This is an optimization exercise on Yosys and OpenROAD, whose aim is small area, a short achievable clock period and few clock cycles per item, not a production implementation.
At most, simulation tests tie the RTL to the original design; equivalence was not proved.
Some runs may be left out. An edit can pass the tests and still lose a function that they never use.
For runs 7 to 12, only the layout was checked, not whether the RTL still works.

### flow/config.mk
export PLATFORM = sky130hd
export DESIGN_NAME = Divider_Modulo
export DESIGN_NICKNAME = Divider_Modulo
export VERILOG_FILES = /design/flow/design.v
export SDC_FILE = /design/flow/constraint.sdc
export NUM_CORES = 4
export LEC_CHECK = 0
export CAP_MARGIN = 20
export CORE_MARGIN = 2
export CORE_UTILIZATION = 40
export SLEW_MARGIN = 20
### flow/constraint.sdc
create_clock -name core_clock -period 25.0 [get_ports {clk}]
set_input_delay 5.0000 -clock core_clock [delete_from_list [all_inputs] [get_ports {clk}]]
set_output_delay 5.0000 -clock core_clock [all_outputs]
set_load 0.01 [all_outputs]
### flow/design.v
module cas (divisor, dividend, quotient, cin, cout, remainder);
input wire divisor, dividend, quotient, cin;
output wire cout, remainder;
assign remainder = (quotient ^ divisor) ^ dividend ^ cin;
assign cout = ((quotient ^ divisor)&dividend) | ((quotient ^ divisor)&cin) | (cin&dividend);
endmodule
module Divider_row(divisor, p_in, bit_in, p_out, q_out);
parameter ROWV = 7;
input  [14:0] divisor;
input  [14:0] p_in;
input         bit_in;
output [14:0] p_out;
output        q_out;
wire [15:0] x = {p_in, bit_in};
generate
if (ROWV == 0) begin : v0
	wire [16:0] diff = {1'b0, x} - {2'b0, divisor};
	assign q_out = ~diff[16];
	assign p_out = q_out ? diff[14:0] : x[14:0];
end else if (ROWV == 1) begin : v1
	wire [15:0] nd = ~{1'b0, divisor};
	wire [16:0] c;
	wire [15:0] s;
	assign c[0] = 1'b1;
	genvar j;
	for (j = 0; j < 16; j = j + 1) begin : b
		assign s[j]   = x[j] ^ nd[j] ^ c[j];
		assign c[j+1] = (x[j] & nd[j]) | (x[j] & c[j]) | (nd[j] & c[j]);
	end
	assign q_out = c[16];
	assign p_out = q_out ? s[14:0] : x[14:0];
end else if (ROWV == 2) begin : v2
	wire [15:0] nd = ~{1'b0, divisor};
	wire [4:0] bc;
	wire [15:0] s;
	assign bc[0] = 1'b1;
	genvar k;
	for (k = 0; k < 4; k = k + 1) begin : blk
		wire [4:0] s0 = {1'b0, x[4*k+3:4*k]} + {1'b0, nd[4*k+3:4*k]};
		wire [4:0] s1 = {1'b0, x[4*k+3:4*k]} + {1'b0, nd[4*k+3:4*k]} + 5'd1;
		assign s[4*k+3:4*k] = bc[k] ? s1[3:0] : s0[3:0];
		assign bc[k+1] = bc[k] ? s1[4] : s0[4];
	end
	assign q_out = bc[4];
	assign p_out = q_out ? s[14:0] : x[14:0];
end else if (ROWV == 3) begin : v3
	wire ge = x >= {1'b0, divisor};
	wire [15:0] diff = x - {1'b0, divisor};
	assign q_out = ge;
	assign p_out = ge ? diff[14:0] : x[14:0];
end else if (ROWV == 4) begin : v4
	wire [15:0] nd = ~{1'b0, divisor};
	wire [15:0] g0 = x & nd;
	wire [15:0] p0 = x ^ nd;
	wire [15:0] gg0 = {g0[15:1], g0[0] | p0[0]};
	wire [15:0] pp0 = p0;
	wire [15:0] gg1, pp1;
	assign gg1[0] = gg0[0];
	assign pp1[0] = pp0[0];
	assign gg1[1] = gg0[1] | (pp0[1] & gg0[0]);
	assign pp1[1] = pp0[1] & pp0[0];
	assign gg1[2] = gg0[2];
	assign pp1[2] = pp0[2];
	assign gg1[3] = gg0[3] | (pp0[3] & gg0[2]);
	assign pp1[3] = pp0[3] & pp0[2];
	assign gg1[4] = gg0[4];
	assign pp1[4] = pp0[4];
	assign gg1[5] = gg0[5] | (pp0[5] & gg0[4]);
	assign pp1[5] = pp0[5] & pp0[4];
	assign gg1[6] = gg0[6];
	assign pp1[6] = pp0[6];
	assign gg1[7] = gg0[7] | (pp0[7] & gg0[6]);
	assign pp1[7] = pp0[7] & pp0[6];
	assign gg1[8] = gg0[8];
	assign pp1[8] = pp0[8];
	assign gg1[9] = gg0[9] | (pp0[9] & gg0[8]);
	assign pp1[9] = pp0[9] & pp0[8];
	assign gg1[10] = gg0[10];
	assign pp1[10] = pp0[10];
	assign gg1[11] = gg0[11] | (pp0[11] & gg0[10]);
	assign pp1[11] = pp0[11] & pp0[10];
	assign gg1[12] = gg0[12];
	assign pp1[12] = pp0[12];
	assign gg1[13] = gg0[13] | (pp0[13] & gg0[12]);
	assign pp1[13] = pp0[13] & pp0[12];
	assign gg1[14] = gg0[14];
	assign pp1[14] = pp0[14];
	assign gg1[15] = gg0[15] | (pp0[15] & gg0[14]);
	assign pp1[15] = pp0[15] & pp0[14];
	wire [15:0] gg2, pp2;
	assign gg2[0] = gg1[0];
	assign pp2[0] = pp1[0];
	assign gg2[1] = gg1[1];
	assign pp2[1] = pp1[1];
	assign gg2[2] = gg1[2];
	assign pp2[2] = pp1[2];
	assign gg2[3] = gg1[3] | (pp1[3] & gg1[1]);
	assign pp2[3] = pp1[3] & pp1[1];
	assign gg2[4] = gg1[4];
	assign pp2[4] = pp1[4];
	assign gg2[5] = gg1[5];
	assign pp2[5] = pp1[5];
	assign gg2[6] = gg1[6];
	assign pp2[6] = pp1[6];
	assign gg2[7] = gg1[7] | (pp1[7] & gg1[5]);
	assign pp2[7] = pp1[7] & pp1[5];
	assign gg2[8] = gg1[8];
	assign pp2[8] = pp1[8];
	assign gg2[9] = gg1[9];
	assign pp2[9] = pp1[9];
	assign gg2[10] = gg1[10];
	assign pp2[10] = pp1[10];
	assign gg2[11] = gg1[11] | (pp1[11] & gg1[9]);
	assign pp2[11] = pp1[11] & pp1[9];
	assign gg2[12] = gg1[12];
	assign pp2[12] = pp1[12];
	assign gg2[13] = gg1[13];
	assign pp2[13] = pp1[13];
	assign gg2[14] = gg1[14];
	assign pp2[14] = pp1[14];
	assign gg2[15] = gg1[15] | (pp1[15] & gg1[13]);
	assign pp2[15] = pp1[15] & pp1[13];
	wire [15:0] gg3, pp3;
	assign gg3[0] = gg2[0];
	assign pp3[0] = pp2[0];
	assign gg3[1] = gg2[1];
	assign pp3[1] = pp2[1];
	assign gg3[2] = gg2[2];
	assign pp3[2] = pp2[2];
	assign gg3[3] = gg2[3];
	assign pp3[3] = pp2[3];
	assign gg3[4] = gg2[4];
	assign pp3[4] = pp2[4];
	assign gg3[5] = gg2[5];
	assign pp3[5] = pp2[5];
	assign gg3[6] = gg2[6];
	assign pp3[6] = pp2[6];
	assign gg3[7] = gg2[7] | (pp2[7] & gg2[3]);
	assign pp3[7] = pp2[7] & pp2[3];
	assign gg3[8] = gg2[8];
	assign pp3[8] = pp2[8];
	assign gg3[9] = gg2[9];
	assign pp3[9] = pp2[9];
	assign gg3[10] = gg2[10];
	assign pp3[10] = pp2[10];
	assign gg3[11] = gg2[11];
	assign pp3[11] = pp2[11];
	assign gg3[12] = gg2[12];
	assign pp3[12] = pp2[12];
	assign gg3[13] = gg2[13];
	assign pp3[13] = pp2[13];
	assign gg3[14] = gg2[14];
	assign pp3[14] = pp2[14];
	assign gg3[15] = gg2[15] | (pp2[15] & gg2[11]);
	assign pp3[15] = pp2[15] & pp2[11];
	wire [15:0] gg4, pp4;
	assign gg4[0] = gg3[0];
	assign pp4[0] = pp3[0];
	assign gg4[1] = gg3[1];
	assign pp4[1] = pp3[1];
	assign gg4[2] = gg3[2];
	assign pp4[2] = pp3[2];
	assign gg4[3] = gg3[3];
	assign pp4[3] = pp3[3];
	assign gg4[4] = gg3[4];
	assign pp4[4] = pp3[4];
	assign gg4[5] = gg3[5];
	assign pp4[5] = pp3[5];
	assign gg4[6] = gg3[6];
	assign pp4[6] = pp3[6];
	assign gg4[7] = gg3[7];
	assign pp4[7] = pp3[7];
	assign gg4[8] = gg3[8];
	assign pp4[8] = pp3[8];
	assign gg4[9] = gg3[9];
	assign pp4[9] = pp3[9];
	assign gg4[10] = gg3[10];
	assign pp4[10] = pp3[10];
	assign gg4[11] = gg3[11];
	assign pp4[11] = pp3[11];
	assign gg4[12] = gg3[12];
	assign pp4[12] = pp3[12];
	assign gg4[13] = gg3[13];
	assign pp4[13] = pp3[13];
	assign gg4[14] = gg3[14];
	assign pp4[14] = pp3[14];
	assign gg4[15] = gg3[15] | (pp3[15] & gg3[7]);
	assign pp4[15] = pp3[15] & pp3[7];
	wire [15:0] gg5, pp5;
	assign gg5[0] = gg4[0];
	assign pp5[0] = pp4[0];
	assign gg5[1] = gg4[1];
	assign pp5[1] = pp4[1];
	assign gg5[2] = gg4[2];
	assign pp5[2] = pp4[2];
	assign gg5[3] = gg4[3];
	assign pp5[3] = pp4[3];
	assign gg5[4] = gg4[4];
	assign pp5[4] = pp4[4];
	assign gg5[5] = gg4[5];
	assign pp5[5] = pp4[5];
	assign gg5[6] = gg4[6];
	assign pp5[6] = pp4[6];
	assign gg5[7] = gg4[7];
	assign pp5[7] = pp4[7];
	assign gg5[8] = gg4[8];
	assign pp5[8] = pp4[8];
	assign gg5[9] = gg4[9];
	assign pp5[9] = pp4[9];
	assign gg5[10] = gg4[10];
	assign pp5[10] = pp4[10];
	assign gg5[11] = gg4[11] | (pp4[11] & gg4[7]);
	assign pp5[11] = pp4[11] & pp4[7];
	assign gg5[12] = gg4[12];
	assign pp5[12] = pp4[12];
	assign gg5[13] = gg4[13];
	assign pp5[13] = pp4[13];
	assign gg5[14] = gg4[14];
	assign pp5[14] = pp4[14];
	assign gg5[15] = gg4[15];
	assign pp5[15] = pp4[15];
	wire [15:0] gg6, pp6;
	assign gg6[0] = gg5[0];
	assign pp6[0] = pp5[0];
	assign gg6[1] = gg5[1];
	assign pp6[1] = pp5[1];
	assign gg6[2] = gg5[2];
	assign pp6[2] = pp5[2];
	assign gg6[3] = gg5[3];
	assign pp6[3] = pp5[3];
	assign gg6[4] = gg5[4];
	assign pp6[4] = pp5[4];
	assign gg6[5] = gg5[5] | (pp5[5] & gg5[3]);
	assign pp6[5] = pp5[5] & pp5[3];
	assign gg6[6] = gg5[6];
	assign pp6[6] = pp5[6];
	assign gg6[7] = gg5[7];
	assign pp6[7] = pp5[7];
	assign gg6[8] = gg5[8];
	assign pp6[8] = pp5[8];
	assign gg6[9] = gg5[9] | (pp5[9] & gg5[7]);
	assign pp6[9] = pp5[9] & pp5[7];
	assign gg6[10] = gg5[10];
	assign pp6[10] = pp5[10];
	assign gg6[11] = gg5[11];
	assign pp6[11] = pp5[11];
	assign gg6[12] = gg5[12];
	assign pp6[12] = pp5[12];
	assign gg6[13] = gg5[13] | (pp5[13] & gg5[11]);
	assign pp6[13] = pp5[13] & pp5[11];
	assign gg6[14] = gg5[14];
	assign pp6[14] = pp5[14];
	assign gg6[15] = gg5[15];
	assign pp6[15] = pp5[15];
	wire [15:0] gg7, pp7;
	assign gg7[0] = gg6[0];
	assign pp7[0] = pp6[0];
	assign gg7[1] = gg6[1];
	assign pp7[1] = pp6[1];
	assign gg7[2] = gg6[2] | (pp6[2] & gg6[1]);
	assign pp7[2] = pp6[2] & pp6[1];
	assign gg7[3] = gg6[3];
	assign pp7[3] = pp6[3];
	assign gg7[4] = gg6[4] | (pp6[4] & gg6[3]);
	assign pp7[4] = pp6[4] & pp6[3];
	assign gg7[5] = gg6[5];
	assign pp7[5] = pp6[5];
	assign gg7[6] = gg6[6] | (pp6[6] & gg6[5]);
	assign pp7[6] = pp6[6] & pp6[5];
	assign gg7[7] = gg6[7];
	assign pp7[7] = pp6[7];
	assign gg7[8] = gg6[8] | (pp6[8] & gg6[7]);
	assign pp7[8] = pp6[8] & pp6[7];
	assign gg7[9] = gg6[9];
	assign pp7[9] = pp6[9];
	assign gg7[10] = gg6[10] | (pp6[10] & gg6[9]);
	assign pp7[10] = pp6[10] & pp6[9];
	assign gg7[11] = gg6[11];
	assign pp7[11] = pp6[11];
	assign gg7[12] = gg6[12] | (pp6[12] & gg6[11]);
	assign pp7[12] = pp6[12] & pp6[11];
	assign gg7[13] = gg6[13];
	assign pp7[13] = pp6[13];
	assign gg7[14] = gg6[14] | (pp6[14] & gg6[13]);
	assign pp7[14] = pp6[14] & pp6[13];
	assign gg7[15] = gg6[15];
	assign pp7[15] = pp6[15];
	wire [16:0] c = {gg7, 1'b1};
	wire [15:0] s = p0 ^ c[15:0];
	assign q_out = c[16];
	assign p_out = q_out ? s[14:0] : x[14:0];
end else if (ROWV == 5) begin : v5
	wire [15:0] nd = ~{1'b0, divisor};
	wire [15:0] g0 = x & nd;
	wire [15:0] p0 = x ^ nd;
	wire [15:0] gg0 = {g0[15:1], g0[0] | p0[0]};
	wire [15:0] pp0 = p0;
	wire [15:0] gg1, pp1;
	assign gg1[0] = gg0[0];
	assign pp1[0] = pp0[0];
	assign gg1[1] = gg0[1] | (pp0[1] & gg0[0]);
	assign pp1[1] = pp0[1] & pp0[0];
	assign gg1[2] = gg0[2];
	assign pp1[2] = pp0[2];
	assign gg1[3] = gg0[3] | (pp0[3] & gg0[2]);
	assign pp1[3] = pp0[3] & pp0[2];
	assign gg1[4] = gg0[4];
	assign pp1[4] = pp0[4];
	assign gg1[5] = gg0[5] | (pp0[5] & gg0[4]);
	assign pp1[5] = pp0[5] & pp0[4];
	assign gg1[6] = gg0[6];
	assign pp1[6] = pp0[6];
	assign gg1[7] = gg0[7] | (pp0[7] & gg0[6]);
	assign pp1[7] = pp0[7] & pp0[6];
	assign gg1[8] = gg0[8];
	assign pp1[8] = pp0[8];
	assign gg1[9] = gg0[9] | (pp0[9] & gg0[8]);
	assign pp1[9] = pp0[9] & pp0[8];
	assign gg1[10] = gg0[10];
	assign pp1[10] = pp0[10];
	assign gg1[11] = gg0[11] | (pp0[11] & gg0[10]);
	assign pp1[11] = pp0[11] & pp0[10];
	assign gg1[12] = gg0[12];
	assign pp1[12] = pp0[12];
	assign gg1[13] = gg0[13] | (pp0[13] & gg0[12]);
	assign pp1[13] = pp0[13] & pp0[12];
	assign gg1[14] = gg0[14];
	assign pp1[14] = pp0[14];
	assign gg1[15] = gg0[15] | (pp0[15] & gg0[14]);
	assign pp1[15] = pp0[15] & pp0[14];
	wire [15:0] gg2, pp2;
	assign gg2[0] = gg1[0];
	assign pp2[0] = pp1[0];
	assign gg2[1] = gg1[1];
	assign pp2[1] = pp1[1];
	assign gg2[2] = gg1[2] | (pp1[2] & gg1[1]);
	assign pp2[2] = pp1[2] & pp1[1];
	assign gg2[3] = gg1[3] | (pp1[3] & gg1[1]);
	assign pp2[3] = pp1[3] & pp1[1];
	assign gg2[4] = gg1[4];
	assign pp2[4] = pp1[4];
	assign gg2[5] = gg1[5];
	assign pp2[5] = pp1[5];
	assign gg2[6] = gg1[6] | (pp1[6] & gg1[5]);
	assign pp2[6] = pp1[6] & pp1[5];
	assign gg2[7] = gg1[7] | (pp1[7] & gg1[5]);
	assign pp2[7] = pp1[7] & pp1[5];
	assign gg2[8] = gg1[8];
	assign pp2[8] = pp1[8];
	assign gg2[9] = gg1[9];
	assign pp2[9] = pp1[9];
	assign gg2[10] = gg1[10] | (pp1[10] & gg1[9]);
	assign pp2[10] = pp1[10] & pp1[9];
	assign gg2[11] = gg1[11] | (pp1[11] & gg1[9]);
	assign pp2[11] = pp1[11] & pp1[9];
	assign gg2[12] = gg1[12];
	assign pp2[12] = pp1[12];
	assign gg2[13] = gg1[13];
	assign pp2[13] = pp1[13];
	assign gg2[14] = gg1[14] | (pp1[14] & gg1[13]);
	assign pp2[14] = pp1[14] & pp1[13];
	assign gg2[15] = gg1[15] | (pp1[15] & gg1[13]);
	assign pp2[15] = pp1[15] & pp1[13];
	wire [15:0] gg3, pp3;
	assign gg3[0] = gg2[0];
	assign pp3[0] = pp2[0];
	assign gg3[1] = gg2[1];
	assign pp3[1] = pp2[1];
	assign gg3[2] = gg2[2];
	assign pp3[2] = pp2[2];
	assign gg3[3] = gg2[3];
	assign pp3[3] = pp2[3];
	assign gg3[4] = gg2[4] | (pp2[4] & gg2[3]);
	assign pp3[4] = pp2[4] & pp2[3];
	assign gg3[5] = gg2[5] | (pp2[5] & gg2[3]);
	assign pp3[5] = pp2[5] & pp2[3];
	assign gg3[6] = gg2[6] | (pp2[6] & gg2[3]);
	assign pp3[6] = pp2[6] & pp2[3];
	assign gg3[7] = gg2[7] | (pp2[7] & gg2[3]);
	assign pp3[7] = pp2[7] & pp2[3];
	assign gg3[8] = gg2[8];
	assign pp3[8] = pp2[8];
	assign gg3[9] = gg2[9];
	assign pp3[9] = pp2[9];
	assign gg3[10] = gg2[10];
	assign pp3[10] = pp2[10];
	assign gg3[11] = gg2[11];
	assign pp3[11] = pp2[11];
	assign gg3[12] = gg2[12] | (pp2[12] & gg2[11]);
	assign pp3[12] = pp2[12] & pp2[11];
	assign gg3[13] = gg2[13] | (pp2[13] & gg2[11]);
	assign pp3[13] = pp2[13] & pp2[11];
	assign gg3[14] = gg2[14] | (pp2[14] & gg2[11]);
	assign pp3[14] = pp2[14] & pp2[11];
	assign gg3[15] = gg2[15] | (pp2[15] & gg2[11]);
	assign pp3[15] = pp2[15] & pp2[11];
	wire [15:0] gg4, pp4;
	assign gg4[0] = gg3[0];
	assign pp4[0] = pp3[0];
	assign gg4[1] = gg3[1];
	assign pp4[1] = pp3[1];
	assign gg4[2] = gg3[2];
	assign pp4[2] = pp3[2];
	assign gg4[3] = gg3[3];
	assign pp4[3] = pp3[3];
	assign gg4[4] = gg3[4];
	assign pp4[4] = pp3[4];
	assign gg4[5] = gg3[5];
	assign pp4[5] = pp3[5];
	assign gg4[6] = gg3[6];
	assign pp4[6] = pp3[6];
	assign gg4[7] = gg3[7];
	assign pp4[7] = pp3[7];
	assign gg4[8] = gg3[8] | (pp3[8] & gg3[7]);
	assign pp4[8] = pp3[8] & pp3[7];
	assign gg4[9] = gg3[9] | (pp3[9] & gg3[7]);
	assign pp4[9] = pp3[9] & pp3[7];
	assign gg4[10] = gg3[10] | (pp3[10] & gg3[7]);
	assign pp4[10] = pp3[10] & pp3[7];
	assign gg4[11] = gg3[11] | (pp3[11] & gg3[7]);
	assign pp4[11] = pp3[11] & pp3[7];
	assign gg4[12] = gg3[12] | (pp3[12] & gg3[7]);
	assign pp4[12] = pp3[12] & pp3[7];
	assign gg4[13] = gg3[13] | (pp3[13] & gg3[7]);
	assign pp4[13] = pp3[13] & pp3[7];
	assign gg4[14] = gg3[14] | (pp3[14] & gg3[7]);
	assign pp4[14] = pp3[14] & pp3[7];
	assign gg4[15] = gg3[15] | (pp3[15] & gg3[7]);
	assign pp4[15] = pp3[15] & pp3[7];
	wire [16:0] c = {gg4, 1'b1};
	wire [15:0] s = p0 ^ c[15:0];
	assign q_out = c[16];
	assign p_out = q_out ? s[14:0] : x[14:0];
end else if (ROWV == 6) begin : v6
	wire [15:0] nd = ~{1'b0, divisor};
	wire [15:0] g0 = x & nd;
	wire [15:0] p0 = x ^ nd;
	wire [15:0] gg0 = {g0[15:1], g0[0] | p0[0]};
	wire [15:0] pp0 = p0;
	wire [15:0] gg1, pp1;
	assign gg1[0] = gg0[0];
	assign pp1[0] = pp0[0];
	assign gg1[1] = gg0[1] | (pp0[1] & gg0[0]);
	assign pp1[1] = pp0[1] & pp0[0];
	assign gg1[2] = gg0[2] | (pp0[2] & gg0[1]);
	assign pp1[2] = pp0[2] & pp0[1];
	assign gg1[3] = gg0[3] | (pp0[3] & gg0[2]);
	assign pp1[3] = pp0[3] & pp0[2];
	assign gg1[4] = gg0[4] | (pp0[4] & gg0[3]);
	assign pp1[4] = pp0[4] & pp0[3];
	assign gg1[5] = gg0[5] | (pp0[5] & gg0[4]);
	assign pp1[5] = pp0[5] & pp0[4];
	assign gg1[6] = gg0[6] | (pp0[6] & gg0[5]);
	assign pp1[6] = pp0[6] & pp0[5];
	assign gg1[7] = gg0[7] | (pp0[7] & gg0[6]);
	assign pp1[7] = pp0[7] & pp0[6];
	assign gg1[8] = gg0[8] | (pp0[8] & gg0[7]);
	assign pp1[8] = pp0[8] & pp0[7];
	assign gg1[9] = gg0[9] | (pp0[9] & gg0[8]);
	assign pp1[9] = pp0[9] & pp0[8];
	assign gg1[10] = gg0[10] | (pp0[10] & gg0[9]);
	assign pp1[10] = pp0[10] & pp0[9];
	assign gg1[11] = gg0[11] | (pp0[11] & gg0[10]);
	assign pp1[11] = pp0[11] & pp0[10];
	assign gg1[12] = gg0[12] | (pp0[12] & gg0[11]);
	assign pp1[12] = pp0[12] & pp0[11];
	assign gg1[13] = gg0[13] | (pp0[13] & gg0[12]);
	assign pp1[13] = pp0[13] & pp0[12];
	assign gg1[14] = gg0[14] | (pp0[14] & gg0[13]);
	assign pp1[14] = pp0[14] & pp0[13];
	assign gg1[15] = gg0[15] | (pp0[15] & gg0[14]);
	assign pp1[15] = pp0[15] & pp0[14];
	wire [15:0] gg2, pp2;
	assign gg2[0] = gg1[0];
	assign pp2[0] = pp1[0];
	assign gg2[1] = gg1[1];
	assign pp2[1] = pp1[1];
	assign gg2[2] = gg1[2] | (pp1[2] & gg1[0]);
	assign pp2[2] = pp1[2] & pp1[0];
	assign gg2[3] = gg1[3] | (pp1[3] & gg1[1]);
	assign pp2[3] = pp1[3] & pp1[1];
	assign gg2[4] = gg1[4] | (pp1[4] & gg1[2]);
	assign pp2[4] = pp1[4] & pp1[2];
	assign gg2[5] = gg1[5] | (pp1[5] & gg1[3]);
	assign pp2[5] = pp1[5] & pp1[3];
	assign gg2[6] = gg1[6] | (pp1[6] & gg1[4]);
	assign pp2[6] = pp1[6] & pp1[4];
	assign gg2[7] = gg1[7] | (pp1[7] & gg1[5]);
	assign pp2[7] = pp1[7] & pp1[5];
	assign gg2[8] = gg1[8] | (pp1[8] & gg1[6]);
	assign pp2[8] = pp1[8] & pp1[6];
	assign gg2[9] = gg1[9] | (pp1[9] & gg1[7]);
	assign pp2[9] = pp1[9] & pp1[7];
	assign gg2[10] = gg1[10] | (pp1[10] & gg1[8]);
	assign pp2[10] = pp1[10] & pp1[8];
	assign gg2[11] = gg1[11] | (pp1[11] & gg1[9]);
	assign pp2[11] = pp1[11] & pp1[9];
	assign gg2[12] = gg1[12] | (pp1[12] & gg1[10]);
	assign pp2[12] = pp1[12] & pp1[10];
	assign gg2[13] = gg1[13] | (pp1[13] & gg1[11]);
	assign pp2[13] = pp1[13] & pp1[11];
	assign gg2[14] = gg1[14] | (pp1[14] & gg1[12]);
	assign pp2[14] = pp1[14] & pp1[12];
	assign gg2[15] = gg1[15] | (pp1[15] & gg1[13]);
	assign pp2[15] = pp1[15] & pp1[13];
	wire [15:0] gg3, pp3;
	assign gg3[0] = gg2[0];
	assign pp3[0] = pp2[0];
	assign gg3[1] = gg2[1];
	assign pp3[1] = pp2[1];
	assign gg3[2] = gg2[2];
	assign pp3[2] = pp2[2];
	assign gg3[3] = gg2[3];
	assign pp3[3] = pp2[3];
	assign gg3[4] = gg2[4] | (pp2[4] & gg2[0]);
	assign pp3[4] = pp2[4] & pp2[0];
	assign gg3[5] = gg2[5] | (pp2[5] & gg2[1]);
	assign pp3[5] = pp2[5] & pp2[1];
	assign gg3[6] = gg2[6] | (pp2[6] & gg2[2]);
	assign pp3[6] = pp2[6] & pp2[2];
	assign gg3[7] = gg2[7] | (pp2[7] & gg2[3]);
	assign pp3[7] = pp2[7] & pp2[3];
	assign gg3[8] = gg2[8] | (pp2[8] & gg2[4]);
	assign pp3[8] = pp2[8] & pp2[4];
	assign gg3[9] = gg2[9] | (pp2[9] & gg2[5]);
	assign pp3[9] = pp2[9] & pp2[5];
	assign gg3[10] = gg2[10] | (pp2[10] & gg2[6]);
	assign pp3[10] = pp2[10] & pp2[6];
	assign gg3[11] = gg2[11] | (pp2[11] & gg2[7]);
	assign pp3[11] = pp2[11] & pp2[7];
	assign gg3[12] = gg2[12] | (pp2[12] & gg2[8]);
	assign pp3[12] = pp2[12] & pp2[8];
	assign gg3[13] = gg2[13] | (pp2[13] & gg2[9]);
	assign pp3[13] = pp2[13] & pp2[9];
	assign gg3[14] = gg2[14] | (pp2[14] & gg2[10]);
	assign pp3[14] = pp2[14] & pp2[10];
	assign gg3[15] = gg2[15] | (pp2[15] & gg2[11]);
	assign pp3[15] = pp2[15] & pp2[11];
	wire [15:0] gg4, pp4;
	assign gg4[0] = gg3[0];
	assign pp4[0] = pp3[0];
	assign gg4[1] = gg3[1];
	assign pp4[1] = pp3[1];
	assign gg4[2] = gg3[2];
	assign pp4[2] = pp3[2];
	assign gg4[3] = gg3[3];
	assign pp4[3] = pp3[3];
	assign gg4[4] = gg3[4];
	assign pp4[4] = pp3[4];
	assign gg4[5] = gg3[5];
	assign pp4[5] = pp3[5];
	assign gg4[6] = gg3[6];
	assign pp4[6] = pp3[6];
	assign gg4[7] = gg3[7];
	assign pp4[7] = pp3[7];
	assign gg4[8] = gg3[8] | (pp3[8] & gg3[0]);
	assign pp4[8] = pp3[8] & pp3[0];
	assign gg4[9] = gg3[9] | (pp3[9] & gg3[1]);
	assign pp4[9] = pp3[9] & pp3[1];
	assign gg4[10] = gg3[10] | (pp3[10] & gg3[2]);
	assign pp4[10] = pp3[10] & pp3[2];
	assign gg4[11] = gg3[11] | (pp3[11] & gg3[3]);
	assign pp4[11] = pp3[11] & pp3[3];
	assign gg4[12] = gg3[12] | (pp3[12] & gg3[4]);
	assign pp4[12] = pp3[12] & pp3[4];
	assign gg4[13] = gg3[13] | (pp3[13] & gg3[5]);
	assign pp4[13] = pp3[13] & pp3[5];
	assign gg4[14] = gg3[14] | (pp3[14] & gg3[6]);
	assign pp4[14] = pp3[14] & pp3[6];
	assign gg4[15] = gg3[15] | (pp3[15] & gg3[7]);
	assign pp4[15] = pp3[15] & pp3[7];
	wire [16:0] c = {gg4, 1'b1};
	wire [15:0] s = p0 ^ c[15:0];
	assign q_out = c[16];
	assign p_out = q_out ? s[14:0] : x[14:0];
end else if (ROWV == 7) begin : v7
	wire [15:0] nd = {1'b1, divisor};
	wire [15:0] g0 = x & nd;
	wire [15:0] p0 = x ^ nd;
	wire [15:0] gg0 = {g0[15:1], g0[0] | p0[0]};
	wire [15:0] pp0 = p0;
	wire [15:0] gg1, pp1;
	assign gg1[0] = gg0[0];
	assign pp1[0] = pp0[0];
	assign gg1[1] = gg0[1] | (pp0[1] & gg0[0]);
	assign pp1[1] = pp0[1] & pp0[0];
	assign gg1[2] = gg0[2];
	assign pp1[2] = pp0[2];
	assign gg1[3] = gg0[3] | (pp0[3] & gg0[2]);
	assign pp1[3] = pp0[3] & pp0[2];
	assign gg1[4] = gg0[4];
	assign pp1[4] = pp0[4];
	assign gg1[5] = gg0[5] | (pp0[5] & gg0[4]);
	assign pp1[5] = pp0[5] & pp0[4];
	assign gg1[6] = gg0[6];
	assign pp1[6] = pp0[6];
	assign gg1[7] = gg0[7] | (pp0[7] & gg0[6]);
	assign pp1[7] = pp0[7] & pp0[6];
	assign gg1[8] = gg0[8];
	assign pp1[8] = pp0[8];
	assign gg1[9] = gg0[9] | (pp0[9] & gg0[8]);
	assign pp1[9] = pp0[9] & pp0[8];
	assign gg1[10] = gg0[10];
	assign pp1[10] = pp0[10];
	assign gg1[11] = gg0[11] | (pp0[11] & gg0[10]);
	assign pp1[11] = pp0[11] & pp0[10];
	assign gg1[12] = gg0[12];
	assign pp1[12] = pp0[12];
	assign gg1[13] = gg0[13] | (pp0[13] & gg0[12]);
	assign pp1[13] = pp0[13] & pp0[12];
	assign gg1[14] = gg0[14];
	assign pp1[14] = pp0[14];
	assign gg1[15] = gg0[15] | (pp0[15] & gg0[14]);
	assign pp1[15] = pp0[15] & pp0[14];
	wire [15:0] gg2, pp2;
	assign gg2[0] = gg1[0];
	assign pp2[0] = pp1[0];
	assign gg2[1] = gg1[1];
	assign pp2[1] = pp1[1];
	assign gg2[2] = gg1[2] | (pp1[2] & gg1[1]);
	assign pp2[2] = pp1[2] & pp1[1];
	assign gg2[3] = gg1[3] | (pp1[3] & gg1[1]);
	assign pp2[3] = pp1[3] & pp1[1];
	assign gg2[4] = gg1[4];
	assign pp2[4] = pp1[4];
	assign gg2[5] = gg1[5];
	assign pp2[5] = pp1[5];
	assign gg2[6] = gg1[6] | (pp1[6] & gg1[5]);
	assign pp2[6] = pp1[6] & pp1[5];
	assign gg2[7] = gg1[7] | (pp1[7] & gg1[5]);
	assign pp2[7] = pp1[7] & pp1[5];
	assign gg2[8] = gg1[8];
	assign pp2[8] = pp1[8];
	assign gg2[9] = gg1[9];
	assign pp2[9] = pp1[9];
	assign gg2[10] = gg1[10] | (pp1[10] & gg1[9]);
	assign pp2[10] = pp1[10] & pp1[9];
	assign gg2[11] = gg1[11] | (pp1[11] & gg1[9]);
	assign pp2[11] = pp1[11] & pp1[9];
	assign gg2[12] = gg1[12];
	assign pp2[12] = pp1[12];
	assign gg2[13] = gg1[13];
	assign pp2[13] = pp1[13];
	assign gg2[14] = gg1[14] | (pp1[14] & gg1[13]);
	assign pp2[14] = pp1[14] & pp1[13];
	assign gg2[15] = gg1[15] | (pp1[15] & gg1[13]);
	assign pp2[15] = pp1[15] & pp1[13];
	wire [15:0] gg3, pp3;
	assign gg3[0] = gg2[0];
	assign pp3[0] = pp2[0];
	assign gg3[1] = gg2[1];
	assign pp3[1] = pp2[1];
	assign gg3[2] = gg2[2];
	assign pp3[2] = pp2[2];
	assign gg3[3] = gg2[3];
	assign pp3[3] = pp2[3];
	assign gg3[4] = gg2[4] | (pp2[4] & gg2[3]);
	assign pp3[4] = pp2[4] & pp2[3];
	assign gg3[5] = gg2[5] | (pp2[5] & gg2[3]);
	assign pp3[5] = pp2[5] & pp2[3];
	assign gg3[6] = gg2[6] | (pp2[6] & gg2[3]);
	assign pp3[6] = pp2[6] & pp2[3];
	assign gg3[7] = gg2[7] | (pp2[7] & gg2[3]);
	assign pp3[7] = pp2[7] & pp2[3];
	assign gg3[8] = gg2[8];
	assign pp3[8] = pp2[8];
	assign gg3[9] = gg2[9];
	assign pp3[9] = pp2[9];
	assign gg3[10] = gg2[10];
	assign pp3[10] = pp2[10];
	assign gg3[11] = gg2[11];
	assign pp3[11] = pp2[11];
	assign gg3[12] = gg2[12] | (pp2[12] & gg2[11]);
	assign pp3[12] = pp2[12] & pp2[11];
	assign gg3[13] = gg2[13] | (pp2[13] & gg2[11]);
	assign pp3[13] = pp2[13] & pp2[11];
	assign gg3[14] = gg2[14] | (pp2[14] & gg2[11]);
	assign pp3[14] = pp2[14] & pp2[11];
	assign gg3[15] = gg2[15] | (pp2[15] & gg2[11]);
	assign pp3[15] = pp2[15] & pp2[11];
	wire [15:0] gg4, pp4;
	assign gg4[0] = gg3[0];
	assign pp4[0] = pp3[0];
	assign gg4[1] = gg3[1];
	assign pp4[1] = pp3[1];
	assign gg4[2] = gg3[2];
	assign pp4[2] = pp3[2];
	assign gg4[3] = gg3[3];
	assign pp4[3] = pp3[3];
	assign gg4[4] = gg3[4];
	assign pp4[4] = pp3[4];
	assign gg4[5] = gg3[5];
	assign pp4[5] = pp3[5];
	assign gg4[6] = gg3[6];
	assign pp4[6] = pp3[6];
	assign gg4[7] = gg3[7];
	assign pp4[7] = pp3[7];
	assign gg4[8] = gg3[8] | (pp3[8] & gg3[7]);
	assign pp4[8] = pp3[8] & pp3[7];
	assign gg4[9] = gg3[9] | (pp3[9] & gg3[7]);
	assign pp4[9] = pp3[9] & pp3[7];
	assign gg4[10] = gg3[10] | (pp3[10] & gg3[7]);
	assign pp4[10] = pp3[10] & pp3[7];
	assign gg4[11] = gg3[11] | (pp3[11] & gg3[7]);
	assign pp4[11] = pp3[11] & pp3[7];
	assign gg4[12] = gg3[12] | (pp3[12] & gg3[7]);
	assign pp4[12] = pp3[12] & pp3[7];
	assign gg4[13] = gg3[13] | (pp3[13] & gg3[7]);
	assign pp4[13] = pp3[13] & pp3[7];
	assign gg4[14] = gg3[14] | (pp3[14] & gg3[7]);
	assign pp4[14] = pp3[14] & pp3[7];
	assign gg4[15] = gg3[15] | (pp3[15] & gg3[7]);
	assign pp4[15] = pp3[15] & pp3[7];
	wire [16:0] c = {gg4, 1'b1};
	wire [15:0] s = p0 ^ c[15:0];
	assign q_out = c[16];
	assign p_out = q_out ? s[14:0] : x[14:0];
end
endgenerate
endmodule
module Divider_Modulo (clk , reset, mode, valid_in, divisor, dividend, result, valid_out);
input wire clk, reset, mode, valid_in;
input wire [31:0] dividend;
input wire [15:0] divisor;
output reg valid_out;
output wire [31:0] result;
localparam [16:0] CUT = 17'b0_1010_1010_1010_1010;
reg        v_in;
reg        m_in;
reg [31:0] dd_in;
reg [14:0] dv_in;
always @(posedge clk or posedge reset)
	if (reset) v_in <= 1'b0;
	else       v_in <= valid_in;
always @(posedge clk) begin
	m_in  <= mode;
	dd_in <= dividend;
	dv_in <= ~divisor[14:0];
end
wire [14:0] p   [0:17];
wire [16:0] s   [0:17];
wire [14:0] d   [0:17];
wire        m   [0:17];
wire        v   [0:17];
assign p[0] = dd_in[31:17];
assign s[0] = dd_in[16:0];
assign d[0] = dv_in;
assign m[0] = m_in;
assign v[0] = v_in;
genvar i;
generate for (i = 0; i < 17; i = i + 1) begin : row
	wire [14:0] p_n;
	wire        q_n;
	Divider_row r (
		.divisor (d[i]),
		.p_in    (p[i]),
		.bit_in  (s[i][16]),
		.p_out   (p_n),
		.q_out   (q_n)
	);
	if (CUT[i]) begin : cut
		reg [14:0] p_r;
		reg [16:0] s_r;
		reg [14:0] d_r;
		reg        m_r;
		reg        v_r;
		always @(posedge clk or posedge reset)
			if (reset) v_r <= 1'b0;
			else       v_r <= v[i];
		always @(posedge clk) begin
			p_r <= p_n;
			s_r <= {s[i][15:0], q_n};
			d_r <= d[i];
			m_r <= m[i];
		end
		assign p[i+1] = p_r;
		assign s[i+1] = s_r;
		assign d[i+1] = d_r;
		assign m[i+1] = m_r;
		assign v[i+1] = v_r;
	end else begin : nocut
		assign p[i+1] = p_n;
		assign s[i+1] = {s[i][15:0], q_n};
		assign d[i+1] = d[i];
		assign m[i+1] = m[i];
		assign v[i+1] = v[i];
	end
end endgenerate
reg [16:0] res_r;
always @(posedge clk or posedge reset)
	if (reset) valid_out <= 1'b0;
	else       valid_out <= v[17];
always @(posedge clk)
	res_r <= m[17] ? {2'b0, p[17]} : s[17];
assign result = {15'b0, res_r};
endmodule
### flow/run.sh
#!/bin/bash
# synth_recipe.tcl (not shown) runs the flow's synth.tcl, then flattens the netlist and writes it again
# the make line also repeats each setting of config.mk as NAME=value (left out here)
make -C /OpenROAD-flow-scripts/flow DESIGN_CONFIG=/design/flow/config.mk WORK_HOME=/design/flow/orfs CLKGATE_MAP_FILE= SYNTH_SCRIPT=/design/flow/synth_recipe.tcl finish
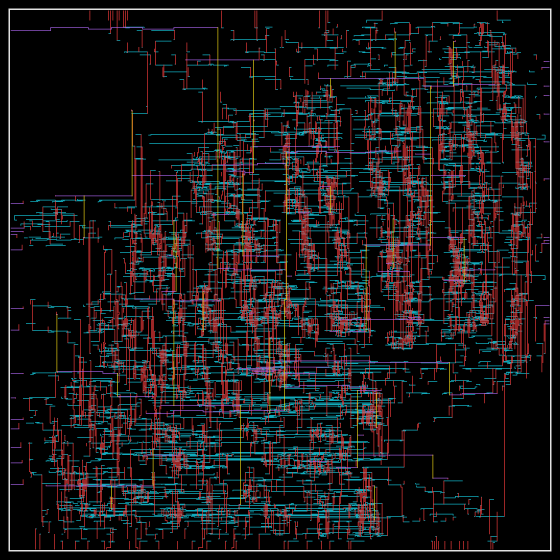
*Metal layers overlaid, run 1*
legend:
  M4:
    color: yellow
    wire_length: 904 µm
  M2:
    color: red
    wire_length: 18100 µm
  M1:
    color: cyan
    wire_length: 18400 µm
  M3:
    color: purple
    wire_length: 1280 µm
drt wl/cell: 13.4 µm
Detailed Route WL: 38.7 mm

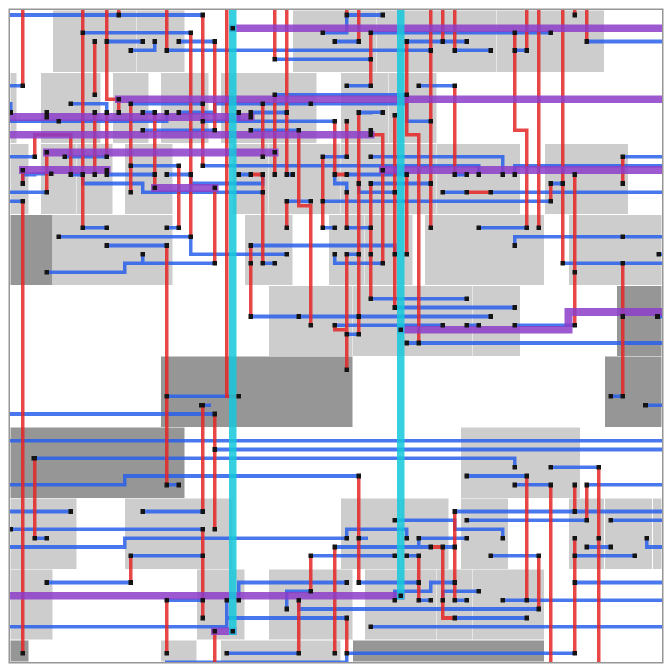
*A small window of the routed layout, run 1*
Window x 106 to 131, y 59 to 84 µm. Cells in gray, sequential cells in the stronger gray; small squares are vias.
legend:
  M4:
    color: cyan
  M1:
    color: blue
  M3:
    color: purple
  M2:
    color: red
most frequent: ha_1 (7), a21oi_1 (6), nor2_1 (4)
sequential cells in the window: 2
cells with their middle in the window: 44
netlist names of flops here include: row.cut.d_r (1), row.cut.p_r (1)

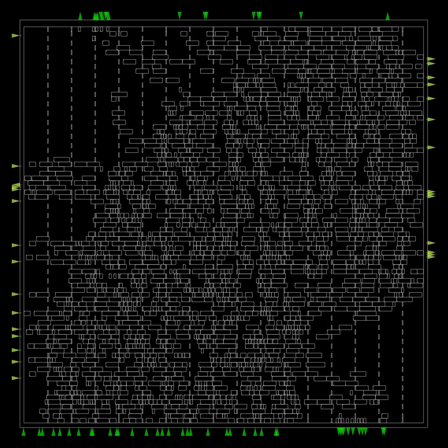
*Placed standard cells, run 1*
Seq area share: 0.369
tapcell count: 696
FFs & Latches: 459
# rows: 85

==> out/qor.txt, run 1 <==
outcome = complete, no violations
core footprint = 53900 µm²
Ports = 85
clock latency (worst-skew pair) = 0.60 ns
Synth Area in Adders = 0.198
Post-Synth XOR/XNOR Area = 0.0564
placed insts = 2788
slowest CP cell = clkdlybuf4s50_1
startpoint of the worst hold path = row[13].cut.s_r[2]
TritonRoute pass-1 iters = 5
Max Clk Rate = 155 MHz
antenna-violating nets left = 0
RePlAce Congestion = 0.800
Worst path max stage delay = 0.53 ns
final worst path period share = 0.258
Cell Count, Final, Fillers Out = 2881
cell class contributing the biggest share of worst-path delay = buffers and inverters
Port Buffers = 68
Hold Path Sink = row[15].cut.s_r[4]
min cycle time layout = 6.46 ns
ranking of synthesized cells by area = dfxtp_1, ha_1, fa_1
top-count cell post-synth = dfxtp_1
Seq/Total Area, Yosys = 0.422
Avg Inst Size Synth = 10.7 µm²
die width = 238 µm
Slew Viols, Final = 0
vias = 14100
clock sinks = 459
vias per inst = 4.90
Yosys reg bits = 459
HP Class = reg2reg
Max Cap Violations = 0
post-cts sizing count = 0
first-pass GRT wire length = 67.9 mm
Post-CTS Hold Fix Bufs = 0
slew of the pin with the lowest slew margin = 1.05 ns
Synth Warn # = 1
Max FO, Critical Path = 1
nets = 2503
DRC errors left = 0
hold path cells = 0
CTS buffer count = 51
most frequent cells after synthesis = dfxtp_1, ha_1, inv_1, a21oi_1, nor2_1
Testbench counts for the RTL of run 1, summed over its fixed seeds: cycles 16,072, items 16,000.
run 1: per-stage QoR:
step	instance area (µm²)	setup WS, ns
after global placement	23300	18.96
after detailed placement	23300	18.89
after global routing	25000	18.49
after floorplan	21900	19.62
after CTS	25000	18.49
final	25000	18.54
run 1: routing by layer:
layer / routed length, µm / vias to the layer above / track usage
met5: 0 / - / 0
met4: 903 / 0 / 0.0444
met3: 1280 / 73 / 0.0265
met2: 18100 / 138 / 0.246
met1: 18400 / 6580 / 0.179
li1: - / 7321 / -
run 1: placed cells by master, fill, tap and decap left out, types with 12 or more instances in the layout:
cell type / synthesis / routed
clkbuf_16: 0 / 51
nor2_1: 130 / 130
ha_1: 238 / 238
nand2_1: 82 / 82
clkdlybuf4s50_1: 0 / 68
or3_1: 13 / 13
nor3_1: 25 / 25
a211o_1: 12 / 12
nand3_1: 26 / 26
fa_1: 68 / 68
xor2_1: 68 / 68
conb_1: 1 / 15
a21oi_1: 131 / 131
clkinvlp_4: 0 / 12
mux2i_1: 62 / 62
a21o_1: 29 / 29
o21a_1: 34 / 34
a31oi_1: 13 / 12
inv_1: 152 / 152
o21ai_0: 67 / 67
mux2_2: 94 / 94
dfxtp_1: 449 / 449
nand2b_1: 35 / 35
nor2b_1: 21 / 21
xnor2_1: 73 / 73
run 1: sequential cells by signal, indices dropped and copies added (netlist names):
signal and count:
valid_out 1, m_in 1, row.cut.d_r 120, row.cut.v_r 8, row.cut.p_r 120, dd_in 32
row.cut.s_r 136, row.cut.m_r 8, dv_in 15, res_r 17, v_in 1
run 1: worst max-delay path by stage:
stage               cells past startpoint  slack, ns                   to          startpoint
CTS                                     1      18.49            valid_out           valid_out
floorplan                               0      19.62            valid_out           valid_out
finish                                  1      18.54            valid_out           valid_out
global placement                       19      18.96   row[15].cut.p_r[7]  row[13].cut.d_r[0]
detailed placement                     19      18.89  row[15].cut.p_r[13]  row[13].cut.d_r[0]
global route                            1      18.49            valid_out           valid_out
run 1: kinds of logic after synthesis:
group / Yosys count
compound gates: 396
xor+xnor: 141
fa+ha+maj: 306
buf+inv: 200
flops: 459
mux: 161
other cells: 1
simple gates: 386
run 1: area by class of cell:
type / instances / area (µm²)
Timing Repair Buffer: 72 / 711
Multi-Input combinational cell: 1405 / 11900
Fill cell: 4897 / 28900
Clock inverter: 31 / 377
Inverter: 156 / 586
Sequential cell: 459 / 9240
Tap cell: 696 / 871
Clock buffer: 62 / 1390
### I/O nets highlighted, run 1

Scale bar: 50 µm.
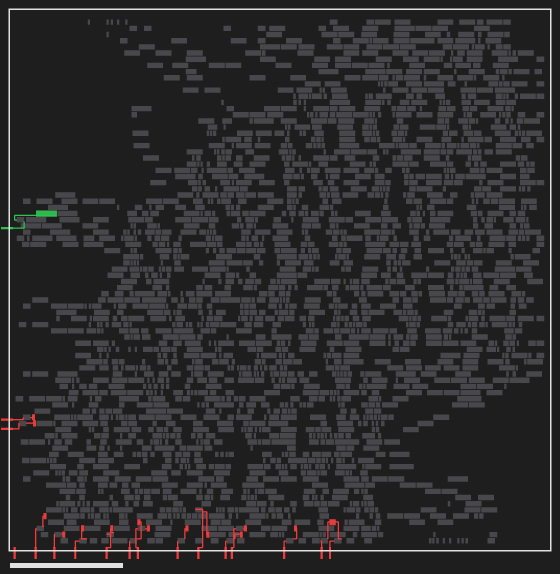

==> inputs of run 2 (changes only) <==
--- a/flow/config.mk
+++ b/flow/config.mk
@@ -10,2 +10,4 @@
 export CORE_UTILIZATION = 40
+export CTS_CLUSTER_DIAMETER = 60
+export CTS_CLUSTER_SIZE = 20
 export SLEW_MARGIN = 20
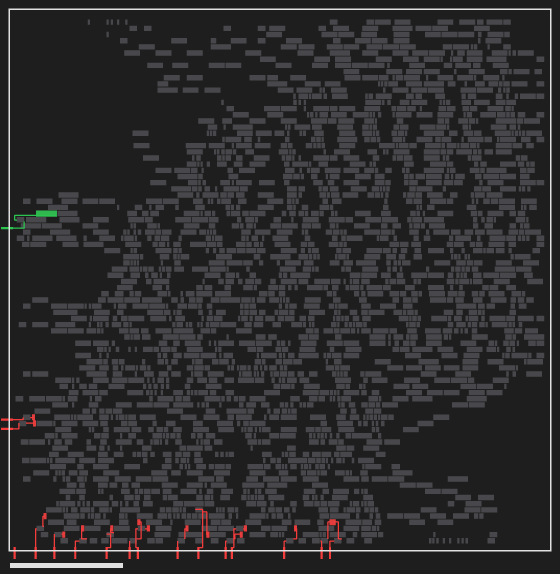
*I/O nets highlighted, run 2*
Scale bar: 50 µm.
legend:
  divisor:
    color: red
    bits: 16
    direction: input
    edge: 14 south, 2 west
    end_cells: 15
    buffers: 15
    wire: 194 µm
  valid_out:
    color: green
    bits: 1
    direction: output
    edge: west
    end_cells: 1
    buffers: 1
    wire: 30.0 µm
Port Buffers: 68
Ports: 85

==> run 2 against run 1 <==
Non-clock buffer count unchanged. Largest cell class unchanged. Area after synthesis is the same. Still clean on timing, DRC and antenna. Hold slack improved by 0.0048 ns.
==> out/qor.txt, run 2 <==
clock latency (worst-skew pair) = 0.57 ns
Worst path depth = 1
Yosys reg bits = 459
Biggest register = row.cut.s_r
outcome = complete, no violations
core footprint = 53900 µm²
Largest register FFs = 136
DRC errors left = 0
Detailed Route WL = 38.6 mm
most frequent cells after synthesis = dfxtp_1, ha_1, inv_1, a21oi_1, nor2_1
drt wl/cell = 13.5 µm
cell class contributing the biggest share of worst-path delay = buffers and inverters
Post-CTS Hold Fix Bufs = 0
clock sinks = 459
# rows = 85
most frequent cells in the layout = dfxtp_1, ha_1, inv_1
slew of the pin with the lowest slew margin = 1.07 ns
antenna-violating nets left = 0
HP Class = reg2reg
min cycle time layout = 6.43 ns
ranking of synthesized cells by area = dfxtp_1, ha_1, fa_1
Worst setup endpoint = valid_out
Max Clk Rate = 155 MHz
Seq/Total Area, Yosys = 0.422
Synth Warn # = 1
Worst path max stage delay = 0.53 ns
Crit. Startpoint = valid_out
final worst path period share = 0.257
vias per inst = 4.91
Slew Viols, Final = 0
hold path cells = 0
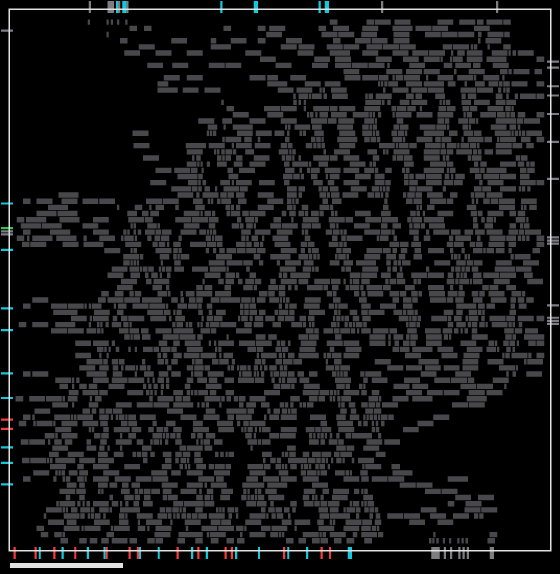
*Ports around the boundary, run 2*
Scale bar: 50 µm. Pins as bars across the die edge, other pins in gray.
legend:
  divisor:
    color: red
    pins: 16
    direction: input
    edge: 14 south, 2 west
  dividend:
    color: cyan
    pins: 32
    direction: input
    edge: 14 south, 9 north, 9 west
  valid_out:
    color: green
    pins: 1
    direction: output
    edge: west
all pins by edge: 39 south, 17 north, 15 west, 14 east
die width: 238 µm
Die Y: 238 µm

run 2: metal layers:
| layer | up-vias | track usage | wire (µm) |
|---|---|---|---|
| li1 | 7284 | - | - |
| met3 | 66 | 0.0223 | 1200 |
| met5 | - | 0 | 0 |
| met2 | 149 | 0.244 | 18100 |
| met4 | 0 | 0.0505 | 1030 |
| met1 | 6564 | 0.179 | 18400 |
run 2: area by class of cell:
class / instances / area, µm²
Timing Repair Buffer: 72 / 711
Sequential cell: 459 / 9240
Clock inverter: 23 / 240
Clock buffer: 51 / 1200
Tap cell: 696 / 871
Fill cell: 4947 / 29200
Multi-Input combinational cell: 1405 / 11900
Inverter: 156 / 586
run 2: logic make-up (layout without fill, tap and decap cells):
logic type               after synthesis  count (layout)  share of synthesized area
flip-flops                           459             459                      0.422
AO/OA/AOI/OAI                        396             396                      0.119
AND/OR/NAND/NOR                      386             386                     0.0858
adder cells (fa/ha/maj)              306             306                      0.198
buffers and inverters                200             302                     0.0385
multiplexers                         161             161                     0.0801
XOR/XNOR                             141             141                     0.0564
other                                  1              15                   0.000171
run 2: worst min-delay path by stage:
stage,start,end,slack (ns)
global route,dd_in[4],row[1].cut.s_r[6],0.32
finish,row[1].cut.s_r[5],row[3].cut.s_r[7],0.31
global placement,row[3].cut.m_r,row[5].cut.m_r,0.31
CTS,row[1].cut.s_r[5],row[3].cut.s_r[7],0.31
floorplan,row[9].cut.m_r,row[11].cut.m_r,0.31
detailed placement,row[9].cut.s_r[13],row[11].cut.s_r[15],0.31
run 2: through the flow:
stage / setup WS (ns) / instance area (µm²) / std cells / hold WS (ns)
final: 18.57 / 24700 / 2862 / 0.310
after global routing: 18.53 / 24700 / 2862 / 0.320
after CTS: 18.53 / 24700 / 2862 / 0.314
after detailed placement: 18.89 / 23300 / 2788 / 0.312
after global placement: 18.96 / 23300 / 2788 / 0.310
after floorplan: 19.62 / 21900 / 2064 / 0.310
### A small window of the routed layout, run 2

Window x 106 to 131, y 59 to 84 µm. Cells in gray, sequential cells in the stronger gray; small squares are vias.
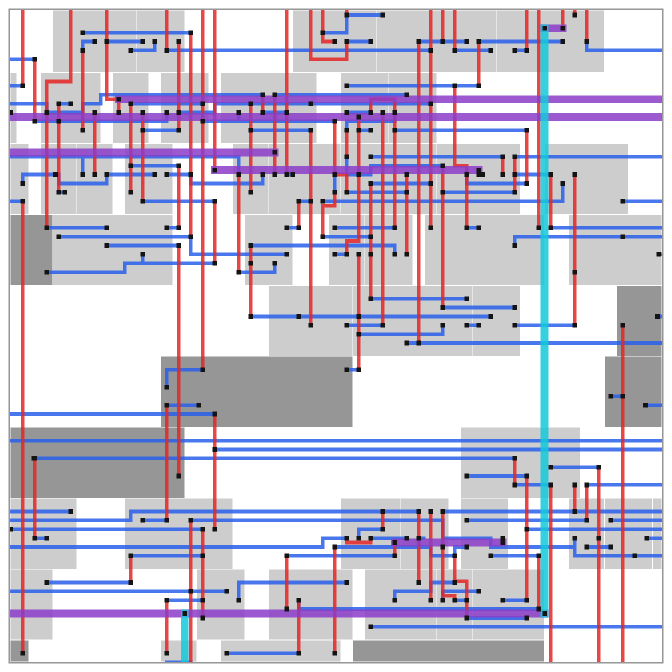

==> inputs of run 3 (changes only) <==
--- a/flow/config.mk
+++ b/flow/config.mk
@@ -10,4 +10,4 @@
 export CORE_UTILIZATION = 40
-export CTS_CLUSTER_DIAMETER = 60
-export CTS_CLUSTER_SIZE = 20
+export CTS_BUF_LIST = sky130_fd_sc_hd__clkbuf_4 sky130_fd_sc_hd__clkbuf_8
+export CTS_CLUSTER_SIZE = 30
 export SLEW_MARGIN = 20
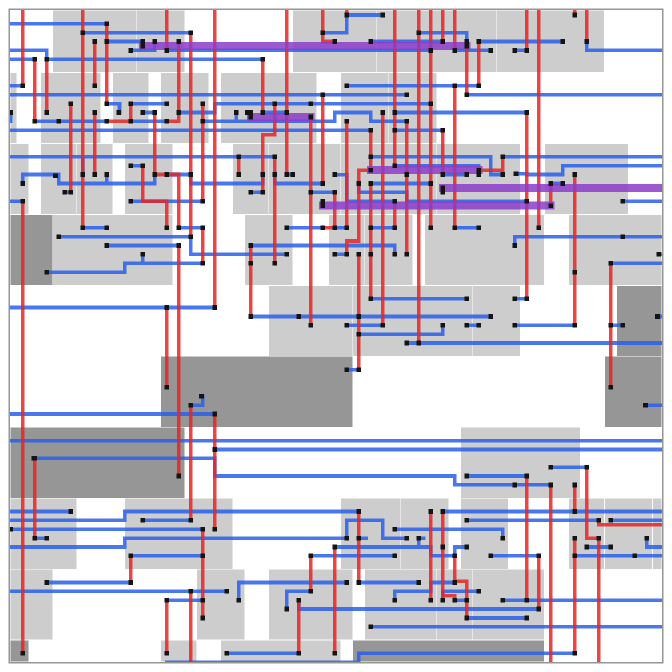
*A small window of the routed layout, run 3*
Window x 106 to 131, y 59 to 84 µm. Cells in gray, sequential cells in the stronger gray; small squares are vias.
legend:
  M2:
    color: red
  M3:
    color: purple
  M1:
    color: blue
sequential cells in the window: 2
most frequent: ha_1 (7), a21oi_1 (6), nor2_1 (4)
cells with their middle in the window: 44
netlist names of flops here include: row.cut.d_r (1), row.cut.p_r (1)

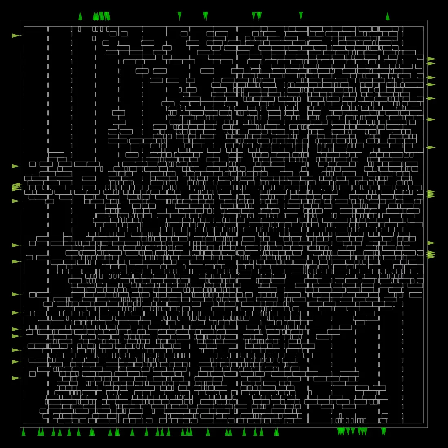
*Placed standard cells, run 3*
Cell Count, Final, Fillers Out: 2936
utilization after layout: 0.467
Seq area share: 0.367
# fillers: 4934
core footprint: 53900 µm²

==> run 3 against run 2 <==
Area after synthesis stayed put. Setup slack worse by 0.10 ns. Clock-buffer cell count is 69 higher. Register-to-register slack hardly changed. Still clean. Largest cell class unchanged. Flip-flop and latch count stayed put. Hold slack worse by 0.0045 ns. Highest routed layer unchanged.
==> out/qor.txt, run 3 <==
setup violators final = 0
Slew Viols, Final = 0
hold_ws = 0.306 ns
hold path cells = 0
Seq/Total Area, Yosys = 0.422
biggest regs = row.cut.s_r x136, row.cut.d_r x120, row.cut.p_r x120
WL met3 = 1.52 mm
antenna-violating nets left = 0
Port Buffers = 68
RePlAce Congestion = 0.800
top-count cell post-synth = dfxtp_1
drt wl/cell = 13.3 µm
CTS buffer count = 81
Met2 Routed Length = 18.3 mm
Biggest register = row.cut.s_r
ranking of synthesized cells by area = dfxtp_1, ha_1, fa_1
# rows = 85
most frequent cells in the layout = dfxtp_1, ha_1, inv_1
first-pass GRT wire length = 68.7 mm
vias per inst = 4.88
met1 WL = 18.4 mm
clock latency (worst-skew pair) = 0.69 ns
clock sinks = 459
Worst path max stage delay = 0.53 ns
Synth Warn # = 1
die width = 238 µm
Largest register FFs = 136
startpoint of the worst hold path = row[7].cut.s_r[13]
min cycle time layout = 6.53 ns
cell class contributing the biggest share of worst-path delay = buffers and inverters
Detailed Route WL = 39.2 mm
slowest CP cell = clkdlybuf4s50_1
Highest Signal Layer = met4
TritonRoute pass-1 iters = 5
Worst path depth = 1
Max Cap Violations = 0
Die Y = 238 µm
HP Class = reg2reg
Avg Inst Size Synth = 10.7 µm²
most common cell after layout, fill and taps aside = dfxtp_1
DRC errors left = 0
outcome = complete, no violations
most frequent cells after synthesis = dfxtp_1, ha_1, inv_1, a21oi_1, nor2_1
nets = 2533
Yosys reg bits = 459
Ports = 85
slew of the pin with the lowest slew margin = 1.06 ns
Max Clk Rate = 153 MHz
Post-CTS Hold Fix Bufs = 0
[run 3: cells by family after synthesis]
kind of cell / count (synthesis) / share of synthesized area
mux: 161 / 0.0801
flops: 459 / 0.422
simple gates: 386 / 0.0858
xor+xnor: 141 / 0.0564
compound gates: 396 / 0.119
other cells: 1 / 0.000171
fa+ha+maj: 306 / 0.198
buf+inv: 200 / 0.0385
[run 3: final timing paths]
kind / endpoint / slack (ns)
max: valid_out / 18.47
min: row[9].cut.s_r[15] / 0.31
max reg2reg: row[15].cut.p_r[2] / 18.97
min reg2reg: row[9].cut.s_r[15] / 0.31
max in group asynchronous: row[13].cut.v_r / 20.13
min in group asynchronous: row[7].cut.v_r / 4.60
[run 3: cell type report]
class	instances	area [µm²]	share of cell area
well taps	696	871	0.0346
multi-input cells	1405	11900	0.471
inverters	156	586	0.0233
clock buffers	120	1530	0.0606
flip-flops and latches	459	9240	0.367
diodes	2	5.00	0.000199
clock inverters	26	378	0.0150
repair buffers	72	711	0.0282
[run 3: metrics by stage]
stage | cells | cell area, µm² | setup slack, ns
2_1_floorplan | 2064 | 21900 | 19.62
3_3_place_gp | 2788 | 23300 | 18.96
3_5_place_dp | 2788 | 23300 | 18.89
4_1_cts | 2934 | 25200 | 18.38
5_1_grt | 2936 | 25200 | 18.40
6_report | 2936 | 25200 | 18.47
[run 3: worst register-to-register path, stage by stage, from the launching register on]
cell,delay [ns]
dfxtp_1,0.34
inv_1,0.07
ha_1,0.21
fa_1,0.41
nand2b_1,0.20
a21o_1,0.19
a31oi_1,0.40
a21bo_2,0.22
o21ai_0,0.20
nand2_1,0.59
mux2_2,0.44
fa_1,0.40
nor2b_1,0.18
o31a_1,0.20
o21ai_1,0.12
o21ai_0,0.39
and4_1,0.31
o31ai_1,0.11
nand2_1,0.54
mux2_2,0.42
[run 3: routing by layer]
| layer | global-route usage | vias up |
|---|---|---|
| met5 | 0 | - |
| met1 | 0.178 | 6650 |
| li1 | - | 7399 |
| met3 | 0.0309 | 80 |
| met4 | 0.0629 | 0 |
| met2 | 0.246 | 185 |
### I/O nets highlighted, run 3

Scale bar: 50 µm.
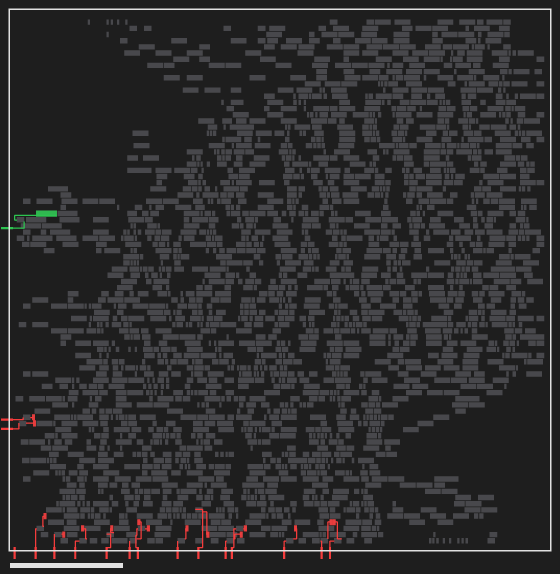

==> inputs of run 4 (changes only) <==
--- a/flow/config.mk
+++ b/flow/config.mk
@@ -10,4 +10,4 @@
 export CORE_UTILIZATION = 40
-export CTS_BUF_LIST = sky130_fd_sc_hd__clkbuf_4 sky130_fd_sc_hd__clkbuf_8
-export CTS_CLUSTER_SIZE = 30
+export CTS_CLUSTER_DIAMETER = 100
+export CTS_CLUSTER_SIZE = 25
 export SLEW_MARGIN = 20
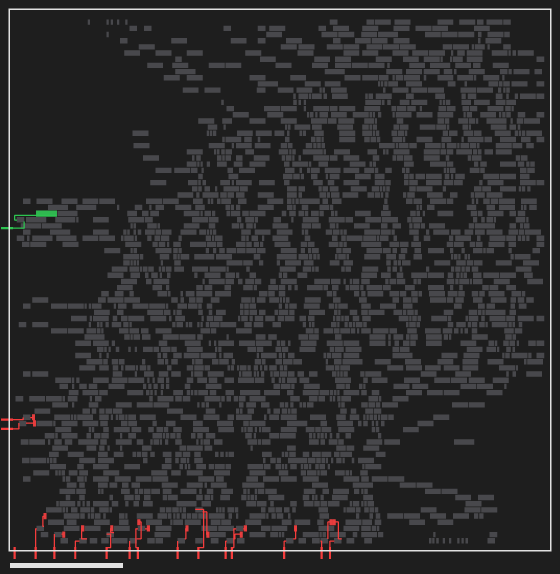
*I/O nets highlighted, run 4*
Scale bar: 50 µm.
legend:
  divisor:
    color: red
    bits: 16
    direction: input
    edge: 14 south, 2 west
    end_cells: 15
    buffers: 15
    wire: 194 µm
  valid_out:
    color: green
    bits: 1
    direction: output
    edge: west
    end_cells: 1
    buffers: 1
    wire: 30.0 µm

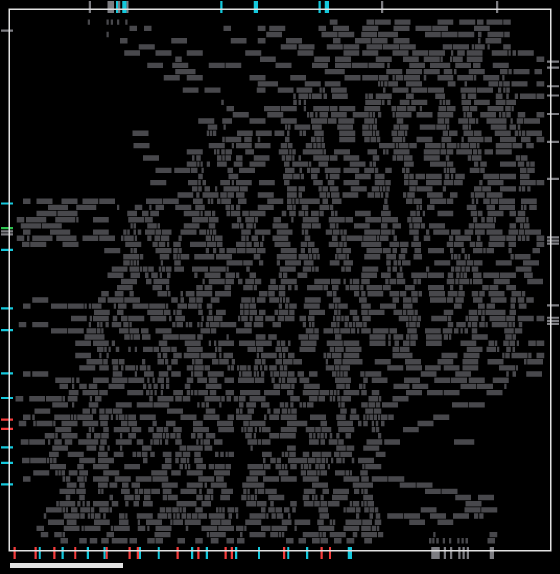
*Ports around the boundary, run 4*
Scale bar: 50 µm. Pins as bars across the die edge, other pins in gray.
legend:
  dividend:
    color: cyan
    pins: 32
    direction: input
    edge: 14 south, 9 north, 9 west
  valid_out:
    color: green
    pins: 1
    direction: output
    edge: west
  divisor:
    color: red
    pins: 16
    direction: input
    edge: 14 south, 2 west

==> run 4 against run 3 <==
Clock-buffer cell count shrank 95. Routed wire length down 3.0%. Non-clock buffer count unchanged. Die area stayed put. Flip-flop and latch count unchanged. Via count shrank 2.9%. Utilization shrank 2.3 points. Synthesized cell count did not move. Critical path depth unchanged. Critical path type unchanged. Critical endpoint unchanged. Largest cell class unchanged.
==> out/qor.txt, run 4 <==
outcome = complete, no violations
Worst path depth = 1
Seq/Total Area, Yosys = 0.422
# fillers = 5012
Biggest register = row.cut.s_r
DP Worst Slack = 18.89 ns
Synth Warn # = 1
clock latency (worst-skew pair) = 0.57 ns
Post-Synth XOR/XNOR Area = 0.0564
vias = 13900
RR Endpoint = row[15].cut.p_r[13]
Antenna Cells = 0
min cycle time layout = 6.46 ns
top-count cell post-synth = dfxtp_1
placed insts = 2788
clock sinks = 459
RePlAce Congestion = 0.800
Cell Count, Final, Fillers Out = 2819
drt wl/cell = 13.5 µm
Post-CTS Hold Fix Bufs = 0
post-cts sizing count = 0
final instance area = 23900 µm²
slowest CP cell = clkdlybuf4s50_1
CTS buffer count = 23
Yosys reg bits = 459
largest family of logic cells by synthesized area = adder cells
most frequent cells after synthesis = dfxtp_1, ha_1, inv_1, a21oi_1, nor2_1
hold_ws = 0.320 ns
Avg Inst Size Synth = 10.7 µm²
Sequential cell area = 9240 µm²
most frequent cells in the layout = dfxtp_1, ha_1, inv_1
R2R Setup Slk = 18.96 ns
area share of and/or/nand/nor cells after synthesis = 0.0858
Max FO, Critical Path = 1
HP Class = reg2reg
core footprint = 53900 µm²
cell class contributing the biggest share of worst-path delay = buffers and inverters
die width = 238 µm
run 4: cells by family (layout without fill, tap and decap cells):
family                   after synthesis  in the layout
other                                  1             15
flip-flops                           459            459
XOR/XNOR                             141            141
AND/OR/NAND/NOR                      386            386
multiplexers                         161            161
buffers and inverters                200            259
AO/OA/AOI/OAI                        396            396
adder cells (fa/ha/maj)              306            306
run 4: worst min-delay path by stage:
stage          slack [ns]  depth (start not counted)                   to                 from
2_1_floorplan        0.31                          0      row[11].cut.m_r       row[9].cut.m_r
3_3_place_gp         0.31                          0       row[5].cut.m_r       row[3].cut.m_r
3_5_place_dp         0.31                          0  row[11].cut.s_r[15]   row[9].cut.s_r[13]
4_1_cts              0.32                          0  row[13].cut.s_r[15]  row[11].cut.s_r[13]
5_1_grt              0.33                          0   row[15].cut.s_r[3]   row[13].cut.s_r[1]
6_report             0.32                          0  row[13].cut.s_r[15]  row[11].cut.s_r[13]
run 4: routing by layer:
metal,routed length [µm],vias to the layer above,GRT usage
li1,-,7217,-
met1,18400,6508,0.179
met2,17900,128,0.244
met3,1120,42,0.0171
met4,563,0,0.0328
met5,0,-,0
run 4: final cells by class:
cell class / count / share of cell area
Clock buffer: 25 / 0.0244
Inverter: 156 / 0.0245
Timing Repair Buffer: 72 / 0.0297
Tap cell: 696 / 0.0364
Multi-Input combinational cell: 1405 / 0.496
Sequential cell: 459 / 0.386
Clock inverter: 6 / 0.00256
### A small window of the routed layout, run 4

Window x 106 to 131, y 59 to 84 µm. Cells in gray, sequential cells in the stronger gray; small squares are vias.
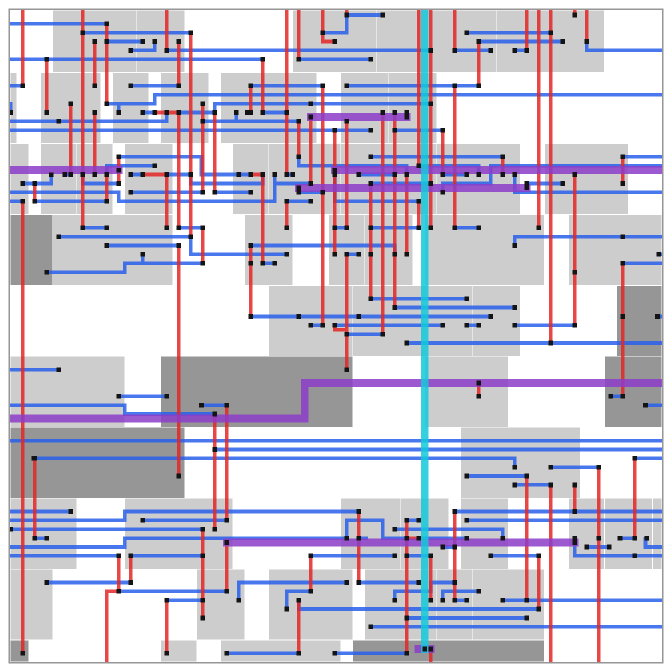

==> inputs of run 5 (changes only) <==
==> flow/flow/run.sh (new file) <==
#!/bin/bash
# The standard layout (standard.sh, unchanged synthesis and steps),
# with one change: ports are buffered with a fixed buffer cell instead of
# the one buffer_ports picks by default.
set -euo pipefail
bash standard.sh "BUFFER_PORTS_ARGS=-buffer_cell sky130_fd_sc_hd__buf_2" finish > make_finish.log 2>&1
==> flow/standard.sh (new file) <==
#!/bin/bash
# synth_recipe.tcl (not shown) runs the flow's synth.tcl, then flattens the netlist and writes it again
# the make line also repeats each setting of config.mk as NAME=value (left out here)
make -C /OpenROAD-flow-scripts/flow DESIGN_CONFIG=/design/flow/config.mk WORK_HOME=/design/flow/orfs CLKGATE_MAP_FILE= SYNTH_SCRIPT=/design/flow/synth_recipe.tcl "${@:-finish}"
removed: flow/run.sh
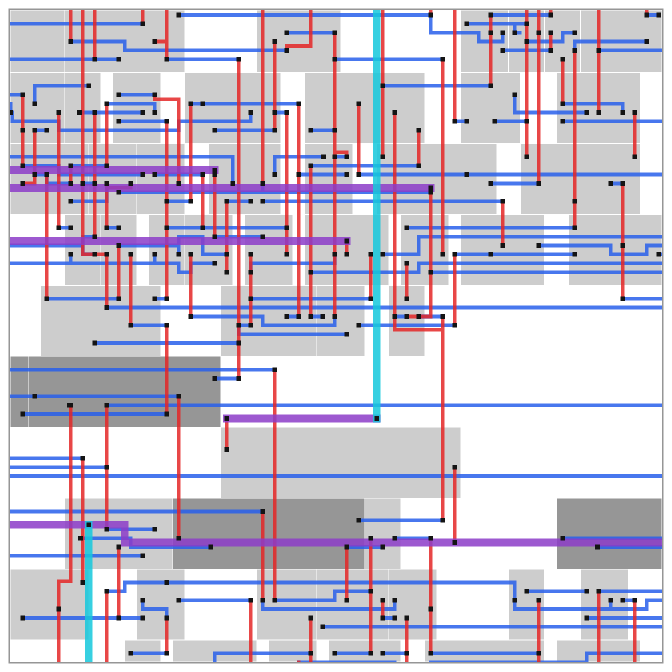
*A small window of the routed layout, run 5*
Window x 106 to 131, y 59 to 84 µm. Cells in gray, sequential cells in the stronger gray; small squares are vias.
legend:
  M1:
    color: blue
  M3:
    color: purple
  M4:
    color: cyan
  M2:
    color: red
sequential cells in the window: 3
netlist names of flops here include: row.cut.d_r (2), row.cut.p_r (1)
cells with their middle in the window: 46
most frequent: ha_1 (7), a21oi_1 (5)

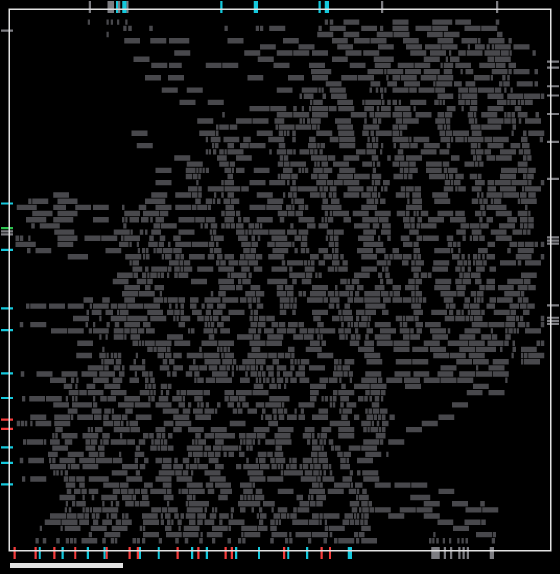
*Ports around the boundary, run 5*
Scale bar: 50 µm. Pins as bars across the die edge, other pins in gray.
legend:
  dividend:
    color: cyan
    pins: 32
    direction: input
    edge: 14 south, 9 north, 9 west
  valid_out:
    color: green
    pins: 1
    direction: output
    edge: west
  divisor:
    color: red
    pins: 16
    direction: input
    edge: 14 south, 2 west
all pins by edge: 39 south, 17 north, 15 west, 14 east

==> run 5 against run 4 <==
First-iteration DRC count grew 25%. Non-clock buffer count is the same. Critical path type unchanged. Synthesized cell count is the same. Register-to-register slack is essentially flat.
==> out/qor.txt, run 5 <==
Post-Synth XOR/XNOR Area = 0.0564
Worst path max stage delay = 0.37 ns
vias = 13900
compound-gate portion of the synthesized area = 0.119
die width = 238 µm
Die Y = 238 µm
outcome = complete, no violations
ranking of synthesized cells by area = dfxtp_1, ha_1, fa_1
Biggest register = row.cut.s_r
RePlAce Congestion = 0.805
Synth Area in Adders = 0.198
top-count cell post-synth = dfxtp_1
R2R Setup Slk = 18.97 ns
clock latency (worst-skew pair) = 0.57 ns
slew of the pin with the lowest slew margin = 1.07 ns
Detailed Route WL = 37.8 mm
DRC errors left = 0
mux contribution to synthesized area = 0.0801
largest family of logic cells by synthesized area = adder cells
TritonRoute pass-1 iters = 6
biggest regs = row.cut.s_r x136, row.cut.d_r x120, row.cut.p_r x120
Seq/Total Area, Yosys = 0.422
antenna-violating nets left = 0
CTS buffer count = 25
PnR worst setup slack = 18.94 ns
Synth Warn # = 1
first-pass GRT wire length = 65.8 mm
most frequent cells in the layout = dfxtp_1, ha_1, inv_1
run 5: worst paths after layout:
kind                                    startpoint                 end  cells past startpoint
max in group asynchronous                    reset     row[13].cut.v_r                      2
worst max register to register   row[1].cut.d_r[0]   row[3].cut.p_r[7]                     19
worst min-delay path            row[3].cut.s_r[13]  row[5].cut.s_r[15]                      0
min in group asynchronous                    reset     row[15].cut.v_r                      2
worst max-delay path                     valid_out           valid_out                      1
worst min register to register  row[3].cut.s_r[13]  row[5].cut.s_r[15]                      0
run 5: metrics by stage:
stage                     utilization  area, µm²  instances
after global placement          0.425      22900       2788
after CTS                       0.440      23700       2825
after floorplan                     -      21900       2064
after global routing            0.440      23700       2825
after detailed placement        0.425      22900       2788
final                           0.440      23700       2825
run 5: kinds of logic after synthesis:
| logic type | count (synthesis) |
|---|---|
| simple gates | 386 |
| other cells | 1 |
| buf+inv | 200 |
| flops | 459 |
| mux | 161 |
| compound gates | 396 |
| xor+xnor | 141 |
| fa+ha+maj | 306 |
run 5: layout make-up:
type	count	area, µm²	area share
Multi-Input combinational cell	1405	11900	0.501
Sequential cell	459	9240	0.390
Tap cell	696	871	0.0367
Clock buffer	29	661	0.0279
Inverter	156	586	0.0247
Timing Repair Buffer	72	370	0.0156
Clock inverter	8	105	0.00443
run 5: layer usage:
| metal | share of wire | wire length [µm] | global-route usage | vias up |
|---|---|---|---|---|
| met4 | 0.017 | 626 | 0.0313 | 0 |
| met1 | 0.49 | 18500 | 0.180 | 6532 |
| met5 | 0 | 0 | 0 | - |
| met3 | 0.029 | 1100 | 0.0161 | 43 |
| met2 | 0.47 | 17600 | 0.237 | 138 |
| li1 | - | - | - | 7220 |
### Metal layers overlaid, run 5

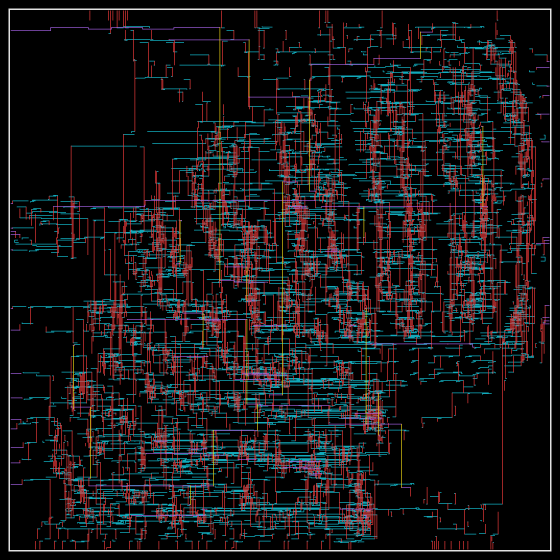

==> inputs of run 6 (changes only) <==
--- a/flow/flow/run.sh
+++ b/flow/flow/run.sh
@@ -5,2 +5,2 @@
 set -euo pipefail
-bash standard.sh "BUFFER_PORTS_ARGS=-buffer_cell sky130_fd_sc_hd__buf_2" finish > make_finish.log 2>&1
+bash standard.sh "BUFFER_PORTS_ARGS=-buffer_cell sky130_fd_sc_hd__buf_4" finish > make_finish.log 2>&1
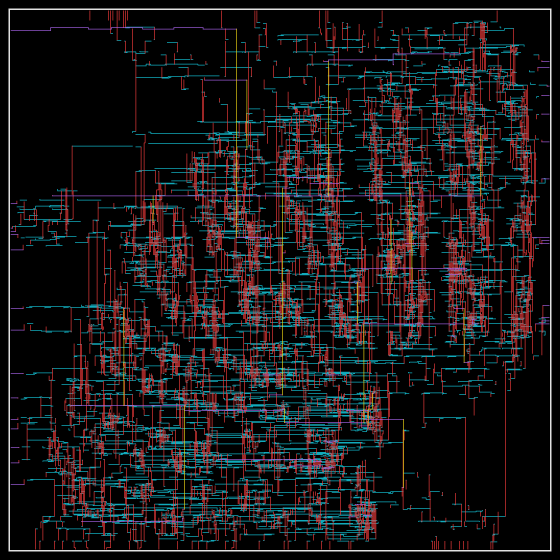
*Metal layers overlaid, run 6*
legend:
  M4:
    color: yellow
    wire_length: 617 µm
  M2:
    color: red
    wire_length: 18300 µm
  M1:
    color: cyan
    wire_length: 18400 µm
  M3:
    color: purple
    wire_length: 977 µm
vias: 13800
drt wl/cell: 13.6 µm

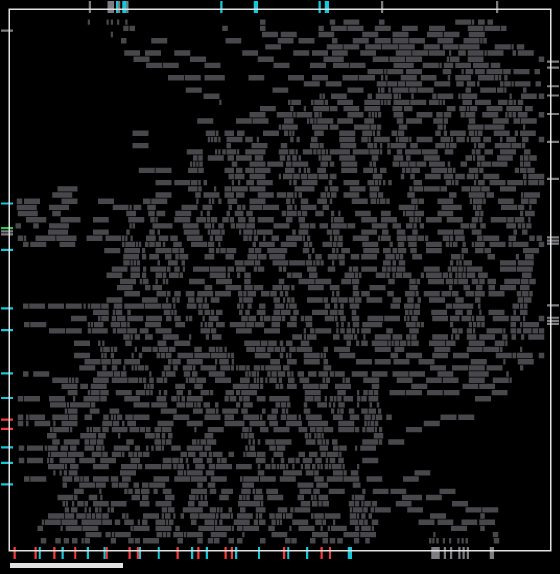
*Ports around the boundary, run 6*
Scale bar: 50 µm. Pins as bars across the die edge, other pins in gray.
legend:
  divisor:
    color: red
    pins: 16
    direction: input
    edge: 14 south, 2 west
  valid_out:
    color: green
    pins: 1
    direction: output
    edge: west
  dividend:
    color: cyan
    pins: 32
    direction: input
    edge: 14 south, 9 north, 9 west
all pins by edge: 39 south, 17 north, 15 west, 14 east

==> run 6 against run 5 <==
Still clean. Flip-flop and latch count did not move. Sequential share of layout area fell by 0.072 points. Design area rose by 0.18%. Maximum frequency barely moved. Highest routed layer unchanged.
==> out/qor.txt, run 6 <==
total negative setup slack = 0 ns
placed insts = 2788
most frequent cells in the layout = dfxtp_1, ha_1, inv_1
clock sinks = 459
setup violators final = 0
core footprint = 53900 µm²
HP Class = reg2reg
Post-DP Area = 23100 µm²
Crit. Startpoint = valid_out
CTS Root Buffer Type = clkbuf_16
Biggest register = row.cut.s_r
Worst path depth = 1
Antenna Cells = 0
most common cell after layout, fill and taps aside = dfxtp_1
Yosys reg bits = 459
largest family of logic cells by synthesized area = adder cells
outcome = complete, no violations
DRC errors left = 0
Slew Viols, Final = 0
most frequent cells after synthesis = dfxtp_1, ha_1, inv_1, a21oi_1, nor2_1
Post-CTS Hold Fix Bufs = 0
top-count cell post-synth = dfxtp_1
Reg2Reg Depth = 18
nets = 2476
min cycle time layout = 6.05 ns
# fillers = 4976
slowest CP cell = dfrtp_1
post-cts sizing count = 0
Synth Warn # = 1
compound-gate portion of the synthesized area = 0.119
Max Cap Violations = 0
Synth Area in Adders = 0.198
Avg Inst Size Synth = 10.7 µm²
RePlAce Congestion = 0.810
TritonRoute pass-1 iters = 5
vias per inst = 4.91
Port Buffers = 68
clock latency (worst-skew pair) = 0.56 ns
Largest register FFs = 136
Worst path max stage delay = 0.37 ns
R2R Setup Slk = 18.96 ns
Detailed Route WL = 38.3 mm
biggest regs = row.cut.s_r x136, row.cut.d_r x120, row.cut.p_r x120
Die Y = 238 µm
first-pass GRT wire length = 65.9 mm
die width = 238 µm
antenna-violating nets left = 0
mux contribution to synthesized area = 0.0801
reg-to-reg critical path startpoint = row[9].cut.d_r[0]
Max Clk Rate = 165 MHz
ranking of synthesized cells by area = dfxtp_1, ha_1, fa_1
Post-Synth XOR/XNOR Area = 0.0564
area share of and/or/nand/nor cells after synthesis = 0.0858
Seq/Total Area, Yosys = 0.422
Ports = 85
RR Endpoint = row[11].cut.p_r[5]
Cell Count, Final, Fillers Out = 2817
-- run 6: worst min-delay path by stage --
stage,from,endpoint,slack (ns),cells past startpoint
after floorplan,row[9].cut.m_r,row[11].cut.m_r,0.31,0
after global placement,row[11].cut.s_r[0],row[13].cut.s_r[2],0.31,0
after detailed placement,row[9].cut.s_r[11],row[11].cut.s_r[13],0.31,0
after CTS,row[9].cut.s_r[4],row[11].cut.s_r[6],0.33,0
after global routing,row[7].cut.s_r[8],row[9].cut.s_r[10],0.33,0
final,row[7].cut.s_r[8],row[9].cut.s_r[10],0.33,0
-- run 6: cells by family after synthesis --
| logic type | count (synthesis) |
|---|---|
| DFF | 459 |
| AOI/OAI and AO/OA | 396 |
| other | 1 |
| and+or+nand+nor | 386 |
| adders and majority gates | 306 |
| muxes | 161 |
| buffers and inverters | 200 |
| xor gates and xnor gates | 141 |
-- run 6: metal layers --
layer	routed length, µm	track usage	up-vias
li1	-	-	7217
met1	18400	0.179	6455
met2	18300	0.241	112
met3	977	0.0164	39
met4	617	0.0309	0
met5	0	0	-
-- run 6: cell type report --
cell class                 count  area (µm²)  share of cell area
clock buffer                  23         576              0.0242
multi-input combinational   1405       11900               0.500
sequential                   459        9240               0.389
tap                          696         871              0.0367
clock inverter                 5        52.6             0.00221
inverter                     156         586              0.0247
timing repair buffer          73         552              0.0232
-- run 6: stage by stage --
stage	worst slack, ns	hold WS [ns]	utilization
global placement	18.96	0.309	0.429
CTS	18.85	0.331	0.440
detailed placement	18.85	0.312	0.429
global route	18.53	0.332	0.440
finish	18.95	0.327	0.440
floorplan	19.62	0.310	-
### Placed standard cells, run 6

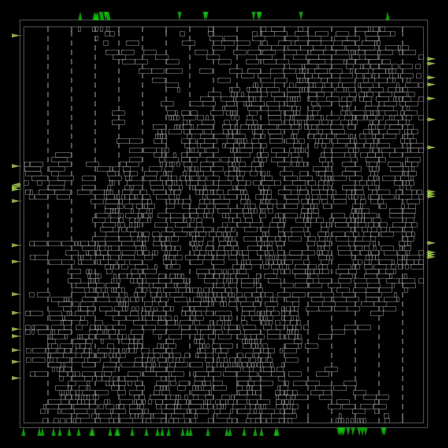

==> inputs of run 7 (changes only) <==
==> flow/design.v (replaced) <==
module cas (divisor, dividend, quotient, cin, cout, remainder);
input wire divisor, dividend, quotient, cin;
output wire cout, remainder;
assign remainder = (quotient ^ divisor) ^ dividend ^ cin;
assign cout = ((quotient ^ divisor)&dividend) | ((quotient ^ divisor)&cin) | (cin&dividend);
endmodule
module Divider_row(divisor, p_in, bit_in, p_out, q_out);
input  [14:0] divisor;
input  [14:0] p_in;
input         bit_in;
output [14:0] p_out;
output        q_out;
wire [15:0] shifted = {p_in, bit_in};
wire [16:0] diff    = {1'b0, shifted} - {2'b0, divisor};
assign q_out = ~diff[16];
assign p_out = q_out ? diff[14:0] : shifted[14:0];
endmodule
module Divider_Modulo (clk , reset, mode, valid_in, divisor, dividend, result, valid_out);
input wire clk, reset, mode, valid_in;
input wire [31:0] dividend;
input wire [15:0] divisor;
output reg valid_out;
output wire [31:0] result;
localparam [16:0] CUT = 17'b0_0100_1001_0010_0100;
reg        v_in;
reg        m_in;
reg [31:0] dd_in;
reg [14:0] dv_in;
always @(posedge clk or posedge reset)
	if (reset) v_in <= 1'b0;
	else       v_in <= valid_in;
always @(posedge clk) begin
	m_in  <= mode;
	dd_in <= dividend;
	dv_in <= divisor[14:0];
end
wire [14:0] p   [0:17];
wire [16:0] s   [0:17];
wire [14:0] d   [0:17];
wire        m   [0:17];
wire        v   [0:17];
assign p[0] = dd_in[31:17];
assign s[0] = dd_in[16:0];
assign d[0] = dv_in;
assign m[0] = m_in;
assign v[0] = v_in;
genvar i;
generate for (i = 0; i < 17; i = i + 1) begin : row
	wire [14:0] p_n;
	wire        q_n;
	Divider_row r (
		.divisor (d[i]),
		.p_in    (p[i]),
		.bit_in  (s[i][16]),
		.p_out   (p_n),
		.q_out   (q_n)
	);
	if (CUT[i]) begin : cut
		reg [14:0] p_r;
		reg [16:0] s_r;
		reg [14:0] d_r;
		reg        m_r;
		reg        v_r;
		always @(posedge clk or posedge reset)
			if (reset) v_r <= 1'b0;
			else       v_r <= v[i];
		always @(posedge clk) begin
			p_r <= p_n;
			s_r <= {s[i][15:0], q_n};
			d_r <= d[i];
			m_r <= m[i];
		end
		assign p[i+1] = p_r;
		assign s[i+1] = s_r;
		assign d[i+1] = d_r;
		assign m[i+1] = m_r;
		assign v[i+1] = v_r;
	end else begin : nocut
		assign p[i+1] = p_n;
		assign s[i+1] = {s[i][15:0], q_n};
		assign d[i+1] = d[i];
		assign m[i+1] = m[i];
		assign v[i+1] = v[i];
	end
end endgenerate
reg [16:0] res_r;
always @(posedge clk or posedge reset)
	if (reset) valid_out <= 1'b0;
	else       valid_out <= v[17];
always @(posedge clk)
	res_r <= m[17] ? {2'b0, p[17]} : s[17];
assign result = {15'b0, res_r};
endmodule
==> flow/run.sh (new file) <==
#!/bin/bash
# synth_recipe.tcl (not shown) runs the flow's synth.tcl, then flattens the netlist and writes it again
# the make line also repeats each setting of config.mk as NAME=value (left out here)
make -C /OpenROAD-flow-scripts/flow DESIGN_CONFIG=/design/flow/config.mk WORK_HOME=/design/flow/orfs CLKGATE_MAP_FILE= SYNTH_SCRIPT=/design/flow/synth_recipe.tcl finish
--- a/flow/config.mk
+++ b/flow/config.mk
@@ -10,4 +10,2 @@
 export CORE_UTILIZATION = 40
-export CTS_CLUSTER_DIAMETER = 100
-export CTS_CLUSTER_SIZE = 25
 export SLEW_MARGIN = 20
removed: flow/flow/run.sh
removed: flow/standard.sh
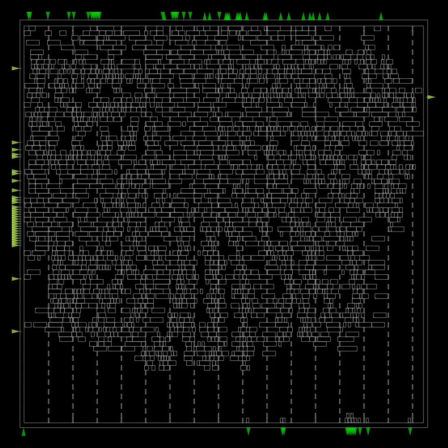
*Placed standard cells, run 7*
FFs & Latches: 312
core footprint: 51300 µm²
# fillers: 4945
tapcell count: 680
utilization after layout: 0.455

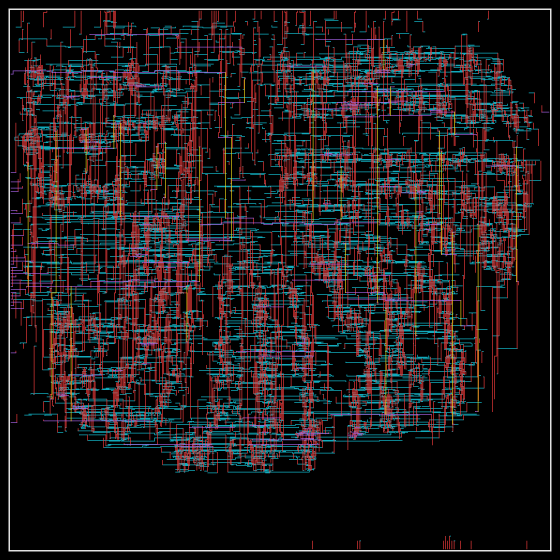
*Metal layers overlaid, run 7*
legend:
  M2:
    color: red
    wire_length: 22.9 mm
  M1:
    color: cyan
    wire_length: 22.0 mm
  M3:
    color: purple
    wire_length: 1640 µm
  M4:
    color: yellow
    wire_length: 1200 µm
vias: 16300
Detailed Route WL: 47.7 mm

==> run 7 against run 6 <==
Still clean. Utilization rose by 1.4 points. Synthesized cell count is 12% higher. Final cell count increased by 9.5%. Maximum frequency decreased by 37%. Die area fell by 5.0%. Register-to-register slack worse by 3.5 ns. Global-route usage is 4.0 points higher. Non-clock buffer count is 6 higher.
==> out/qor.txt, run 7 <==
outcome = complete, no violations
# rows = 83
CTS buffer count = 35
DRC errors left = 0
Antenna Cells = 0
CTS Root Buffer Type = clkbuf_16
Biggest register = row.cut.s_r
Yosys reg bits = 312
nets = 2704
Port Buffers = 68
Max FO, Critical Path = 22
antenna-violating nets left = 0
RePlAce Congestion = 0.868
TritonRoute pass-1 iters = 5
Worst setup endpoint = row[14].cut.p_r[5]
PnR worst setup slack = 15.43 ns
vias per inst = 5.30
setup violators final = 0
Die Y = 232 µm
most common cell after layout, fill and taps aside = dfxtp_1
clock sinks = 312
RR Endpoint = row[14].cut.p_r[5]
hold path cells = 0
DP Worst Slack = 15.59 ns
Post-CTS Hold Fix Bufs = 0
most frequent cells after synthesis = dfxtp_1, ha_1, nor2_1, inv_1, a21oi_1
Max Cap Violations = 0
HP Class = reg2reg
Worst path max stage delay = 0.90 ns
final worst path period share = 0.383
Seq/Total Area, Yosys = 0.302
Avg Inst Size Synth = 9.04 µm²
slowest CP cell = a311oi_4
Largest register FFs = 85
die width = 232 µm
first-pass GRT wire length = 78.1 mm
reg-to-reg critical path startpoint = row[11].cut.d_r[0]
Synth Warn # = 1
Reg2Reg Depth = 28
R2R Setup Slk = 15.43 ns
Crit. Startpoint = row[11].cut.d_r[0]
top-count cell post-synth = dfxtp_1
ranking of synthesized cells by area = dfxtp_1, ha_1, mux2_2
Ports = 85
Max Clk Rate = 104 MHz
most frequent cells in the layout = dfxtp_1, ha_1, nor2_1
min cycle time layout = 9.57 ns
run 7: how the worst min path moves through the flow:
stage                      startpoint             endpoint
finish              row[8].cut.s_r[1]   row[11].cut.s_r[4]
global route          row[11].cut.m_r      row[14].cut.m_r
CTS                 row[8].cut.s_r[1]   row[11].cut.s_r[4]
detailed placement  row[8].cut.s_r[9]  row[11].cut.s_r[12]
global placement       row[8].cut.m_r      row[11].cut.m_r
floorplan              row[8].cut.m_r      row[11].cut.m_r
run 7: final cells by class:
class	instances	area [µm²]
fillers	4945	28000
multi-input cells	1772	13600
flip-flops and latches	312	6280
clock buffers	41	928
well taps	680	851
repair buffers	79	763
inverters	180	678
clock inverters	21	210
run 7: kinds of logic after synthesis:
logic type | share of synthesized area
compound gates | 0.182
xor+xnor | 0.0704
fa+ha+maj | 0.170
buf+inv | 0.0462
flops | 0.302
mux | 0.0974
other cells | 0.000181
simple gates | 0.132
run 7: through the flow:
step	cell area (µm²)	instances	util
after global routing	23300	3085	0.455
after CTS	23300	3085	0.455
after detailed placement	22200	3023	0.432
after floorplan	20800	2313	-
final	23300	3085	0.455
after global placement	22200	3023	0.432
run 7: critical path: cells and delay by family (launching register included):
family	cells	cell delay [ns]
fa+ha+maj	4	1.23
flops	1	0.41
mux	1	0.42
compound gates	17	5.95
buf+inv	3	0.85
simple gates	3	0.56
run 7: layer usage:
layer	global-route usage	vias to the layer above	share of wire
li1	-	8406	-
met1	0.225	7603	0.46
met2	0.312	266	0.48
met3	0.0215	65	0.034
met4	0.0525	0	0.025
met5	0	-	0
### A small window of the routed layout, run 7

Window x 103 to 128, y 57 to 82 µm. Cells in gray, sequential cells in the stronger gray; small squares are vias.
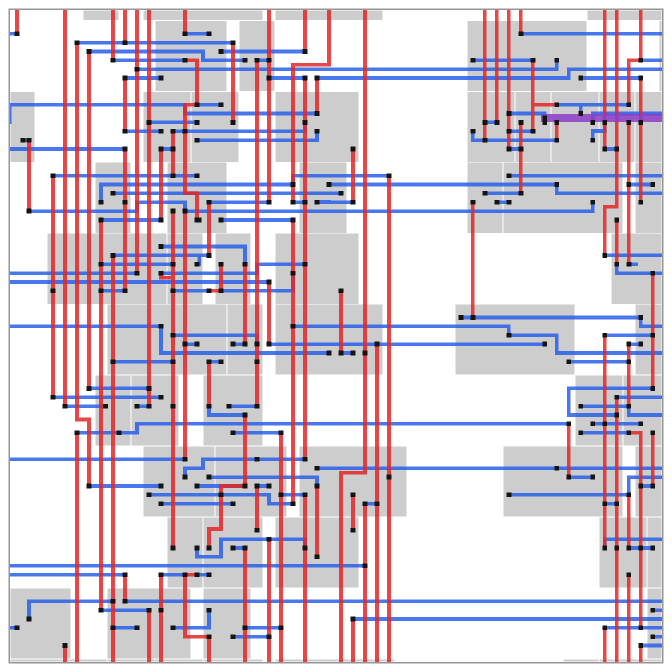

==> inputs of run 8 (changes only) <==
--- a/flow/config.mk
+++ b/flow/config.mk
@@ -7,2 +7,3 @@
 export LEC_CHECK = 0
+export ABC_AREA = 1
 export CAP_MARGIN = 20
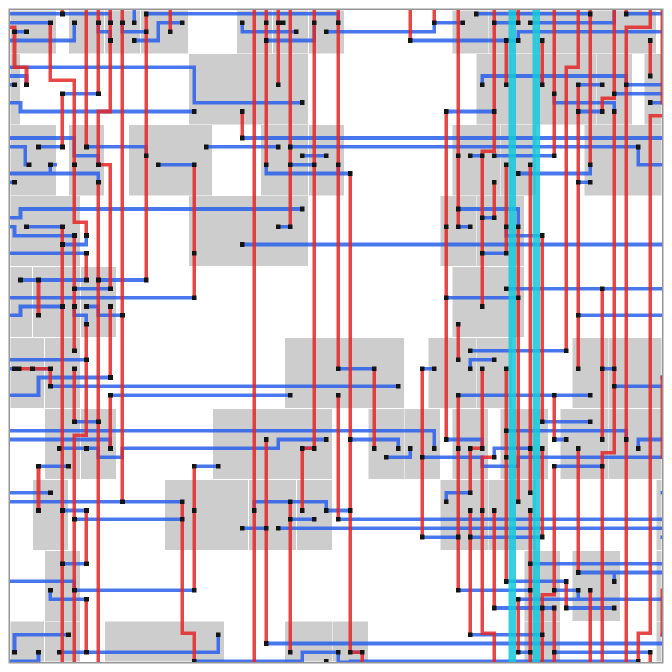
*A small window of the routed layout, run 8*
Window x 110 to 135, y 61 to 86 µm. Cells in gray, sequential cells in the stronger gray; small squares are vias.
legend:
  M1:
    color: blue
  M4:
    color: cyan
  M2:
    color: red
most frequent: nand2_1 (21), ha_1 (7), inv_1 (6)
sequential cells in the window: 0
cells with their middle in the window: 60

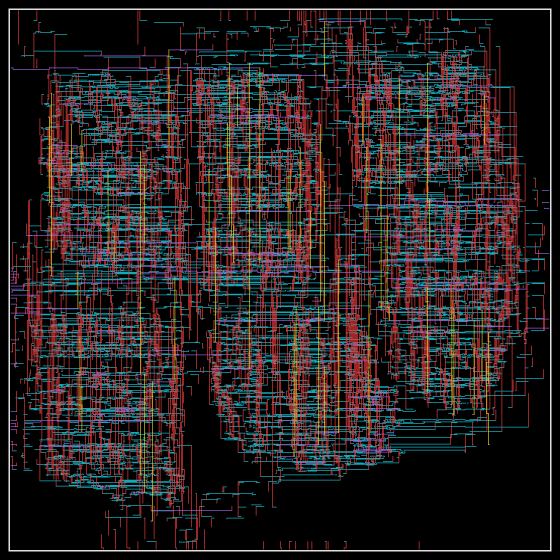
*Metal layers overlaid, run 8*
legend:
  M3:
    color: purple
    wire_length: 2270 µm
  M4:
    color: yellow
    wire_length: 2420 µm
  M1:
    color: cyan
    wire_length: 28.5 mm
  M2:
    color: red
    wire_length: 28.5 mm
Detailed Route WL: 61.7 mm
drt wl/cell: 14.3 µm
GRT Overall Usage: 0.205
vias: 20900

==> run 8 against run 7 <==
Non-clock buffer count down 9. Flip-flop and latch count unchanged. Clock-buffer cell count down 1. First-iteration DRC count up 59%. Sequential share of layout area down 2.7 points. Clock skew down 0.00051 ns. Routed wire length up 29%. Critical endpoint is now row[5].cut.p_r[6]. Synthesized cell count up 50%. Global-route usage up 2.8 points. Maximum frequency up 31%. Highest routed layer unchanged.
==> out/qor.txt, run 8 <==
core footprint = 57700 µm²
final worst path period share = 0.292
die width = 246 µm
Worst path max stage delay = 0.73 ns
placed insts = 4240
most frequent cells after synthesis = nand2_1, inv_1, dfxtp_1, nand3_1, ha_1
total negative setup slack = 0 ns
Die Y = 246 µm
R2R Setup Slk = 17.69 ns
Max Cap Violations = 0
ranking of synthesized cells by area = dfxtp_1, nand2_1, ha_1
Largest register FFs = 85
Multi-input gate area = 14900 µm²
slew of the pin with the lowest slew margin = 0.888 ns
most common cell after layout, fill and taps aside = nand2_1
slowest CP cell = a21oi_2
CTS Root Buffer Type = clkbuf_16
biggest regs = row.cut.s_r x85, row.cut.d_r x75, row.cut.p_r x75
post-cts sizing count = 0
Yosys reg bits = 312
top-count cell post-synth = nand2_1
reg-to-reg critical path startpoint = row[2].cut.d_r[0]
most frequent cells in the layout = nand2_1, inv_1, dfxtp_1
Slew Viols, Final = 0
Port Buffers = 68
CTS buffer count = 37
RR Endpoint = row[5].cut.p_r[6]
RePlAce Congestion = 0.914
Antenna Cells = 0
clock sinks = 312
vias per inst = 4.86
# rows = 88
Worst setup endpoint = row[5].cut.p_r[6]
Synth Warn # = 1
Avg Inst Size Synth = 6.77 µm²
outcome = complete, no violations
[run 8: per-layer routing]
metal,share of wire,GRT usage,vias to the layer above
li1,-,-,11200
met1,0.46,0.260,9173
met2,0.46,0.350,392
met3,0.037,0.0243,121
met4,0.039,0.0827,0
met5,0,0,-
[run 8: worst min path at each step]
stage,cells past startpoint,to
2_1_floorplan,0,row[11].cut.m_r
3_3_place_gp,0,row[11].cut.s_r[5]
3_5_place_dp,0,row[11].cut.m_r
4_1_cts,0,row[8].cut.s_r[5]
5_1_grt,0,row[14].cut.s_r[9]
6_report,0,row[14].cut.s_r[9]
[run 8: area by class of cell]
cell class / count / share of cell area
Clock buffer: 40 / 0.0369
Clock inverter: 25 / 0.0126
Inverter: 474 / 0.0688
Multi-Input combinational cell: 2619 / 0.576
Sequential cell: 312 / 0.242
Tap cell: 765 / 0.0369
Timing Repair Buffer: 70 / 0.0268
[run 8: worst max-delay path: cells and delay by family, from the launching register on]
family | cells | cell delay (ns)
flip-flops | 1 | 0.58
buffers and inverters | 3 | 0.84
adder cells (fa/ha/maj) | 4 | 1.40
AO/OA/AOI/OAI | 6 | 1.80
AND/OR/NAND/NOR | 20 | 2.52
[run 8: stage by stage]
step | utilization | cell area [µm²] | setup slack, ns | hold slack (ns)
after floorplan | - | 23400 | 19.62 | 0.310
after global placement | 0.427 | 24600 | 17.82 | 0.310
after detailed placement | 0.427 | 24600 | 17.83 | 0.312
after CTS | 0.449 | 25900 | 17.78 | 0.322
after global routing | 0.449 | 25900 | 17.04 | 0.319
final | 0.449 | 25900 | 17.69 | 0.313
[run 8: kinds of logic after synthesis]
family | after synthesis | synth area share
other | 1 | 0.000161
DFF | 312 | 0.269
xor gates and xnor gates | 152 | 0.0570
AOI/OAI and AO/OA | 434 | 0.104
adders and majority gates | 272 | 0.151
and+or+nand+nor | 1746 | 0.324
buffers and inverters | 532 | 0.0948
### Placed standard cells, run 8

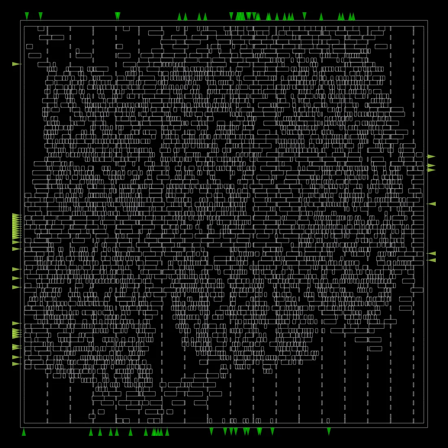

==> inputs of run 9 (changes only) <==
--- a/flow/design.v
+++ b/flow/design.v
@@ -23,3 +23,3 @@
 output wire [31:0] result;
-localparam [16:0] CUT = 17'b0_0100_1001_0010_0100;
+localparam [16:0] CUT = 17'b0_1010_1010_1010_1010;
 reg        v_in;
--- a/flow/config.mk
+++ b/flow/config.mk
@@ -7,3 +7,2 @@
 export LEC_CHECK = 0
-export ABC_AREA = 1
 export CAP_MARGIN = 20
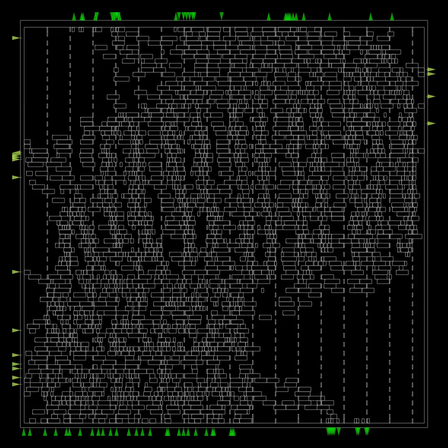
*Placed standard cells, run 9*
core footprint: 57900 µm²
tapcell count: 765
utilization after layout: 0.459
Cell Count, Final, Fillers Out: 3359

==> run 9 against run 8 <==
Sequential share of layout area increased by 11 points. Flip-flop and latch count rose by 147. Register-to-register slack better by 0.89 ns. Setup slack better by 0.86 ns. Highest routed layer unchanged. Clock-buffer cell count increased by 28. Critical path depth decreased by 32. Clock skew down 0.013 ns. Non-clock buffer count is 6 higher.
==> out/qor.txt, run 9 <==
outcome = complete, no violations
biggest regs = row.cut.s_r x136, row.cut.d_r x120, row.cut.p_r x120
# rows = 88
Global Route met1 Usage = 0.192
Seq/Total Area, Yosys = 0.394
most frequent cells in the layout = dfxtp_1, ha_1, inv_1
Worst setup endpoint = result[1]
RR Endpoint = row[3].cut.p_r[2]
Max Clk Rate = 155 MHz
Max Cap Violations = 0
Global Route met2 Usage = 0.282
cell class contributing the biggest share of worst-path delay = buffers and inverters
Crit. Startpoint = res_r[1]
Port Buffers = 68
Ports = 85
total negative setup slack = 0 ns
Synth Warn # = 1
Post-CTS Hold Fix Bufs = 0
DRC errors left = 0
min cycle time layout = 6.44 ns
GRT Overall Usage = 0.158
Slew Viols, Final = 0
TritonRoute pass-1 iters = 5
RePlAce Congestion = 0.876
CTS buffer count = 50
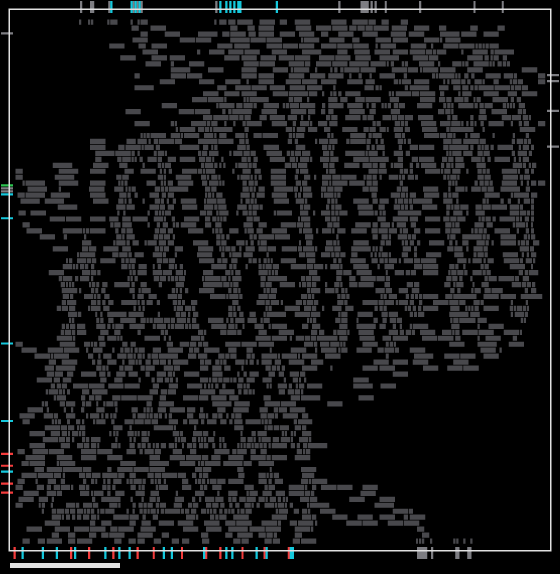
*Ports around the boundary, run 9*
Scale bar: 50 µm. Pins as bars across the die edge, other pins in gray.
legend:
  dividend:
    color: cyan
    pins: 32
    direction: input
    edge: 16 south, 11 north, 5 west
  divisor:
    color: red
    pins: 16
    direction: input
    edge: 12 south, 4 west
  valid_out:
    color: green
    pins: 1
    direction: output
    edge: west
die width: 246 µm
Die Y: 246 µm

==> run 9: how the worst min path moves through the flow <==
stage	start	slack, ns	depth (start not counted)	endpoint
6_report	row[7].cut.s_r[14]	0.31	0	row[9].cut.s_r[16]
2_1_floorplan	row[9].cut.m_r	0.31	0	row[11].cut.m_r
4_1_cts	row[13].cut.m_r	0.30	0	row[15].cut.m_r
5_1_grt	row[13].cut.m_r	0.31	0	row[15].cut.m_r
3_5_place_dp	row[9].cut.s_r[5]	0.31	0	row[11].cut.s_r[7]
3_3_place_gp	row[13].cut.s_r[13]	0.31	0	row[15].cut.s_r[15]
==> run 9: area by class of cell <==
cell class,count,area (µm²),area share
clock buffer,68,1420,0.0534
tap,765,957,0.0360
multi-input combinational,1767,13200,0.498
clock inverter,23,244,0.00918
inverter,201,754,0.0284
timing repair buffer,76,741,0.0279
sequential,459,9240,0.347
==> run 9: layer usage <==
metal | wire (µm) | vias up
li1 | - | 8843
met1 | 21700 | 7980
met2 | 23400 | 263
met3 | 1780 | 94
met4 | 1200 | 0
met5 | 0 | -
==> run 9: through the flow <==
stage	hold slack (ns)	area (µm²)	setup slack (ns)
floorplan	0.310	23500	19.62
global placement	0.310	24900	18.70
detailed placement	0.312	24900	18.62
CTS	0.305	26600	18.50
global route	0.312	26600	17.72
finish	0.314	26600	18.56
==> run 9: worst reg2reg max path: cells and delay by family, from the launching register on <==
| kind | cells | cell delay, ns |
|---|---|---|
| fa+ha+maj | 2 | 0.65 |
| flops | 1 | 0.35 |
| buf+inv | 3 | 0.57 |
| mux | 1 | 0.41 |
| compound gates | 12 | 3.62 |
| simple gates | 2 | 0.71 |
==> run 9: logic make-up (layout without fill, tap and decap cells) <==
| group | Yosys count | count (layout) | share of synthesized area |
|---|---|---|---|
| AOI/OAI and AO/OA | 603 | 603 | 0.166 |
| and+or+nand+nor | 588 | 588 | 0.123 |
| DFF | 459 | 459 | 0.394 |
| adders and majority gates | 272 | 272 | 0.150 |
| buffers and inverters | 251 | 368 | 0.0456 |
| xor gates and xnor gates | 151 | 151 | 0.0563 |
| muxes | 138 | 138 | 0.0654 |
| other | 1 | 15 | 0.000160 |
### A small window of the routed layout, run 9

Window x 111 to 136, y 61 to 86 µm. Cells in gray, sequential cells in the stronger gray; small squares are vias.
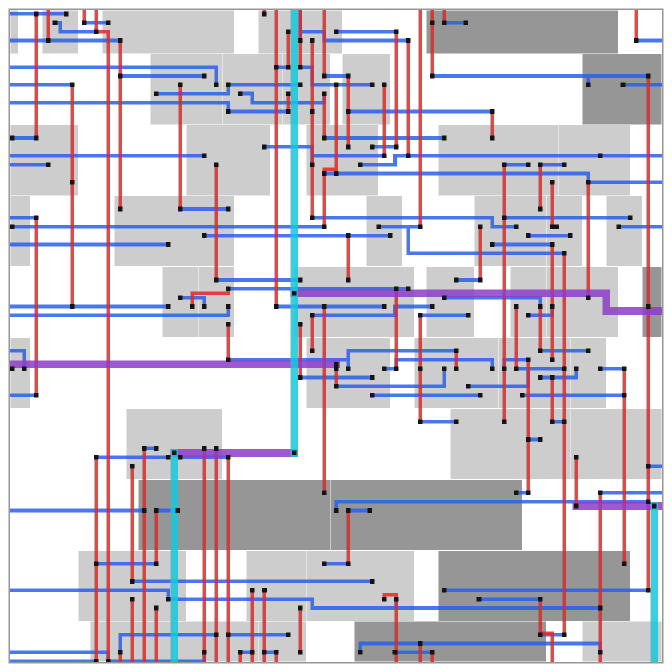

==> inputs of run 10 (changes only) <==
--- a/flow/config.mk
+++ b/flow/config.mk
@@ -7,2 +7,3 @@
 export LEC_CHECK = 0
+export ABC_AREA = 1
 export CAP_MARGIN = 20
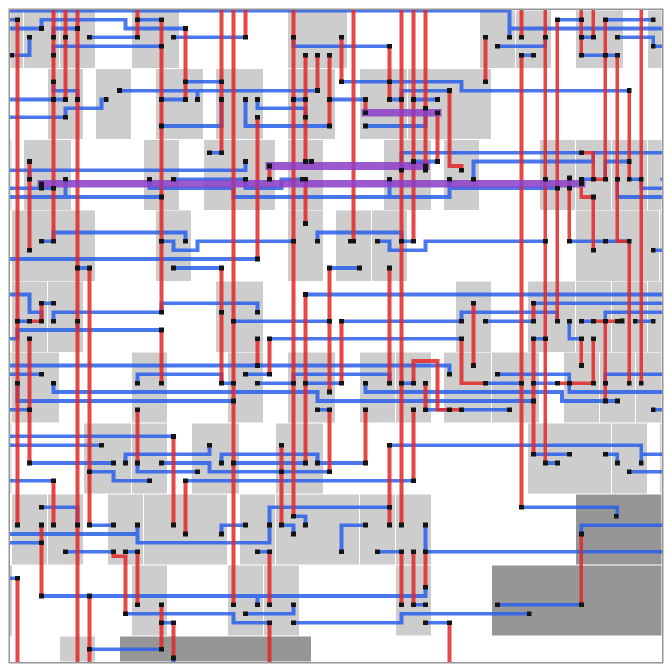
*A small window of the routed layout, run 10*
Window x 120 to 145, y 67 to 92 µm. Cells in gray, sequential cells in the stronger gray; small squares are vias.
legend:
  M3:
    color: purple
  M2:
    color: red
  M1:
    color: blue
netlist names of flops here include: row.cut.p_r (1)
most frequent: nand2_1 (28), nor2_1 (8)
sequential cells in the window: 1
cells with their middle in the window: 66

==> run 10 against run 9 <==
Still clean. Via count rose by 34%. Sequential share of layout area fell by 4.6 points. Global-route usage rose by 3.5 points. Area after synthesis rose by 16%. Setup slack got worse by 0.0014 ns. Routed wire length rose by 42%. Clock skew rose by 0.013 ns. Flip-flop and latch count did not move. Register-to-register slack improved by 1.9 ns. Synthesized cell count rose by 56%. Critical path type unchanged. Critical endpoint is now result[16].
==> out/qor.txt, run 10 <==
Post-CTS Hold Fix Bufs = 0
final worst path period share = 0.258
RePlAce Congestion = 0.933
HP Class = reg2reg
Worst path max stage delay = 0.52 ns
cell class contributing the biggest share of worst-path delay = buffers and inverters
DRC errors left = 0
Seq/Total Area, Yosys = 0.338
Avg Inst Size Synth = 7.10 µm²
clock sinks = 459
clock latency (worst-skew pair) = 0.62 ns
post-cts sizing count = 0
Biggest register = row.cut.s_r
hold_ws = 0.304 ns
Ports = 85
reg-to-reg critical path startpoint = row[1].cut.d_r[0]
Max FO, Critical Path = 1
nets = 4263
min cycle time layout = 6.45 ns
outcome = complete, no violations
number of synthesized flops with an enable pin = 0
startpoint of the worst hold path = row[11].cut.s_r[2]
Yosys reg bits = 459
Sequential cell area = 9240 µm²
most common cell after layout, fill and taps aside = nand2_1
ranking of synthesized cells by area = dfxtp_1, nand2_1, ha_1
Multi-input gate area = 15400 µm²
Synth Warn # = 1
Syn Inst Count = 3847
Die Y = 265 µm
GRT Overall Usage = 0.193
Antenna Cells = 0
Max Clk Rate = 155 MHz
biggest regs = row.cut.s_r x136, row.cut.d_r x120, row.cut.p_r x120
CP bufs+invs = 1
crit end category = output pin
setup violators final = 0
placed insts = 4757
CTS buffer count = 53
Port Buffers = 68
most frequent cells in the layout = nand2_1, inv_1, dfxtp_1
CTS Root Buffer Type = clkbuf_16
core footprint = 67400 µm²
vias per inst = 4.75
antenna-violating nets left = 0
TritonRoute pass-1 iters = 6
most frequent cells after synthesis = nand2_1, inv_1, dfxtp_1, ha_1, nand3_1
slew of the pin with the lowest slew margin = 0.962 ns
die width = 265 µm
# rows = 95
top-count cell post-synth = nand2_1
Slew Viols, Final = 0
total negative setup slack = 0 ns
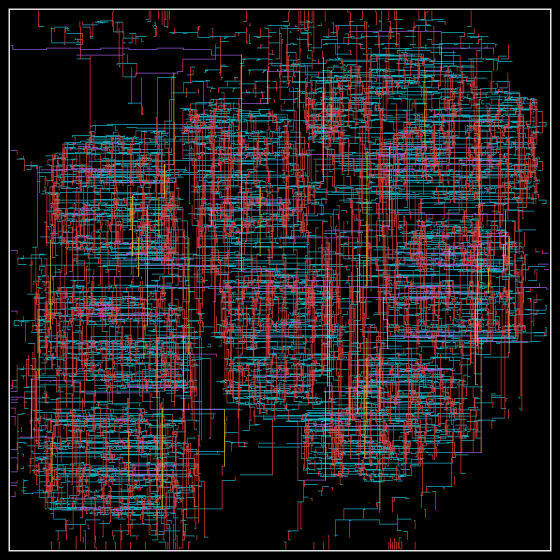
*Metal layers overlaid, run 10*
legend:
  M2:
    color: red
    wire_length: 31.6 mm
  M3:
    color: purple
    wire_length: 2860 µm
  M1:
    color: cyan
    wire_length: 31.9 mm
  M4:
    color: yellow
    wire_length: 1910 µm
Detailed Route WL: 68.3 mm
drt wl/cell: 14.1 µm
vias: 23000

==> run 10: area by class of cell <==
type | count | share of cell area
Clock buffer | 68 | 0.0491
Clock inverter | 30 | 0.0133
Inverter | 607 | 0.0746
Multi-Input combinational cell | 2750 | 0.504
Sequential cell | 459 | 0.301
Tap cell | 873 | 0.0356
Timing Repair Buffer | 68 | 0.0222
==> run 10: path summary, 6_finish.rpt <==
kind | slack [ns] | depth (start not counted) | end
worst max-delay path | 18.55 | 1 | result[16]
worst min-delay path | 0.30 | 0 | row[13].cut.s_r[4]
worst max register to register | 20.50 | 23 | row[3].cut.p_r[1]
worst min register to register | 0.30 | 0 | row[13].cut.s_r[4]
max in group asynchronous | 20.06 | 2 | row[11].cut.v_r
min in group asynchronous | 4.67 | 2 | row[9].cut.v_r
==> run 10: layer usage <==
metal | global-route usage | share of wire
met1 | 0.254 | 0.47
met2 | 0.331 | 0.46
met3 | 0.0220 | 0.042
met4 | 0.0605 | 0.028
met5 | 0 | 0
==> run 10: cell families (layout without fill, tap and decap cells) <==
logic type | Yosys count | in the layout | share of synthesized area
and+or+nand+nor | 1921 | 1921 | 0.307
buffers and inverters | 652 | 773 | 0.0975
DFF | 459 | 459 | 0.338
AOI/OAI and AO/OA | 393 | 393 | 0.0800
adders and majority gates | 272 | 272 | 0.129
xor gates and xnor gates | 149 | 149 | 0.0478
other | 1 | 15 | 0.000137
==> run 10: stage by stage <==
step	utilization	worst slack, ns	area (µm²)
after floorplan	-	19.62	27300
after global placement	0.427	19.17	28700
after detailed placement	0.427	19.17	28700
after CTS	0.455	18.50	30700
after global routing	0.455	18.49	30700
final	0.455	18.55	30700
### I/O nets highlighted, run 10

Scale bar: 100 µm.
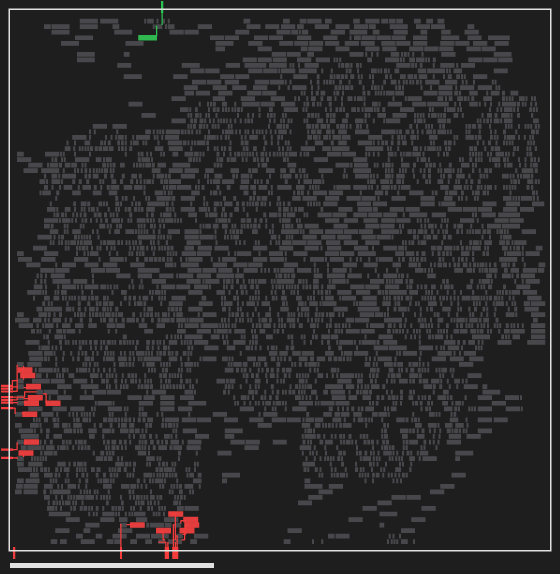

==> inputs of run 11 (changes only) <==
--- a/flow/config.mk
+++ b/flow/config.mk
@@ -7,3 +7,3 @@
 export LEC_CHECK = 0
-export ABC_AREA = 1
+export ABC_CLOCK_PERIOD_IN_PS = 5500
 export CAP_MARGIN = 20
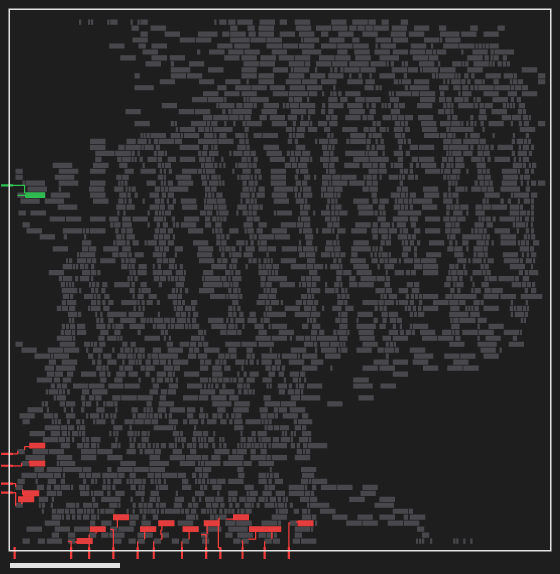
*I/O nets highlighted, run 11*
Scale bar: 50 µm.
legend:
  divisor:
    color: red
    bits: 16
    direction: input
    edge: 12 south, 4 west
    end_cells: 15
    buffers: 15
    wire: 167 µm
  valid_out:
    color: green
    bits: 1
    direction: output
    edge: west
    end_cells: 1
    buffers: 1
    wire: 22.9 µm

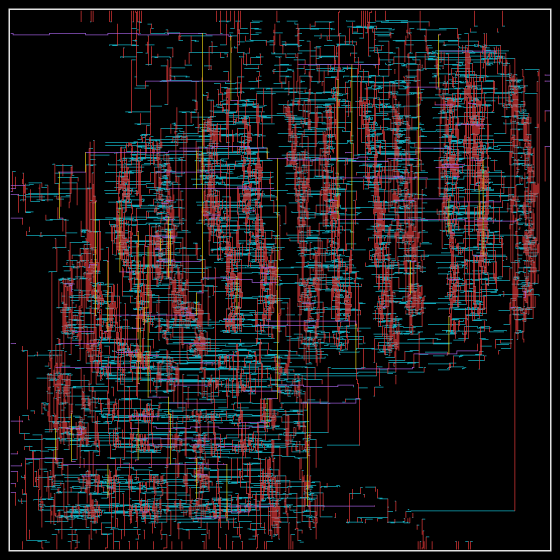
*Metal layers overlaid, run 11*
legend:
  M4:
    color: yellow
    wire_length: 1200 µm
  M2:
    color: red
    wire_length: 23.4 mm
  M1:
    color: cyan
    wire_length: 21.7 mm
  M3:
    color: purple
    wire_length: 1780 µm
vias: 17200
GRT Overall Usage: 0.158
drt wl/cell: 14.3 µm
Detailed Route WL: 48.1 mm

==> run 11 against run 10 <==
Flip-flop and latch count did not move. Sequential share of layout area up 4.6 points. Hold slack better by 0.010 ns. Maximum frequency hardly changed. Non-clock buffer count up 8. Clock skew fell by 0.013 ns. Register-to-register slack got worse by 1.9 ns. Area after synthesis is 14% lower. Clock-buffer cell count stayed put. Critical path type unchanged. Critical endpoint is now result[1].
==> out/qor.txt, run 11 <==
outcome = complete, no violations
# rows = 88
antenna-violating nets left = 0
Post-CTS Hold Fix Bufs = 0
RePlAce Congestion = 0.876
TritonRoute pass-1 iters = 5
Post-DP Area = 24900 µm²
Worst path max stage delay = 0.54 ns
Yosys reg bits = 459
Avg Inst Size Synth = 9.53 µm²
DRC errors left = 0
Ports = 85
# fillers = 5451
CP bufs+invs = 1
Die Y = 246 µm
Area growth syn-to-layout = 13.2%
nets = 2879
number of synthesized flops with an enable pin = 0
slowest CP cell = clkdlybuf4s50_1
top-count cell post-synth = dfxtp_1
most frequent cells after synthesis = dfxtp_1, ha_1, inv_1, nor2_1, a21oi_1
slew of the pin with the lowest slew margin = 1.00 ns
Multi-input gate area = 13200 µm²
Antenna Cells = 0
CTS buffer count = 50
most frequent cells in the layout = dfxtp_1, ha_1, inv_1
clock latency (worst-skew pair) = 0.59 ns
vias per inst = 5.11
total negative setup slack = 0 ns
biggest regs = row.cut.s_r x136, row.cut.d_r x120, row.cut.p_r x120
post-cts sizing count = 0
final worst path period share = 0.258
Max Clk Rate = 155 MHz
Max FO, Critical Path = 1
die width = 246 µm
placed insts = 3268
crit end category = output pin
setup violators final = 0
CTS Root Buffer Type = clkbuf_16
Port Buffers = 68
Synth Warn # = 1
Slew Viols, Final = 0
Biggest register = row.cut.s_r
HP Class = reg2reg
min cycle time layout = 6.44 ns
-- run 11: cell count changes in the layout (fill, tap and decap cells not counted), sizes merged, moves of 41 or more --
cell and change:
nand3 -212, a21oi -41, nand2 -1206, inv -406, o21a +54, nor2b +55
nand4 -77, mux2 +120
-- run 11: kinds of logic (layout without fill, tap and decap cells) --
family                   count (synthesis)  after routing  share of synthesized area
adder cells (fa/ha/maj)                272            272                      0.150
AO/OA/AOI/OAI                          603            603                      0.166
AND/OR/NAND/NOR                        588            588                      0.123
flip-flops                             459            459                      0.394
buffers and inverters                  251            368                     0.0456
multiplexers                           138            138                     0.0654
other                                    1             15                   0.000160
XOR/XNOR                               151            151                     0.0563
-- run 11: per-layer routing --
metal,routed length (µm),vias to the layer above,track usage
met5,0,-,0
met4,1200,0,0.0514
met3,1780,94,0.0272
met2,23400,263,0.282
met1,21700,7980,0.192
li1,-,8843,-
-- run 11: worst paths after layout --
check,startpoint,end,slack (ns),depth (start not counted)
min reg2reg,row[7].cut.s_r[14],row[9].cut.s_r[16],0.31,0
max,res_r[1],result[1],18.56,1
min in group asynchronous,reset,row[3].cut.v_r,4.68,2
min,row[7].cut.s_r[14],row[9].cut.s_r[16],0.31,0
max reg2reg,row[1].cut.d_r[6],row[3].cut.p_r[2],18.58,20
max in group asynchronous,reset,row[9].cut.v_r,20.07,2
-- run 11: cell type report --
cell class | instances | share of cell area
Multi-Input combinational cell | 1767 | 0.498
Sequential cell | 459 | 0.347
Clock buffer | 68 | 0.0534
Tap cell | 765 | 0.0360
Inverter | 201 | 0.0284
Timing Repair Buffer | 76 | 0.0279
Clock inverter | 23 | 0.00918
-- run 11: metrics by stage --
stage / setup slack (ns) / hold WS, ns / util
finish: 18.56 / 0.314 / 0.459
global route: 17.72 / 0.312 / 0.459
CTS: 18.50 / 0.305 / 0.459
detailed placement: 18.62 / 0.312 / 0.430
global placement: 18.70 / 0.310 / 0.430
floorplan: 19.62 / 0.310 / -
==> inputs of run 12 (changes only) <==
--- a/flow/design.v
+++ b/flow/design.v
@@ -23,3 +23,3 @@
 output wire [31:0] result;
-localparam [16:0] CUT = 17'b0_1010_1010_1010_1010;
+localparam [16:0] CUT = 17'b0_0100_1001_0010_0100;
 reg        v_in;
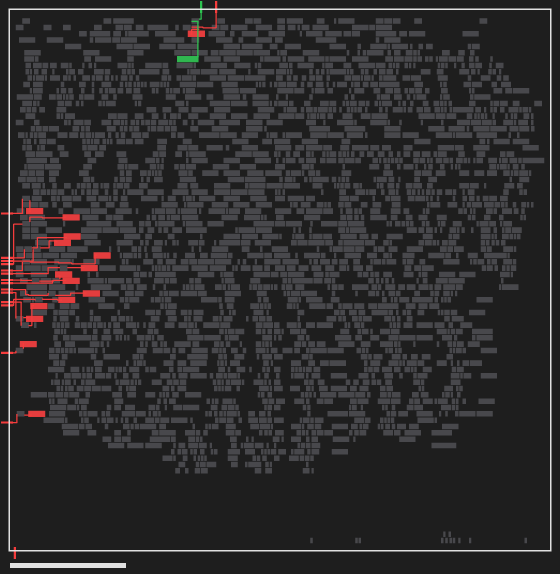
*I/O nets highlighted, run 12*
Scale bar: 50 µm.
legend:
  valid_out:
    color: green
    bits: 1
    direction: output
    edge: north
    end_cells: 1
    buffers: 1
    wire: 22.5 µm
  divisor:
    color: red
    bits: 16
    direction: input
    edge: 14 west, 1 north, 1 south
    end_cells: 15
    buffers: 15
    wire: 358 µm

==> run 12 against run 11 <==
Still clean on timing, DRC and antenna. Utilization decreased by 0.45 points. Critical path depth increased by 27. Clock skew increased by 0.014 ns. Highest routed layer unchanged.
==> out/qor.txt, run 12 <==
most frequent cells in the layout = dfxtp_1, ha_1, nor2_1
vias per inst = 5.30
TritonRoute pass-1 iters = 5
Max Cap Violations = 0
biggest regs = row.cut.s_r x85, row.cut.d_r x75, row.cut.p_r x75
nets = 2704
first-pass GRT wire length = 78.1 mm
Cell Count, Final, Fillers Out = 3085
Multi-input gate area = 13600 µm²
Yosys reg bits = 312
Max Clk Rate = 104 MHz
Post-CTS Hold Fix Bufs = 0
core footprint = 51300 µm²
RePlAce Congestion = 0.868
Post-DP Area = 22200 µm²
clock latency (worst-skew pair) = 0.55 ns
Syn Inst Count = 2299
final instance area = 23300 µm²
largest family of logic cells by synthesized area = compound AO/OA/AOI/OAI gates
Detailed Route WL = 47.7 mm
min cycle time layout = 9.57 ns
Seq/Total Area, Yosys = 0.302
slew of the pin with the lowest slew margin = 0.965 ns
most common cell after layout, fill and taps aside = dfxtp_1
final worst path period share = 0.383
Biggest register = row.cut.s_r
clock sinks = 312
number of synthesized flops with an enable pin = 0
vias = 16300
cell class contributing the biggest share of worst-path delay = compound AO/OA/AOI/OAI gates
Ports = 85
outcome = complete, no violations
area share of and/or/nand/nor cells after synthesis = 0.132
total negative setup slack = 0 ns
Post-Synth XOR/XNOR Area = 0.0704
Sequential cell area = 6280 µm²
compound-gate portion of the synthesized area = 0.182
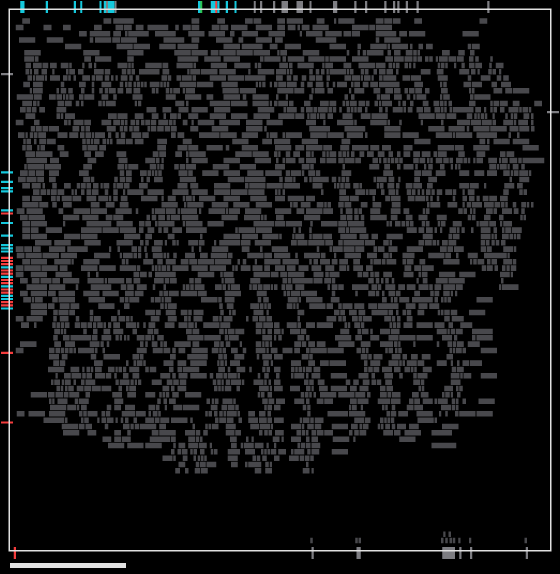
*Ports around the boundary, run 12*
Scale bar: 50 µm. Pins as bars across the die edge, other pins in gray.
legend:
  valid_out:
    color: green
    pins: 1
    direction: output
    edge: north
  dividend:
    color: cyan
    pins: 32
    direction: input
    edge: 16 north, 16 west
  divisor:
    color: red
    pins: 16
    direction: input
    edge: 14 west, 1 north, 1 south
die width: 232 µm
Die Y: 232 µm

[run 12: cell types whose count changed after synthesis, sizes merged, moves of 11 or more]
| cell | before | now |
|---|---|---|
| a211oi | 13 | 25 |
| dfxtp | 449 | 305 |
| inv | 201 | 179 |
| mux2 | 120 | 142 |
| mux2i | 18 | 39 |
| nand2 | 129 | 118 |
| nand2b | 34 | 21 |
| nor2 | 178 | 193 |
| nor2b | 55 | 42 |
| nor4 | 3 | 16 |
| o21ai | 152 | 117 |
| xnor2 | 103 | 121 |
[run 12: final timing paths]
| check | start | end | slack [ns] | depth (start not counted) |
|---|---|---|---|---|
| min in group asynchronous | reset | v_in | 4.69 | 2 |
| max in group asynchronous | reset | valid_out | 20.09 | 2 |
| hold / removal | row[8].cut.s_r[1] | row[11].cut.s_r[4] | 0.32 | 0 |
| hold reg to reg | row[8].cut.s_r[1] | row[11].cut.s_r[4] | 0.32 | 0 |
| setup reg to reg | row[11].cut.d_r[0] | row[14].cut.p_r[5] | 15.43 | 28 |
| setup / recovery | row[11].cut.d_r[0] | row[14].cut.p_r[5] | 15.43 | 28 |
[run 12: kinds of logic (layout without fill, tap and decap cells)]
logic type                 count (synthesis)  count (layout)
and+or+nand+nor                          572             572
AOI/OAI and AO/OA                        565             565
DFF                                      312             312
adders and majority gates                272             272
buffers and inverters                    229             321
muxes                                    181             181
xor gates and xnor gates                 167             167
other                                      1              15
[run 12: through the flow]
stage	hold slack, ns	worst slack [ns]
after floorplan	0.310	17.34
after global placement	0.310	15.65
after detailed placement	0.312	15.59
after CTS	0.326	15.49
after global routing	0.328	14.56
final	0.323	15.43
[run 12: worst reg2reg max path: cells and delay by family, from the launching register on]
family,cells,cell delay (ns)
flip-flops,1,0.41
AO/OA/AOI/OAI,17,5.98
adder cells (fa/ha/maj),4,1.23
buffers and inverters,3,0.85
multiplexers,1,0.43
AND/OR/NAND/NOR,3,0.56
[run 12: cell type report]
type,count,share of cell area
Clock buffer,41,0.0398
Clock inverter,21,0.00901
Inverter,180,0.0291
Multi-Input combinational cell,1772,0.583
Sequential cell,312,0.269
Tap cell,680,0.0365
Timing Repair Buffer,79,0.0327
[run 12: layer usage]
layer | routed length, µm | vias up | global-route usage | share of wire
met4 | 1200 | 0 | 0.0525 | 0.025
met5 | 0 | - | 0 | 0
li1 | - | 8406 | - | -
met2 | 22900 | 266 | 0.312 | 0.48
met1 | 22000 | 7603 | 0.225 | 0.46
met3 | 1640 | 65 | 0.0215 | 0.034
==> inputs of run 13 (changes only) <==
--- a/flow/design.v
+++ b/flow/design.v
@@ -6,4 +6,4 @@
 endmodule
-module Divider_row(divisor, p_in, bit_in, p_out, q_out);
-input  [14:0] divisor;
+module Divider_row(ndivisor, p_in, bit_in, p_out, q_out);
+input  [14:0] ndivisor;
 input  [14:0] p_in;
@@ -12,6 +12,27 @@
 output        q_out;
-wire [15:0] shifted = {p_in, bit_in};
-wire [16:0] diff    = {1'b0, shifted} - {2'b0, divisor};
-assign q_out = ~diff[16];
-assign p_out = q_out ? diff[14:0] : shifted[14:0];
+wire [15:0] x  = {p_in, bit_in};
+wire [15:0] nd = {1'b1, ndivisor};
+wire [15:0] g0 = x & nd;
+wire [15:0] p0 = x ^ nd;
+wire [15:0] gl [0:4];
+wire [15:0] pl [0:4];
+assign gl[0] = {g0[15:1], g0[0] | p0[0]};
+assign pl[0] = p0;
+genvar l, i;
+generate for (l = 0; l < 4; l = l + 1) begin : lvl
+	for (i = 0; i < 16; i = i + 1) begin : b
+		if ((i >> l) & 1) begin : comb
+			localparam integer J = ((i >> (l + 1)) << (l + 1)) + (1 << l) - 1;
+			assign gl[l+1][i] = gl[l][i] | (pl[l][i] & gl[l][J]);
+			assign pl[l+1][i] = pl[l][i] & pl[l][J];
+		end else begin : pass
+			assign gl[l+1][i] = gl[l][i];
+			assign pl[l+1][i] = pl[l][i];
+		end
+	end
+end endgenerate
+wire [16:0] c = {gl[4], 1'b1};
+wire [15:0] s = p0 ^ c[15:0];
+assign q_out = c[16];
+assign p_out = q_out ? s[14:0] : x[14:0];
 endmodule
@@ -23,3 +44,3 @@
 output wire [31:0] result;
-localparam [16:0] CUT = 17'b0_0100_1001_0010_0100;
+localparam [16:0] CUT = 17'b0_1010_1010_1010_1010;
 reg        v_in;
@@ -27,3 +48,3 @@
 reg [31:0] dd_in;
-reg [14:0] dv_in;
+reg [14:0] dv_in;    
 always @(posedge clk or posedge reset)
@@ -34,3 +55,3 @@
 	dd_in <= dividend;
-	dv_in <= divisor[14:0];
+	dv_in <= ~divisor[14:0];
 end
@@ -38,3 +59,3 @@
 wire [16:0] s   [0:17];
-wire [14:0] d   [0:17];
+wire [14:0] d   [0:17];    
 wire        m   [0:17];
@@ -51,3 +72,3 @@
 	Divider_row r (
-		.divisor (d[i]),
+		.ndivisor (d[i]),
 		.p_in    (p[i]),
==> flow/flow/run.sh (new file) <==
#!/bin/bash
# The standard layout (standard.sh, unchanged synthesis and steps),
# with one change: ports are buffered with a fixed buffer cell instead of
# the one buffer_ports picks by default.
set -euo pipefail
bash standard.sh "BUFFER_PORTS_ARGS=-buffer_cell sky130_fd_sc_hd__buf_2" finish > make_finish.log 2>&1
==> flow/standard.sh (new file) <==
#!/bin/bash
# synth_recipe.tcl (not shown) runs the flow's synth.tcl, then flattens the netlist and writes it again
# the make line also repeats each setting of config.mk as NAME=value (left out here)
make -C /OpenROAD-flow-scripts/flow DESIGN_CONFIG=/design/flow/config.mk WORK_HOME=/design/flow/orfs CLKGATE_MAP_FILE= SYNTH_SCRIPT=/design/flow/synth_recipe.tcl "${@:-finish}"
--- a/flow/config.mk
+++ b/flow/config.mk
@@ -7,3 +7,2 @@
 export LEC_CHECK = 0
-export ABC_CLOCK_PERIOD_IN_PS = 5500
 export CAP_MARGIN = 20
@@ -11,2 +10,5 @@
 export CORE_UTILIZATION = 40
+export CTS_CLUSTER_DIAMETER = 100
+export CTS_CLUSTER_SIZE = 25
+export GPL_TIMING_DRIVEN = 1
 export SLEW_MARGIN = 20
removed: flow/run.sh
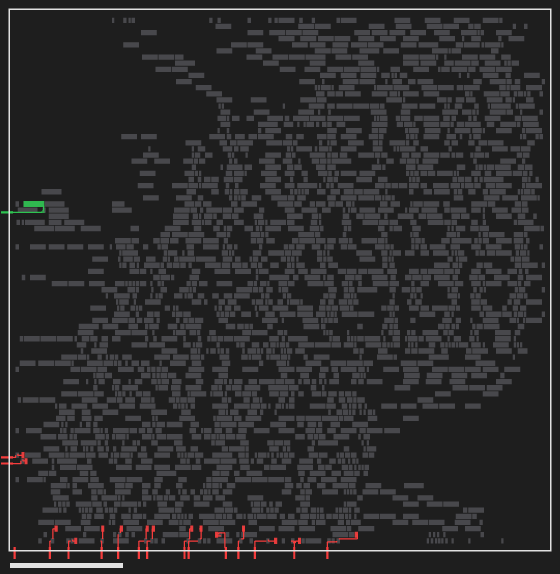
*I/O nets highlighted, run 13*
Scale bar: 50 µm.
legend:
  valid_out:
    color: green
    bits: 1
    direction: output
    edge: west
    end_cells: 1
    buffers: 1
    wire: 17.6 µm
  divisor:
    color: red
    bits: 16
    direction: input
    edge: 14 south, 2 west
    end_cells: 15
    buffers: 15
    wire: 151 µm

==> run 13 against run 12 <==
Synthesized cell count fell by 9.7%. Via count fell by 13%. Routed wire length fell by 16%. First-iteration DRC count fell by 35%. Maximum frequency rose by 57%.
==> out/qor.txt, run 13 <==
Slew Viols, Final = 0
final worst path period share = 0.243
crit end category = output pin
Crit. Startpoint = valid_out
total negative setup slack = 0 ns
top-count cell post-synth = dfxtp_1
most common cell after layout, fill and taps aside = dfxtp_1
Seq/Total Area, Yosys = 0.415
CP bufs+invs = 1
RePlAce Congestion = 0.808
slowest CP cell = dfrtp_1
reg-to-reg critical path startpoint = row[5].cut.d_r[0]
Detailed Route WL = 40.3 mm
placed insts = 2875
nets = 2512
Avg Inst Size Synth = 10.7 µm²
Syn Inst Count = 2075
Biggest register = row.cut.s_r
Die Y = 240 µm
TritonRoute pass-1 iters = 5
Area growth syn-to-layout = 8.66%
first-pass GRT wire length = 69.0 mm
Antenna Cells = 0
Max FO, Critical Path = 1
RR Endpoint = row[7].cut.p_r[13]
vias = 14300
GRT Overall Usage = 0.143
Cell Count, Final, Fillers Out = 2914
Reg2Reg Depth = 18
most frequent cells after synthesis = dfxtp_1, ha_1, inv_1, a21oi_1, mux2_2
post-cts sizing count = 0
most frequent cells in the layout = dfxtp_1, ha_1, inv_1
clock sinks = 459
biggest regs = row.cut.s_r x136, row.cut.d_r x120, row.cut.p_r x120
# fillers = 5144
Max Cap Violations = 0
vias per inst = 4.90
R2R Setup Slk = 19.03 ns
number of synthesized flops with an enable pin = 0
Post-CTS Hold Fix Bufs = 0
Worst path depth = 1
setup violators final = 0
outcome = complete, no violations
DRC errors left = 0
antenna-violating nets left = 0
Worst setup endpoint = valid_out
# rows = 86
Testbench counts for the RTL of run 13, summed over its fixed seeds: cycles 16,072, items 16,000.
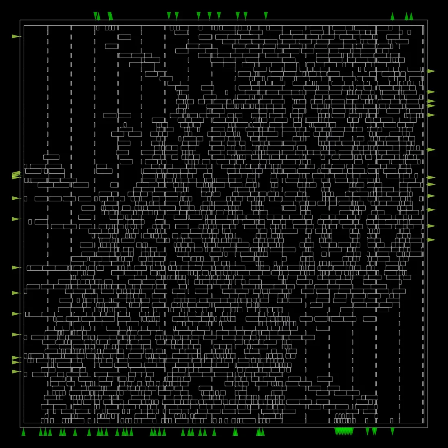
*Placed standard cells, run 13*
Seq area share: 0.382
FFs & Latches: 459
core footprint: 55100 µm²

==> run 13: worst min-delay path by stage <==
stage / startpoint / end / slack (ns) / cells after the start
after floorplan: row[9].cut.m_r / row[11].cut.m_r / 0.31 / 0
after global placement: row[11].cut.s_r[11] / row[13].cut.s_r[13] / 0.31 / 0
after detailed placement: row[9].cut.s_r[9] / row[11].cut.s_r[11] / 0.31 / 0
after CTS: row[13].cut.s_r[14] / row[15].cut.s_r[16] / 0.33 / 0
after global routing: row[5].cut.s_r[2] / row[7].cut.s_r[4] / 0.33 / 0
final: row[13].cut.s_r[14] / row[15].cut.s_r[16] / 0.33 / 0
==> run 13: routing by layer <==
metal,part of all wire,track usage
met2,0.47,0.248
met4,0.016,0.0327
met5,0,0
met1,0.48,0.188
met3,0.032,0.0189
==> run 13: kinds of logic after synthesis <==
group | after synthesis | synth area share
and+or+nand+nor | 335 | 0.0738
other | 1 | 0.000169
DFF | 459 | 0.415
AOI/OAI and AO/OA | 426 | 0.126
adders and majority gates | 306 | 0.195
buffers and inverters | 214 | 0.0406
muxes | 199 | 0.0962
xor gates and xnor gates | 135 | 0.0531
==> run 13: area by class of cell <==
cell class | instances | area (µm²) | area share
clock buffer | 25 | 626 | 0.0259
clock inverter | 14 | 140 | 0.00580
inverter | 173 | 649 | 0.0269
multi-input combinational | 1416 | 12200 | 0.503
sequential | 459 | 9240 | 0.382
tap | 748 | 936 | 0.0387
timing repair buffer | 79 | 423 | 0.0175
==> run 13: worst reg2reg max path: cells and delay by family, from the launching register on <==
family | cells | cell delay (ns)
adders and majority gates | 3 | 0.82
buffers and inverters | 3 | 0.68
AOI/OAI and AO/OA | 5 | 1.54
and+or+nand+nor | 5 | 1.74
muxes | 2 | 0.75
DFF | 1 | 0.37
==> run 13: per-stage QoR <==
stage,cell area [µm²],util,setup slack [ns],hold WS [ns]
final,24200,0.439,18.92,0.325
after CTS,24200,0.439,18.86,0.330
after detailed placement,23400,0.425,19.06,0.312
after global routing,24200,0.439,18.63,0.330
after global placement,23400,0.425,19.06,0.310
after floorplan,22300,-,19.62,0.310
==> inputs of run 14 (changes only) <==
--- a/flow/config.mk
+++ b/flow/config.mk
@@ -12,3 +12,2 @@
 export CTS_CLUSTER_SIZE = 25
-export GPL_TIMING_DRIVEN = 1
 export SLEW_MARGIN = 20
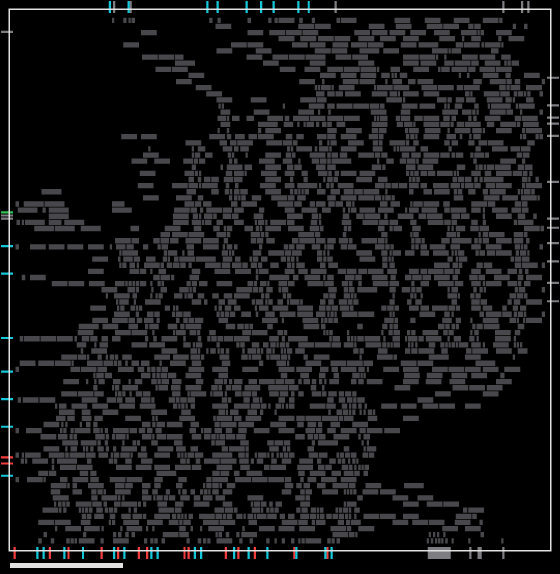
*Ports around the boundary, run 14*
Scale bar: 50 µm. Pins as bars across the die edge, other pins in gray.
legend:
  dividend:
    color: cyan
    pins: 32
    direction: input
    edge: 16 south, 9 north, 7 west
  valid_out:
    color: green
    pins: 1
    direction: output
    edge: west
  divisor:
    color: red
    pins: 16
    direction: input
    edge: 14 south, 2 west
all pins by edge: 45 south, 15 north, 13 west, 12 east
die width: 240 µm
Die Y: 240 µm

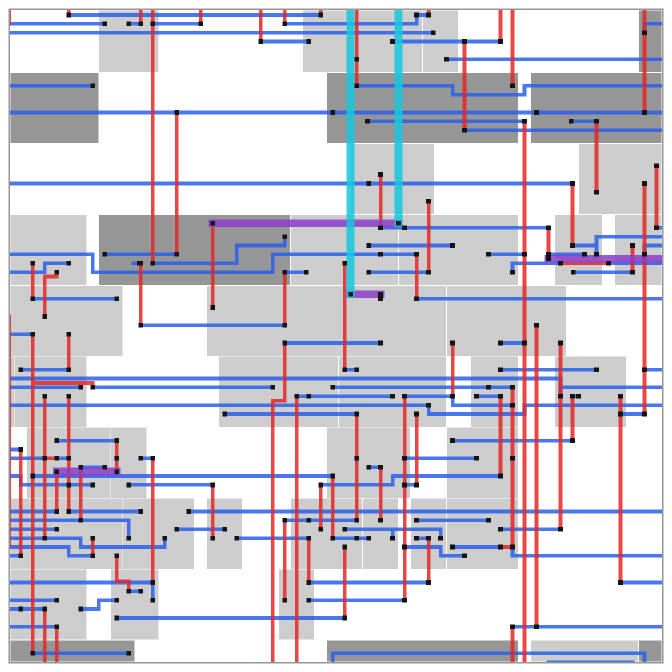
*A small window of the routed layout, run 14*
Window x 107 to 132, y 59 to 84 µm. Cells in gray, sequential cells in the stronger gray; small squares are vias.
legend:
  M3:
    color: purple
  M4:
    color: cyan
  M2:
    color: red
  M1:
    color: blue
cells with their middle in the window: 35
sequential cells in the window: 3
most frequent: ha_1 (6), mux2_2 (4)
netlist names of flops here include: row.cut.p_r (2), row.cut.d_r (1)

==> run 14 against run 13 <==
Routed wire length stayed put. Hold slack unchanged. Critical path type unchanged. Flip-flop and latch count stayed put. Clock-buffer cell count is the same. Still clean on timing, DRC and antenna.
==> out/qor.txt, run 14 <==
outcome = complete, no violations
Seq/Total Area, Yosys = 0.415
post-cts sizing count = 0
Post-CTS Hold Fix Bufs = 0
RePlAce Congestion = 0.808
CTS Root Buffer Type = clkbuf_16
total negative setup slack = 0 ns
TritonRoute pass-1 iters = 5
R2R Setup Slk = 19.03 ns
Avg Inst Size Synth = 10.7 µm²
crit end category = output pin
Biggest register = row.cut.s_r
final worst path period share = 0.243
Syn Inst Count = 2075
Max Cap Violations = 0
vias = 14300
number of synthesized flops with an enable pin = 0
vias per inst = 4.90
# rows = 86
CP bufs+invs = 1
min cycle time layout = 6.08 ns
Reg2Reg Depth = 18
reg-to-reg critical path startpoint = row[5].cut.d_r[0]
Synth Warn # = 2
Yosys reg bits = 459
cell class contributing the biggest share of worst-path delay = flip-flops
Detailed Route WL = 40.3 mm
first-pass GRT wire length = 69.0 mm
CTS buffer count = 25
clock latency (worst-skew pair) = 0.59 ns
most frequent cells in the layout = dfxtp_1, ha_1, inv_1
Worst path max stage delay = 0.36 ns
[run 14: worst max-delay path by stage]
stage                      startpoint                  to  cells past startpoint
finish                      valid_out           valid_out                      1
detailed placement  row[5].cut.d_r[0]   row[7].cut.p_r[9]                     19
global placement    row[5].cut.d_r[0]  row[7].cut.p_r[11]                     18
floorplan                   valid_out           valid_out                      0
CTS                         valid_out           valid_out                      1
global route        row[5].cut.d_r[0]  row[7].cut.p_r[13]                     19
[run 14: stage by stage]
stage / instances / setup slack (ns) / utilization / hold slack [ns]
floorplan: 2089 / 19.62 / - / 0.310
global placement: 2875 / 19.06 / 0.425 / 0.310
detailed placement: 2875 / 19.06 / 0.425 / 0.312
CTS: 2914 / 18.86 / 0.439 / 0.330
global route: 2914 / 18.63 / 0.439 / 0.330
finish: 2914 / 18.92 / 0.439 / 0.325
[run 14: kinds of logic after synthesis]
group                    count (synthesis)  share of synthesized area
AO/OA/AOI/OAI                          426                      0.126
flip-flops                             459                      0.415
other                                    1                   0.000169
XOR/XNOR                               135                     0.0531
AND/OR/NAND/NOR                        335                     0.0738
adder cells (fa/ha/maj)                306                      0.195
buffers and inverters                  214                     0.0406
multiplexers                           199                     0.0962
[run 14: area by class of cell]
type	count	area [µm²]
sequential	459	9240
timing repair buffer	79	423
clock buffer	25	626
multi-input combinational	1416	12200
tap	748	936
fill	5144	30900
inverter	173	649
clock inverter	14	140
[run 14: worst register-to-register path, cell delays in order (launching register included)]
cell       delay (ns)
dfxtp_1          0.37
inv_1            0.08
ha_1             0.21
fa_1             0.40
nand2b_1         0.18
a21oi_1          0.41
o2111ai_1        0.27
nand3_1          0.27
nand2_1          0.22
inv_2            0.30
mux2_2           0.40
ha_1             0.21
or4_1            0.53
o221ai_1         0.30
a21oi_1          0.16
o31a_1           0.40
nor2_1           0.54
buf_4            0.30
mux2_2           0.35
[run 14: metal layers]
| layer | global-route usage | part of all wire |
|---|---|---|
| met1 | 0.188 | 0.48 |
| met2 | 0.248 | 0.47 |
| met3 | 0.0189 | 0.032 |
| met4 | 0.0327 | 0.016 |
| met5 | 0 | 0 |
### Metal layers overlaid, run 14

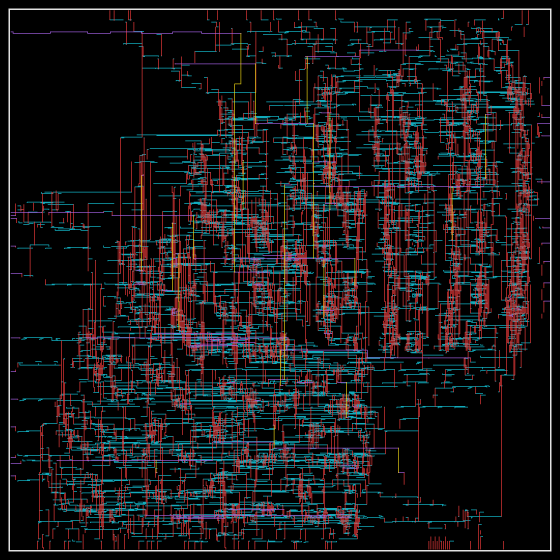

==> inputs of run 15 (changes only) <==
==> flow/flow/run.sh (replaced) <==
#!/bin/bash
# The standard layout (standard.sh) with two changes:
#  - synthesis maps with flow/abc_map.script (see flow/synth_wrap.tcl);
#  - ports are buffered with a fixed buffer cell instead of the one
#    buffer_ports picks by default.
set -euo pipefail
export FLOW_SYNTH_TCL="$PWD/synth_recipe.tcl"
export MY_ABC_SCRIPT="$PWD/flow/abc_map.script"
bash standard.sh "SYNTH_SCRIPT=$PWD/flow/synth_wrap.tcl" \
  "BUFFER_PORTS_ARGS=-buffer_cell sky130_fd_sc_hd__buf_2" finish > make_finish.log 2>&1
==> flow/flow/abc_map.script (new file) <==
strash
dch -f
map -D 4500
topo
buffer -c
upsize -D 4500
dnsize -D 4500
stime -p
==> flow/flow/synth_wrap.tcl (new file) <==
# The standard synthesis (synth_recipe.tcl, sourced unchanged), with one
# change: the ABC technology-mapping call runs flow/abc_map.script instead of
# ORFS's abc_speed.script. Everything else, including register naming,
# flattening and renaming, is the standard synthesis.
proc abc {args} {
  set i [lsearch -exact $args -script]
  if {$i >= 0} { set args [lreplace $args $i [expr {$i + 1}] -script $::env(MY_ABC_SCRIPT)] }
  yosys abc {*}$args
}
source $::env(FLOW_SYNTH_TCL)
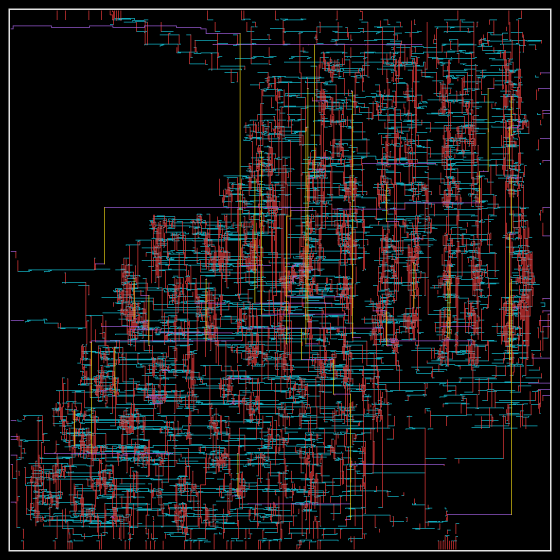
*Metal layers overlaid, run 15*
legend:
  M1:
    color: cyan
    wire_length: 17200 µm
  M2:
    color: red
    wire_length: 17900 µm
  M3:
    color: purple
    wire_length: 1210 µm
  M4:
    color: yellow
    wire_length: 1290 µm
vias: 14600
drt wl/cell: 12.1 µm
GRT Overall Usage: 0.140
Detailed Route WL: 37.6 mm

==> run 15 against run 14 <==
Global-route usage decreased by 0.22 points. First-iteration DRC count increased by 29%. Flip-flop and latch count unchanged. Via count increased by 2.3%. Clock-buffer cell count increased by 3. Hold slack got worse by 0.034 ns. Maximum frequency increased by 0.20%. Area after synthesis decreased by 4.7%. Largest cell class unchanged.
==> out/qor.txt, run 15 <==
outcome = complete, no violations
slew of the pin with the lowest slew margin = 0.805 ns
Seq/Total Area, Yosys = 0.436
Avg Inst Size Synth = 9.12 µm²
reg-to-reg critical path startpoint = row[5].cut.d_r[0]
most frequent cells after synthesis = dfxtp_1, nand2_1, inv_1, ha_1, o21ai_0
Largest register FFs = 136
clock sinks = 459
HP Class = reg2reg
post-cts sizing count = 0
Hold Path Sink = row[3].cut.s_r[13]
Slew Viols, Final = 0
clock latency (worst-skew pair) = 0.58 ns
final worst path period share = 0.243
total negative setup slack = 0 ns
RR Endpoint = row[7].cut.p_r[1]
Max Cap Violations = 0
setup violators final = 0
Die Y = 234 µm
antenna-violating nets left = 0
Port Buffers = 68
most common cell after layout, fill and taps aside = dfxtp_1
CTS Root Buffer Type = clkbuf_16
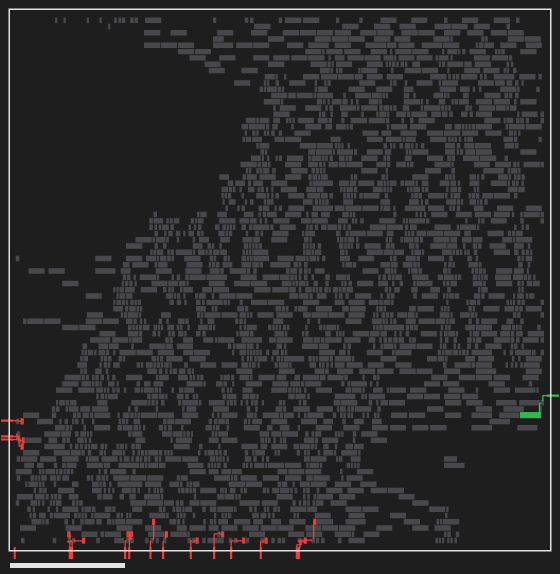
*I/O nets highlighted, run 15*
Scale bar: 50 µm.
legend:
  valid_out:
    color: green
    bits: 1
    direction: output
    edge: east
    end_cells: 1
    buffers: 1
    wire: 10.5 µm
  divisor:
    color: red
    bits: 16
    direction: input
    edge: 13 south, 3 west
    end_cells: 15
    buffers: 15
    wire: 129 µm

==> run 15: through the flow <==
step / hold slack, ns / worst slack, ns / utilization / cells
after floorplan: 0.310 / 19.62 / - / 2341
after global placement: 0.310 / 19.11 / 0.426 / 3062
after detailed placement: 0.312 / 18.96 / 0.426 / 3062
after CTS: 0.296 / 18.89 / 0.440 / 3098
after global routing: 0.289 / 18.39 / 0.440 / 3098
final: 0.291 / 18.93 / 0.440 / 3098
==> run 15: worst max path at each step <==
| stage | startpoint | end | slack, ns | depth (start not counted) |
|---|---|---|---|---|
| 2_1_floorplan | valid_out | valid_out | 19.62 | 0 |
| 3_3_place_gp | row[5].cut.d_r[0] | row[7].cut.p_r[1] | 19.11 | 24 |
| 3_5_place_dp | row[5].cut.d_r[0] | row[7].cut.p_r[1] | 18.96 | 24 |
| 4_1_cts | row[5].cut.d_r[0] | row[7].cut.p_r[1] | 18.89 | 24 |
| 5_1_grt | row[5].cut.d_r[0] | row[7].cut.p_r[1] | 18.39 | 24 |
| 6_report | valid_out | valid_out | 18.93 | 1 |
==> run 15: cell families (layout without fill, tap and decap cells) <==
group,Yosys count,in the layout,share of synthesized area
flip-flops,459,459,0.436
AND/OR/NAND/NOR,581,581,0.110
XOR/XNOR,148,148,0.0611
AO/OA/AOI/OAI,462,462,0.117
multiplexers,10,10,0.00484
adder cells (fa/ha/maj),306,306,0.205
other,1,15,0.000177
buffers and inverters,360,429,0.0664
==> run 15: layout make-up <==
type                       count  area (µm²)
fill                        5016       29400
multi-input combinational   1522       10600
sequential                   459        9240
inverter                     309        1160
tap                          688         861
clock buffer                  28         636
timing repair buffer          84         460
clock inverter                 8         113
==> run 15: per-layer routing <==
layer | vias up | wire (µm) | track usage
li1 | 7690 | - | -
met1 | 6696 | 17200 | 0.173
met2 | 176 | 17900 | 0.249
met4 | 0 | 1290 | 0.0511
met3 | 65 | 1210 | 0.0196
met5 | - | 0 | 0
### Ports around the boundary, run 15

Scale bar: 50 µm. Pins as bars across the die edge, other pins in gray.
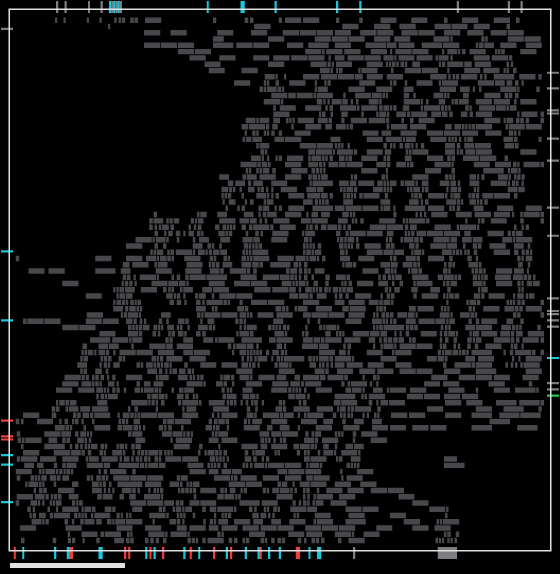

==> inputs of run 16 (changes only) <==
--- a/flow/design.v
+++ b/flow/design.v
@@ -44,3 +44,3 @@
 output wire [31:0] result;
-localparam [16:0] CUT = 17'b0_1010_1010_1010_1010;
+localparam [16:0] CUT = 17'b0_0100_1001_0010_0100;
 reg        v_in;
==> flow/flow/run.sh (replaced) <==
#!/bin/bash
# The standard layout (standard.sh) with three changes:
#  - synthesis maps with flow/abc_map.script (see flow/synth_wrap.tcl);
#  - no full/half-adder cell extraction (ADDER_MAP_FILE empty), so ABC maps
#    the adders' logic freely;
#  - ports are buffered with a fixed buffer cell instead of the one
#    buffer_ports picks by default.
set -euo pipefail
export FLOW_SYNTH_TCL="$PWD/synth_recipe.tcl"
export MY_ABC_SCRIPT="$PWD/flow/abc_map.script"
bash standard.sh "SYNTH_SCRIPT=$PWD/flow/synth_wrap.tcl" "ADDER_MAP_FILE=" \
  "BUFFER_PORTS_ARGS=-buffer_cell sky130_fd_sc_hd__buf_2" finish > make_finish.log 2>&1
==> flow/flow/abc_map.script (replaced) <==
strash
dch -f
map -D 3500
topo
buffer -c
upsize -D 3500
dnsize -D 3500
stime -p
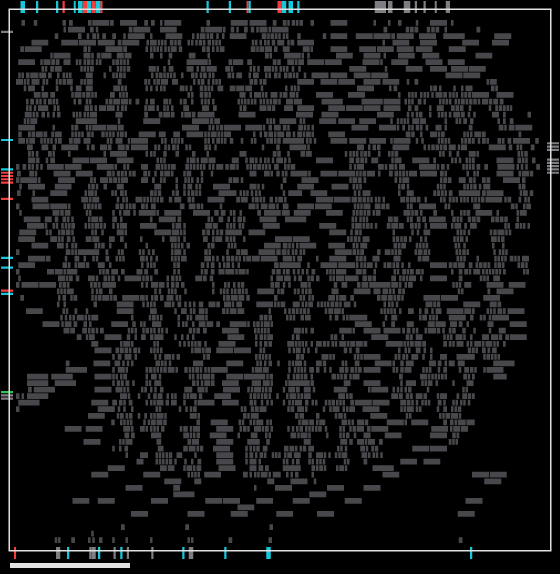
*Ports around the boundary, run 16*
Scale bar: 50 µm. Pins as bars across the die edge, other pins in gray.
legend:
  dividend:
    color: cyan
    pins: 32
    direction: input
    edge: 19 north, 8 south, 5 west
  valid_out:
    color: green
    pins: 1
    direction: output
    edge: west
  divisor:
    color: red
    pins: 16
    direction: input
    edge: 9 north, 6 west, 1 south
all pins by edge: 43 north, 19 south, 15 west, 8 east
die width: 224 µm
Die Y: 224 µm

==> run 16 against run 15 <==
Still clean on timing, DRC and antenna. Area after synthesis is 8.5% lower. Maximum frequency decreased by 15%. Setup slack worse by 1.1 ns. Design area is 11% lower. Final cell count increased by 17%. Global-route usage is 3.8 points higher. Clock skew decreased by 0.011 ns. Flip-flop and latch count shrank 147. Highest routed layer unchanged.
==> out/qor.txt, run 16 <==
Worst path max stage delay = 0.75 ns
nets = 3057
most frequent cells in the layout = nor2_1, nand2_1, inv_1
slowest CP cell = o21ai_2
PnR worst setup slack = 17.85 ns
hold_ws = 0.331 ns
total negative setup slack = 0 ns
Crit. Startpoint = row[2].cut.d_r[0]
GRT Overall Usage = 0.179
reg-to-reg critical path startpoint = row[2].cut.d_r[0]
Max FO, Critical Path = 27
HP Class = reg2reg
outcome = complete, no violations
Max Cap Violations = 0
core footprint = 47800 µm²
Detailed Route WL = 45.2 mm
Syn Inst Count = 2964
vias = 17800
ranking of synthesized cells by area = dfxtp_1, nor2_1, nand2_1
Antenna Cells = 0
top-count cell post-synth = nor2_1
Post-CTS Hold Fix Bufs = 0
Post-DP Area = 20200 µm²
Ports = 85
clock sinks = 312
number of synthesized flops with an enable pin = 0
Testbench counts for the RTL of run 16, summed over its fixed seeds: cycles 16,048, items 16,000.
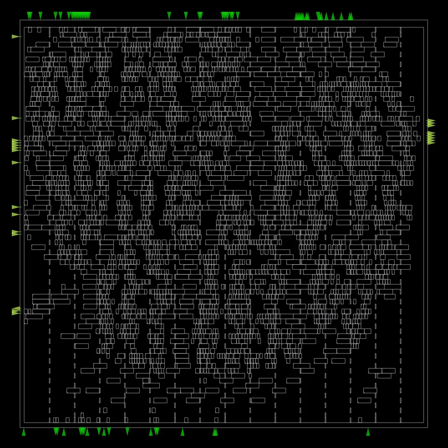
*Placed standard cells, run 16*
Seq area share: 0.304
Cell Count, Final, Fillers Out: 3624
# fillers: 4904
# rows: 80

-- run 16: cell count changes in the layout (fill, tap and decap cells not counted), sizes merged, moves of 15 or more --
cell / before / now
fa: 68 / 0
or2: 1 / 41
nand2: 306 / 531
o21a: 0 / 20
inv: 312 / 391
o21ai: 203 / 280
nor3: 19 / 34
ha: 238 / 0
o21bai: 0 / 16
nor4: 3 / 18
xnor2: 21 / 99
a21oi: 187 / 154
nor2: 185 / 672
dfxtp: 449 / 305
-- run 16: kinds of logic after synthesis --
group,Yosys count
AO/OA/AOI/OAI,570
XOR/XNOR,228
adder cells (fa/ha/maj),2
buffers and inverters,451
flip-flops,312
multiplexers,13
other,1
AND/OR/NAND/NOR,1387
-- run 16: routing by layer --
layer / GRT usage / up-vias / part of all wire / wire length [µm]
li1: - / 9456 / - / -
met1: 0.219 / 7980 / 0.45 / 20300
met2: 0.325 / 320 / 0.49 / 22000
met3: 0.0187 / 76 / 0.037 / 1670
met4: 0.0600 / 0 / 0.028 / 1250
met5: 0 / - / 0 / 0
-- run 16: path summary, 6_finish.rpt --
path                                        to  depth (start not counted)
max in group asynchronous      row[14].cut.v_r                          2
min                        row[11].cut.s_r[15]                          0
max                          row[5].cut.p_r[1]                         28
min reg2reg                row[11].cut.s_r[15]                          0
max reg2reg                  row[5].cut.p_r[1]                         28
min in group asynchronous       row[8].cut.v_r                          2
-- run 16: final cells by class --
class	instances	area [µm²]	area share
tap	615	769	0.0373
timing repair buffer	71	363	0.0176
multi-input combinational	2215	11300	0.547
sequential	312	6280	0.304
inverter	388	1460	0.0705
clock inverter	6	56.3	0.00273
clock buffer	17	425	0.0206
-- run 16: worst max-delay path, delay by kind of cell (launching register included) --
family / cells / cell delay [ns]
buf+inv: 4 / 0.65
compound gates: 11 / 3.87
flops: 1 / 0.52
simple gates: 13 / 1.89
-- run 16: through the flow --
| stage | util | std cells |
|---|---|---|
| CTS | 0.432 | 3624 |
| global route | 0.432 | 3624 |
| global placement | 0.421 | 3601 |
| finish | 0.432 | 3624 |
| detailed placement | 0.421 | 3601 |
| floorplan | - | 2978 |
### I/O nets highlighted, run 16

Scale bar: 50 µm.
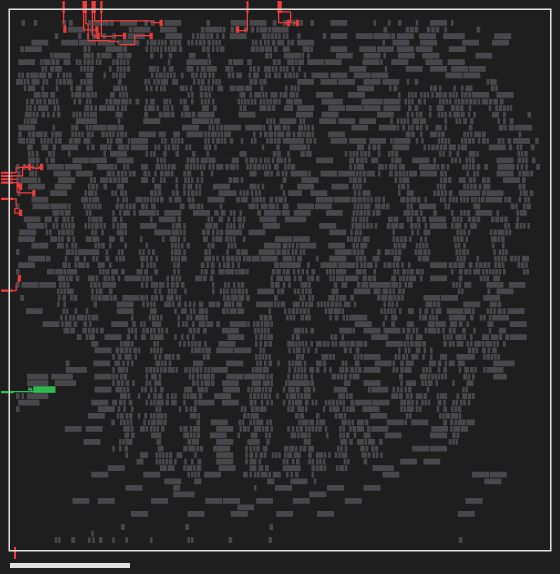

==> inputs of run 17 (changes only) <==
==> flow/flow/abc_map.script (replaced) <==
strash
dch -f
map -D 4000
topo
buffer -c
upsize -D 4000
dnsize -D 4000
stime -p
--- a/flow/config.mk
+++ b/flow/config.mk
@@ -7,3 +7,3 @@
 export LEC_CHECK = 0
-export CAP_MARGIN = 20
+export CAP_MARGIN = 60
 export CORE_MARGIN = 2
@@ -12,2 +12,2 @@
 export CTS_CLUSTER_SIZE = 25
-export SLEW_MARGIN = 20
+export SLEW_MARGIN = 60
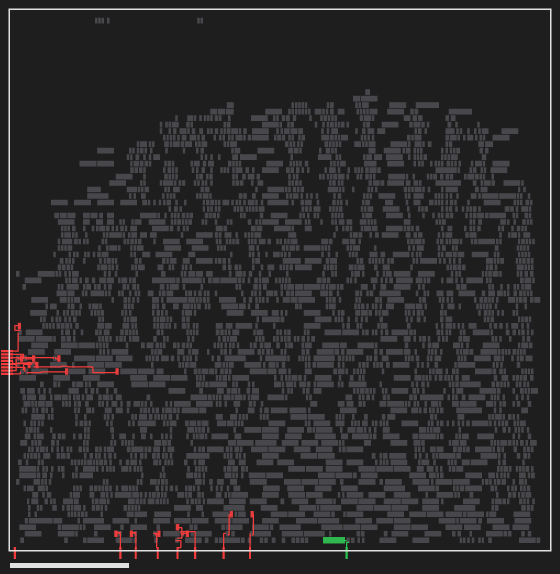
*I/O nets highlighted, run 17*
Scale bar: 50 µm.
legend:
  valid_out:
    color: green
    bits: 1
    direction: output
    edge: south
    end_cells: 1
    buffers: 1
    wire: 5.10 µm
  divisor:
    color: red
    bits: 16
    direction: input
    edge: 8 south, 8 west
    end_cells: 15
    buffers: 15
    wire: 245 µm

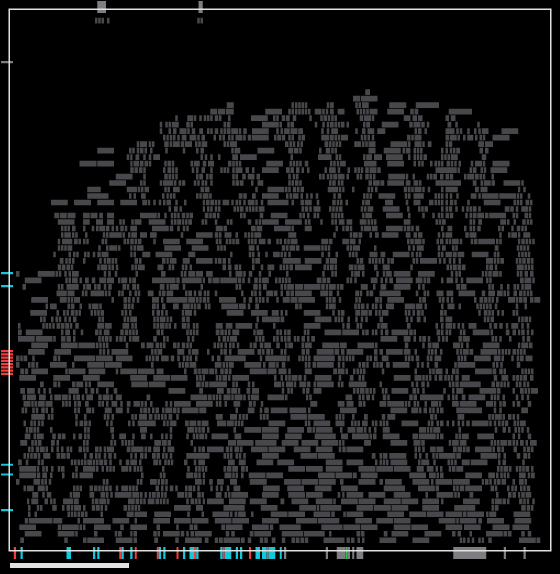
*Ports around the boundary, run 17*
Scale bar: 50 µm. Pins as bars across the die edge, other pins in gray.
legend:
  divisor:
    color: red
    pins: 16
    direction: input
    edge: 8 south, 8 west
  dividend:
    color: cyan
    pins: 32
    direction: input
    edge: 27 south, 5 west
  valid_out:
    color: green
    pins: 1
    direction: output
    edge: south
all pins by edge: 65 south, 14 west, 6 north
die width: 226 µm
Die Y: 226 µm

==> run 17 against run 16 <==
Still clean on timing, DRC and antenna. Critical path depth rose by 7. Synthesized cell count grew 1.6%. Clock-buffer cell count rose by 1.
==> out/qor.txt, run 17 <==
Largest register FFs = 85
vias = 17900
# fillers = 5105
Post-CTS Hold Fix Bufs = 0
Port Buffers = 68
core footprint = 48800 µm²
HP Class = reg2reg
Crit. Startpoint = row[2].cut.d_r[1]
min cycle time layout = 6.35 ns
Avg Inst Size Synth = 6.55 µm²
Reg2Reg Depth = 35
clock sinks = 312
most frequent cells in the layout = nor2_1, nand2_1, inv_1
Worst path max stage delay = 0.42 ns
Max Cap Violations = 0
Biggest register = row.cut.s_r
outcome = complete, no violations
antenna-violating nets left = 0
slew of the pin with the lowest slew margin = 0.548 ns
Antenna Cells = 0
final worst path period share = 0.254
Synth Warn # = 2
first-pass GRT wire length = 75.2 mm
biggest regs = row.cut.s_r x85, row.cut.d_r x75, row.cut.p_r x75
top-count cell post-synth = nor2_1
Worst setup endpoint = row[5].cut.p_r[12]
CTS Root Buffer Type = clkbuf_16
post-cts sizing count = 0
crit end category = register
most frequent cells after synthesis = nor2_1, nand2_1, inv_1, dfxtp_1, a21oi_1
CTS buffer count = 17
reg-to-reg critical path startpoint = row[2].cut.d_r[1]
Slew Viols, Final = 0
Area growth syn-to-layout = 7.10%
vias per inst = 4.79
Syn Inst Count = 3012
-- run 17: stage by stage --
| stage | area (µm²) | std cells |
|---|---|---|
| 3_5_place_dp | 20600 | 3707 |
| 5_1_grt | 21100 | 3732 |
| 2_1_floorplan | 19800 | 3026 |
| 6_report | 21100 | 3732 |
| 3_3_place_gp | 20500 | 3704 |
| 4_1_cts | 21100 | 3731 |
-- run 17: worst min path at each step --
stage	start	endpoint	slack, ns	depth (start not counted)
after floorplan	row[8].cut.m_r	row[11].cut.m_r	0.31	0
after global placement	row[2].cut.s_r[2]	row[5].cut.s_r[5]	0.31	0
after detailed placement	row[8].cut.s_r[7]	row[11].cut.s_r[10]	0.31	0
after CTS	row[8].cut.s_r[4]	row[11].cut.s_r[7]	0.33	0
after global routing	row[2].cut.s_r[1]	row[5].cut.s_r[4]	0.33	0
final	row[5].cut.s_r[4]	row[8].cut.s_r[7]	0.32	0
-- run 17: cell families (layout without fill, tap and decap cells) --
kind of cell	after synthesis	count (layout)	share of synthesized area
AO/OA/AOI/OAI	526	526	0.170
flip-flops	312	312	0.318
XOR/XNOR	218	218	0.0967
multiplexers	24	24	0.0122
AND/OR/NAND/NOR	1407	1407	0.291
other	1	15	0.000190
buffers and inverters	524	566	0.111
-- run 17: layout make-up --
class	instances	area [µm²]	area share
clock buffers	18	429	0.0203
clock inverters	6	109	0.00515
inverters	466	1750	0.0829
multi-input cells	2190	11300	0.536
flip-flops and latches	312	6280	0.297
well taps	664	831	0.0393
repair buffers	76	398	0.0188
-- run 17: critical path: cells and delay by family, from the launching register on --
kind / cells / cell delay [ns]
compound gates: 8 / 1.74
simple gates: 18 / 2.65
buf+inv: 7 / 0.92
xor+xnor: 1 / 0.14
flops: 1 / 0.42
mux: 1 / 0.37
-- run 17: layer usage --
metal,global-route usage,up-vias,share of wire
met3,0.0165,80,0.021
met2,0.353,187,0.52
met1,0.187,8054,0.43
li1,-,9560,-
met5,0,-,0
met4,0.0484,0,0.025
### Metal layers overlaid, run 17

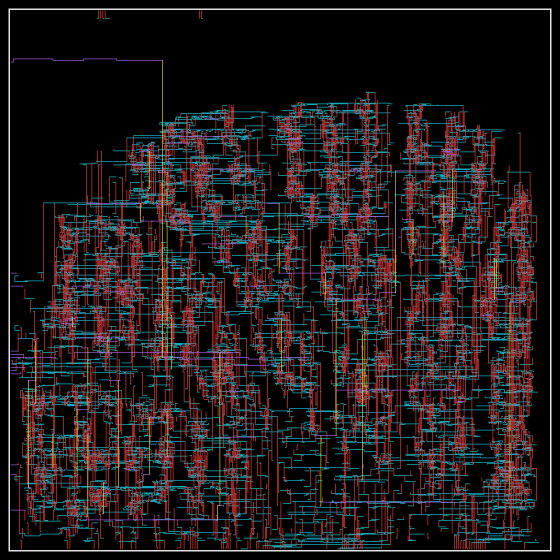

==> inputs of run 18 (changes only) <==
--- a/flow/config.mk
+++ b/flow/config.mk
@@ -7,3 +7,3 @@
 export LEC_CHECK = 0
-export CAP_MARGIN = 60
+export CAP_MARGIN = 80
 export CORE_MARGIN = 2
@@ -12,2 +12,2 @@
 export CTS_CLUSTER_SIZE = 25
-export SLEW_MARGIN = 60
+export SLEW_MARGIN = 80
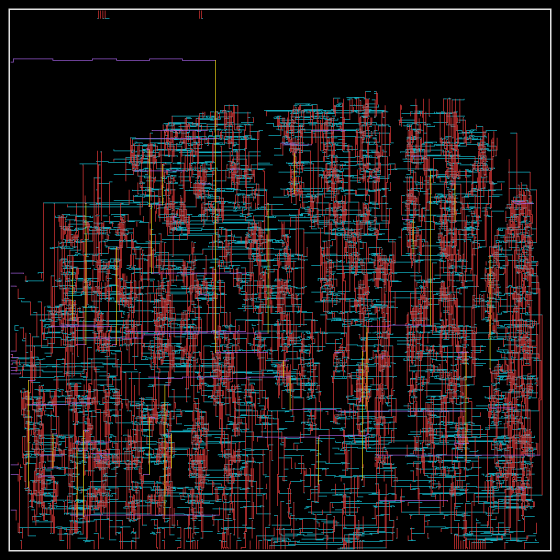
*Metal layers overlaid, run 18*
legend:
  M1:
    color: cyan
    wire_length: 18800 µm
  M3:
    color: purple
    wire_length: 1030 µm
  M4:
    color: yellow
    wire_length: 916 µm
  M2:
    color: red
    wire_length: 24.1 mm
drt wl/cell: 11.9 µm
vias: 18100
Detailed Route WL: 44.8 mm
GRT Overall Usage: 0.175

==> run 18 against run 17 <==
Sequential share of layout area decreased by 1.4 points. Clock-buffer cell count grew 1. Global-route usage rose by 0.20 points. Routed wire length increased by 2.4%. Register-to-register slack lost 1.2 ns. Area after synthesis stayed put. Maximum frequency shrank 16%. Non-clock buffer count is 36 higher. Still clean on timing, DRC and antenna. Utilization is 2.2 points higher.
==> out/qor.txt, run 18 <==
Reg2Reg Depth = 37
min cycle time layout = 7.52 ns
# rows = 81
Worst setup endpoint = row[14].cut.p_r[0]
placed insts = 3741
Worst path max stage delay = 0.63 ns
PnR worst setup slack = 17.48 ns
Ports = 85
Max Cap Violations = 0
Post-CTS Hold Fix Bufs = 0
core footprint = 48800 µm²
post-cts sizing count = 0
die width = 226 µm
hold path cells = 0
most frequent cells in the layout = nor2_1, nand2_1, inv_1
final worst path period share = 0.301
number of synthesized flops with an enable pin = 0
outcome = complete, no violations
Seq/Total Area, Yosys = 0.318
setup violators final = 0
most frequent cells after synthesis = nor2_1, nand2_1, inv_1, dfxtp_1, a21oi_1
DP Worst Slack = 17.45 ns
CTS Root Buffer Type = clkbuf_16
clock latency (worst-skew pair) = 0.54 ns
HP Class = reg2reg
DRC errors left = 0
Port Buffers = 68
ranking of synthesized cells by area = dfxtp_1, nor2_1, nand2_1
Largest register FFs = 85
Biggest register = row.cut.s_r
RR Endpoint = row[14].cut.p_r[0]
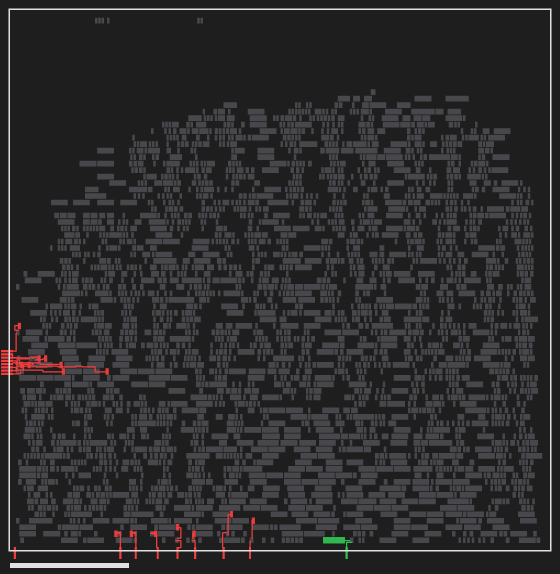
*I/O nets highlighted, run 18*
Scale bar: 50 µm.
legend:
  divisor:
    color: red
    bits: 16
    direction: input
    edge: 8 south, 8 west
    end_cells: 15
    buffers: 15
    wire: 236 µm
  valid_out:
    color: green
    bits: 1
    direction: output
    edge: south
    end_cells: 1
    buffers: 1
    wire: 7.90 µm

==> run 18: cell counts after synthesis <==
Identical to the previous run, type by type.
==> run 18: worst max-delay path, delay by kind of cell (launching register included) <==
kind,cells,cell delay (ns)
XOR/XNOR,1,0.16
AND/OR/NAND/NOR,17,2.34
buffers and inverters,10,2.74
multiplexers,1,0.24
AO/OA/AOI/OAI,8,1.53
flip-flops,1,0.38
==> run 18: cell type report <==
cell class	instances	area (µm²)
tap	664	831
multi-input combinational	2190	12200
clock buffer	19	433
fill	5030	26600
inverter	466	1750
clock inverter	5	80.1
sequential	312	6290
timing repair buffer	112	622
==> run 18: stage by stage <==
stage	area [µm²]	util	hold slack, ns
final	22200	0.455	0.329
after global routing	22200	0.455	0.335
after CTS	21800	0.445	0.329
after detailed placement	21200	0.435	0.312
after global placement	20500	0.421	0.310
after floorplan	19800	-	0.310
==> run 18: worst min path at each step <==
stage | startpoint | to | slack (ns)
finish | row[8].cut.s_r[7] | row[11].cut.s_r[10] | 0.33
detailed placement | row[11].cut.m_r | row[14].cut.m_r | 0.31
CTS | row[2].cut.s_r[1] | row[5].cut.s_r[4] | 0.33
floorplan | row[8].cut.m_r | row[11].cut.m_r | 0.31
global placement | row[2].cut.s_r[2] | row[5].cut.s_r[5] | 0.31
global route | row[2].cut.s_r[1] | row[5].cut.s_r[4] | 0.33
==> run 18: cell families (layout without fill, tap and decap cells) <==
family / Yosys count / in the layout / synth area share
xor gates and xnor gates: 218 / 218 / 0.0967
AOI/OAI and AO/OA: 526 / 526 / 0.170
and+or+nand+nor: 1407 / 1407 / 0.291
buffers and inverters: 524 / 602 / 0.111
other: 1 / 15 / 0.000190
muxes: 24 / 24 / 0.0122
DFF: 312 / 312 / 0.318
==> run 18: routing by layer <==
metal / global-route usage / up-vias / routed length [µm]
met5: 0 / - / 0
li1: - / 9624 / -
met3: 0.0177 / 56 / 1030
met1: 0.186 / 8305 / 18800
met4: 0.0475 / 0 / 915
met2: 0.360 / 158 / 24100
### Placed standard cells, run 18

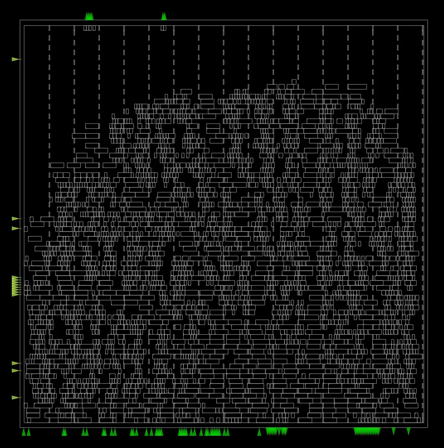

==> inputs of run 19 (changes only) <==
==> flow/flow/abc_map.script (replaced) <==
strash
dch -f
map -D 4000
topo
buffer -c -N 6
upsize -D 4000
dnsize -D 4000
stime -p
--- a/flow/config.mk
+++ b/flow/config.mk
@@ -7,3 +7,3 @@
 export LEC_CHECK = 0
-export CAP_MARGIN = 80
+export CAP_MARGIN = 20
 export CORE_MARGIN = 2
@@ -12,2 +12,2 @@
 export CTS_CLUSTER_SIZE = 25
-export SLEW_MARGIN = 80
+export SLEW_MARGIN = 20
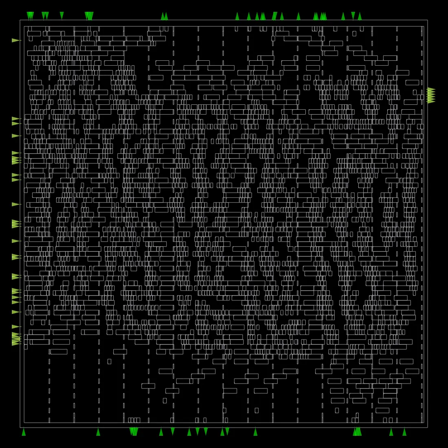
*Placed standard cells, run 19*
Seq area share: 0.298
core footprint: 49000 µm²
# rows: 81
Cell Count, Final, Fillers Out: 3738

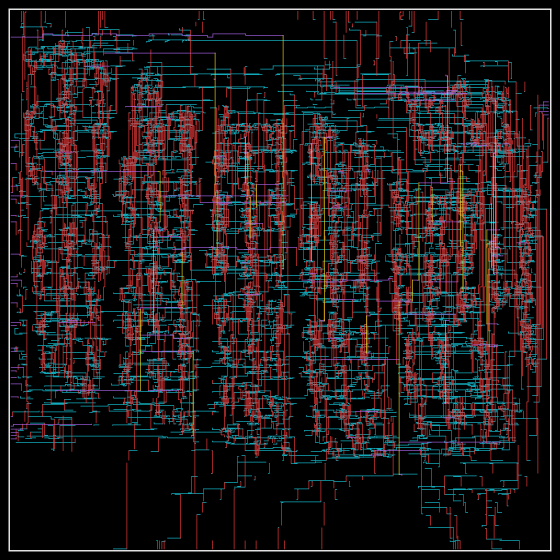
*Metal layers overlaid, run 19*
legend:
  M4:
    color: yellow
    wire_length: 1070 µm
  M3:
    color: purple
    wire_length: 1200 µm
  M1:
    color: cyan
    wire_length: 18200 µm
  M2:
    color: red
    wire_length: 22.9 mm
GRT Overall Usage: 0.170
Detailed Route WL: 43.3 mm
vias: 17700

==> run 19 against run 18 <==
Utilization fell by 2.5 points. Register-to-register slack better by 0.34 ns. Maximum frequency up 4.7%. Critical endpoint is now row[14].cut.p_r[8]. Die area increased by 0.36%. Highest routed layer unchanged. Flip-flop and latch count stayed put. Via count is 2.2% lower. Critical path depth fell by 2. Still clean on timing, DRC and antenna. Clock-buffer cell count up 2.
==> out/qor.txt, run 19 <==
outcome = complete, no violations
final instance area = 21100 µm²
Port Buffers = 68
Avg Inst Size Synth = 6.47 µm²
area share of and/or/nand/nor cells after synthesis = 0.289
Reg2Reg Depth = 35
Yosys reg bits = 312
Post-DP Area = 20500 µm²
Worst path max stage delay = 0.67 ns
Largest register FFs = 85
HP Class = reg2reg
# fillers = 5061
PnR worst setup slack = 17.82 ns
placed insts = 3709
Max Clk Rate = 139 MHz
total negative setup slack = 0 ns
nets = 3117
crit end category = register
clock sinks = 312
CP bufs+invs = 7
Max FO, Critical Path = 24
compound-gate portion of the synthesized area = 0.165
ranking of synthesized cells by area = dfxtp_1, nor2_1, nand2_1
most common cell after layout, fill and taps aside = nor2_1
Synth Area in Adders = 0
Synth Warn # = 2
Syn Inst Count = 3064
-- run 19: cell types whose count changed after synthesis, moves of 7 or more --
| cell | delta |
|---|---|
| buf_2 | +25 |
| buf_6 | -9 |
| clkbuf_1 | +33 |
| inv_1 | +7 |
| nor2_1 | -9 |
| nor2_2 | +11 |
| o21ai_1 | +20 |
| o21ai_2 | -15 |
-- run 19: cell type report --
class	count	share of cell area
Clock inverter	8	0.00380
Inverter	466	0.0831
Multi-Input combinational cell	2190	0.533
Sequential cell	312	0.298
Clock buffer	21	0.0234
Tap cell	664	0.0394
Timing Repair Buffer	77	0.0194
-- run 19: routing by layer --
layer | up-vias | global-route usage | wire length, µm
li1 | 9578 | - | -
met1 | 7901 | 0.181 | 18200
met2 | 203 | 0.344 | 22900
met3 | 64 | 0.0202 | 1200
met4 | 0 | 0.0524 | 1070
met5 | - | 0 | 0
-- run 19: path summary, 6_finish.rpt --
path	startpoint	endpoint	slack, ns
setup / recovery	row[11].cut.d_r[9]	row[14].cut.p_r[8]	17.82
hold / removal	row[11].cut.s_r[11]	row[14].cut.s_r[14]	0.33
setup reg to reg	row[11].cut.d_r[9]	row[14].cut.p_r[8]	17.82
hold reg to reg	row[11].cut.s_r[11]	row[14].cut.s_r[14]	0.33
max in group asynchronous	reset	row[11].cut.v_r	20.44
min in group asynchronous	reset	row[2].cut.v_r	4.36
-- run 19: cell families after synthesis --
| logic type | Yosys count |
|---|---|
| compound gates | 526 |
| xor+xnor | 218 |
| buf+inv | 576 |
| flops | 312 |
| mux | 24 |
| other cells | 1 |
| simple gates | 1407 |
-- run 19: stage by stage --
step           hold WS (ns)  utilization
6_report              0.328        0.430
5_1_grt               0.334        0.430
4_1_cts               0.327        0.430
3_5_place_dp          0.312        0.419
3_3_place_gp          0.310        0.419
2_1_floorplan         0.310            -
### I/O nets highlighted, run 19

Scale bar: 50 µm.
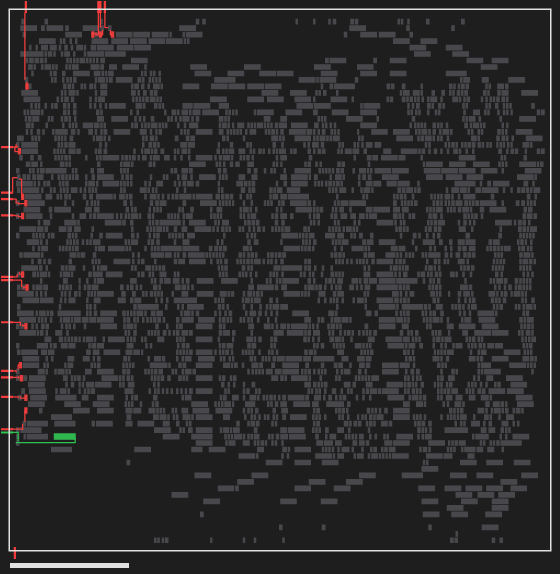

==> inputs of run 20 (changes only) <==
==> flow/flow/abc_map.script (replaced) <==
strash
dch -f
map -D 4000
topo
buffer -c
upsize -D 4000
dnsize -D 4000
stime -p
--- a/flow/config.mk
+++ b/flow/config.mk
@@ -12,2 +12,3 @@
 export CTS_CLUSTER_SIZE = 25
+export GPL_TIMING_DRIVEN = 0
 export SLEW_MARGIN = 20
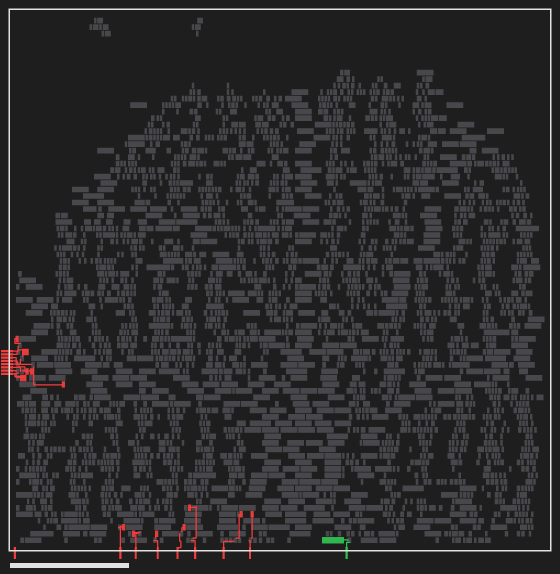
*I/O nets highlighted, run 20*
Scale bar: 50 µm.
legend:
  divisor:
    color: red
    bits: 16
    direction: input
    edge: 8 south, 8 west
    end_cells: 15
    buffers: 15
    wire: 190 µm
  valid_out:
    color: green
    bits: 1
    direction: output
    edge: south
    end_cells: 1
    buffers: 1
    wire: 6.40 µm

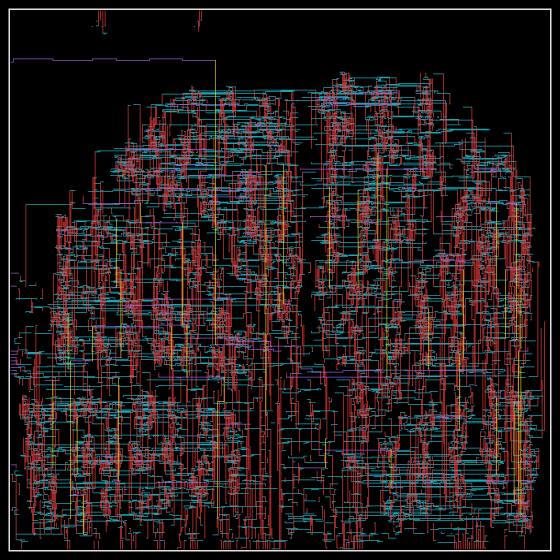
*Metal layers overlaid, run 20*
legend:
  M4:
    color: yellow
    wire_length: 1410 µm
  M1:
    color: cyan
    wire_length: 20.5 mm
  M3:
    color: purple
    wire_length: 1200 µm
  M2:
    color: red
    wire_length: 25.0 mm
vias: 18300
drt wl/cell: 12.7 µm
Detailed Route WL: 48.1 mm
GRT Overall Usage: 0.190

==> run 20 against run 19 <==
Still clean on timing, DRC and antenna. Sequential share of layout area is 0.67 points lower. Non-clock buffer count is 49 higher. Setup slack better by 1.1 ns. Critical endpoint is now row[8].cut.p_r[8]. Largest cell class unchanged.
==> out/qor.txt, run 20 <==
TritonRoute pass-1 iters = 5
post-cts sizing count = 0
Antenna Cells = 0
HP Class = reg2reg
min cycle time layout = 6.04 ns
Max FO, Critical Path = 10
slew of the pin with the lowest slew margin = 0.730 ns
Area growth syn-to-layout = 9.17%
number of synthesized flops with an enable pin = 0
core footprint = 48800 µm²
vias per inst = 4.83
setup violators final = 0
mux contribution to synthesized area = 0.0122
top-count cell post-synth = nor2_1
outcome = complete, no violations
die width = 226 µm
Slew Viols, Final = 0
largest family of logic cells by synthesized area = simple AND/OR/NAND/NOR gates
clock latency (worst-skew pair) = 0.54 ns
biggest regs = row.cut.s_r x85, row.cut.d_r x75, row.cut.p_r x75
Syn Inst Count = 3012
Avg Inst Size Synth = 6.55 µm²
RePlAce Congestion = 0.914
DRC errors left = 0
CTS Root Buffer Type = clkbuf_16
clock sinks = 312
Max Clk Rate = 166 MHz
ranking of synthesized cells by area = dfxtp_1, nor2_1, nand2_1
## run 20: cell count changes after synthesis, moves of 11 or more
cell	change
clkbuf_1	-33
buf_2	-25
o21ai_1	-20
o21ai_2	+15
nor2_2	-11
## run 20: per-stage QoR
step	hold slack (ns)	instance area [µm²]	worst slack, ns	std cells
global placement	0.310	21000	18.94	3758
global route	0.318	21500	18.28	3786
CTS	0.314	21500	18.92	3786
finish	0.307	21500	18.96	3786
detailed placement	0.312	21000	18.94	3758
floorplan	0.310	19800	19.62	3026
## run 20: routing by layer
metal | GRT usage | up-vias | share of wire
met1 | 0.213 | 8297 | 0.43
li1 | - | 9668 | -
met3 | 0.0190 | 78 | 0.025
met2 | 0.372 | 231 | 0.52
met4 | 0.0626 | 0 | 0.029
met5 | 0 | - | 0
## run 20: critical path: cells and delay by family, from the launching register on
family	cells	cell delay, ns
AOI/OAI and AO/OA	9	2.37
and+or+nand+nor	15	1.92
buffers and inverters	6	1.14
DFF	1	0.44
## run 20: logic make-up (layout without fill, tap and decap cells)
family / count (synthesis) / after routing
muxes: 24 / 24
DFF: 312 / 312
and+or+nand+nor: 1407 / 1407
other: 1 / 15
buffers and inverters: 524 / 620
AOI/OAI and AO/OA: 526 / 526
xor gates and xnor gates: 218 / 218
## run 20: final cells by class
class	count	area, µm²	share of cell area
plain buffers	58	447	0.0207
clock buffers	22	487	0.0226
clock inverters	6	98.8	0.00459
inverters	466	1750	0.0813
multi-input cells	2190	11300	0.525
flip-flops and latches	312	6280	0.291
well taps	664	831	0.0386
repair buffers	68	340	0.0158
## run 20: final timing paths
path	from	endpoint	slack (ns)	cells after the start
setup / recovery	row[5].cut.d_r[3]	row[8].cut.p_r[8]	18.96	30
hold reg to reg	row[2].cut.s_r[13]	row[5].cut.s_r[16]	0.31	0
hold / removal	row[2].cut.s_r[13]	row[5].cut.s_r[16]	0.31	0
setup reg to reg	row[5].cut.d_r[3]	row[8].cut.p_r[8]	18.96	30
max in group asynchronous	reset	row[11].cut.v_r	20.40	2
min in group asynchronous	reset	valid_out	4.38	2
### Ports around the boundary, run 20

Scale bar: 50 µm. Pins as bars across the die edge, other pins in gray.
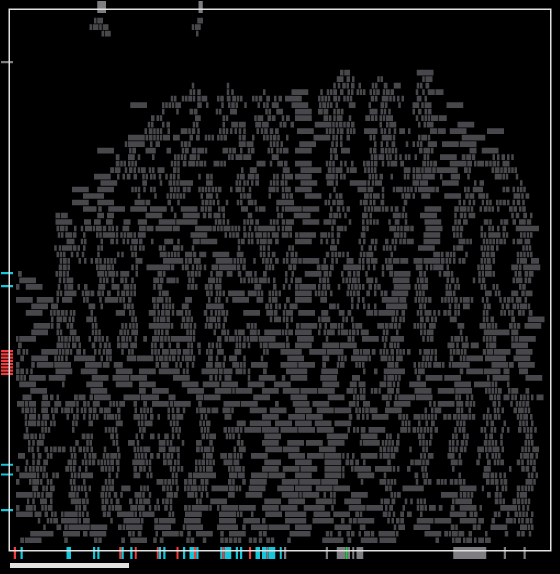

==> inputs of run 21 (changes only) <==
--- a/flow/config.mk
+++ b/flow/config.mk
@@ -12,3 +12,2 @@
 export CTS_CLUSTER_SIZE = 25
-export GPL_TIMING_DRIVEN = 0
 export SLEW_MARGIN = 20
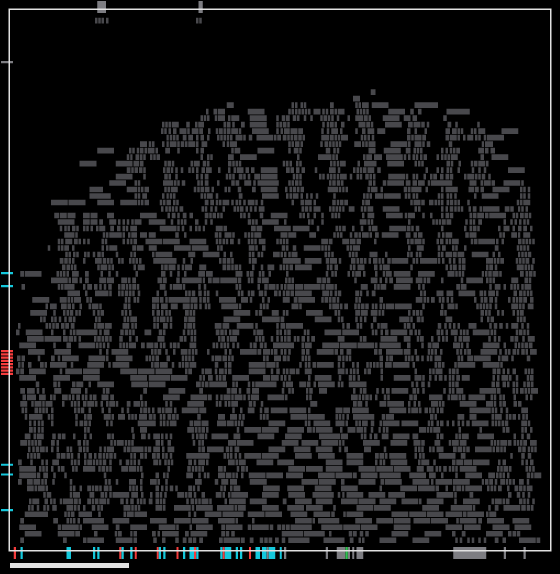
*Ports around the boundary, run 21*
Scale bar: 50 µm. Pins as bars across the die edge, other pins in gray.
legend:
  valid_out:
    color: green
    pins: 1
    direction: output
    edge: south
  divisor:
    color: red
    pins: 16
    direction: input
    edge: 8 south, 8 west
  dividend:
    color: cyan
    pins: 32
    direction: input
    edge: 27 south, 5 west
all pins by edge: 65 south, 14 west, 6 north

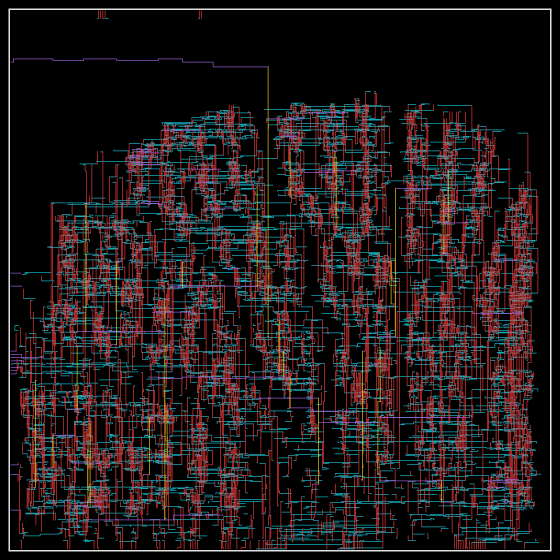
*Metal layers overlaid, run 21*
legend:
  M4:
    color: yellow
    wire_length: 912 µm
  M1:
    color: cyan
    wire_length: 18700 µm
  M3:
    color: purple
    wire_length: 961 µm
  M2:
    color: red
    wire_length: 23.1 mm
GRT Overall Usage: 0.173
Detailed Route WL: 43.6 mm
drt wl/cell: 11.7 µm
vias: 17900

==> run 21 against run 20 <==
Setup slack got worse by 0.34 ns. Non-clock buffer count shrank 54. Routed wire length fell by 9.4%. Hold slack improved by 0.024 ns. Clock skew down 0.0060 ns. Utilization is 1.0 points lower. Design area decreased by 2.3%. Global-route usage decreased by 1.7 points. Largest cell class unchanged.
==> out/qor.txt, run 21 <==
Global Route met1 Usage = 0.186
number of synthesized flops with an enable pin = 0
setup violators final = 0
Avg Inst Size Synth = 6.55 µm²
slew of the pin with the lowest slew margin = 0.765 ns
Largest register FFs = 85
ranking of synthesized cells by area = dfxtp_1, nor2_1, nand2_1
outcome = complete, no violations
clock sinks = 312
crit end category = register
Slew Viols, Final = 0
first-pass GRT wire length = 75.2 mm
Ports = 85
Global Route met2 Usage = 0.354
most used routing layer = met2
Biggest register = row.cut.s_r
most frequent cells in the layout = nor2_1, nand2_1, inv_1
R2R Setup Slk = 18.62 ns
Area growth syn-to-layout = 6.62%
slowest CP cell = o21ai_4
utilization after layout = 0.431
DRC errors left = 0
min cycle time layout = 6.38 ns
M3 GR Usage = 0.0172
Max Clk Rate = 157 MHz
vias per inst = 4.80
Syn Inst Count = 3012
Die Y = 226 µm
Max FO, Critical Path = 27
clock latency (worst-skew pair) = 0.54 ns
Worst path max stage delay = 0.57 ns
[run 21: cell counts after synthesis]
Identical to the previous run, type by type.
[run 21: final cells by class]
cell class | count | area, µm²
multi-input combinational | 2190 | 11300
inverter | 466 | 1750
fill | 5101 | 27800
tap | 664 | 831
clock inverter | 5 | 58.8
sequential | 312 | 6280
clock buffer | 19 | 433
timing repair buffer | 72 | 370
[run 21: metal layers]
layer | vias to the layer above | wire, µm
li1 | 9556 | -
met1 | 8068 | 18600
met2 | 193 | 23100
met3 | 60 | 960
met4 | 0 | 911
met5 | - | 0
[run 21: through the flow]
step	hold WS (ns)	std cells	worst slack [ns]
CTS	0.330	3728	18.37
global route	0.336	3728	17.78
detailed placement	0.312	3704	18.41
finish	0.331	3728	18.62
global placement	0.310	3704	18.58
floorplan	0.310	3026	19.62
[run 21: path summary, 6_finish.rpt]
kind | startpoint | end | depth (start not counted)
setup / recovery | row[2].cut.d_r[1] | row[5].cut.p_r[12] | 33
hold / removal | row[2].cut.s_r[9] | row[5].cut.s_r[12] | 0
setup reg to reg | row[2].cut.d_r[1] | row[5].cut.p_r[12] | 33
hold reg to reg | row[2].cut.s_r[9] | row[5].cut.s_r[12] | 0
max in group asynchronous | reset | row[14].cut.v_r | 2
min in group asynchronous | reset | valid_out | 2
[run 21: cells by family after synthesis]
kind of cell	share of synthesized area
AND/OR/NAND/NOR	0.291
AO/OA/AOI/OAI	0.170
buffers and inverters	0.111
flip-flops	0.318
XOR/XNOR	0.0967
multiplexers	0.0122
other	0.000190
[run 21: critical path: cells and delay by family, from the launching register on]
kind | cells | cell delay (ns)
and+or+nand+nor | 18 | 2.80
AOI/OAI and AO/OA | 8 | 2.18
DFF | 1 | 0.43
muxes | 1 | 0.37
buffers and inverters | 5 | 0.34
xor gates and xnor gates | 1 | 0.14
### I/O nets highlighted, run 21

Scale bar: 50 µm.
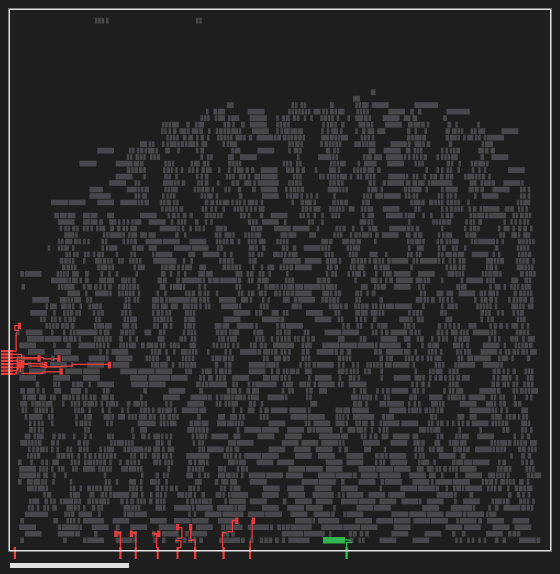

==> inputs of run 22 (changes only) <==
==> flow/flow/run.sh (replaced) <==
#!/bin/bash
# The standard layout (standard.sh) with four changes:
#  - synthesis maps with flow/abc_map.script (see flow/synth_wrap.tcl);
#  - no full/half-adder cell extraction (ADDER_MAP_FILE empty), so ABC maps
#    the adders' logic freely;
#  - ports are buffered with a fixed buffer cell instead of the one
#    buffer_ports picks by default;
#  - after placement repair, flow/size_crit.tcl upsizes the drivers of
#    high-fanout nets (before detailed placement legalizes them).
set -euo pipefail
export FLOW_SYNTH_TCL="$PWD/synth_recipe.tcl"
export MY_ABC_SCRIPT="$PWD/flow/abc_map.script"
export SIZE_MAX_MOVES=400
bash standard.sh "SYNTH_SCRIPT=$PWD/flow/synth_wrap.tcl" "ADDER_MAP_FILE=" \
  "BUFFER_PORTS_ARGS=-buffer_cell sky130_fd_sc_hd__buf_2" \
  "POST_RESIZE_TCL=$PWD/flow/size_crit.tcl" finish > make_finish.log 2>&1
==> flow/flow/size_crit.tcl (new file) <==
# Greedy gate sizing at the design's own constraints. With the design's
# long clock period ORFS's repair_timing sees no violation and leaves every
# gate as synthesis mapped it. This loop repeatedly takes the worst path,
# tries upsizing each gate on it by one step, and keeps the single change
# that most improves the design's worst setup slack; it stops when no
# change helps or after SIZE_MAX_MOVES changes.
estimate_parasitics -placement

proc sc_parse {cell} {
  if {[regexp {^(sky130_fd_sc_hd__[a-z0-9]+)_([0-9]+)$} $cell -> base size]} {
    return [list $base $size]
  }
  return {}
}

# next larger usable size of the same cell family, or ""
proc sc_next {base size} {
  set best ""
  set best_s 1000
  foreach lc [get_lib_cells -quiet */${base}_*] {
    if {[get_property $lc dont_use]} { continue }
    set n [get_name $lc]
    if {![regexp "^${base}_(\[0-9\]+)\$" $n -> s]} { continue }
    if {$s > $size && $s < $best_s} {
      set best $lc
      set best_s $s
    }
  }
  return $best
}

set moves 0
set ws [worst_slack -max]
puts "size_crit: start worst slack $ws"
while {$moves < $::env(SIZE_MAX_MOVES)} {
  set pe [lindex [find_timing_paths -sort_by_slack -group_path_count 1] 0]
  set best_inst ""
  set best_lc ""
  set best_ws $ws
  foreach pt [get_property $pe points] {
    set pin [get_property $pt pin]
    if {[get_property $pin direction] ne "output"} { continue }
    set inst [get_cells -quiet -of_objects $pin]
    if {[llength $inst] != 1} { continue }
    set cell [get_property $inst ref_name]
    set bs [sc_parse $cell]
    if {$bs eq ""} { continue }
    lassign $bs base size
    if {[regexp {clkbuf|conb} $base]} { continue }
    set lc [sc_next $base $size]
    if {$lc eq ""} { continue }
    set old [get_lib_cells */$cell]
    replace_cell $inst $lc
    set nws [worst_slack -max]
    replace_cell $inst $old
    if {$nws > $best_ws + 0.001} {
      set best_ws $nws
      set best_inst $inst
      set best_lc $lc
    }
  }
  if {$best_inst eq ""} { break }
  replace_cell $best_inst $best_lc
  set ws [worst_slack -max]
  incr moves
}
puts "size_crit: $moves moves, worst slack $ws"
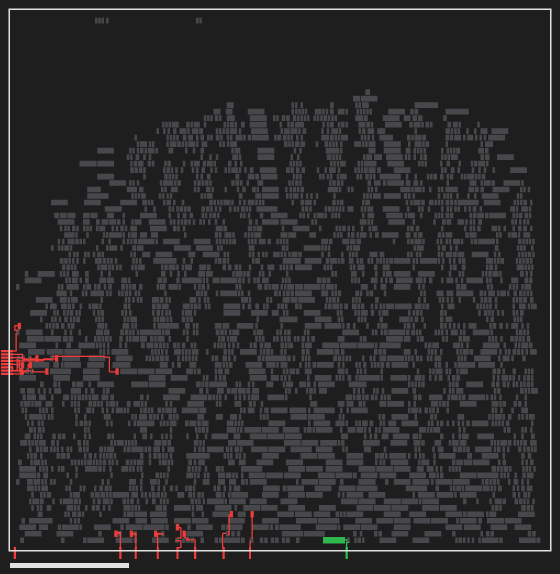
*I/O nets highlighted, run 22*
Scale bar: 50 µm.
legend:
  divisor:
    color: red
    bits: 16
    direction: input
    edge: 8 south, 8 west
    end_cells: 15
    buffers: 15
    wire: 231 µm
  valid_out:
    color: green
    bits: 1
    direction: output
    edge: south
    end_cells: 1
    buffers: 1
    wire: 5.10 µm

==> run 22 against run 21 <==
Die area unchanged. Synthesized cell count did not move. Highest routed layer unchanged.
==> out/qor.txt, run 22 <==
DP Worst Slack = 18.54 ns
total negative setup slack = 0 ns
Port Buffers = 68
Seq/Total Area, Yosys = 0.318
Post-DP Area = 20600 µm²
final worst path period share = 0.257
Post-CTS Hold Fix Bufs = 0
DRC errors left = 0
largest family of logic cells by synthesized area = simple AND/OR/NAND/NOR gates
slowest CP cell = o21ai_4
Max Clk Rate = 156 MHz
compound-gate portion of the synthesized area = 0.170
drt wl/cell = 11.7 µm
Slew Viols, Final = 0
post-cts sizing count = 0
Area growth syn-to-layout = 6.78%
Sequential cell area = 6280 µm²
placed insts = 3704
slew of the pin with the lowest slew margin = 0.785 ns
# fillers = 5084
Syn Inst Count = 3012
TritonRoute pass-1 iters = 5
Antenna Cells = 0
setup violators final = 0
Max Cap Violations = 0
top-count cell post-synth = nor2_1
mux contribution to synthesized area = 0.0122
hold path cells = 0
antenna-violating nets left = 0
Post-Synth XOR/XNOR Area = 0.0967
outcome = complete, no violations
Synth Area in Adders = 0
Multi-input gate area = 11300 µm²
crit end category = register
CTS buffer count = 17
most frequent cells in the layout = nor2_1, nand2_1, inv_1
CTS Root Buffer Type = clkbuf_16
PnR worst setup slack = 18.57 ns
Biggest register = row.cut.s_r
first-pass GRT wire length = 75.1 mm
Max FO, Critical Path = 27
Reg2Reg Depth = 32
Largest register FFs = 85
min cycle time layout = 6.43 ns
CP bufs+invs = 4
GRT Overall Usage = 0.173
Worst path depth = 32
most frequent cells after synthesis = nor2_1, nand2_1, inv_1, dfxtp_1, a21oi_1
Cell Count, Final, Fillers Out = 3729
area share of and/or/nand/nor cells after synthesis = 0.291
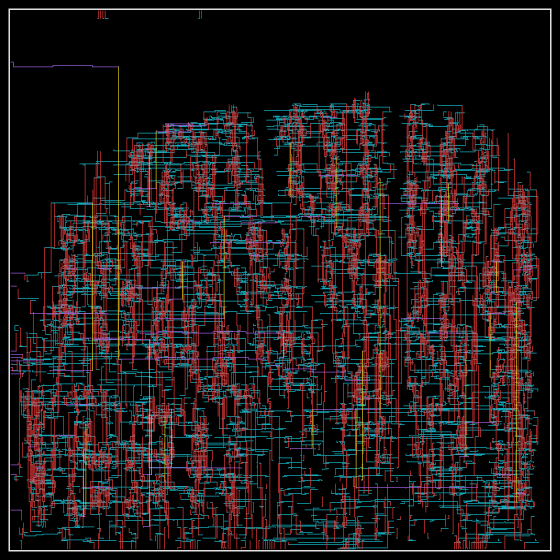
*Metal layers overlaid, run 22*
legend:
  M4:
    color: yellow
    wire_length: 985 µm
  M1:
    color: cyan
    wire_length: 18600 µm
  M2:
    color: red
    wire_length: 23.0 mm
  M3:
    color: purple
    wire_length: 967 µm
vias: 17800
Detailed Route WL: 43.6 mm

[run 22: cell counts after synthesis]
Identical to the previous run, type by type.
[run 22: per-layer routing]
metal | vias to the layer above | track usage | wire length [µm]
li1 | 9544 | - | -
met2 | 177 | 0.354 | 23000
met1 | 8042 | 0.186 | 18600
met4 | 0 | 0.0471 | 985
met3 | 56 | 0.0173 | 967
met5 | - | 0 | 0
[run 22: cell type report]
class                           count  area share
Timing Repair Buffer               72      0.0176
Tap cell                          664      0.0394
Sequential cell                   312       0.298
Clock buffer                       20      0.0212
Inverter                          466      0.0831
Multi-Input combinational cell   2190       0.538
Clock inverter                      5     0.00273
[run 22: kinds of logic (layout without fill, tap and decap cells)]
logic type	after synthesis	after routing
flops	312	312
buf+inv	524	563
simple gates	1407	1407
compound gates	526	526
mux	24	24
xor+xnor	218	218
other cells	1	15
[run 22: worst paths after layout]
kind / from / end / slack [ns]
min reg2reg: row[11].cut.s_r[12] / row[14].cut.s_r[15] / 0.33
max in group asynchronous: reset / v_in / 20.42
min: row[11].cut.s_r[12] / row[14].cut.s_r[15] / 0.33
min in group asynchronous: reset / row[11].cut.v_r / 4.38
max: row[2].cut.d_r[0] / row[5].cut.p_r[12] / 18.57
max reg2reg: row[2].cut.d_r[0] / row[5].cut.p_r[12] / 18.57
[run 22: worst reg2reg max path, delay by kind of cell (launching register included)]
kind / cells / cell delay, ns
AO/OA/AOI/OAI: 8 / 2.26
XOR/XNOR: 1 / 0.14
buffers and inverters: 4 / 0.25
flip-flops: 1 / 0.48
multiplexers: 1 / 0.38
AND/OR/NAND/NOR: 18 / 2.81
==> inputs of run 23 (changes only) <==
--- a/flow/flow/run.sh
+++ b/flow/flow/run.sh
@@ -7,4 +7,4 @@
 #    buffer_ports picks by default;
-#  - after placement repair, flow/size_crit.tcl upsizes the drivers of
-#    high-fanout nets (before detailed placement legalizes them).
+#  - after placement repair, flow/size_crit.tcl upsizes gates on the worst
+#    register-to-register paths (before detailed placement legalizes them).
 set -euo pipefail
@@ -13,2 +13,3 @@
 export SIZE_MAX_MOVES=400
+export SIZE_MIN_GAIN=0.003
 bash standard.sh "SYNTH_SCRIPT=$PWD/flow/synth_wrap.tcl" "ADDER_MAP_FILE=" \
--- a/flow/flow/size_crit.tcl
+++ b/flow/flow/size_crit.tcl
@@ -2,6 +2,8 @@
 # long clock period ORFS's repair_timing sees no violation and leaves every
-# gate as synthesis mapped it. This loop repeatedly takes the worst path,
-# tries upsizing each gate on it by one step, and keeps the single change
-# that most improves the design's worst setup slack; it stops when no
-# change helps or after SIZE_MAX_MOVES changes.
+# gate as synthesis mapped it. This loop repeatedly takes the worst
+# register-to-register path, tries upsizing each gate on it by one step, and
+# keeps the single change that most improves that path group's worst setup
+# slack; it stops when no change gains SIZE_MIN_GAIN ns or after
+# SIZE_MAX_MOVES changes. (Paths to and from the ports are left alone: their
+# fixed external delays and port buffers set them.)
 estimate_parasitics -placement
@@ -31,7 +33,15 @@
 
+set regs [all_registers -edge_triggered]
+proc r2r_path {} {
+  return [lindex [find_timing_paths -from $::regs -to $::regs -sort_by_slack -group_path_count 1] 0]
+}
+proc r2r_ws {} {
+  return [get_property [r2r_path] slack]
+}
+
 set moves 0
-set ws [worst_slack -max]
+set ws [r2r_ws]
 puts "size_crit: start worst slack $ws"
 while {$moves < $::env(SIZE_MAX_MOVES)} {
-  set pe [lindex [find_timing_paths -sort_by_slack -group_path_count 1] 0]
+  set pe [r2r_path]
   set best_inst ""
@@ -53,5 +63,5 @@
     replace_cell $inst $lc
-    set nws [worst_slack -max]
+    set nws [r2r_ws]
     replace_cell $inst $old
-    if {$nws > $best_ws + 0.001} {
+    if {$nws > $best_ws + $::env(SIZE_MIN_GAIN)} {
       set best_ws $nws
@@ -63,3 +73,3 @@
   replace_cell $best_inst $best_lc
-  set ws [worst_slack -max]
+  set ws [r2r_ws]
   incr moves
==> run 23 against run 22 <==
The flow now stops in placement repair. Area after synthesis unchanged. Synthesized cell count is the same.
==> out/qor.txt, run 23 <==
top-count cell post-synth = nor2_1
outcome = aborted with a tool error
most frequent cells after synthesis = nor2_1, nand2_1, inv_1, dfxtp_1, a21oi_1
synthesized area = 19700 µm²
Yosys reg bits = 312
Ports = 85
initial core utilization = 0.404
Port Buffers = 68
Error = Error: resize.tcl, 39 can't read "::regs": no such variable
Die Y = 226 µm
Avg Inst Size Synth = 6.55 µm²
# rows = 81
Post-synth ARST share = 0.0224
ranking of synthesized cells by area = dfxtp_1, nor2_1, nand2_1
Synth Warn # = 2
die width = 226 µm
Synth area leader = dfxtp_1
synth unique cells = 64
number of synthesized flops with an enable pin = 0
failing step = placement repair
Seq/Total Area, Yosys = 0.318
RePlAce Congestion = 0.833
ys flop type = dfxtp_1
share of the synthesized area in the top cell type = 0.309
Syn Inst Count = 3012
run 23: worst max-delay path by stage:
stage / endpoint / depth (start not counted)
2_1_floorplan: valid_out / 0
3_3_place_gp: row[2].cut.p_r[14] / 27
run 23: logic make-up after synthesis:
logic type	synth area share
other cells	0.000190
xor+xnor	0.0967
simple gates	0.291
buf+inv	0.111
flops	0.318
compound gates	0.170
mux	0.0122
run 23: metrics by stage:
| stage | hold slack [ns] | cell area [µm²] |
|---|---|---|
| after global placement | 0.310 | 20500 |
| after floorplan | 0.310 | 19800 |
==> inputs of run 24 (changes only) <==
--- a/flow/flow/size_crit.tcl
+++ b/flow/flow/size_crit.tcl
@@ -33,3 +33,3 @@
 
-set regs [all_registers -edge_triggered]
+set ::regs [all_registers -edge_triggered]
 proc r2r_path {} {
@@ -49,2 +49,4 @@
   set best_ws $ws
+  # collect the path's gates first: resizing invalidates the path object
+  set insts {}
   foreach pt [get_property $pe points] {
@@ -53,3 +55,5 @@
     set inst [get_cells -quiet -of_objects $pin]
-    if {[llength $inst] != 1} { continue }
+    if {[llength $inst] == 1} { lappend insts $inst }
+  }
+  foreach inst $insts {
     set cell [get_property $inst ref_name]
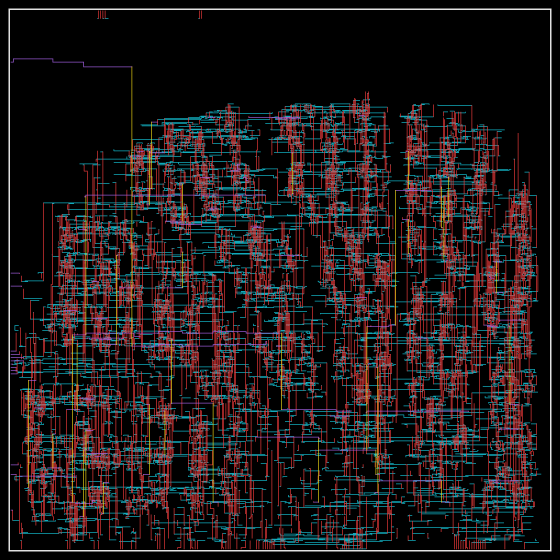
*Metal layers overlaid, run 24*
legend:
  M3:
    color: purple
    wire_length: 865 µm
  M4:
    color: yellow
    wire_length: 1030 µm
  M1:
    color: cyan
    wire_length: 18700 µm
  M2:
    color: red
    wire_length: 22.9 mm
drt wl/cell: 11.7 µm
Detailed Route WL: 43.5 mm
GRT Overall Usage: 0.174

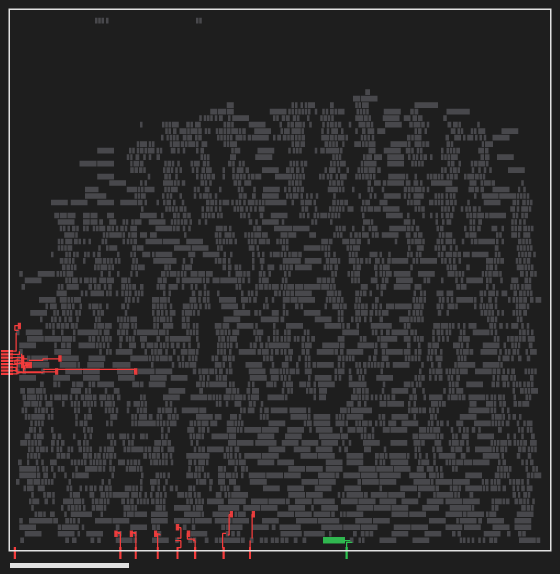
*I/O nets highlighted, run 24*
Scale bar: 50 µm.
legend:
  divisor:
    color: red
    bits: 16
    direction: input
    edge: 8 south, 8 west
    end_cells: 15
    buffers: 15
    wire: 235 µm
  valid_out:
    color: green
    bits: 1
    direction: output
    edge: south
    end_cells: 1
    buffers: 1
    wire: 8.20 µm

==> run 24 against run 23 <==
The run now finishes clean. Synthesized cell count stayed put. Area after synthesis stayed put.
==> out/qor.txt, run 24 <==
first-pass GRT wire length = 75.1 mm
Area growth syn-to-layout = 6.80%
Antenna Cells = 0
Post-synth ARST share = 0.0224
Die Y = 226 µm
Ports = 85
CTS buffer count = 17
die width = 226 µm
DRC errors left = 0
outcome = complete, no violations
ys flop type = dfxtp_1
Synth Warn # = 2
Biggest register = row.cut.s_r
synthesized area = 19700 µm²
biggest regs = row.cut.s_r x85, row.cut.d_r x75, row.cut.p_r x75
ranking of synthesized cells by area = dfxtp_1, nor2_1, nand2_1
slew of the pin with the lowest slew margin = 0.743 ns
startpoint of the worst hold path = row[11].cut.s_r[1]
RePlAce Congestion = 0.833
CTS Root Buffer Type = clkbuf_16
vias = 17800
setup violators final = 0
TritonRoute pass-1 iters = 5
Hold Path Sink = row[14].cut.s_r[4]
HP Class = reg2reg
Cell Count, Final, Fillers Out = 3729
min cycle time layout = 6.38 ns
top-count cell post-synth = nor2_1
vias per inst = 4.77
post-cts sizing count = 0
Synth area leader = dfxtp_1
Slew Viols, Final = 0
Seq/Total Area, Yosys = 0.318
crit end category = register
synth unique cells = 64
number of synthesized flops with an enable pin = 0
hold path cells = 0
# rows = 81
-- run 24: worst max path at each step --
stage / from / to / depth (start not counted)
CTS: row[2].cut.d_r[0] / row[5].cut.p_r[12] / 32
floorplan: valid_out / valid_out / 0
global route: dv_in[9] / row[2].cut.p_r[5] / 32
detailed placement: row[2].cut.d_r[0] / row[5].cut.p_r[12] / 32
global placement: dv_in[9] / row[2].cut.p_r[14] / 27
finish: row[2].cut.d_r[0] / row[5].cut.p_r[12] / 32
-- run 24: area by class of cell --
type	instances	area share
Timing Repair Buffer	72	0.0176
Clock buffer	20	0.0207
Tap cell	664	0.0394
Clock inverter	5	0.00273
Multi-Input combinational cell	2190	0.538
Inverter	466	0.0831
Sequential cell	312	0.298
-- run 24: per-stage QoR --
stage	instance area, µm²
after global routing	21100
after floorplan	19800
after global placement	20500
after detailed placement	20600
final	21100
after CTS	21100
-- run 24: routing by layer --
metal	vias up	share of wire	track usage
met5	-	0	0
met4	0	0.024	0.0505
met3	70	0.020	0.0180
met2	175	0.53	0.350
met1	7992	0.43	0.187
li1	9547	-	-
-- run 24: critical path, delay by kind of cell, from the launching register on --
family,cells,cell delay (ns)
AOI/OAI and AO/OA,8,2.28
xor gates and xnor gates,1,0.14
buffers and inverters,4,0.27
DFF,1,0.47
muxes,1,0.36
and+or+nand+nor,18,2.73
-- run 24: logic make-up (layout without fill, tap and decap cells) --
logic type      Yosys count  count (layout)  synth area share
other cells               1              15          0.000190
xor+xnor                218             218            0.0967
buf+inv                 524             563             0.111
compound gates          526             526             0.170
flops                   312             312             0.318
mux                      24              24            0.0122
simple gates           1407            1407             0.291
### A small window of the routed layout, run 24

Window x 101 to 126, y 55 to 80 µm. Cells in gray, sequential cells in the stronger gray; small squares are vias.
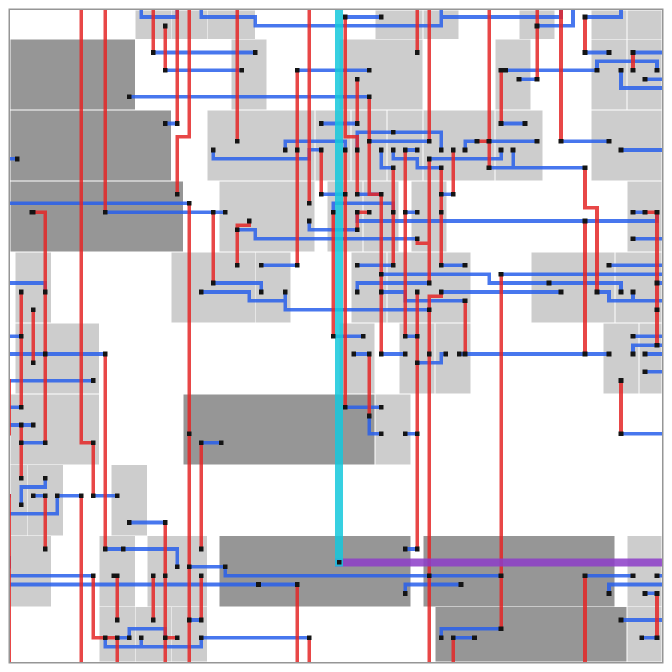

==> inputs of run 25 (changes only) <==
--- a/flow/config.mk
+++ b/flow/config.mk
@@ -12,2 +12,3 @@
 export CTS_CLUSTER_SIZE = 25
+export GPL_TIMING_DRIVEN = 0
 export SLEW_MARGIN = 20
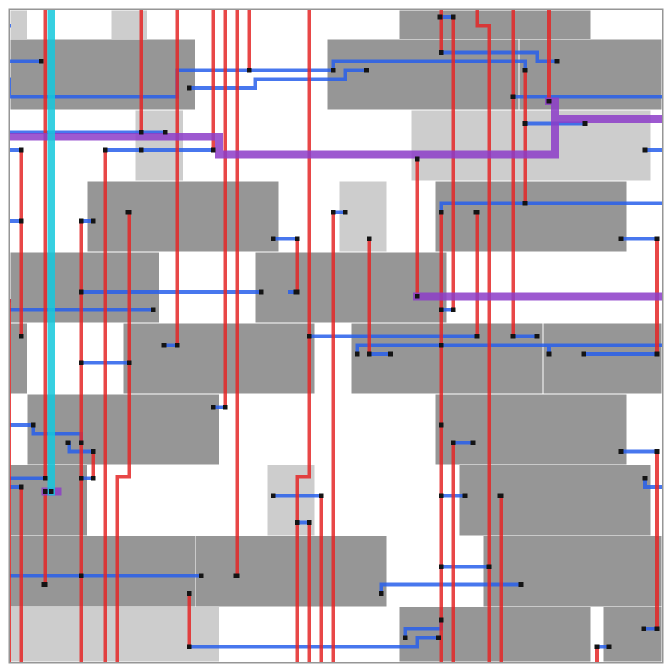
*A small window of the routed layout, run 25*
Window x 101 to 126, y 55 to 80 µm. Cells in gray, sequential cells in the stronger gray; small squares are vias.
legend:
  M4:
    color: cyan
  M1:
    color: blue
  M2:
    color: red
  M3:
    color: purple
most frequent: dfxtp_1 (17), buf_2 (3), clkbuf_16 (2)
sequential cells in the window: 17
netlist names of flops here include: row.cut.s_r (13), dd_in (2), row.cut.d_r (2)
cells with their middle in the window: 22

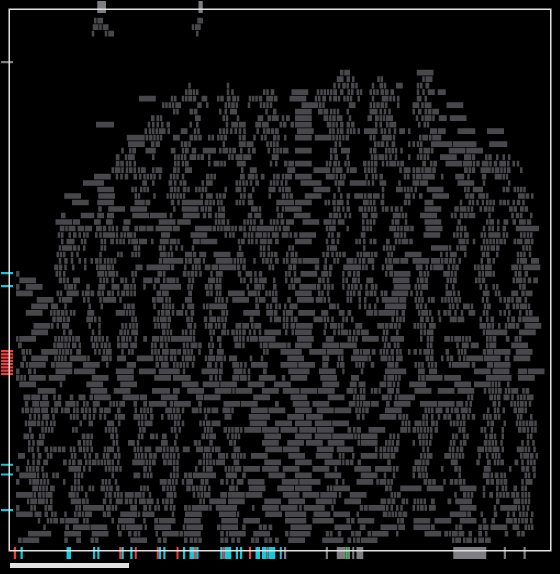
*Ports around the boundary, run 25*
Scale bar: 50 µm. Pins as bars across the die edge, other pins in gray.
legend:
  divisor:
    color: red
    pins: 16
    direction: input
    edge: 8 south, 8 west
  dividend:
    color: cyan
    pins: 32
    direction: input
    edge: 27 south, 5 west
  valid_out:
    color: green
    pins: 1
    direction: output
    edge: south

==> run 25 against run 24 <==
Still clean. Largest cell class unchanged. Via count grew 2.3%. Utilization grew 1.1 points. Highest routed layer unchanged. Routed wire length grew 11%. Critical endpoint is now row[8].cut.p_r[8]. Flip-flop and latch count is the same.
==> out/qor.txt, run 25 <==
Die Y = 226 µm
# fillers = 5094
Post-synth ARST share = 0.0224
DRC errors left = 0
Worst path max stage delay = 0.45 ns
biggest regs = row.cut.s_r x85, row.cut.d_r x75, row.cut.p_r x75
Cell Count, Final, Fillers Out = 3785
# rows = 81
Post-CTS Hold Fix Bufs = 0
nets = 3166
vias = 18200
most frequent cells after synthesis = nor2_1, nand2_1, inv_1, dfxtp_1, a21oi_1
Max Cap Violations = 0
top-count cell post-synth = nor2_1
most common cell after layout, fill and taps aside = nor2_1
clock sinks = 312
final instance area = 21600 µm²
HP Class = reg2reg
TritonRoute pass-1 iters = 5
Antenna Cells = 0
slowest CP cell = dfxtp_1
slew of the pin with the lowest slew margin = 0.740 ns
Avg Inst Size Synth = 6.55 µm²
post-cts sizing count = 0
synth unique cells = 64
final worst path period share = 0.243
drt wl/cell = 12.7 µm
CP bufs+invs = 6
Seq/Total Area, Yosys = 0.318
CTS Root Buffer Type = clkbuf_16
Port Buffers = 68
Largest register FFs = 85
outcome = complete, no violations
Ports = 85
clock latency (worst-skew pair) = 0.53 ns
CTS buffer count = 18
min cycle time layout = 6.07 ns
antenna-violating nets left = 0
Area growth syn-to-layout = 9.39%
share of the synthesized area in the top cell type = 0.309
Biggest register = row.cut.s_r
ranking of synthesized cells by area = dfxtp_1, nor2_1, nand2_1
core footprint = 48800 µm²
Max FO, Critical Path = 10
total negative setup slack = 0 ns
Slew Viols, Final = 0
hold_ws = 0.314 ns
[run 25: cell count changes in the layout (fill, tap and decap cells not counted), moves of 4 or more]
cell,delta
buf_2,+9
buf_4,+18
buf_6,+18
clkbuf_1,+6
dfxtp_1,-4
dfxtp_2,+4
[run 25: logic make-up (layout without fill, tap and decap cells)]
group,Yosys count,in the layout,synth area share
simple gates,1407,1407,0.291
other cells,1,15,0.000190
buf+inv,524,619,0.111
flops,312,312,0.318
compound gates,526,526,0.170
mux,24,24,0.0122
xor+xnor,218,218,0.0967
[run 25: metrics by stage]
step           setup WS (ns)
2_1_floorplan          19.62
3_3_place_gp           18.94
3_5_place_dp           18.86
4_1_cts                18.86
5_1_grt                18.14
6_report               18.93
[run 25: layout make-up]
cell class                 instances  area, µm²  area share
clock inverter                     6       98.8     0.00458
timing repair buffer              68        340      0.0158
tap                              664        831      0.0385
sequential                       312       6290       0.291
clock buffer                      21        483      0.0224
buffer                            58        449      0.0208
multi-input combinational       2190      11300       0.525
inverter                         466       1750      0.0812
[run 25: layer usage]
| metal | vias up | part of all wire | GRT usage |
|---|---|---|---|
| li1 | 9667 | - | - |
| met1 | 8205 | 0.42 | 0.213 |
| met2 | 245 | 0.52 | 0.368 |
| met3 | 75 | 0.029 | 0.0202 |
| met4 | 0 | 0.029 | 0.0586 |
| met5 | - | 0 | 0 |
[run 25: final timing paths]
path | startpoint | to | slack [ns] | depth (start not counted)
max | row[5].cut.d_r[3] | row[8].cut.p_r[8] | 18.93 | 30
min | row[2].cut.s_r[13] | row[5].cut.s_r[16] | 0.31 | 0
max reg2reg | row[5].cut.d_r[3] | row[8].cut.p_r[8] | 18.93 | 30
min reg2reg | row[2].cut.s_r[13] | row[5].cut.s_r[16] | 0.31 | 0
max in group asynchronous | reset | row[11].cut.v_r | 20.41 | 2
min in group asynchronous | reset | valid_out | 4.37 | 2
### Placed standard cells, run 25

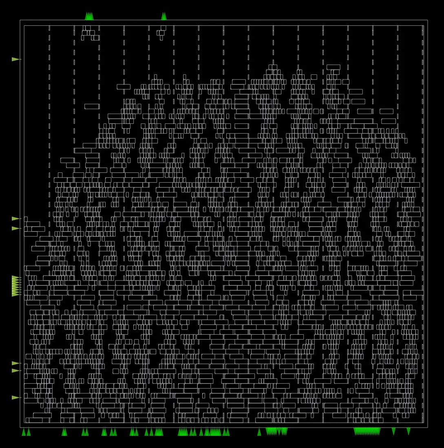

==> inputs of run 26 (changes only) <==
==> flow/flow/run.sh (replaced) <==
#!/bin/bash
# The standard layout (standard.sh) with four changes:
#  - synthesis maps with flow/abc_map.script (see flow/synth_wrap.tcl);
#  - no full/half-adder cell extraction (ADDER_MAP_FILE empty), so ABC maps
#    the adders' logic freely;
#  - ports are buffered with a fixed buffer cell instead of the one
#    buffer_ports picks by default;
#  - after placement repair, flow/upsize.tcl upsizes the drivers of
#    high-fanout nets (before detailed placement legalizes them).
set -euo pipefail
export FLOW_SYNTH_TCL="$PWD/synth_recipe.tcl"
export MY_ABC_SCRIPT="$PWD/flow/abc_map.script"
export UPSIZE_FANOUT=8
bash standard.sh "SYNTH_SCRIPT=$PWD/flow/synth_wrap.tcl" "ADDER_MAP_FILE=" \
  "BUFFER_PORTS_ARGS=-buffer_cell sky130_fd_sc_hd__buf_2" \
  "POST_RESIZE_TCL=$PWD/flow/upsize.tcl" finish > make_finish.log 2>&1
==> flow/flow/upsize.tcl (new file) <==
# Upsize the drivers of high-fanout signal nets. With the design's long
# clock period the standard repair leaves these gates at minimum size, so
# the wide selects of the divider rows switch slowly. Sizing depends only on
# each net's fanout, not on any timing constraint.
set n_up 0
foreach net [get_nets *] {
  set loads [get_pins -quiet -of_objects $net -filter "direction == input"]
  set fo [llength $loads]
  if {$fo < $::env(UPSIZE_FANOUT)} { continue }
  set drv [get_pins -quiet -of_objects $net -filter "direction == output"]
  if {[llength $drv] != 1} { continue }
  set inst [get_cells -of_objects $drv]
  set cell [get_property $inst ref_name]
  if {![regexp {^(sky130_fd_sc_hd__[a-z0-9]+)_([0-9]+)$} $cell -> base size]} { continue }
  if {[regexp {df|dl|clk|conb|buf} $base]} { continue }
  set want [expr {$fo >= 2 * $::env(UPSIZE_FANOUT) ? 4 : 2}]
  if {$size >= $want} { continue }
  foreach s [list $want 2] {
    if {$s <= $size} { continue }
    set lc [get_lib_cells -quiet */${base}_$s]
    if {[llength $lc] == 1 && ![get_property $lc dont_use]} {
      replace_cell $inst $lc
      incr n_up
      break
    }
  }
}
puts "upsize.tcl: upsized $n_up drivers"
--- a/flow/config.mk
+++ b/flow/config.mk
@@ -12,3 +12,2 @@
 export CTS_CLUSTER_SIZE = 25
-export GPL_TIMING_DRIVEN = 0
 export SLEW_MARGIN = 20
removed: flow/flow/size_crit.tcl
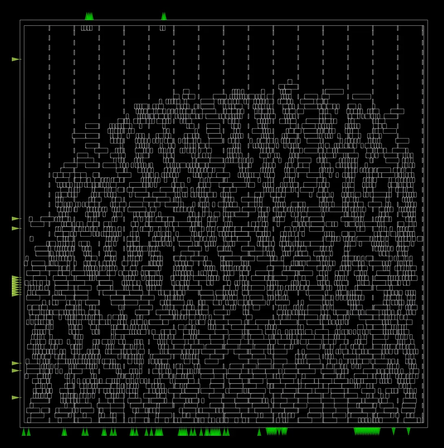
*Placed standard cells, run 26*
Seq area share: 0.298
Cell Count, Final, Fillers Out: 3728
# fillers: 5106
utilization after layout: 0.432
tapcell count: 664

==> run 26 against run 25 <==
Largest cell class unchanged. Highest routed layer unchanged. First-iteration DRC count down 18%. Critical path type unchanged. Sequential share of layout area is 0.65 points higher.
==> out/qor.txt, run 26 <==
drt wl/cell = 11.6 µm
Die Y = 226 µm
Max Cap Violations = 0
share of the synthesized area in the top cell type = 0.309
Post-synth ARST share = 0.0224
Detailed Route WL = 43.4 mm
Syn Inst Count = 3012
TritonRoute pass-1 iters = 5
vias per inst = 4.79
Biggest register = row.cut.s_r
Sequential cell area = 6280 µm²
synthesized area = 19700 µm²
first-pass GRT wire length = 75.0 mm
Post-DP Area = 20600 µm²
total negative setup slack = 0 ns
final instance area = 21100 µm²
most frequent cells after synthesis = nor2_1, nand2_1, inv_1, dfxtp_1, a21oi_1
Antenna Cells = 0
ranking of synthesized cells by area = dfxtp_1, nor2_1, nand2_1
clock latency (worst-skew pair) = 0.54 ns
outcome = complete, no violations
top-count cell post-synth = nor2_1
Port Buffers = 68
setup violators final = 0
Max Clk Rate = 157 MHz
clock sinks = 312
most frequent cells in the layout = nor2_1, nand2_1, inv_1
GRT Overall Usage = 0.173
Largest register FFs = 85
slew of the pin with the lowest slew margin = 0.722 ns
Multi-input gate area = 11400 µm²
final worst path period share = 0.254
HP Class = reg2reg
crit end category = register
CTS buffer count = 17
Slew Viols, Final = 0
PnR worst setup slack = 18.65 ns
DP Worst Slack = 18.65 ns
number of synthesized flops with an enable pin = 0
antenna-violating nets left = 0
Ports = 85
Max FO, Critical Path = 27
initial core utilization = 0.404
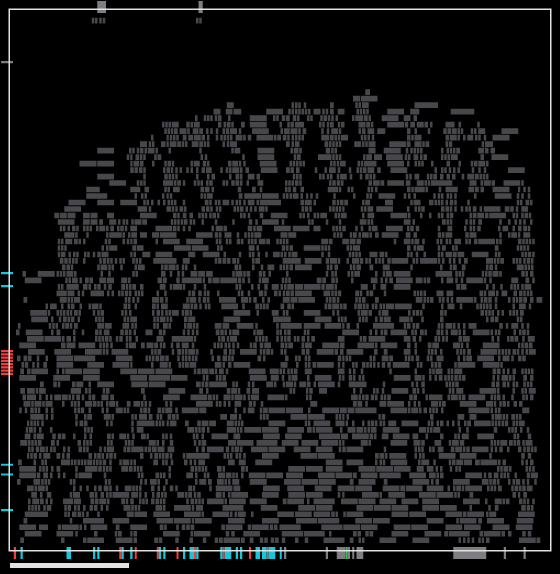
*Ports around the boundary, run 26*
Scale bar: 50 µm. Pins as bars across the die edge, other pins in gray.
legend:
  divisor:
    color: red
    pins: 16
    direction: input
    edge: 8 south, 8 west
  dividend:
    color: cyan
    pins: 32
    direction: input
    edge: 27 south, 5 west
  valid_out:
    color: green
    pins: 1
    direction: output
    edge: south
all pins by edge: 65 south, 14 west, 6 north

## run 26: cell counts after synthesis
Identical to the previous run, type by type.
## run 26: path summary, 6_finish.rpt
check,startpoint,endpoint,cells after the start
hold / removal,row[11].cut.s_r[1],row[14].cut.s_r[4],0
min in group asynchronous,reset,row[5].cut.v_r,2
hold reg to reg,row[11].cut.s_r[1],row[14].cut.s_r[4],0
setup reg to reg,row[2].cut.d_r[0],row[5].cut.p_r[12],32
setup / recovery,row[2].cut.d_r[0],row[5].cut.p_r[12],32
max in group asynchronous,reset,row[14].cut.v_r,2
## run 26: worst max-delay path: cells and delay by family, from the launching register on
kind / cells / cell delay, ns
xor gates and xnor gates: 1 / 0.14
DFF: 1 / 0.47
AOI/OAI and AO/OA: 8 / 2.28
and+or+nand+nor: 18 / 2.70
muxes: 1 / 0.35
buffers and inverters: 4 / 0.27
## run 26: metal layers
| metal | wire length, µm | global-route usage |
|---|---|---|
| met1 | 18600 | 0.186 |
| met3 | 867 | 0.0186 |
| met4 | 1070 | 0.0497 |
| met2 | 22900 | 0.350 |
| met5 | 0 | 0 |
## run 26: cells by family after synthesis
group	Yosys count	share of synthesized area
xor gates and xnor gates	218	0.0967
and+or+nand+nor	1407	0.291
muxes	24	0.0122
other	1	0.000190
AOI/OAI and AO/OA	526	0.170
buffers and inverters	524	0.111
DFF	312	0.318
## run 26: area by class of cell
cell class,instances,area share
inverter,466,0.0832
clock inverter,5,0.00279
timing repair buffer,72,0.0176
tap,664,0.0394
multi-input combinational,2190,0.539
sequential,312,0.298
clock buffer,19,0.0205
### I/O nets highlighted, run 26

Scale bar: 50 µm.
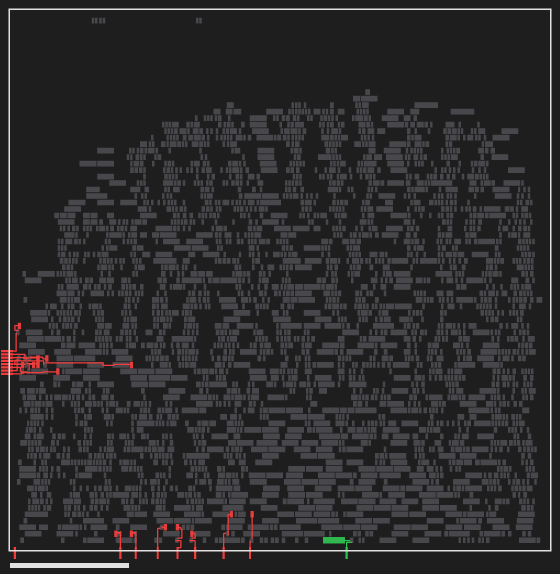

==> inputs of run 27 (changes only) <==
--- a/flow/config.mk
+++ b/flow/config.mk
@@ -12,2 +12,3 @@
 export CTS_CLUSTER_SIZE = 25
+export GPL_TIMING_DRIVEN = 0
 export SLEW_MARGIN = 20
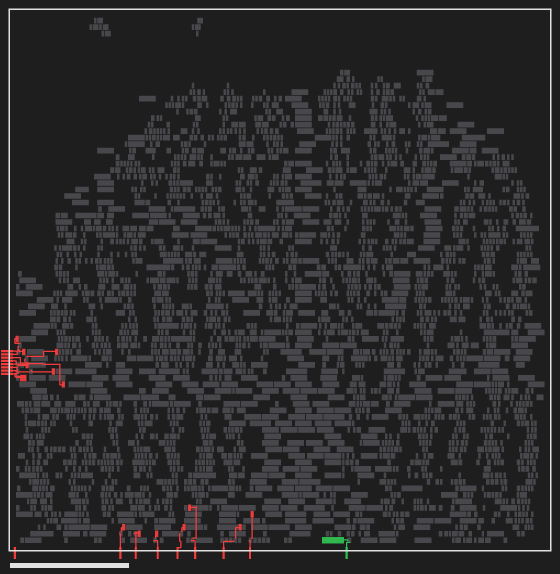
*I/O nets highlighted, run 27*
Scale bar: 50 µm.
legend:
  divisor:
    color: red
    bits: 16
    direction: input
    edge: 8 south, 8 west
    end_cells: 15
    buffers: 15
    wire: 202 µm
  valid_out:
    color: green
    bits: 1
    direction: output
    edge: south
    end_cells: 1
    buffers: 1
    wire: 6.40 µm

==> run 27 against run 26 <==
Synthesized cell count unchanged. Flip-flop and latch count stayed put. Maximum frequency is 5.7% higher. Sequential share of layout area decreased by 0.65 points. Hold slack got worse by 0.014 ns. Routed wire length increased by 11%. Non-clock buffer count grew 54. Final cell count grew 1.5%. Clock-buffer cell count grew 2. Utilization grew 0.96 points. Register-to-register slack better by 0.38 ns. Largest cell class unchanged.
==> out/qor.txt, run 27 <==
cell class contributing the biggest share of worst-path delay = flip-flops
Post-DP Area = 21000 µm²
core footprint = 48800 µm²
CTS buffer count = 18
Max Clk Rate = 166 MHz
ranking of synthesized cells by area = dfxtp_1, nor2_1, nand2_1
Detailed Route WL = 48.1 mm
Ports = 85
initial core utilization = 0.404
# rows = 81
first-pass GRT wire length = 80.3 mm
most frequent cells in the layout = nor2_1, nand2_1, inv_1
RePlAce Congestion = 0.914
ys flop type = dfxtp_1
Largest register FFs = 85
Worst path max stage delay = 0.36 ns
Cell Count, Final, Fillers Out = 3785
Antenna Cells = 0
drt wl/cell = 12.7 µm
outcome = complete, no violations
Max Cap Violations = 0
DRC errors left = 0
final instance area = 21600 µm²
Post-synth ARST share = 0.0224
number of synthesized flops with an enable pin = 0
Biggest register = row.cut.s_r
biggest regs = row.cut.s_r x85, row.cut.d_r x75, row.cut.p_r x75
top-count cell post-synth = nor2_1
Slew Viols, Final = 0
Area growth syn-to-layout = 9.18%
CTS Root Buffer Type = clkbuf_16
clock latency (worst-skew pair) = 0.53 ns
Die Y = 226 µm
most common cell after layout, fill and taps aside = nor2_1
slew of the pin with the lowest slew margin = 0.651 ns
utilization after layout = 0.441
TritonRoute pass-1 iters = 5
GRT Overall Usage = 0.190
setup violators final = 0
clock sinks = 312
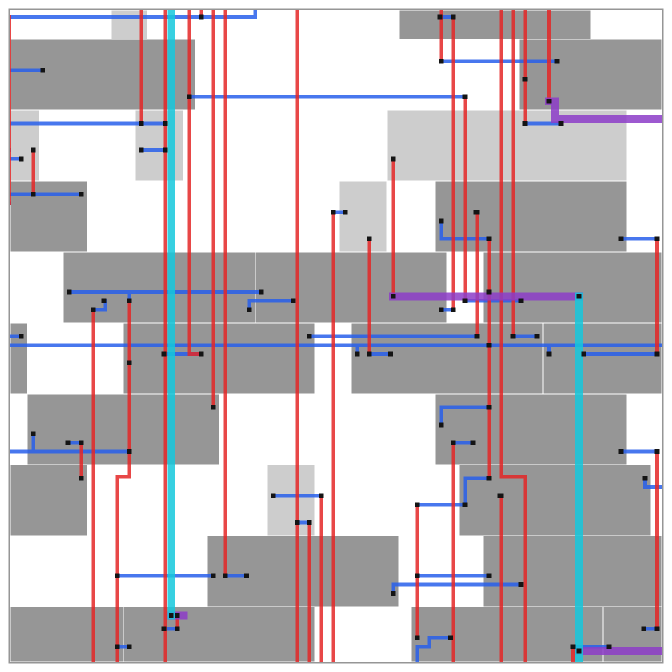
*A small window of the routed layout, run 27*
Window x 101 to 126, y 55 to 80 µm. Cells in gray, sequential cells in the stronger gray; small squares are vias.
legend:
  M2:
    color: red
  M1:
    color: blue
  M4:
    color: cyan
  M3:
    color: purple
netlist names of flops here include: row.cut.s_r (14), dd_in (2)
most frequent: dfxtp_1 (17), buf_2 (3)
sequential cells in the window: 17
cells with their middle in the window: 22

==> run 27: cell count changes in the layout (fill, tap and decap cells not counted), moves of 7 or more <==
| cell | delta |
|---|---|
| nand2_2 | +8 |
| buf_6 | +18 |
| clkbuf_1 | +7 |
| buf_2 | +10 |
| nand2_4 | -7 |
| buf_4 | +17 |
==> run 27: cell families after synthesis <==
kind of cell / after synthesis / synth area share
xor gates and xnor gates: 218 / 0.0967
and+or+nand+nor: 1407 / 0.291
AOI/OAI and AO/OA: 526 / 0.170
other: 1 / 0.000190
muxes: 24 / 0.0122
DFF: 312 / 0.318
buffers and inverters: 524 / 0.111
==> run 27: worst paths after layout <==
path / start / end / slack [ns] / cells past startpoint
max: valid_out / valid_out / 18.99 / 1
min: row[2].cut.s_r[13] / row[5].cut.s_r[16] / 0.31 / 0
max reg2reg: row[5].cut.d_r[3] / row[8].cut.p_r[8] / 19.03 / 30
min reg2reg: row[2].cut.s_r[13] / row[5].cut.s_r[16] / 0.31 / 0
max in group asynchronous: reset / row[11].cut.v_r / 20.40 / 2
min in group asynchronous: reset / v_in / 4.39 / 2
==> run 27: cell type report <==
type,count,area [µm²],area share
Clock buffer,21,483,0.0224
Clock inverter,6,98.8,0.00459
Multi-Input combinational cell,2190,11300,0.525
Sequential cell,312,6280,0.291
Inverter,466,1750,0.0813
Timing Repair Buffer,68,340,0.0158
Buffer,58,447,0.0207
Tap cell,664,831,0.0386
==> run 27: per-layer routing <==
| metal | up-vias | routed length [µm] | GRT usage |
|---|---|---|---|
| li1 | 9659 | - | - |
| met1 | 8233 | 20500 | 0.212 |
| met2 | 234 | 25100 | 0.375 |
| met3 | 74 | 1240 | 0.0182 |
| met4 | 0 | 1350 | 0.0565 |
| met5 | - | 0 | 0 |
==> run 27: per-stage QoR <==
stage	setup slack (ns)	hold WS, ns
after CTS	18.95	0.321
final	18.99	0.315
after global routing	18.24	0.325
after floorplan	19.62	0.310
after detailed placement	18.95	0.312
after global placement	18.94	0.310
### Ports around the boundary, run 27

Scale bar: 50 µm. Pins as bars across the die edge, other pins in gray.
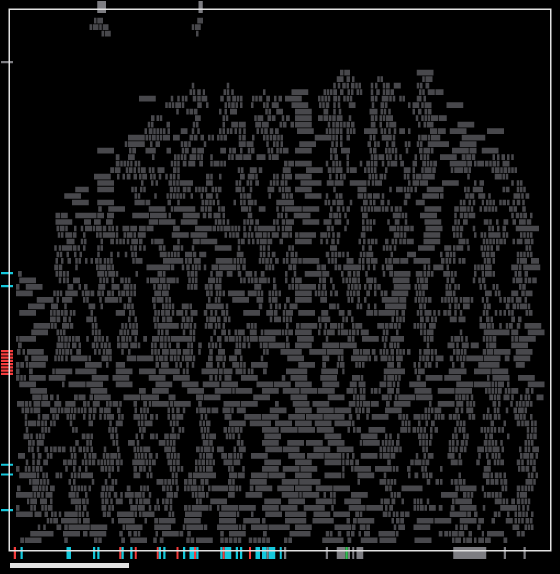

==> inputs of run 28 (changes only) <==
--- a/flow/config.mk
+++ b/flow/config.mk
@@ -9,6 +9,6 @@
 export CORE_MARGIN = 2
-export CORE_UTILIZATION = 40
+export CORE_UTILIZATION = 60
 export CTS_CLUSTER_DIAMETER = 100
 export CTS_CLUSTER_SIZE = 25
-export GPL_TIMING_DRIVEN = 0
+export PLACE_DENSITY = 0.7
 export SLEW_MARGIN = 20
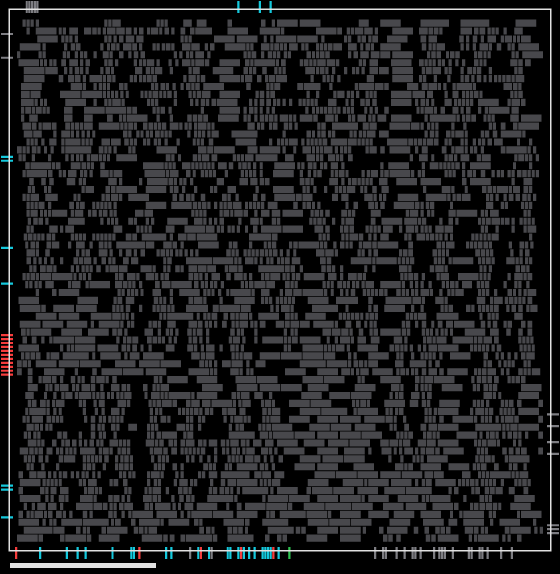
*Ports around the boundary, run 28*
Scale bar: 50 µm. Pins as bars across the die edge, other pins in gray.
legend:
  valid_out:
    color: green
    pins: 1
    direction: output
    edge: south
  dividend:
    color: cyan
    pins: 32
    direction: input
    edge: 22 south, 7 west, 3 north
  divisor:
    color: red
    pins: 16
    direction: input
    edge: 11 west, 5 south
die width: 185 µm
Die Y: 185 µm

==> run 28 against run 27 <==
Global-route usage grew 6.7 points. Clock skew shrank 0.0017 ns. Design area shrank 3.5%. Critical path depth grew 30. First-iteration DRC count grew 1.6%. Via count shrank 1.3%. Non-clock buffer count shrank 56. Register-to-register slack lost 0.52 ns.
==> out/qor.txt, run 28 <==
antenna-violating nets left = 0
Syn Inst Count = 3012
Port Buffers = 68
Area growth syn-to-layout = 5.39%
Synth area leader = dfxtp_1
GRT Overall Usage = 0.256
initial core utilization = 0.608
hold path cells = 0
Sequential cell area = 6280 µm²
clock latency (worst-skew pair) = 0.51 ns
R2R Setup Slk = 18.51 ns
# rows = 66
share of the synthesized area in the top cell type = 0.309
vias = 18000
CTS buffer count = 17
top-count cell post-synth = nor2_1
total negative setup slack = 0 ns
post-cts sizing count = 0
clock sinks = 312
crit end category = register
Biggest register = row.cut.s_r
outcome = complete, no violations
Hold Path Sink = row[14].cut.s_r[6]
Multi-input gate area = 11400 µm²
Ports = 85
Seq/Total Area, Yosys = 0.318
core footprint = 32500 µm²
ranking of synthesized cells by area = dfxtp_1, nor2_1, nand2_1
Cell Count, Final, Fillers Out = 3504
drt wl/cell = 12.4 µm
Worst path max stage delay = 0.59 ns
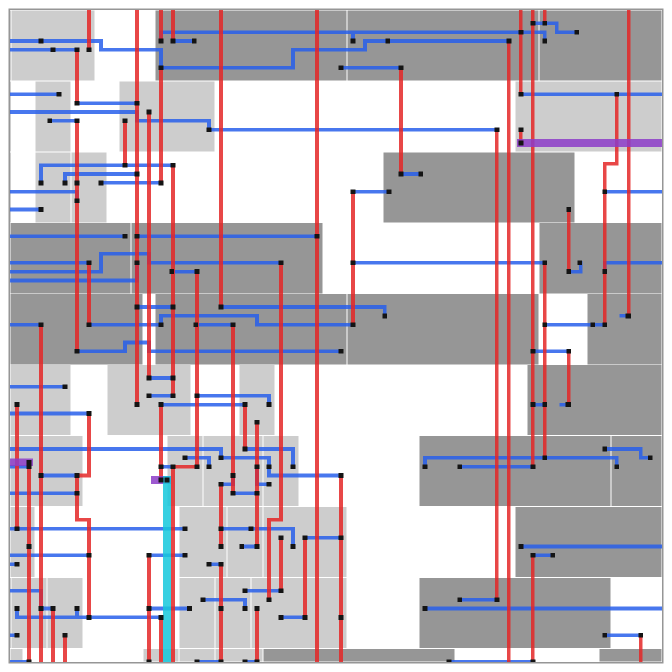
*A small window of the routed layout, run 28*
Window x 80 to 105, y 43 to 68 µm. Cells in gray, sequential cells in the stronger gray; small squares are vias.
legend:
  M1:
    color: blue
  M2:
    color: red
  M4:
    color: cyan
  M3:
    color: purple
cells with their middle in the window: 35
netlist names of flops here include: row.cut.s_r (9), row.cut.d_r (3), row.cut.p_r (2)
sequential cells in the window: 14
most frequent: dfxtp_1 (14), nor2_1 (5), xor2_1 (4)

[run 28: cell type report]
class	count	share of cell area
multi-input combinational	2190	0.547
sequential	312	0.302
inverter	466	0.0843
tap	442	0.0266
clock buffer	19	0.0208
timing repair buffer	70	0.0171
clock inverter	5	0.00277
[run 28: cell families (layout without fill, tap and decap cells)]
kind of cell              count (synthesis)  after routing  synth area share
xor gates and xnor gates                218            218            0.0967
DFF                                     312            312             0.318
muxes                                    24             24            0.0122
buffers and inverters                   524            560             0.111
AOI/OAI and AO/OA                       526            526             0.170
other                                     1             15          0.000190
and+or+nand+nor                        1407           1407             0.291
[run 28: worst max path at each step]
| stage | to | from | slack (ns) |
|---|---|---|---|
| after floorplan | valid_out | valid_out | 19.62 |
| after global placement | row[2].cut.p_r[9] | dv_in[9] | 18.60 |
| after global routing | row[5].cut.p_r[12] | row[2].cut.d_r[0] | 17.82 |
| after detailed placement | row[5].cut.p_r[12] | row[2].cut.d_r[9] | 18.58 |
| final | row[5].cut.p_r[12] | row[2].cut.d_r[9] | 18.51 |
| after CTS | row[5].cut.p_r[12] | row[2].cut.d_r[9] | 18.53 |
[run 28: through the flow]
| stage | setup WS, ns | util | hold WS, ns | cell area (µm²) |
|---|---|---|---|---|
| global placement | 18.60 | 0.624 | 0.310 | 20300 |
| CTS | 18.53 | 0.641 | 0.329 | 20800 |
| global route | 17.82 | 0.641 | 0.337 | 20800 |
| floorplan | 19.62 | - | 0.310 | 19800 |
| detailed placement | 18.58 | 0.626 | 0.312 | 20300 |
| finish | 18.51 | 0.641 | 0.327 | 20800 |
[run 28: metal layers]
metal / track usage / vias up / share of wire
met1: 0.289 / 8048 / 0.43
met3: 0.0224 / 87 / 0.026
met2: 0.500 / 281 / 0.52
met4: 0.0873 / 0 / 0.033
met5: 0 / - / 0
li1: - / 9552 / -
[run 28: critical path, delay by kind of cell, from the launching register on]
family	cells	cell delay [ns]
simple gates	17	2.94
compound gates	9	2.45
buf+inv	5	0.57
flops	1	0.43
### I/O nets highlighted, run 28

Scale bar: 50 µm.
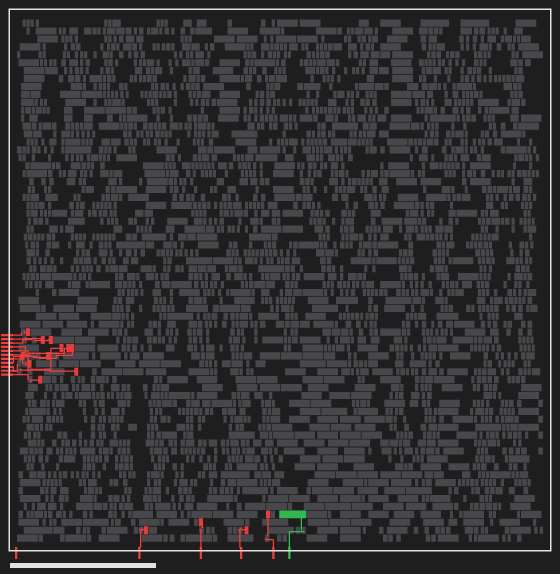

==> inputs of run 29 (changes only) <==
--- a/flow/flow/run.sh
+++ b/flow/flow/run.sh
@@ -12,3 +12,4 @@
 export MY_ABC_SCRIPT="$PWD/flow/abc_map.script"
-export UPSIZE_FANOUT=8
+export UPSIZE_FANOUT=6
+export MAX_FANOUT=10
 bash standard.sh "SYNTH_SCRIPT=$PWD/flow/synth_wrap.tcl" "ADDER_MAP_FILE=" \
--- a/flow/flow/upsize.tcl
+++ b/flow/flow/upsize.tcl
@@ -1,5 +1,8 @@
-# Upsize the drivers of high-fanout signal nets. With the design's long
-# clock period the standard repair leaves these gates at minimum size, so
-# the wide selects of the divider rows switch slowly. Sizing depends only on
-# each net's fanout, not on any timing constraint.
+# Split and strengthen high-fanout signal nets. With the design's long
+# clock period the standard repair leaves them alone, so the wide selects of
+# the divider rows switch slowly. This uses only fanout limits, not any
+# timing constraint: first buffer nets above MAX_FANOUT loads, then upsize
+# the drivers of nets with UPSIZE_FANOUT or more loads.
+set_max_fanout $::env(MAX_FANOUT) [current_design]
+repair_design
 set n_up 0
@@ -14,3 +17,3 @@
   if {![regexp {^(sky130_fd_sc_hd__[a-z0-9]+)_([0-9]+)$} $cell -> base size]} { continue }
-  if {[regexp {df|dl|clk|conb|buf} $base]} { continue }
+  if {[regexp {df|dl|clk|conb} $base]} { continue }
   set want [expr {$fo >= 2 * $::env(UPSIZE_FANOUT) ? 4 : 2}]
--- a/flow/config.mk
+++ b/flow/config.mk
@@ -9,6 +9,5 @@
 export CORE_MARGIN = 2
-export CORE_UTILIZATION = 60
+export CORE_UTILIZATION = 40
 export CTS_CLUSTER_DIAMETER = 100
 export CTS_CLUSTER_SIZE = 25
-export PLACE_DENSITY = 0.7
 export SLEW_MARGIN = 20
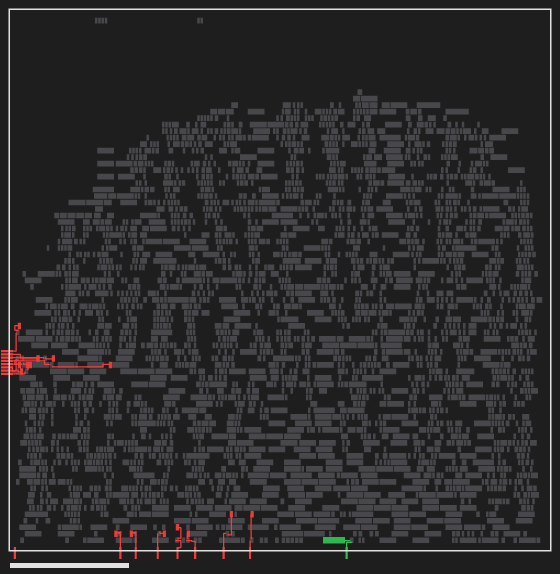
*I/O nets highlighted, run 29*
Scale bar: 50 µm.
legend:
  divisor:
    color: red
    bits: 16
    direction: input
    edge: 8 south, 8 west
    end_cells: 15
    buffers: 15
    wire: 207 µm
  valid_out:
    color: green
    bits: 1
    direction: output
    edge: south
    end_cells: 1
    buffers: 1
    wire: 8.20 µm

==> run 29 against run 28 <==
Still clean on timing, DRC and antenna. Non-clock buffer count is 53 higher. Die area is 49% higher. Clock skew is 0.0042 ns higher. Register-to-register slack worse by 4.6 ns. Final cell count is 7.9% higher. Hold slack worse by 0.0041 ns. Sequential share of layout area is 1.0 points lower. Critical path type unchanged.
==> out/qor.txt, run 29 <==
HP Class = reg2reg
number of synthesized flops with an enable pin = 0
ranking of synthesized cells by area = dfxtp_1, nor2_1, nand2_1
Avg Inst Size Synth = 6.55 µm²
Ports = 85
Worst path max stage delay = 0.86 ns
hold_ws = 0.323 ns
Crit. Startpoint = row[2].cut.d_r[0]
vias per inst = 4.78
antenna-violating nets left = 0
Max Clk Rate = 90.3 MHz
Synth Warn # = 2
post-cts sizing count = 0
die width = 226 µm
CTS Root Buffer Type = clkbuf_16
outcome = complete, no violations
biggest regs = row.cut.s_r x85, row.cut.d_r x75, row.cut.p_r x75
Area growth syn-to-layout = 9.18%
WL met3 = 987 µm
core footprint = 48800 µm²
met1 WL = 19.4 mm
Largest register FFs = 85
Syn Inst Count = 3012
share of the synthesized area in the top cell type = 0.309
setup violators final = 0
Port Buffers = 68
Die Y = 226 µm
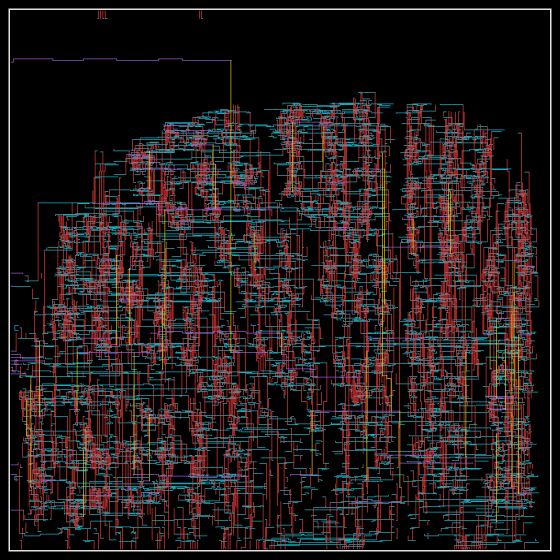
*Metal layers overlaid, run 29*
legend:
  M4:
    color: yellow
    wire_length: 1340 µm
  M1:
    color: cyan
    wire_length: 19400 µm
  M3:
    color: purple
    wire_length: 987 µm
  M2:
    color: red
    wire_length: 23.5 mm
drt wl/cell: 12.0 µm
vias: 18100
Detailed Route WL: 45.3 mm
GRT Overall Usage: 0.180

[run 29: through the flow]
stage	cell area [µm²]	cells	utilization
final	21600	3780	0.441
after global routing	21600	3780	0.441
after CTS	21600	3780	0.441
after detailed placement	21100	3755	0.431
after global placement	20500	3704	0.421
after floorplan	19800	3026	-
[run 29: logic make-up (layout without fill, tap and decap cells)]
group	Yosys count	in the layout	share of synthesized area
AOI/OAI and AO/OA	526	526	0.170
muxes	24	24	0.0122
other	1	15	0.000190
xor gates and xnor gates	218	218	0.0967
DFF	312	312	0.318
and+or+nand+nor	1407	1407	0.291
buffers and inverters	524	614	0.111
[run 29: critical path, delay by kind of cell (launching register included)]
kind | cells | cell delay, ns
flip-flops | 1 | 0.47
buffers and inverters | 12 | 6.14
AND/OR/NAND/NOR | 18 | 2.43
AO/OA/AOI/OAI | 8 | 1.90
[run 29: worst paths after layout]
kind                       cells after the start  slack [ns]                  to
max                                           38       13.93  row[5].cut.p_r[12]
min                                            0        0.32      row[8].cut.m_r
max reg2reg                                   38       13.93  row[5].cut.p_r[12]
min reg2reg                                    0        0.32      row[8].cut.m_r
max in group asynchronous                      2       20.51      row[5].cut.v_r
min in group asynchronous                      2        4.34                v_in
[run 29: per-layer routing]
metal  global-route usage  up-vias
met5                    0        -
met4               0.0586        0
met3               0.0191       79
met2                0.360      183
met1                0.195     8148
li1                     -     9663
[run 29: layout make-up]
class | instances | area [µm²] | share of cell area
sequential | 312 | 6280 | 0.291
clock inverter | 5 | 57.6 | 0.00267
tap | 664 | 831 | 0.0386
inverter | 466 | 1750 | 0.0813
multi-input combinational | 2190 | 11300 | 0.525
timing repair buffer | 123 | 881 | 0.0409
clock buffer | 20 | 437 | 0.0203

## re-timing with driven ports
The flow's constraints put no driver on any port. The routed layouts listed below were extracted and timed again, unchanged, in two steps.
Step 1 sets driving cells, clkbuf_16 on the clock port and buf_2 on the other inputs (assumed; they add their load-dependent delay and slew).
Step 2 adds t to the input delays and takes it off the output delays; t is the mean of the earliest and latest rising clock arrival at the registers after step 1. Input paths then give back, and output paths get back, about the clock's delay inside the block.
a / b / c = ideal / step 1 / step 2; a / b = the first two.
run | t, ns | setup slack, ns | latest minus earliest clock arrival (ns) | worst slew at a driven data input, ns
run 1 | 0.645 | 18.540 / 18.484 / 18.987 | 0.022 / 0.022 | 0.04
run 2 | 0.617 | 18.569 / 18.513 / 18.958 | 0.020 / 0.019 | 0.04
run 3 | 0.714 | 18.466 / 18.412 / 18.973 | 0.057 / 0.056 | 0.04
run 4 | 0.619 | 18.542 / 18.488 / 18.963 | 0.014 / 0.014 | 0.04
run 5 | 0.617 | 18.943 / 18.887 / 18.966 | 0.023 / 0.023 | 0.04
run 6 | 0.606 | 18.949 / 18.895 / 18.957 | 0.021 / 0.022 | 0.03
run 7 | 0.582 | 15.426 / 15.426 / 15.426 | 0.041 / 0.040 | 0.04
run 8 | 0.610 | 17.694 / 17.694 / 17.694 | 0.037 / 0.038 | 0.06
run 9 | 0.643 | 18.555 / 18.495 / 18.583 | 0.022 / 0.023 | 0.03
run 10 | 0.668 | 18.554 / 18.493 / 19.161 | 0.036 / 0.036 | 0.04
run 11 | 0.643 | 18.555 / 18.495 / 18.583 | 0.022 / 0.023 | 0.03
run 12 | 0.582 | 15.426 / 15.426 / 15.426 | 0.041 / 0.040 | 0.04
run 13 | 0.638 | 18.921 / 18.864 / 19.030 | 0.021 / 0.022 | 0.03
run 14 | 0.638 | 18.921 / 18.864 / 19.030 | 0.021 / 0.022 | 0.03
run 15 | 0.614 | 18.933 / 18.878 / 18.996 | 0.044 / 0.044 | 0.03
run 16 | 0.583 | 17.845 / 17.845 / 17.845 | 0.036 / 0.036 | 0.04
run 17 | 0.569 | 18.649 / 18.649 / 18.649 | 0.030 / 0.031 | 0.04
run 18 | 0.590 | 17.482 / 17.482 / 17.482 | 0.029 / 0.030 | 0.03
run 19 | 0.584 | 17.820 / 17.820 / 17.820 | 0.023 / 0.022 | 0.04
run 20 | 0.586 | 18.959 / 18.914 / 18.959 | 0.029 / 0.030 | 0.07
run 21 | 0.581 | 18.620 / 18.620 / 18.620 | 0.018 / 0.018 | 0.03
run 22 | 0.583 | 18.574 / 18.574 / 18.574 | 0.026 / 0.027 | 0.04
run 24 | 0.587 | 18.622 / 18.622 / 18.622 | 0.020 / 0.021 | 0.03
run 25 | 0.580 | 18.931 / 18.916 / 18.931 | 0.022 / 0.022 | 0.07
run 26 | 0.583 | 18.650 / 18.650 / 18.650 | 0.020 / 0.021 | 0.03
run 27 | 0.579 | 18.993 / 18.933 / 19.029 | 0.020 / 0.020 | 0.07
run 28 | 0.558 | 18.513 / 18.513 / 18.513 | 0.017 / 0.017 | 0.04
run 29 | 0.572 | 13.926 / 13.926 / 13.926 | 0.021 / 0.021 | 0.03
After both steps setup and hold are still met in every run listed.
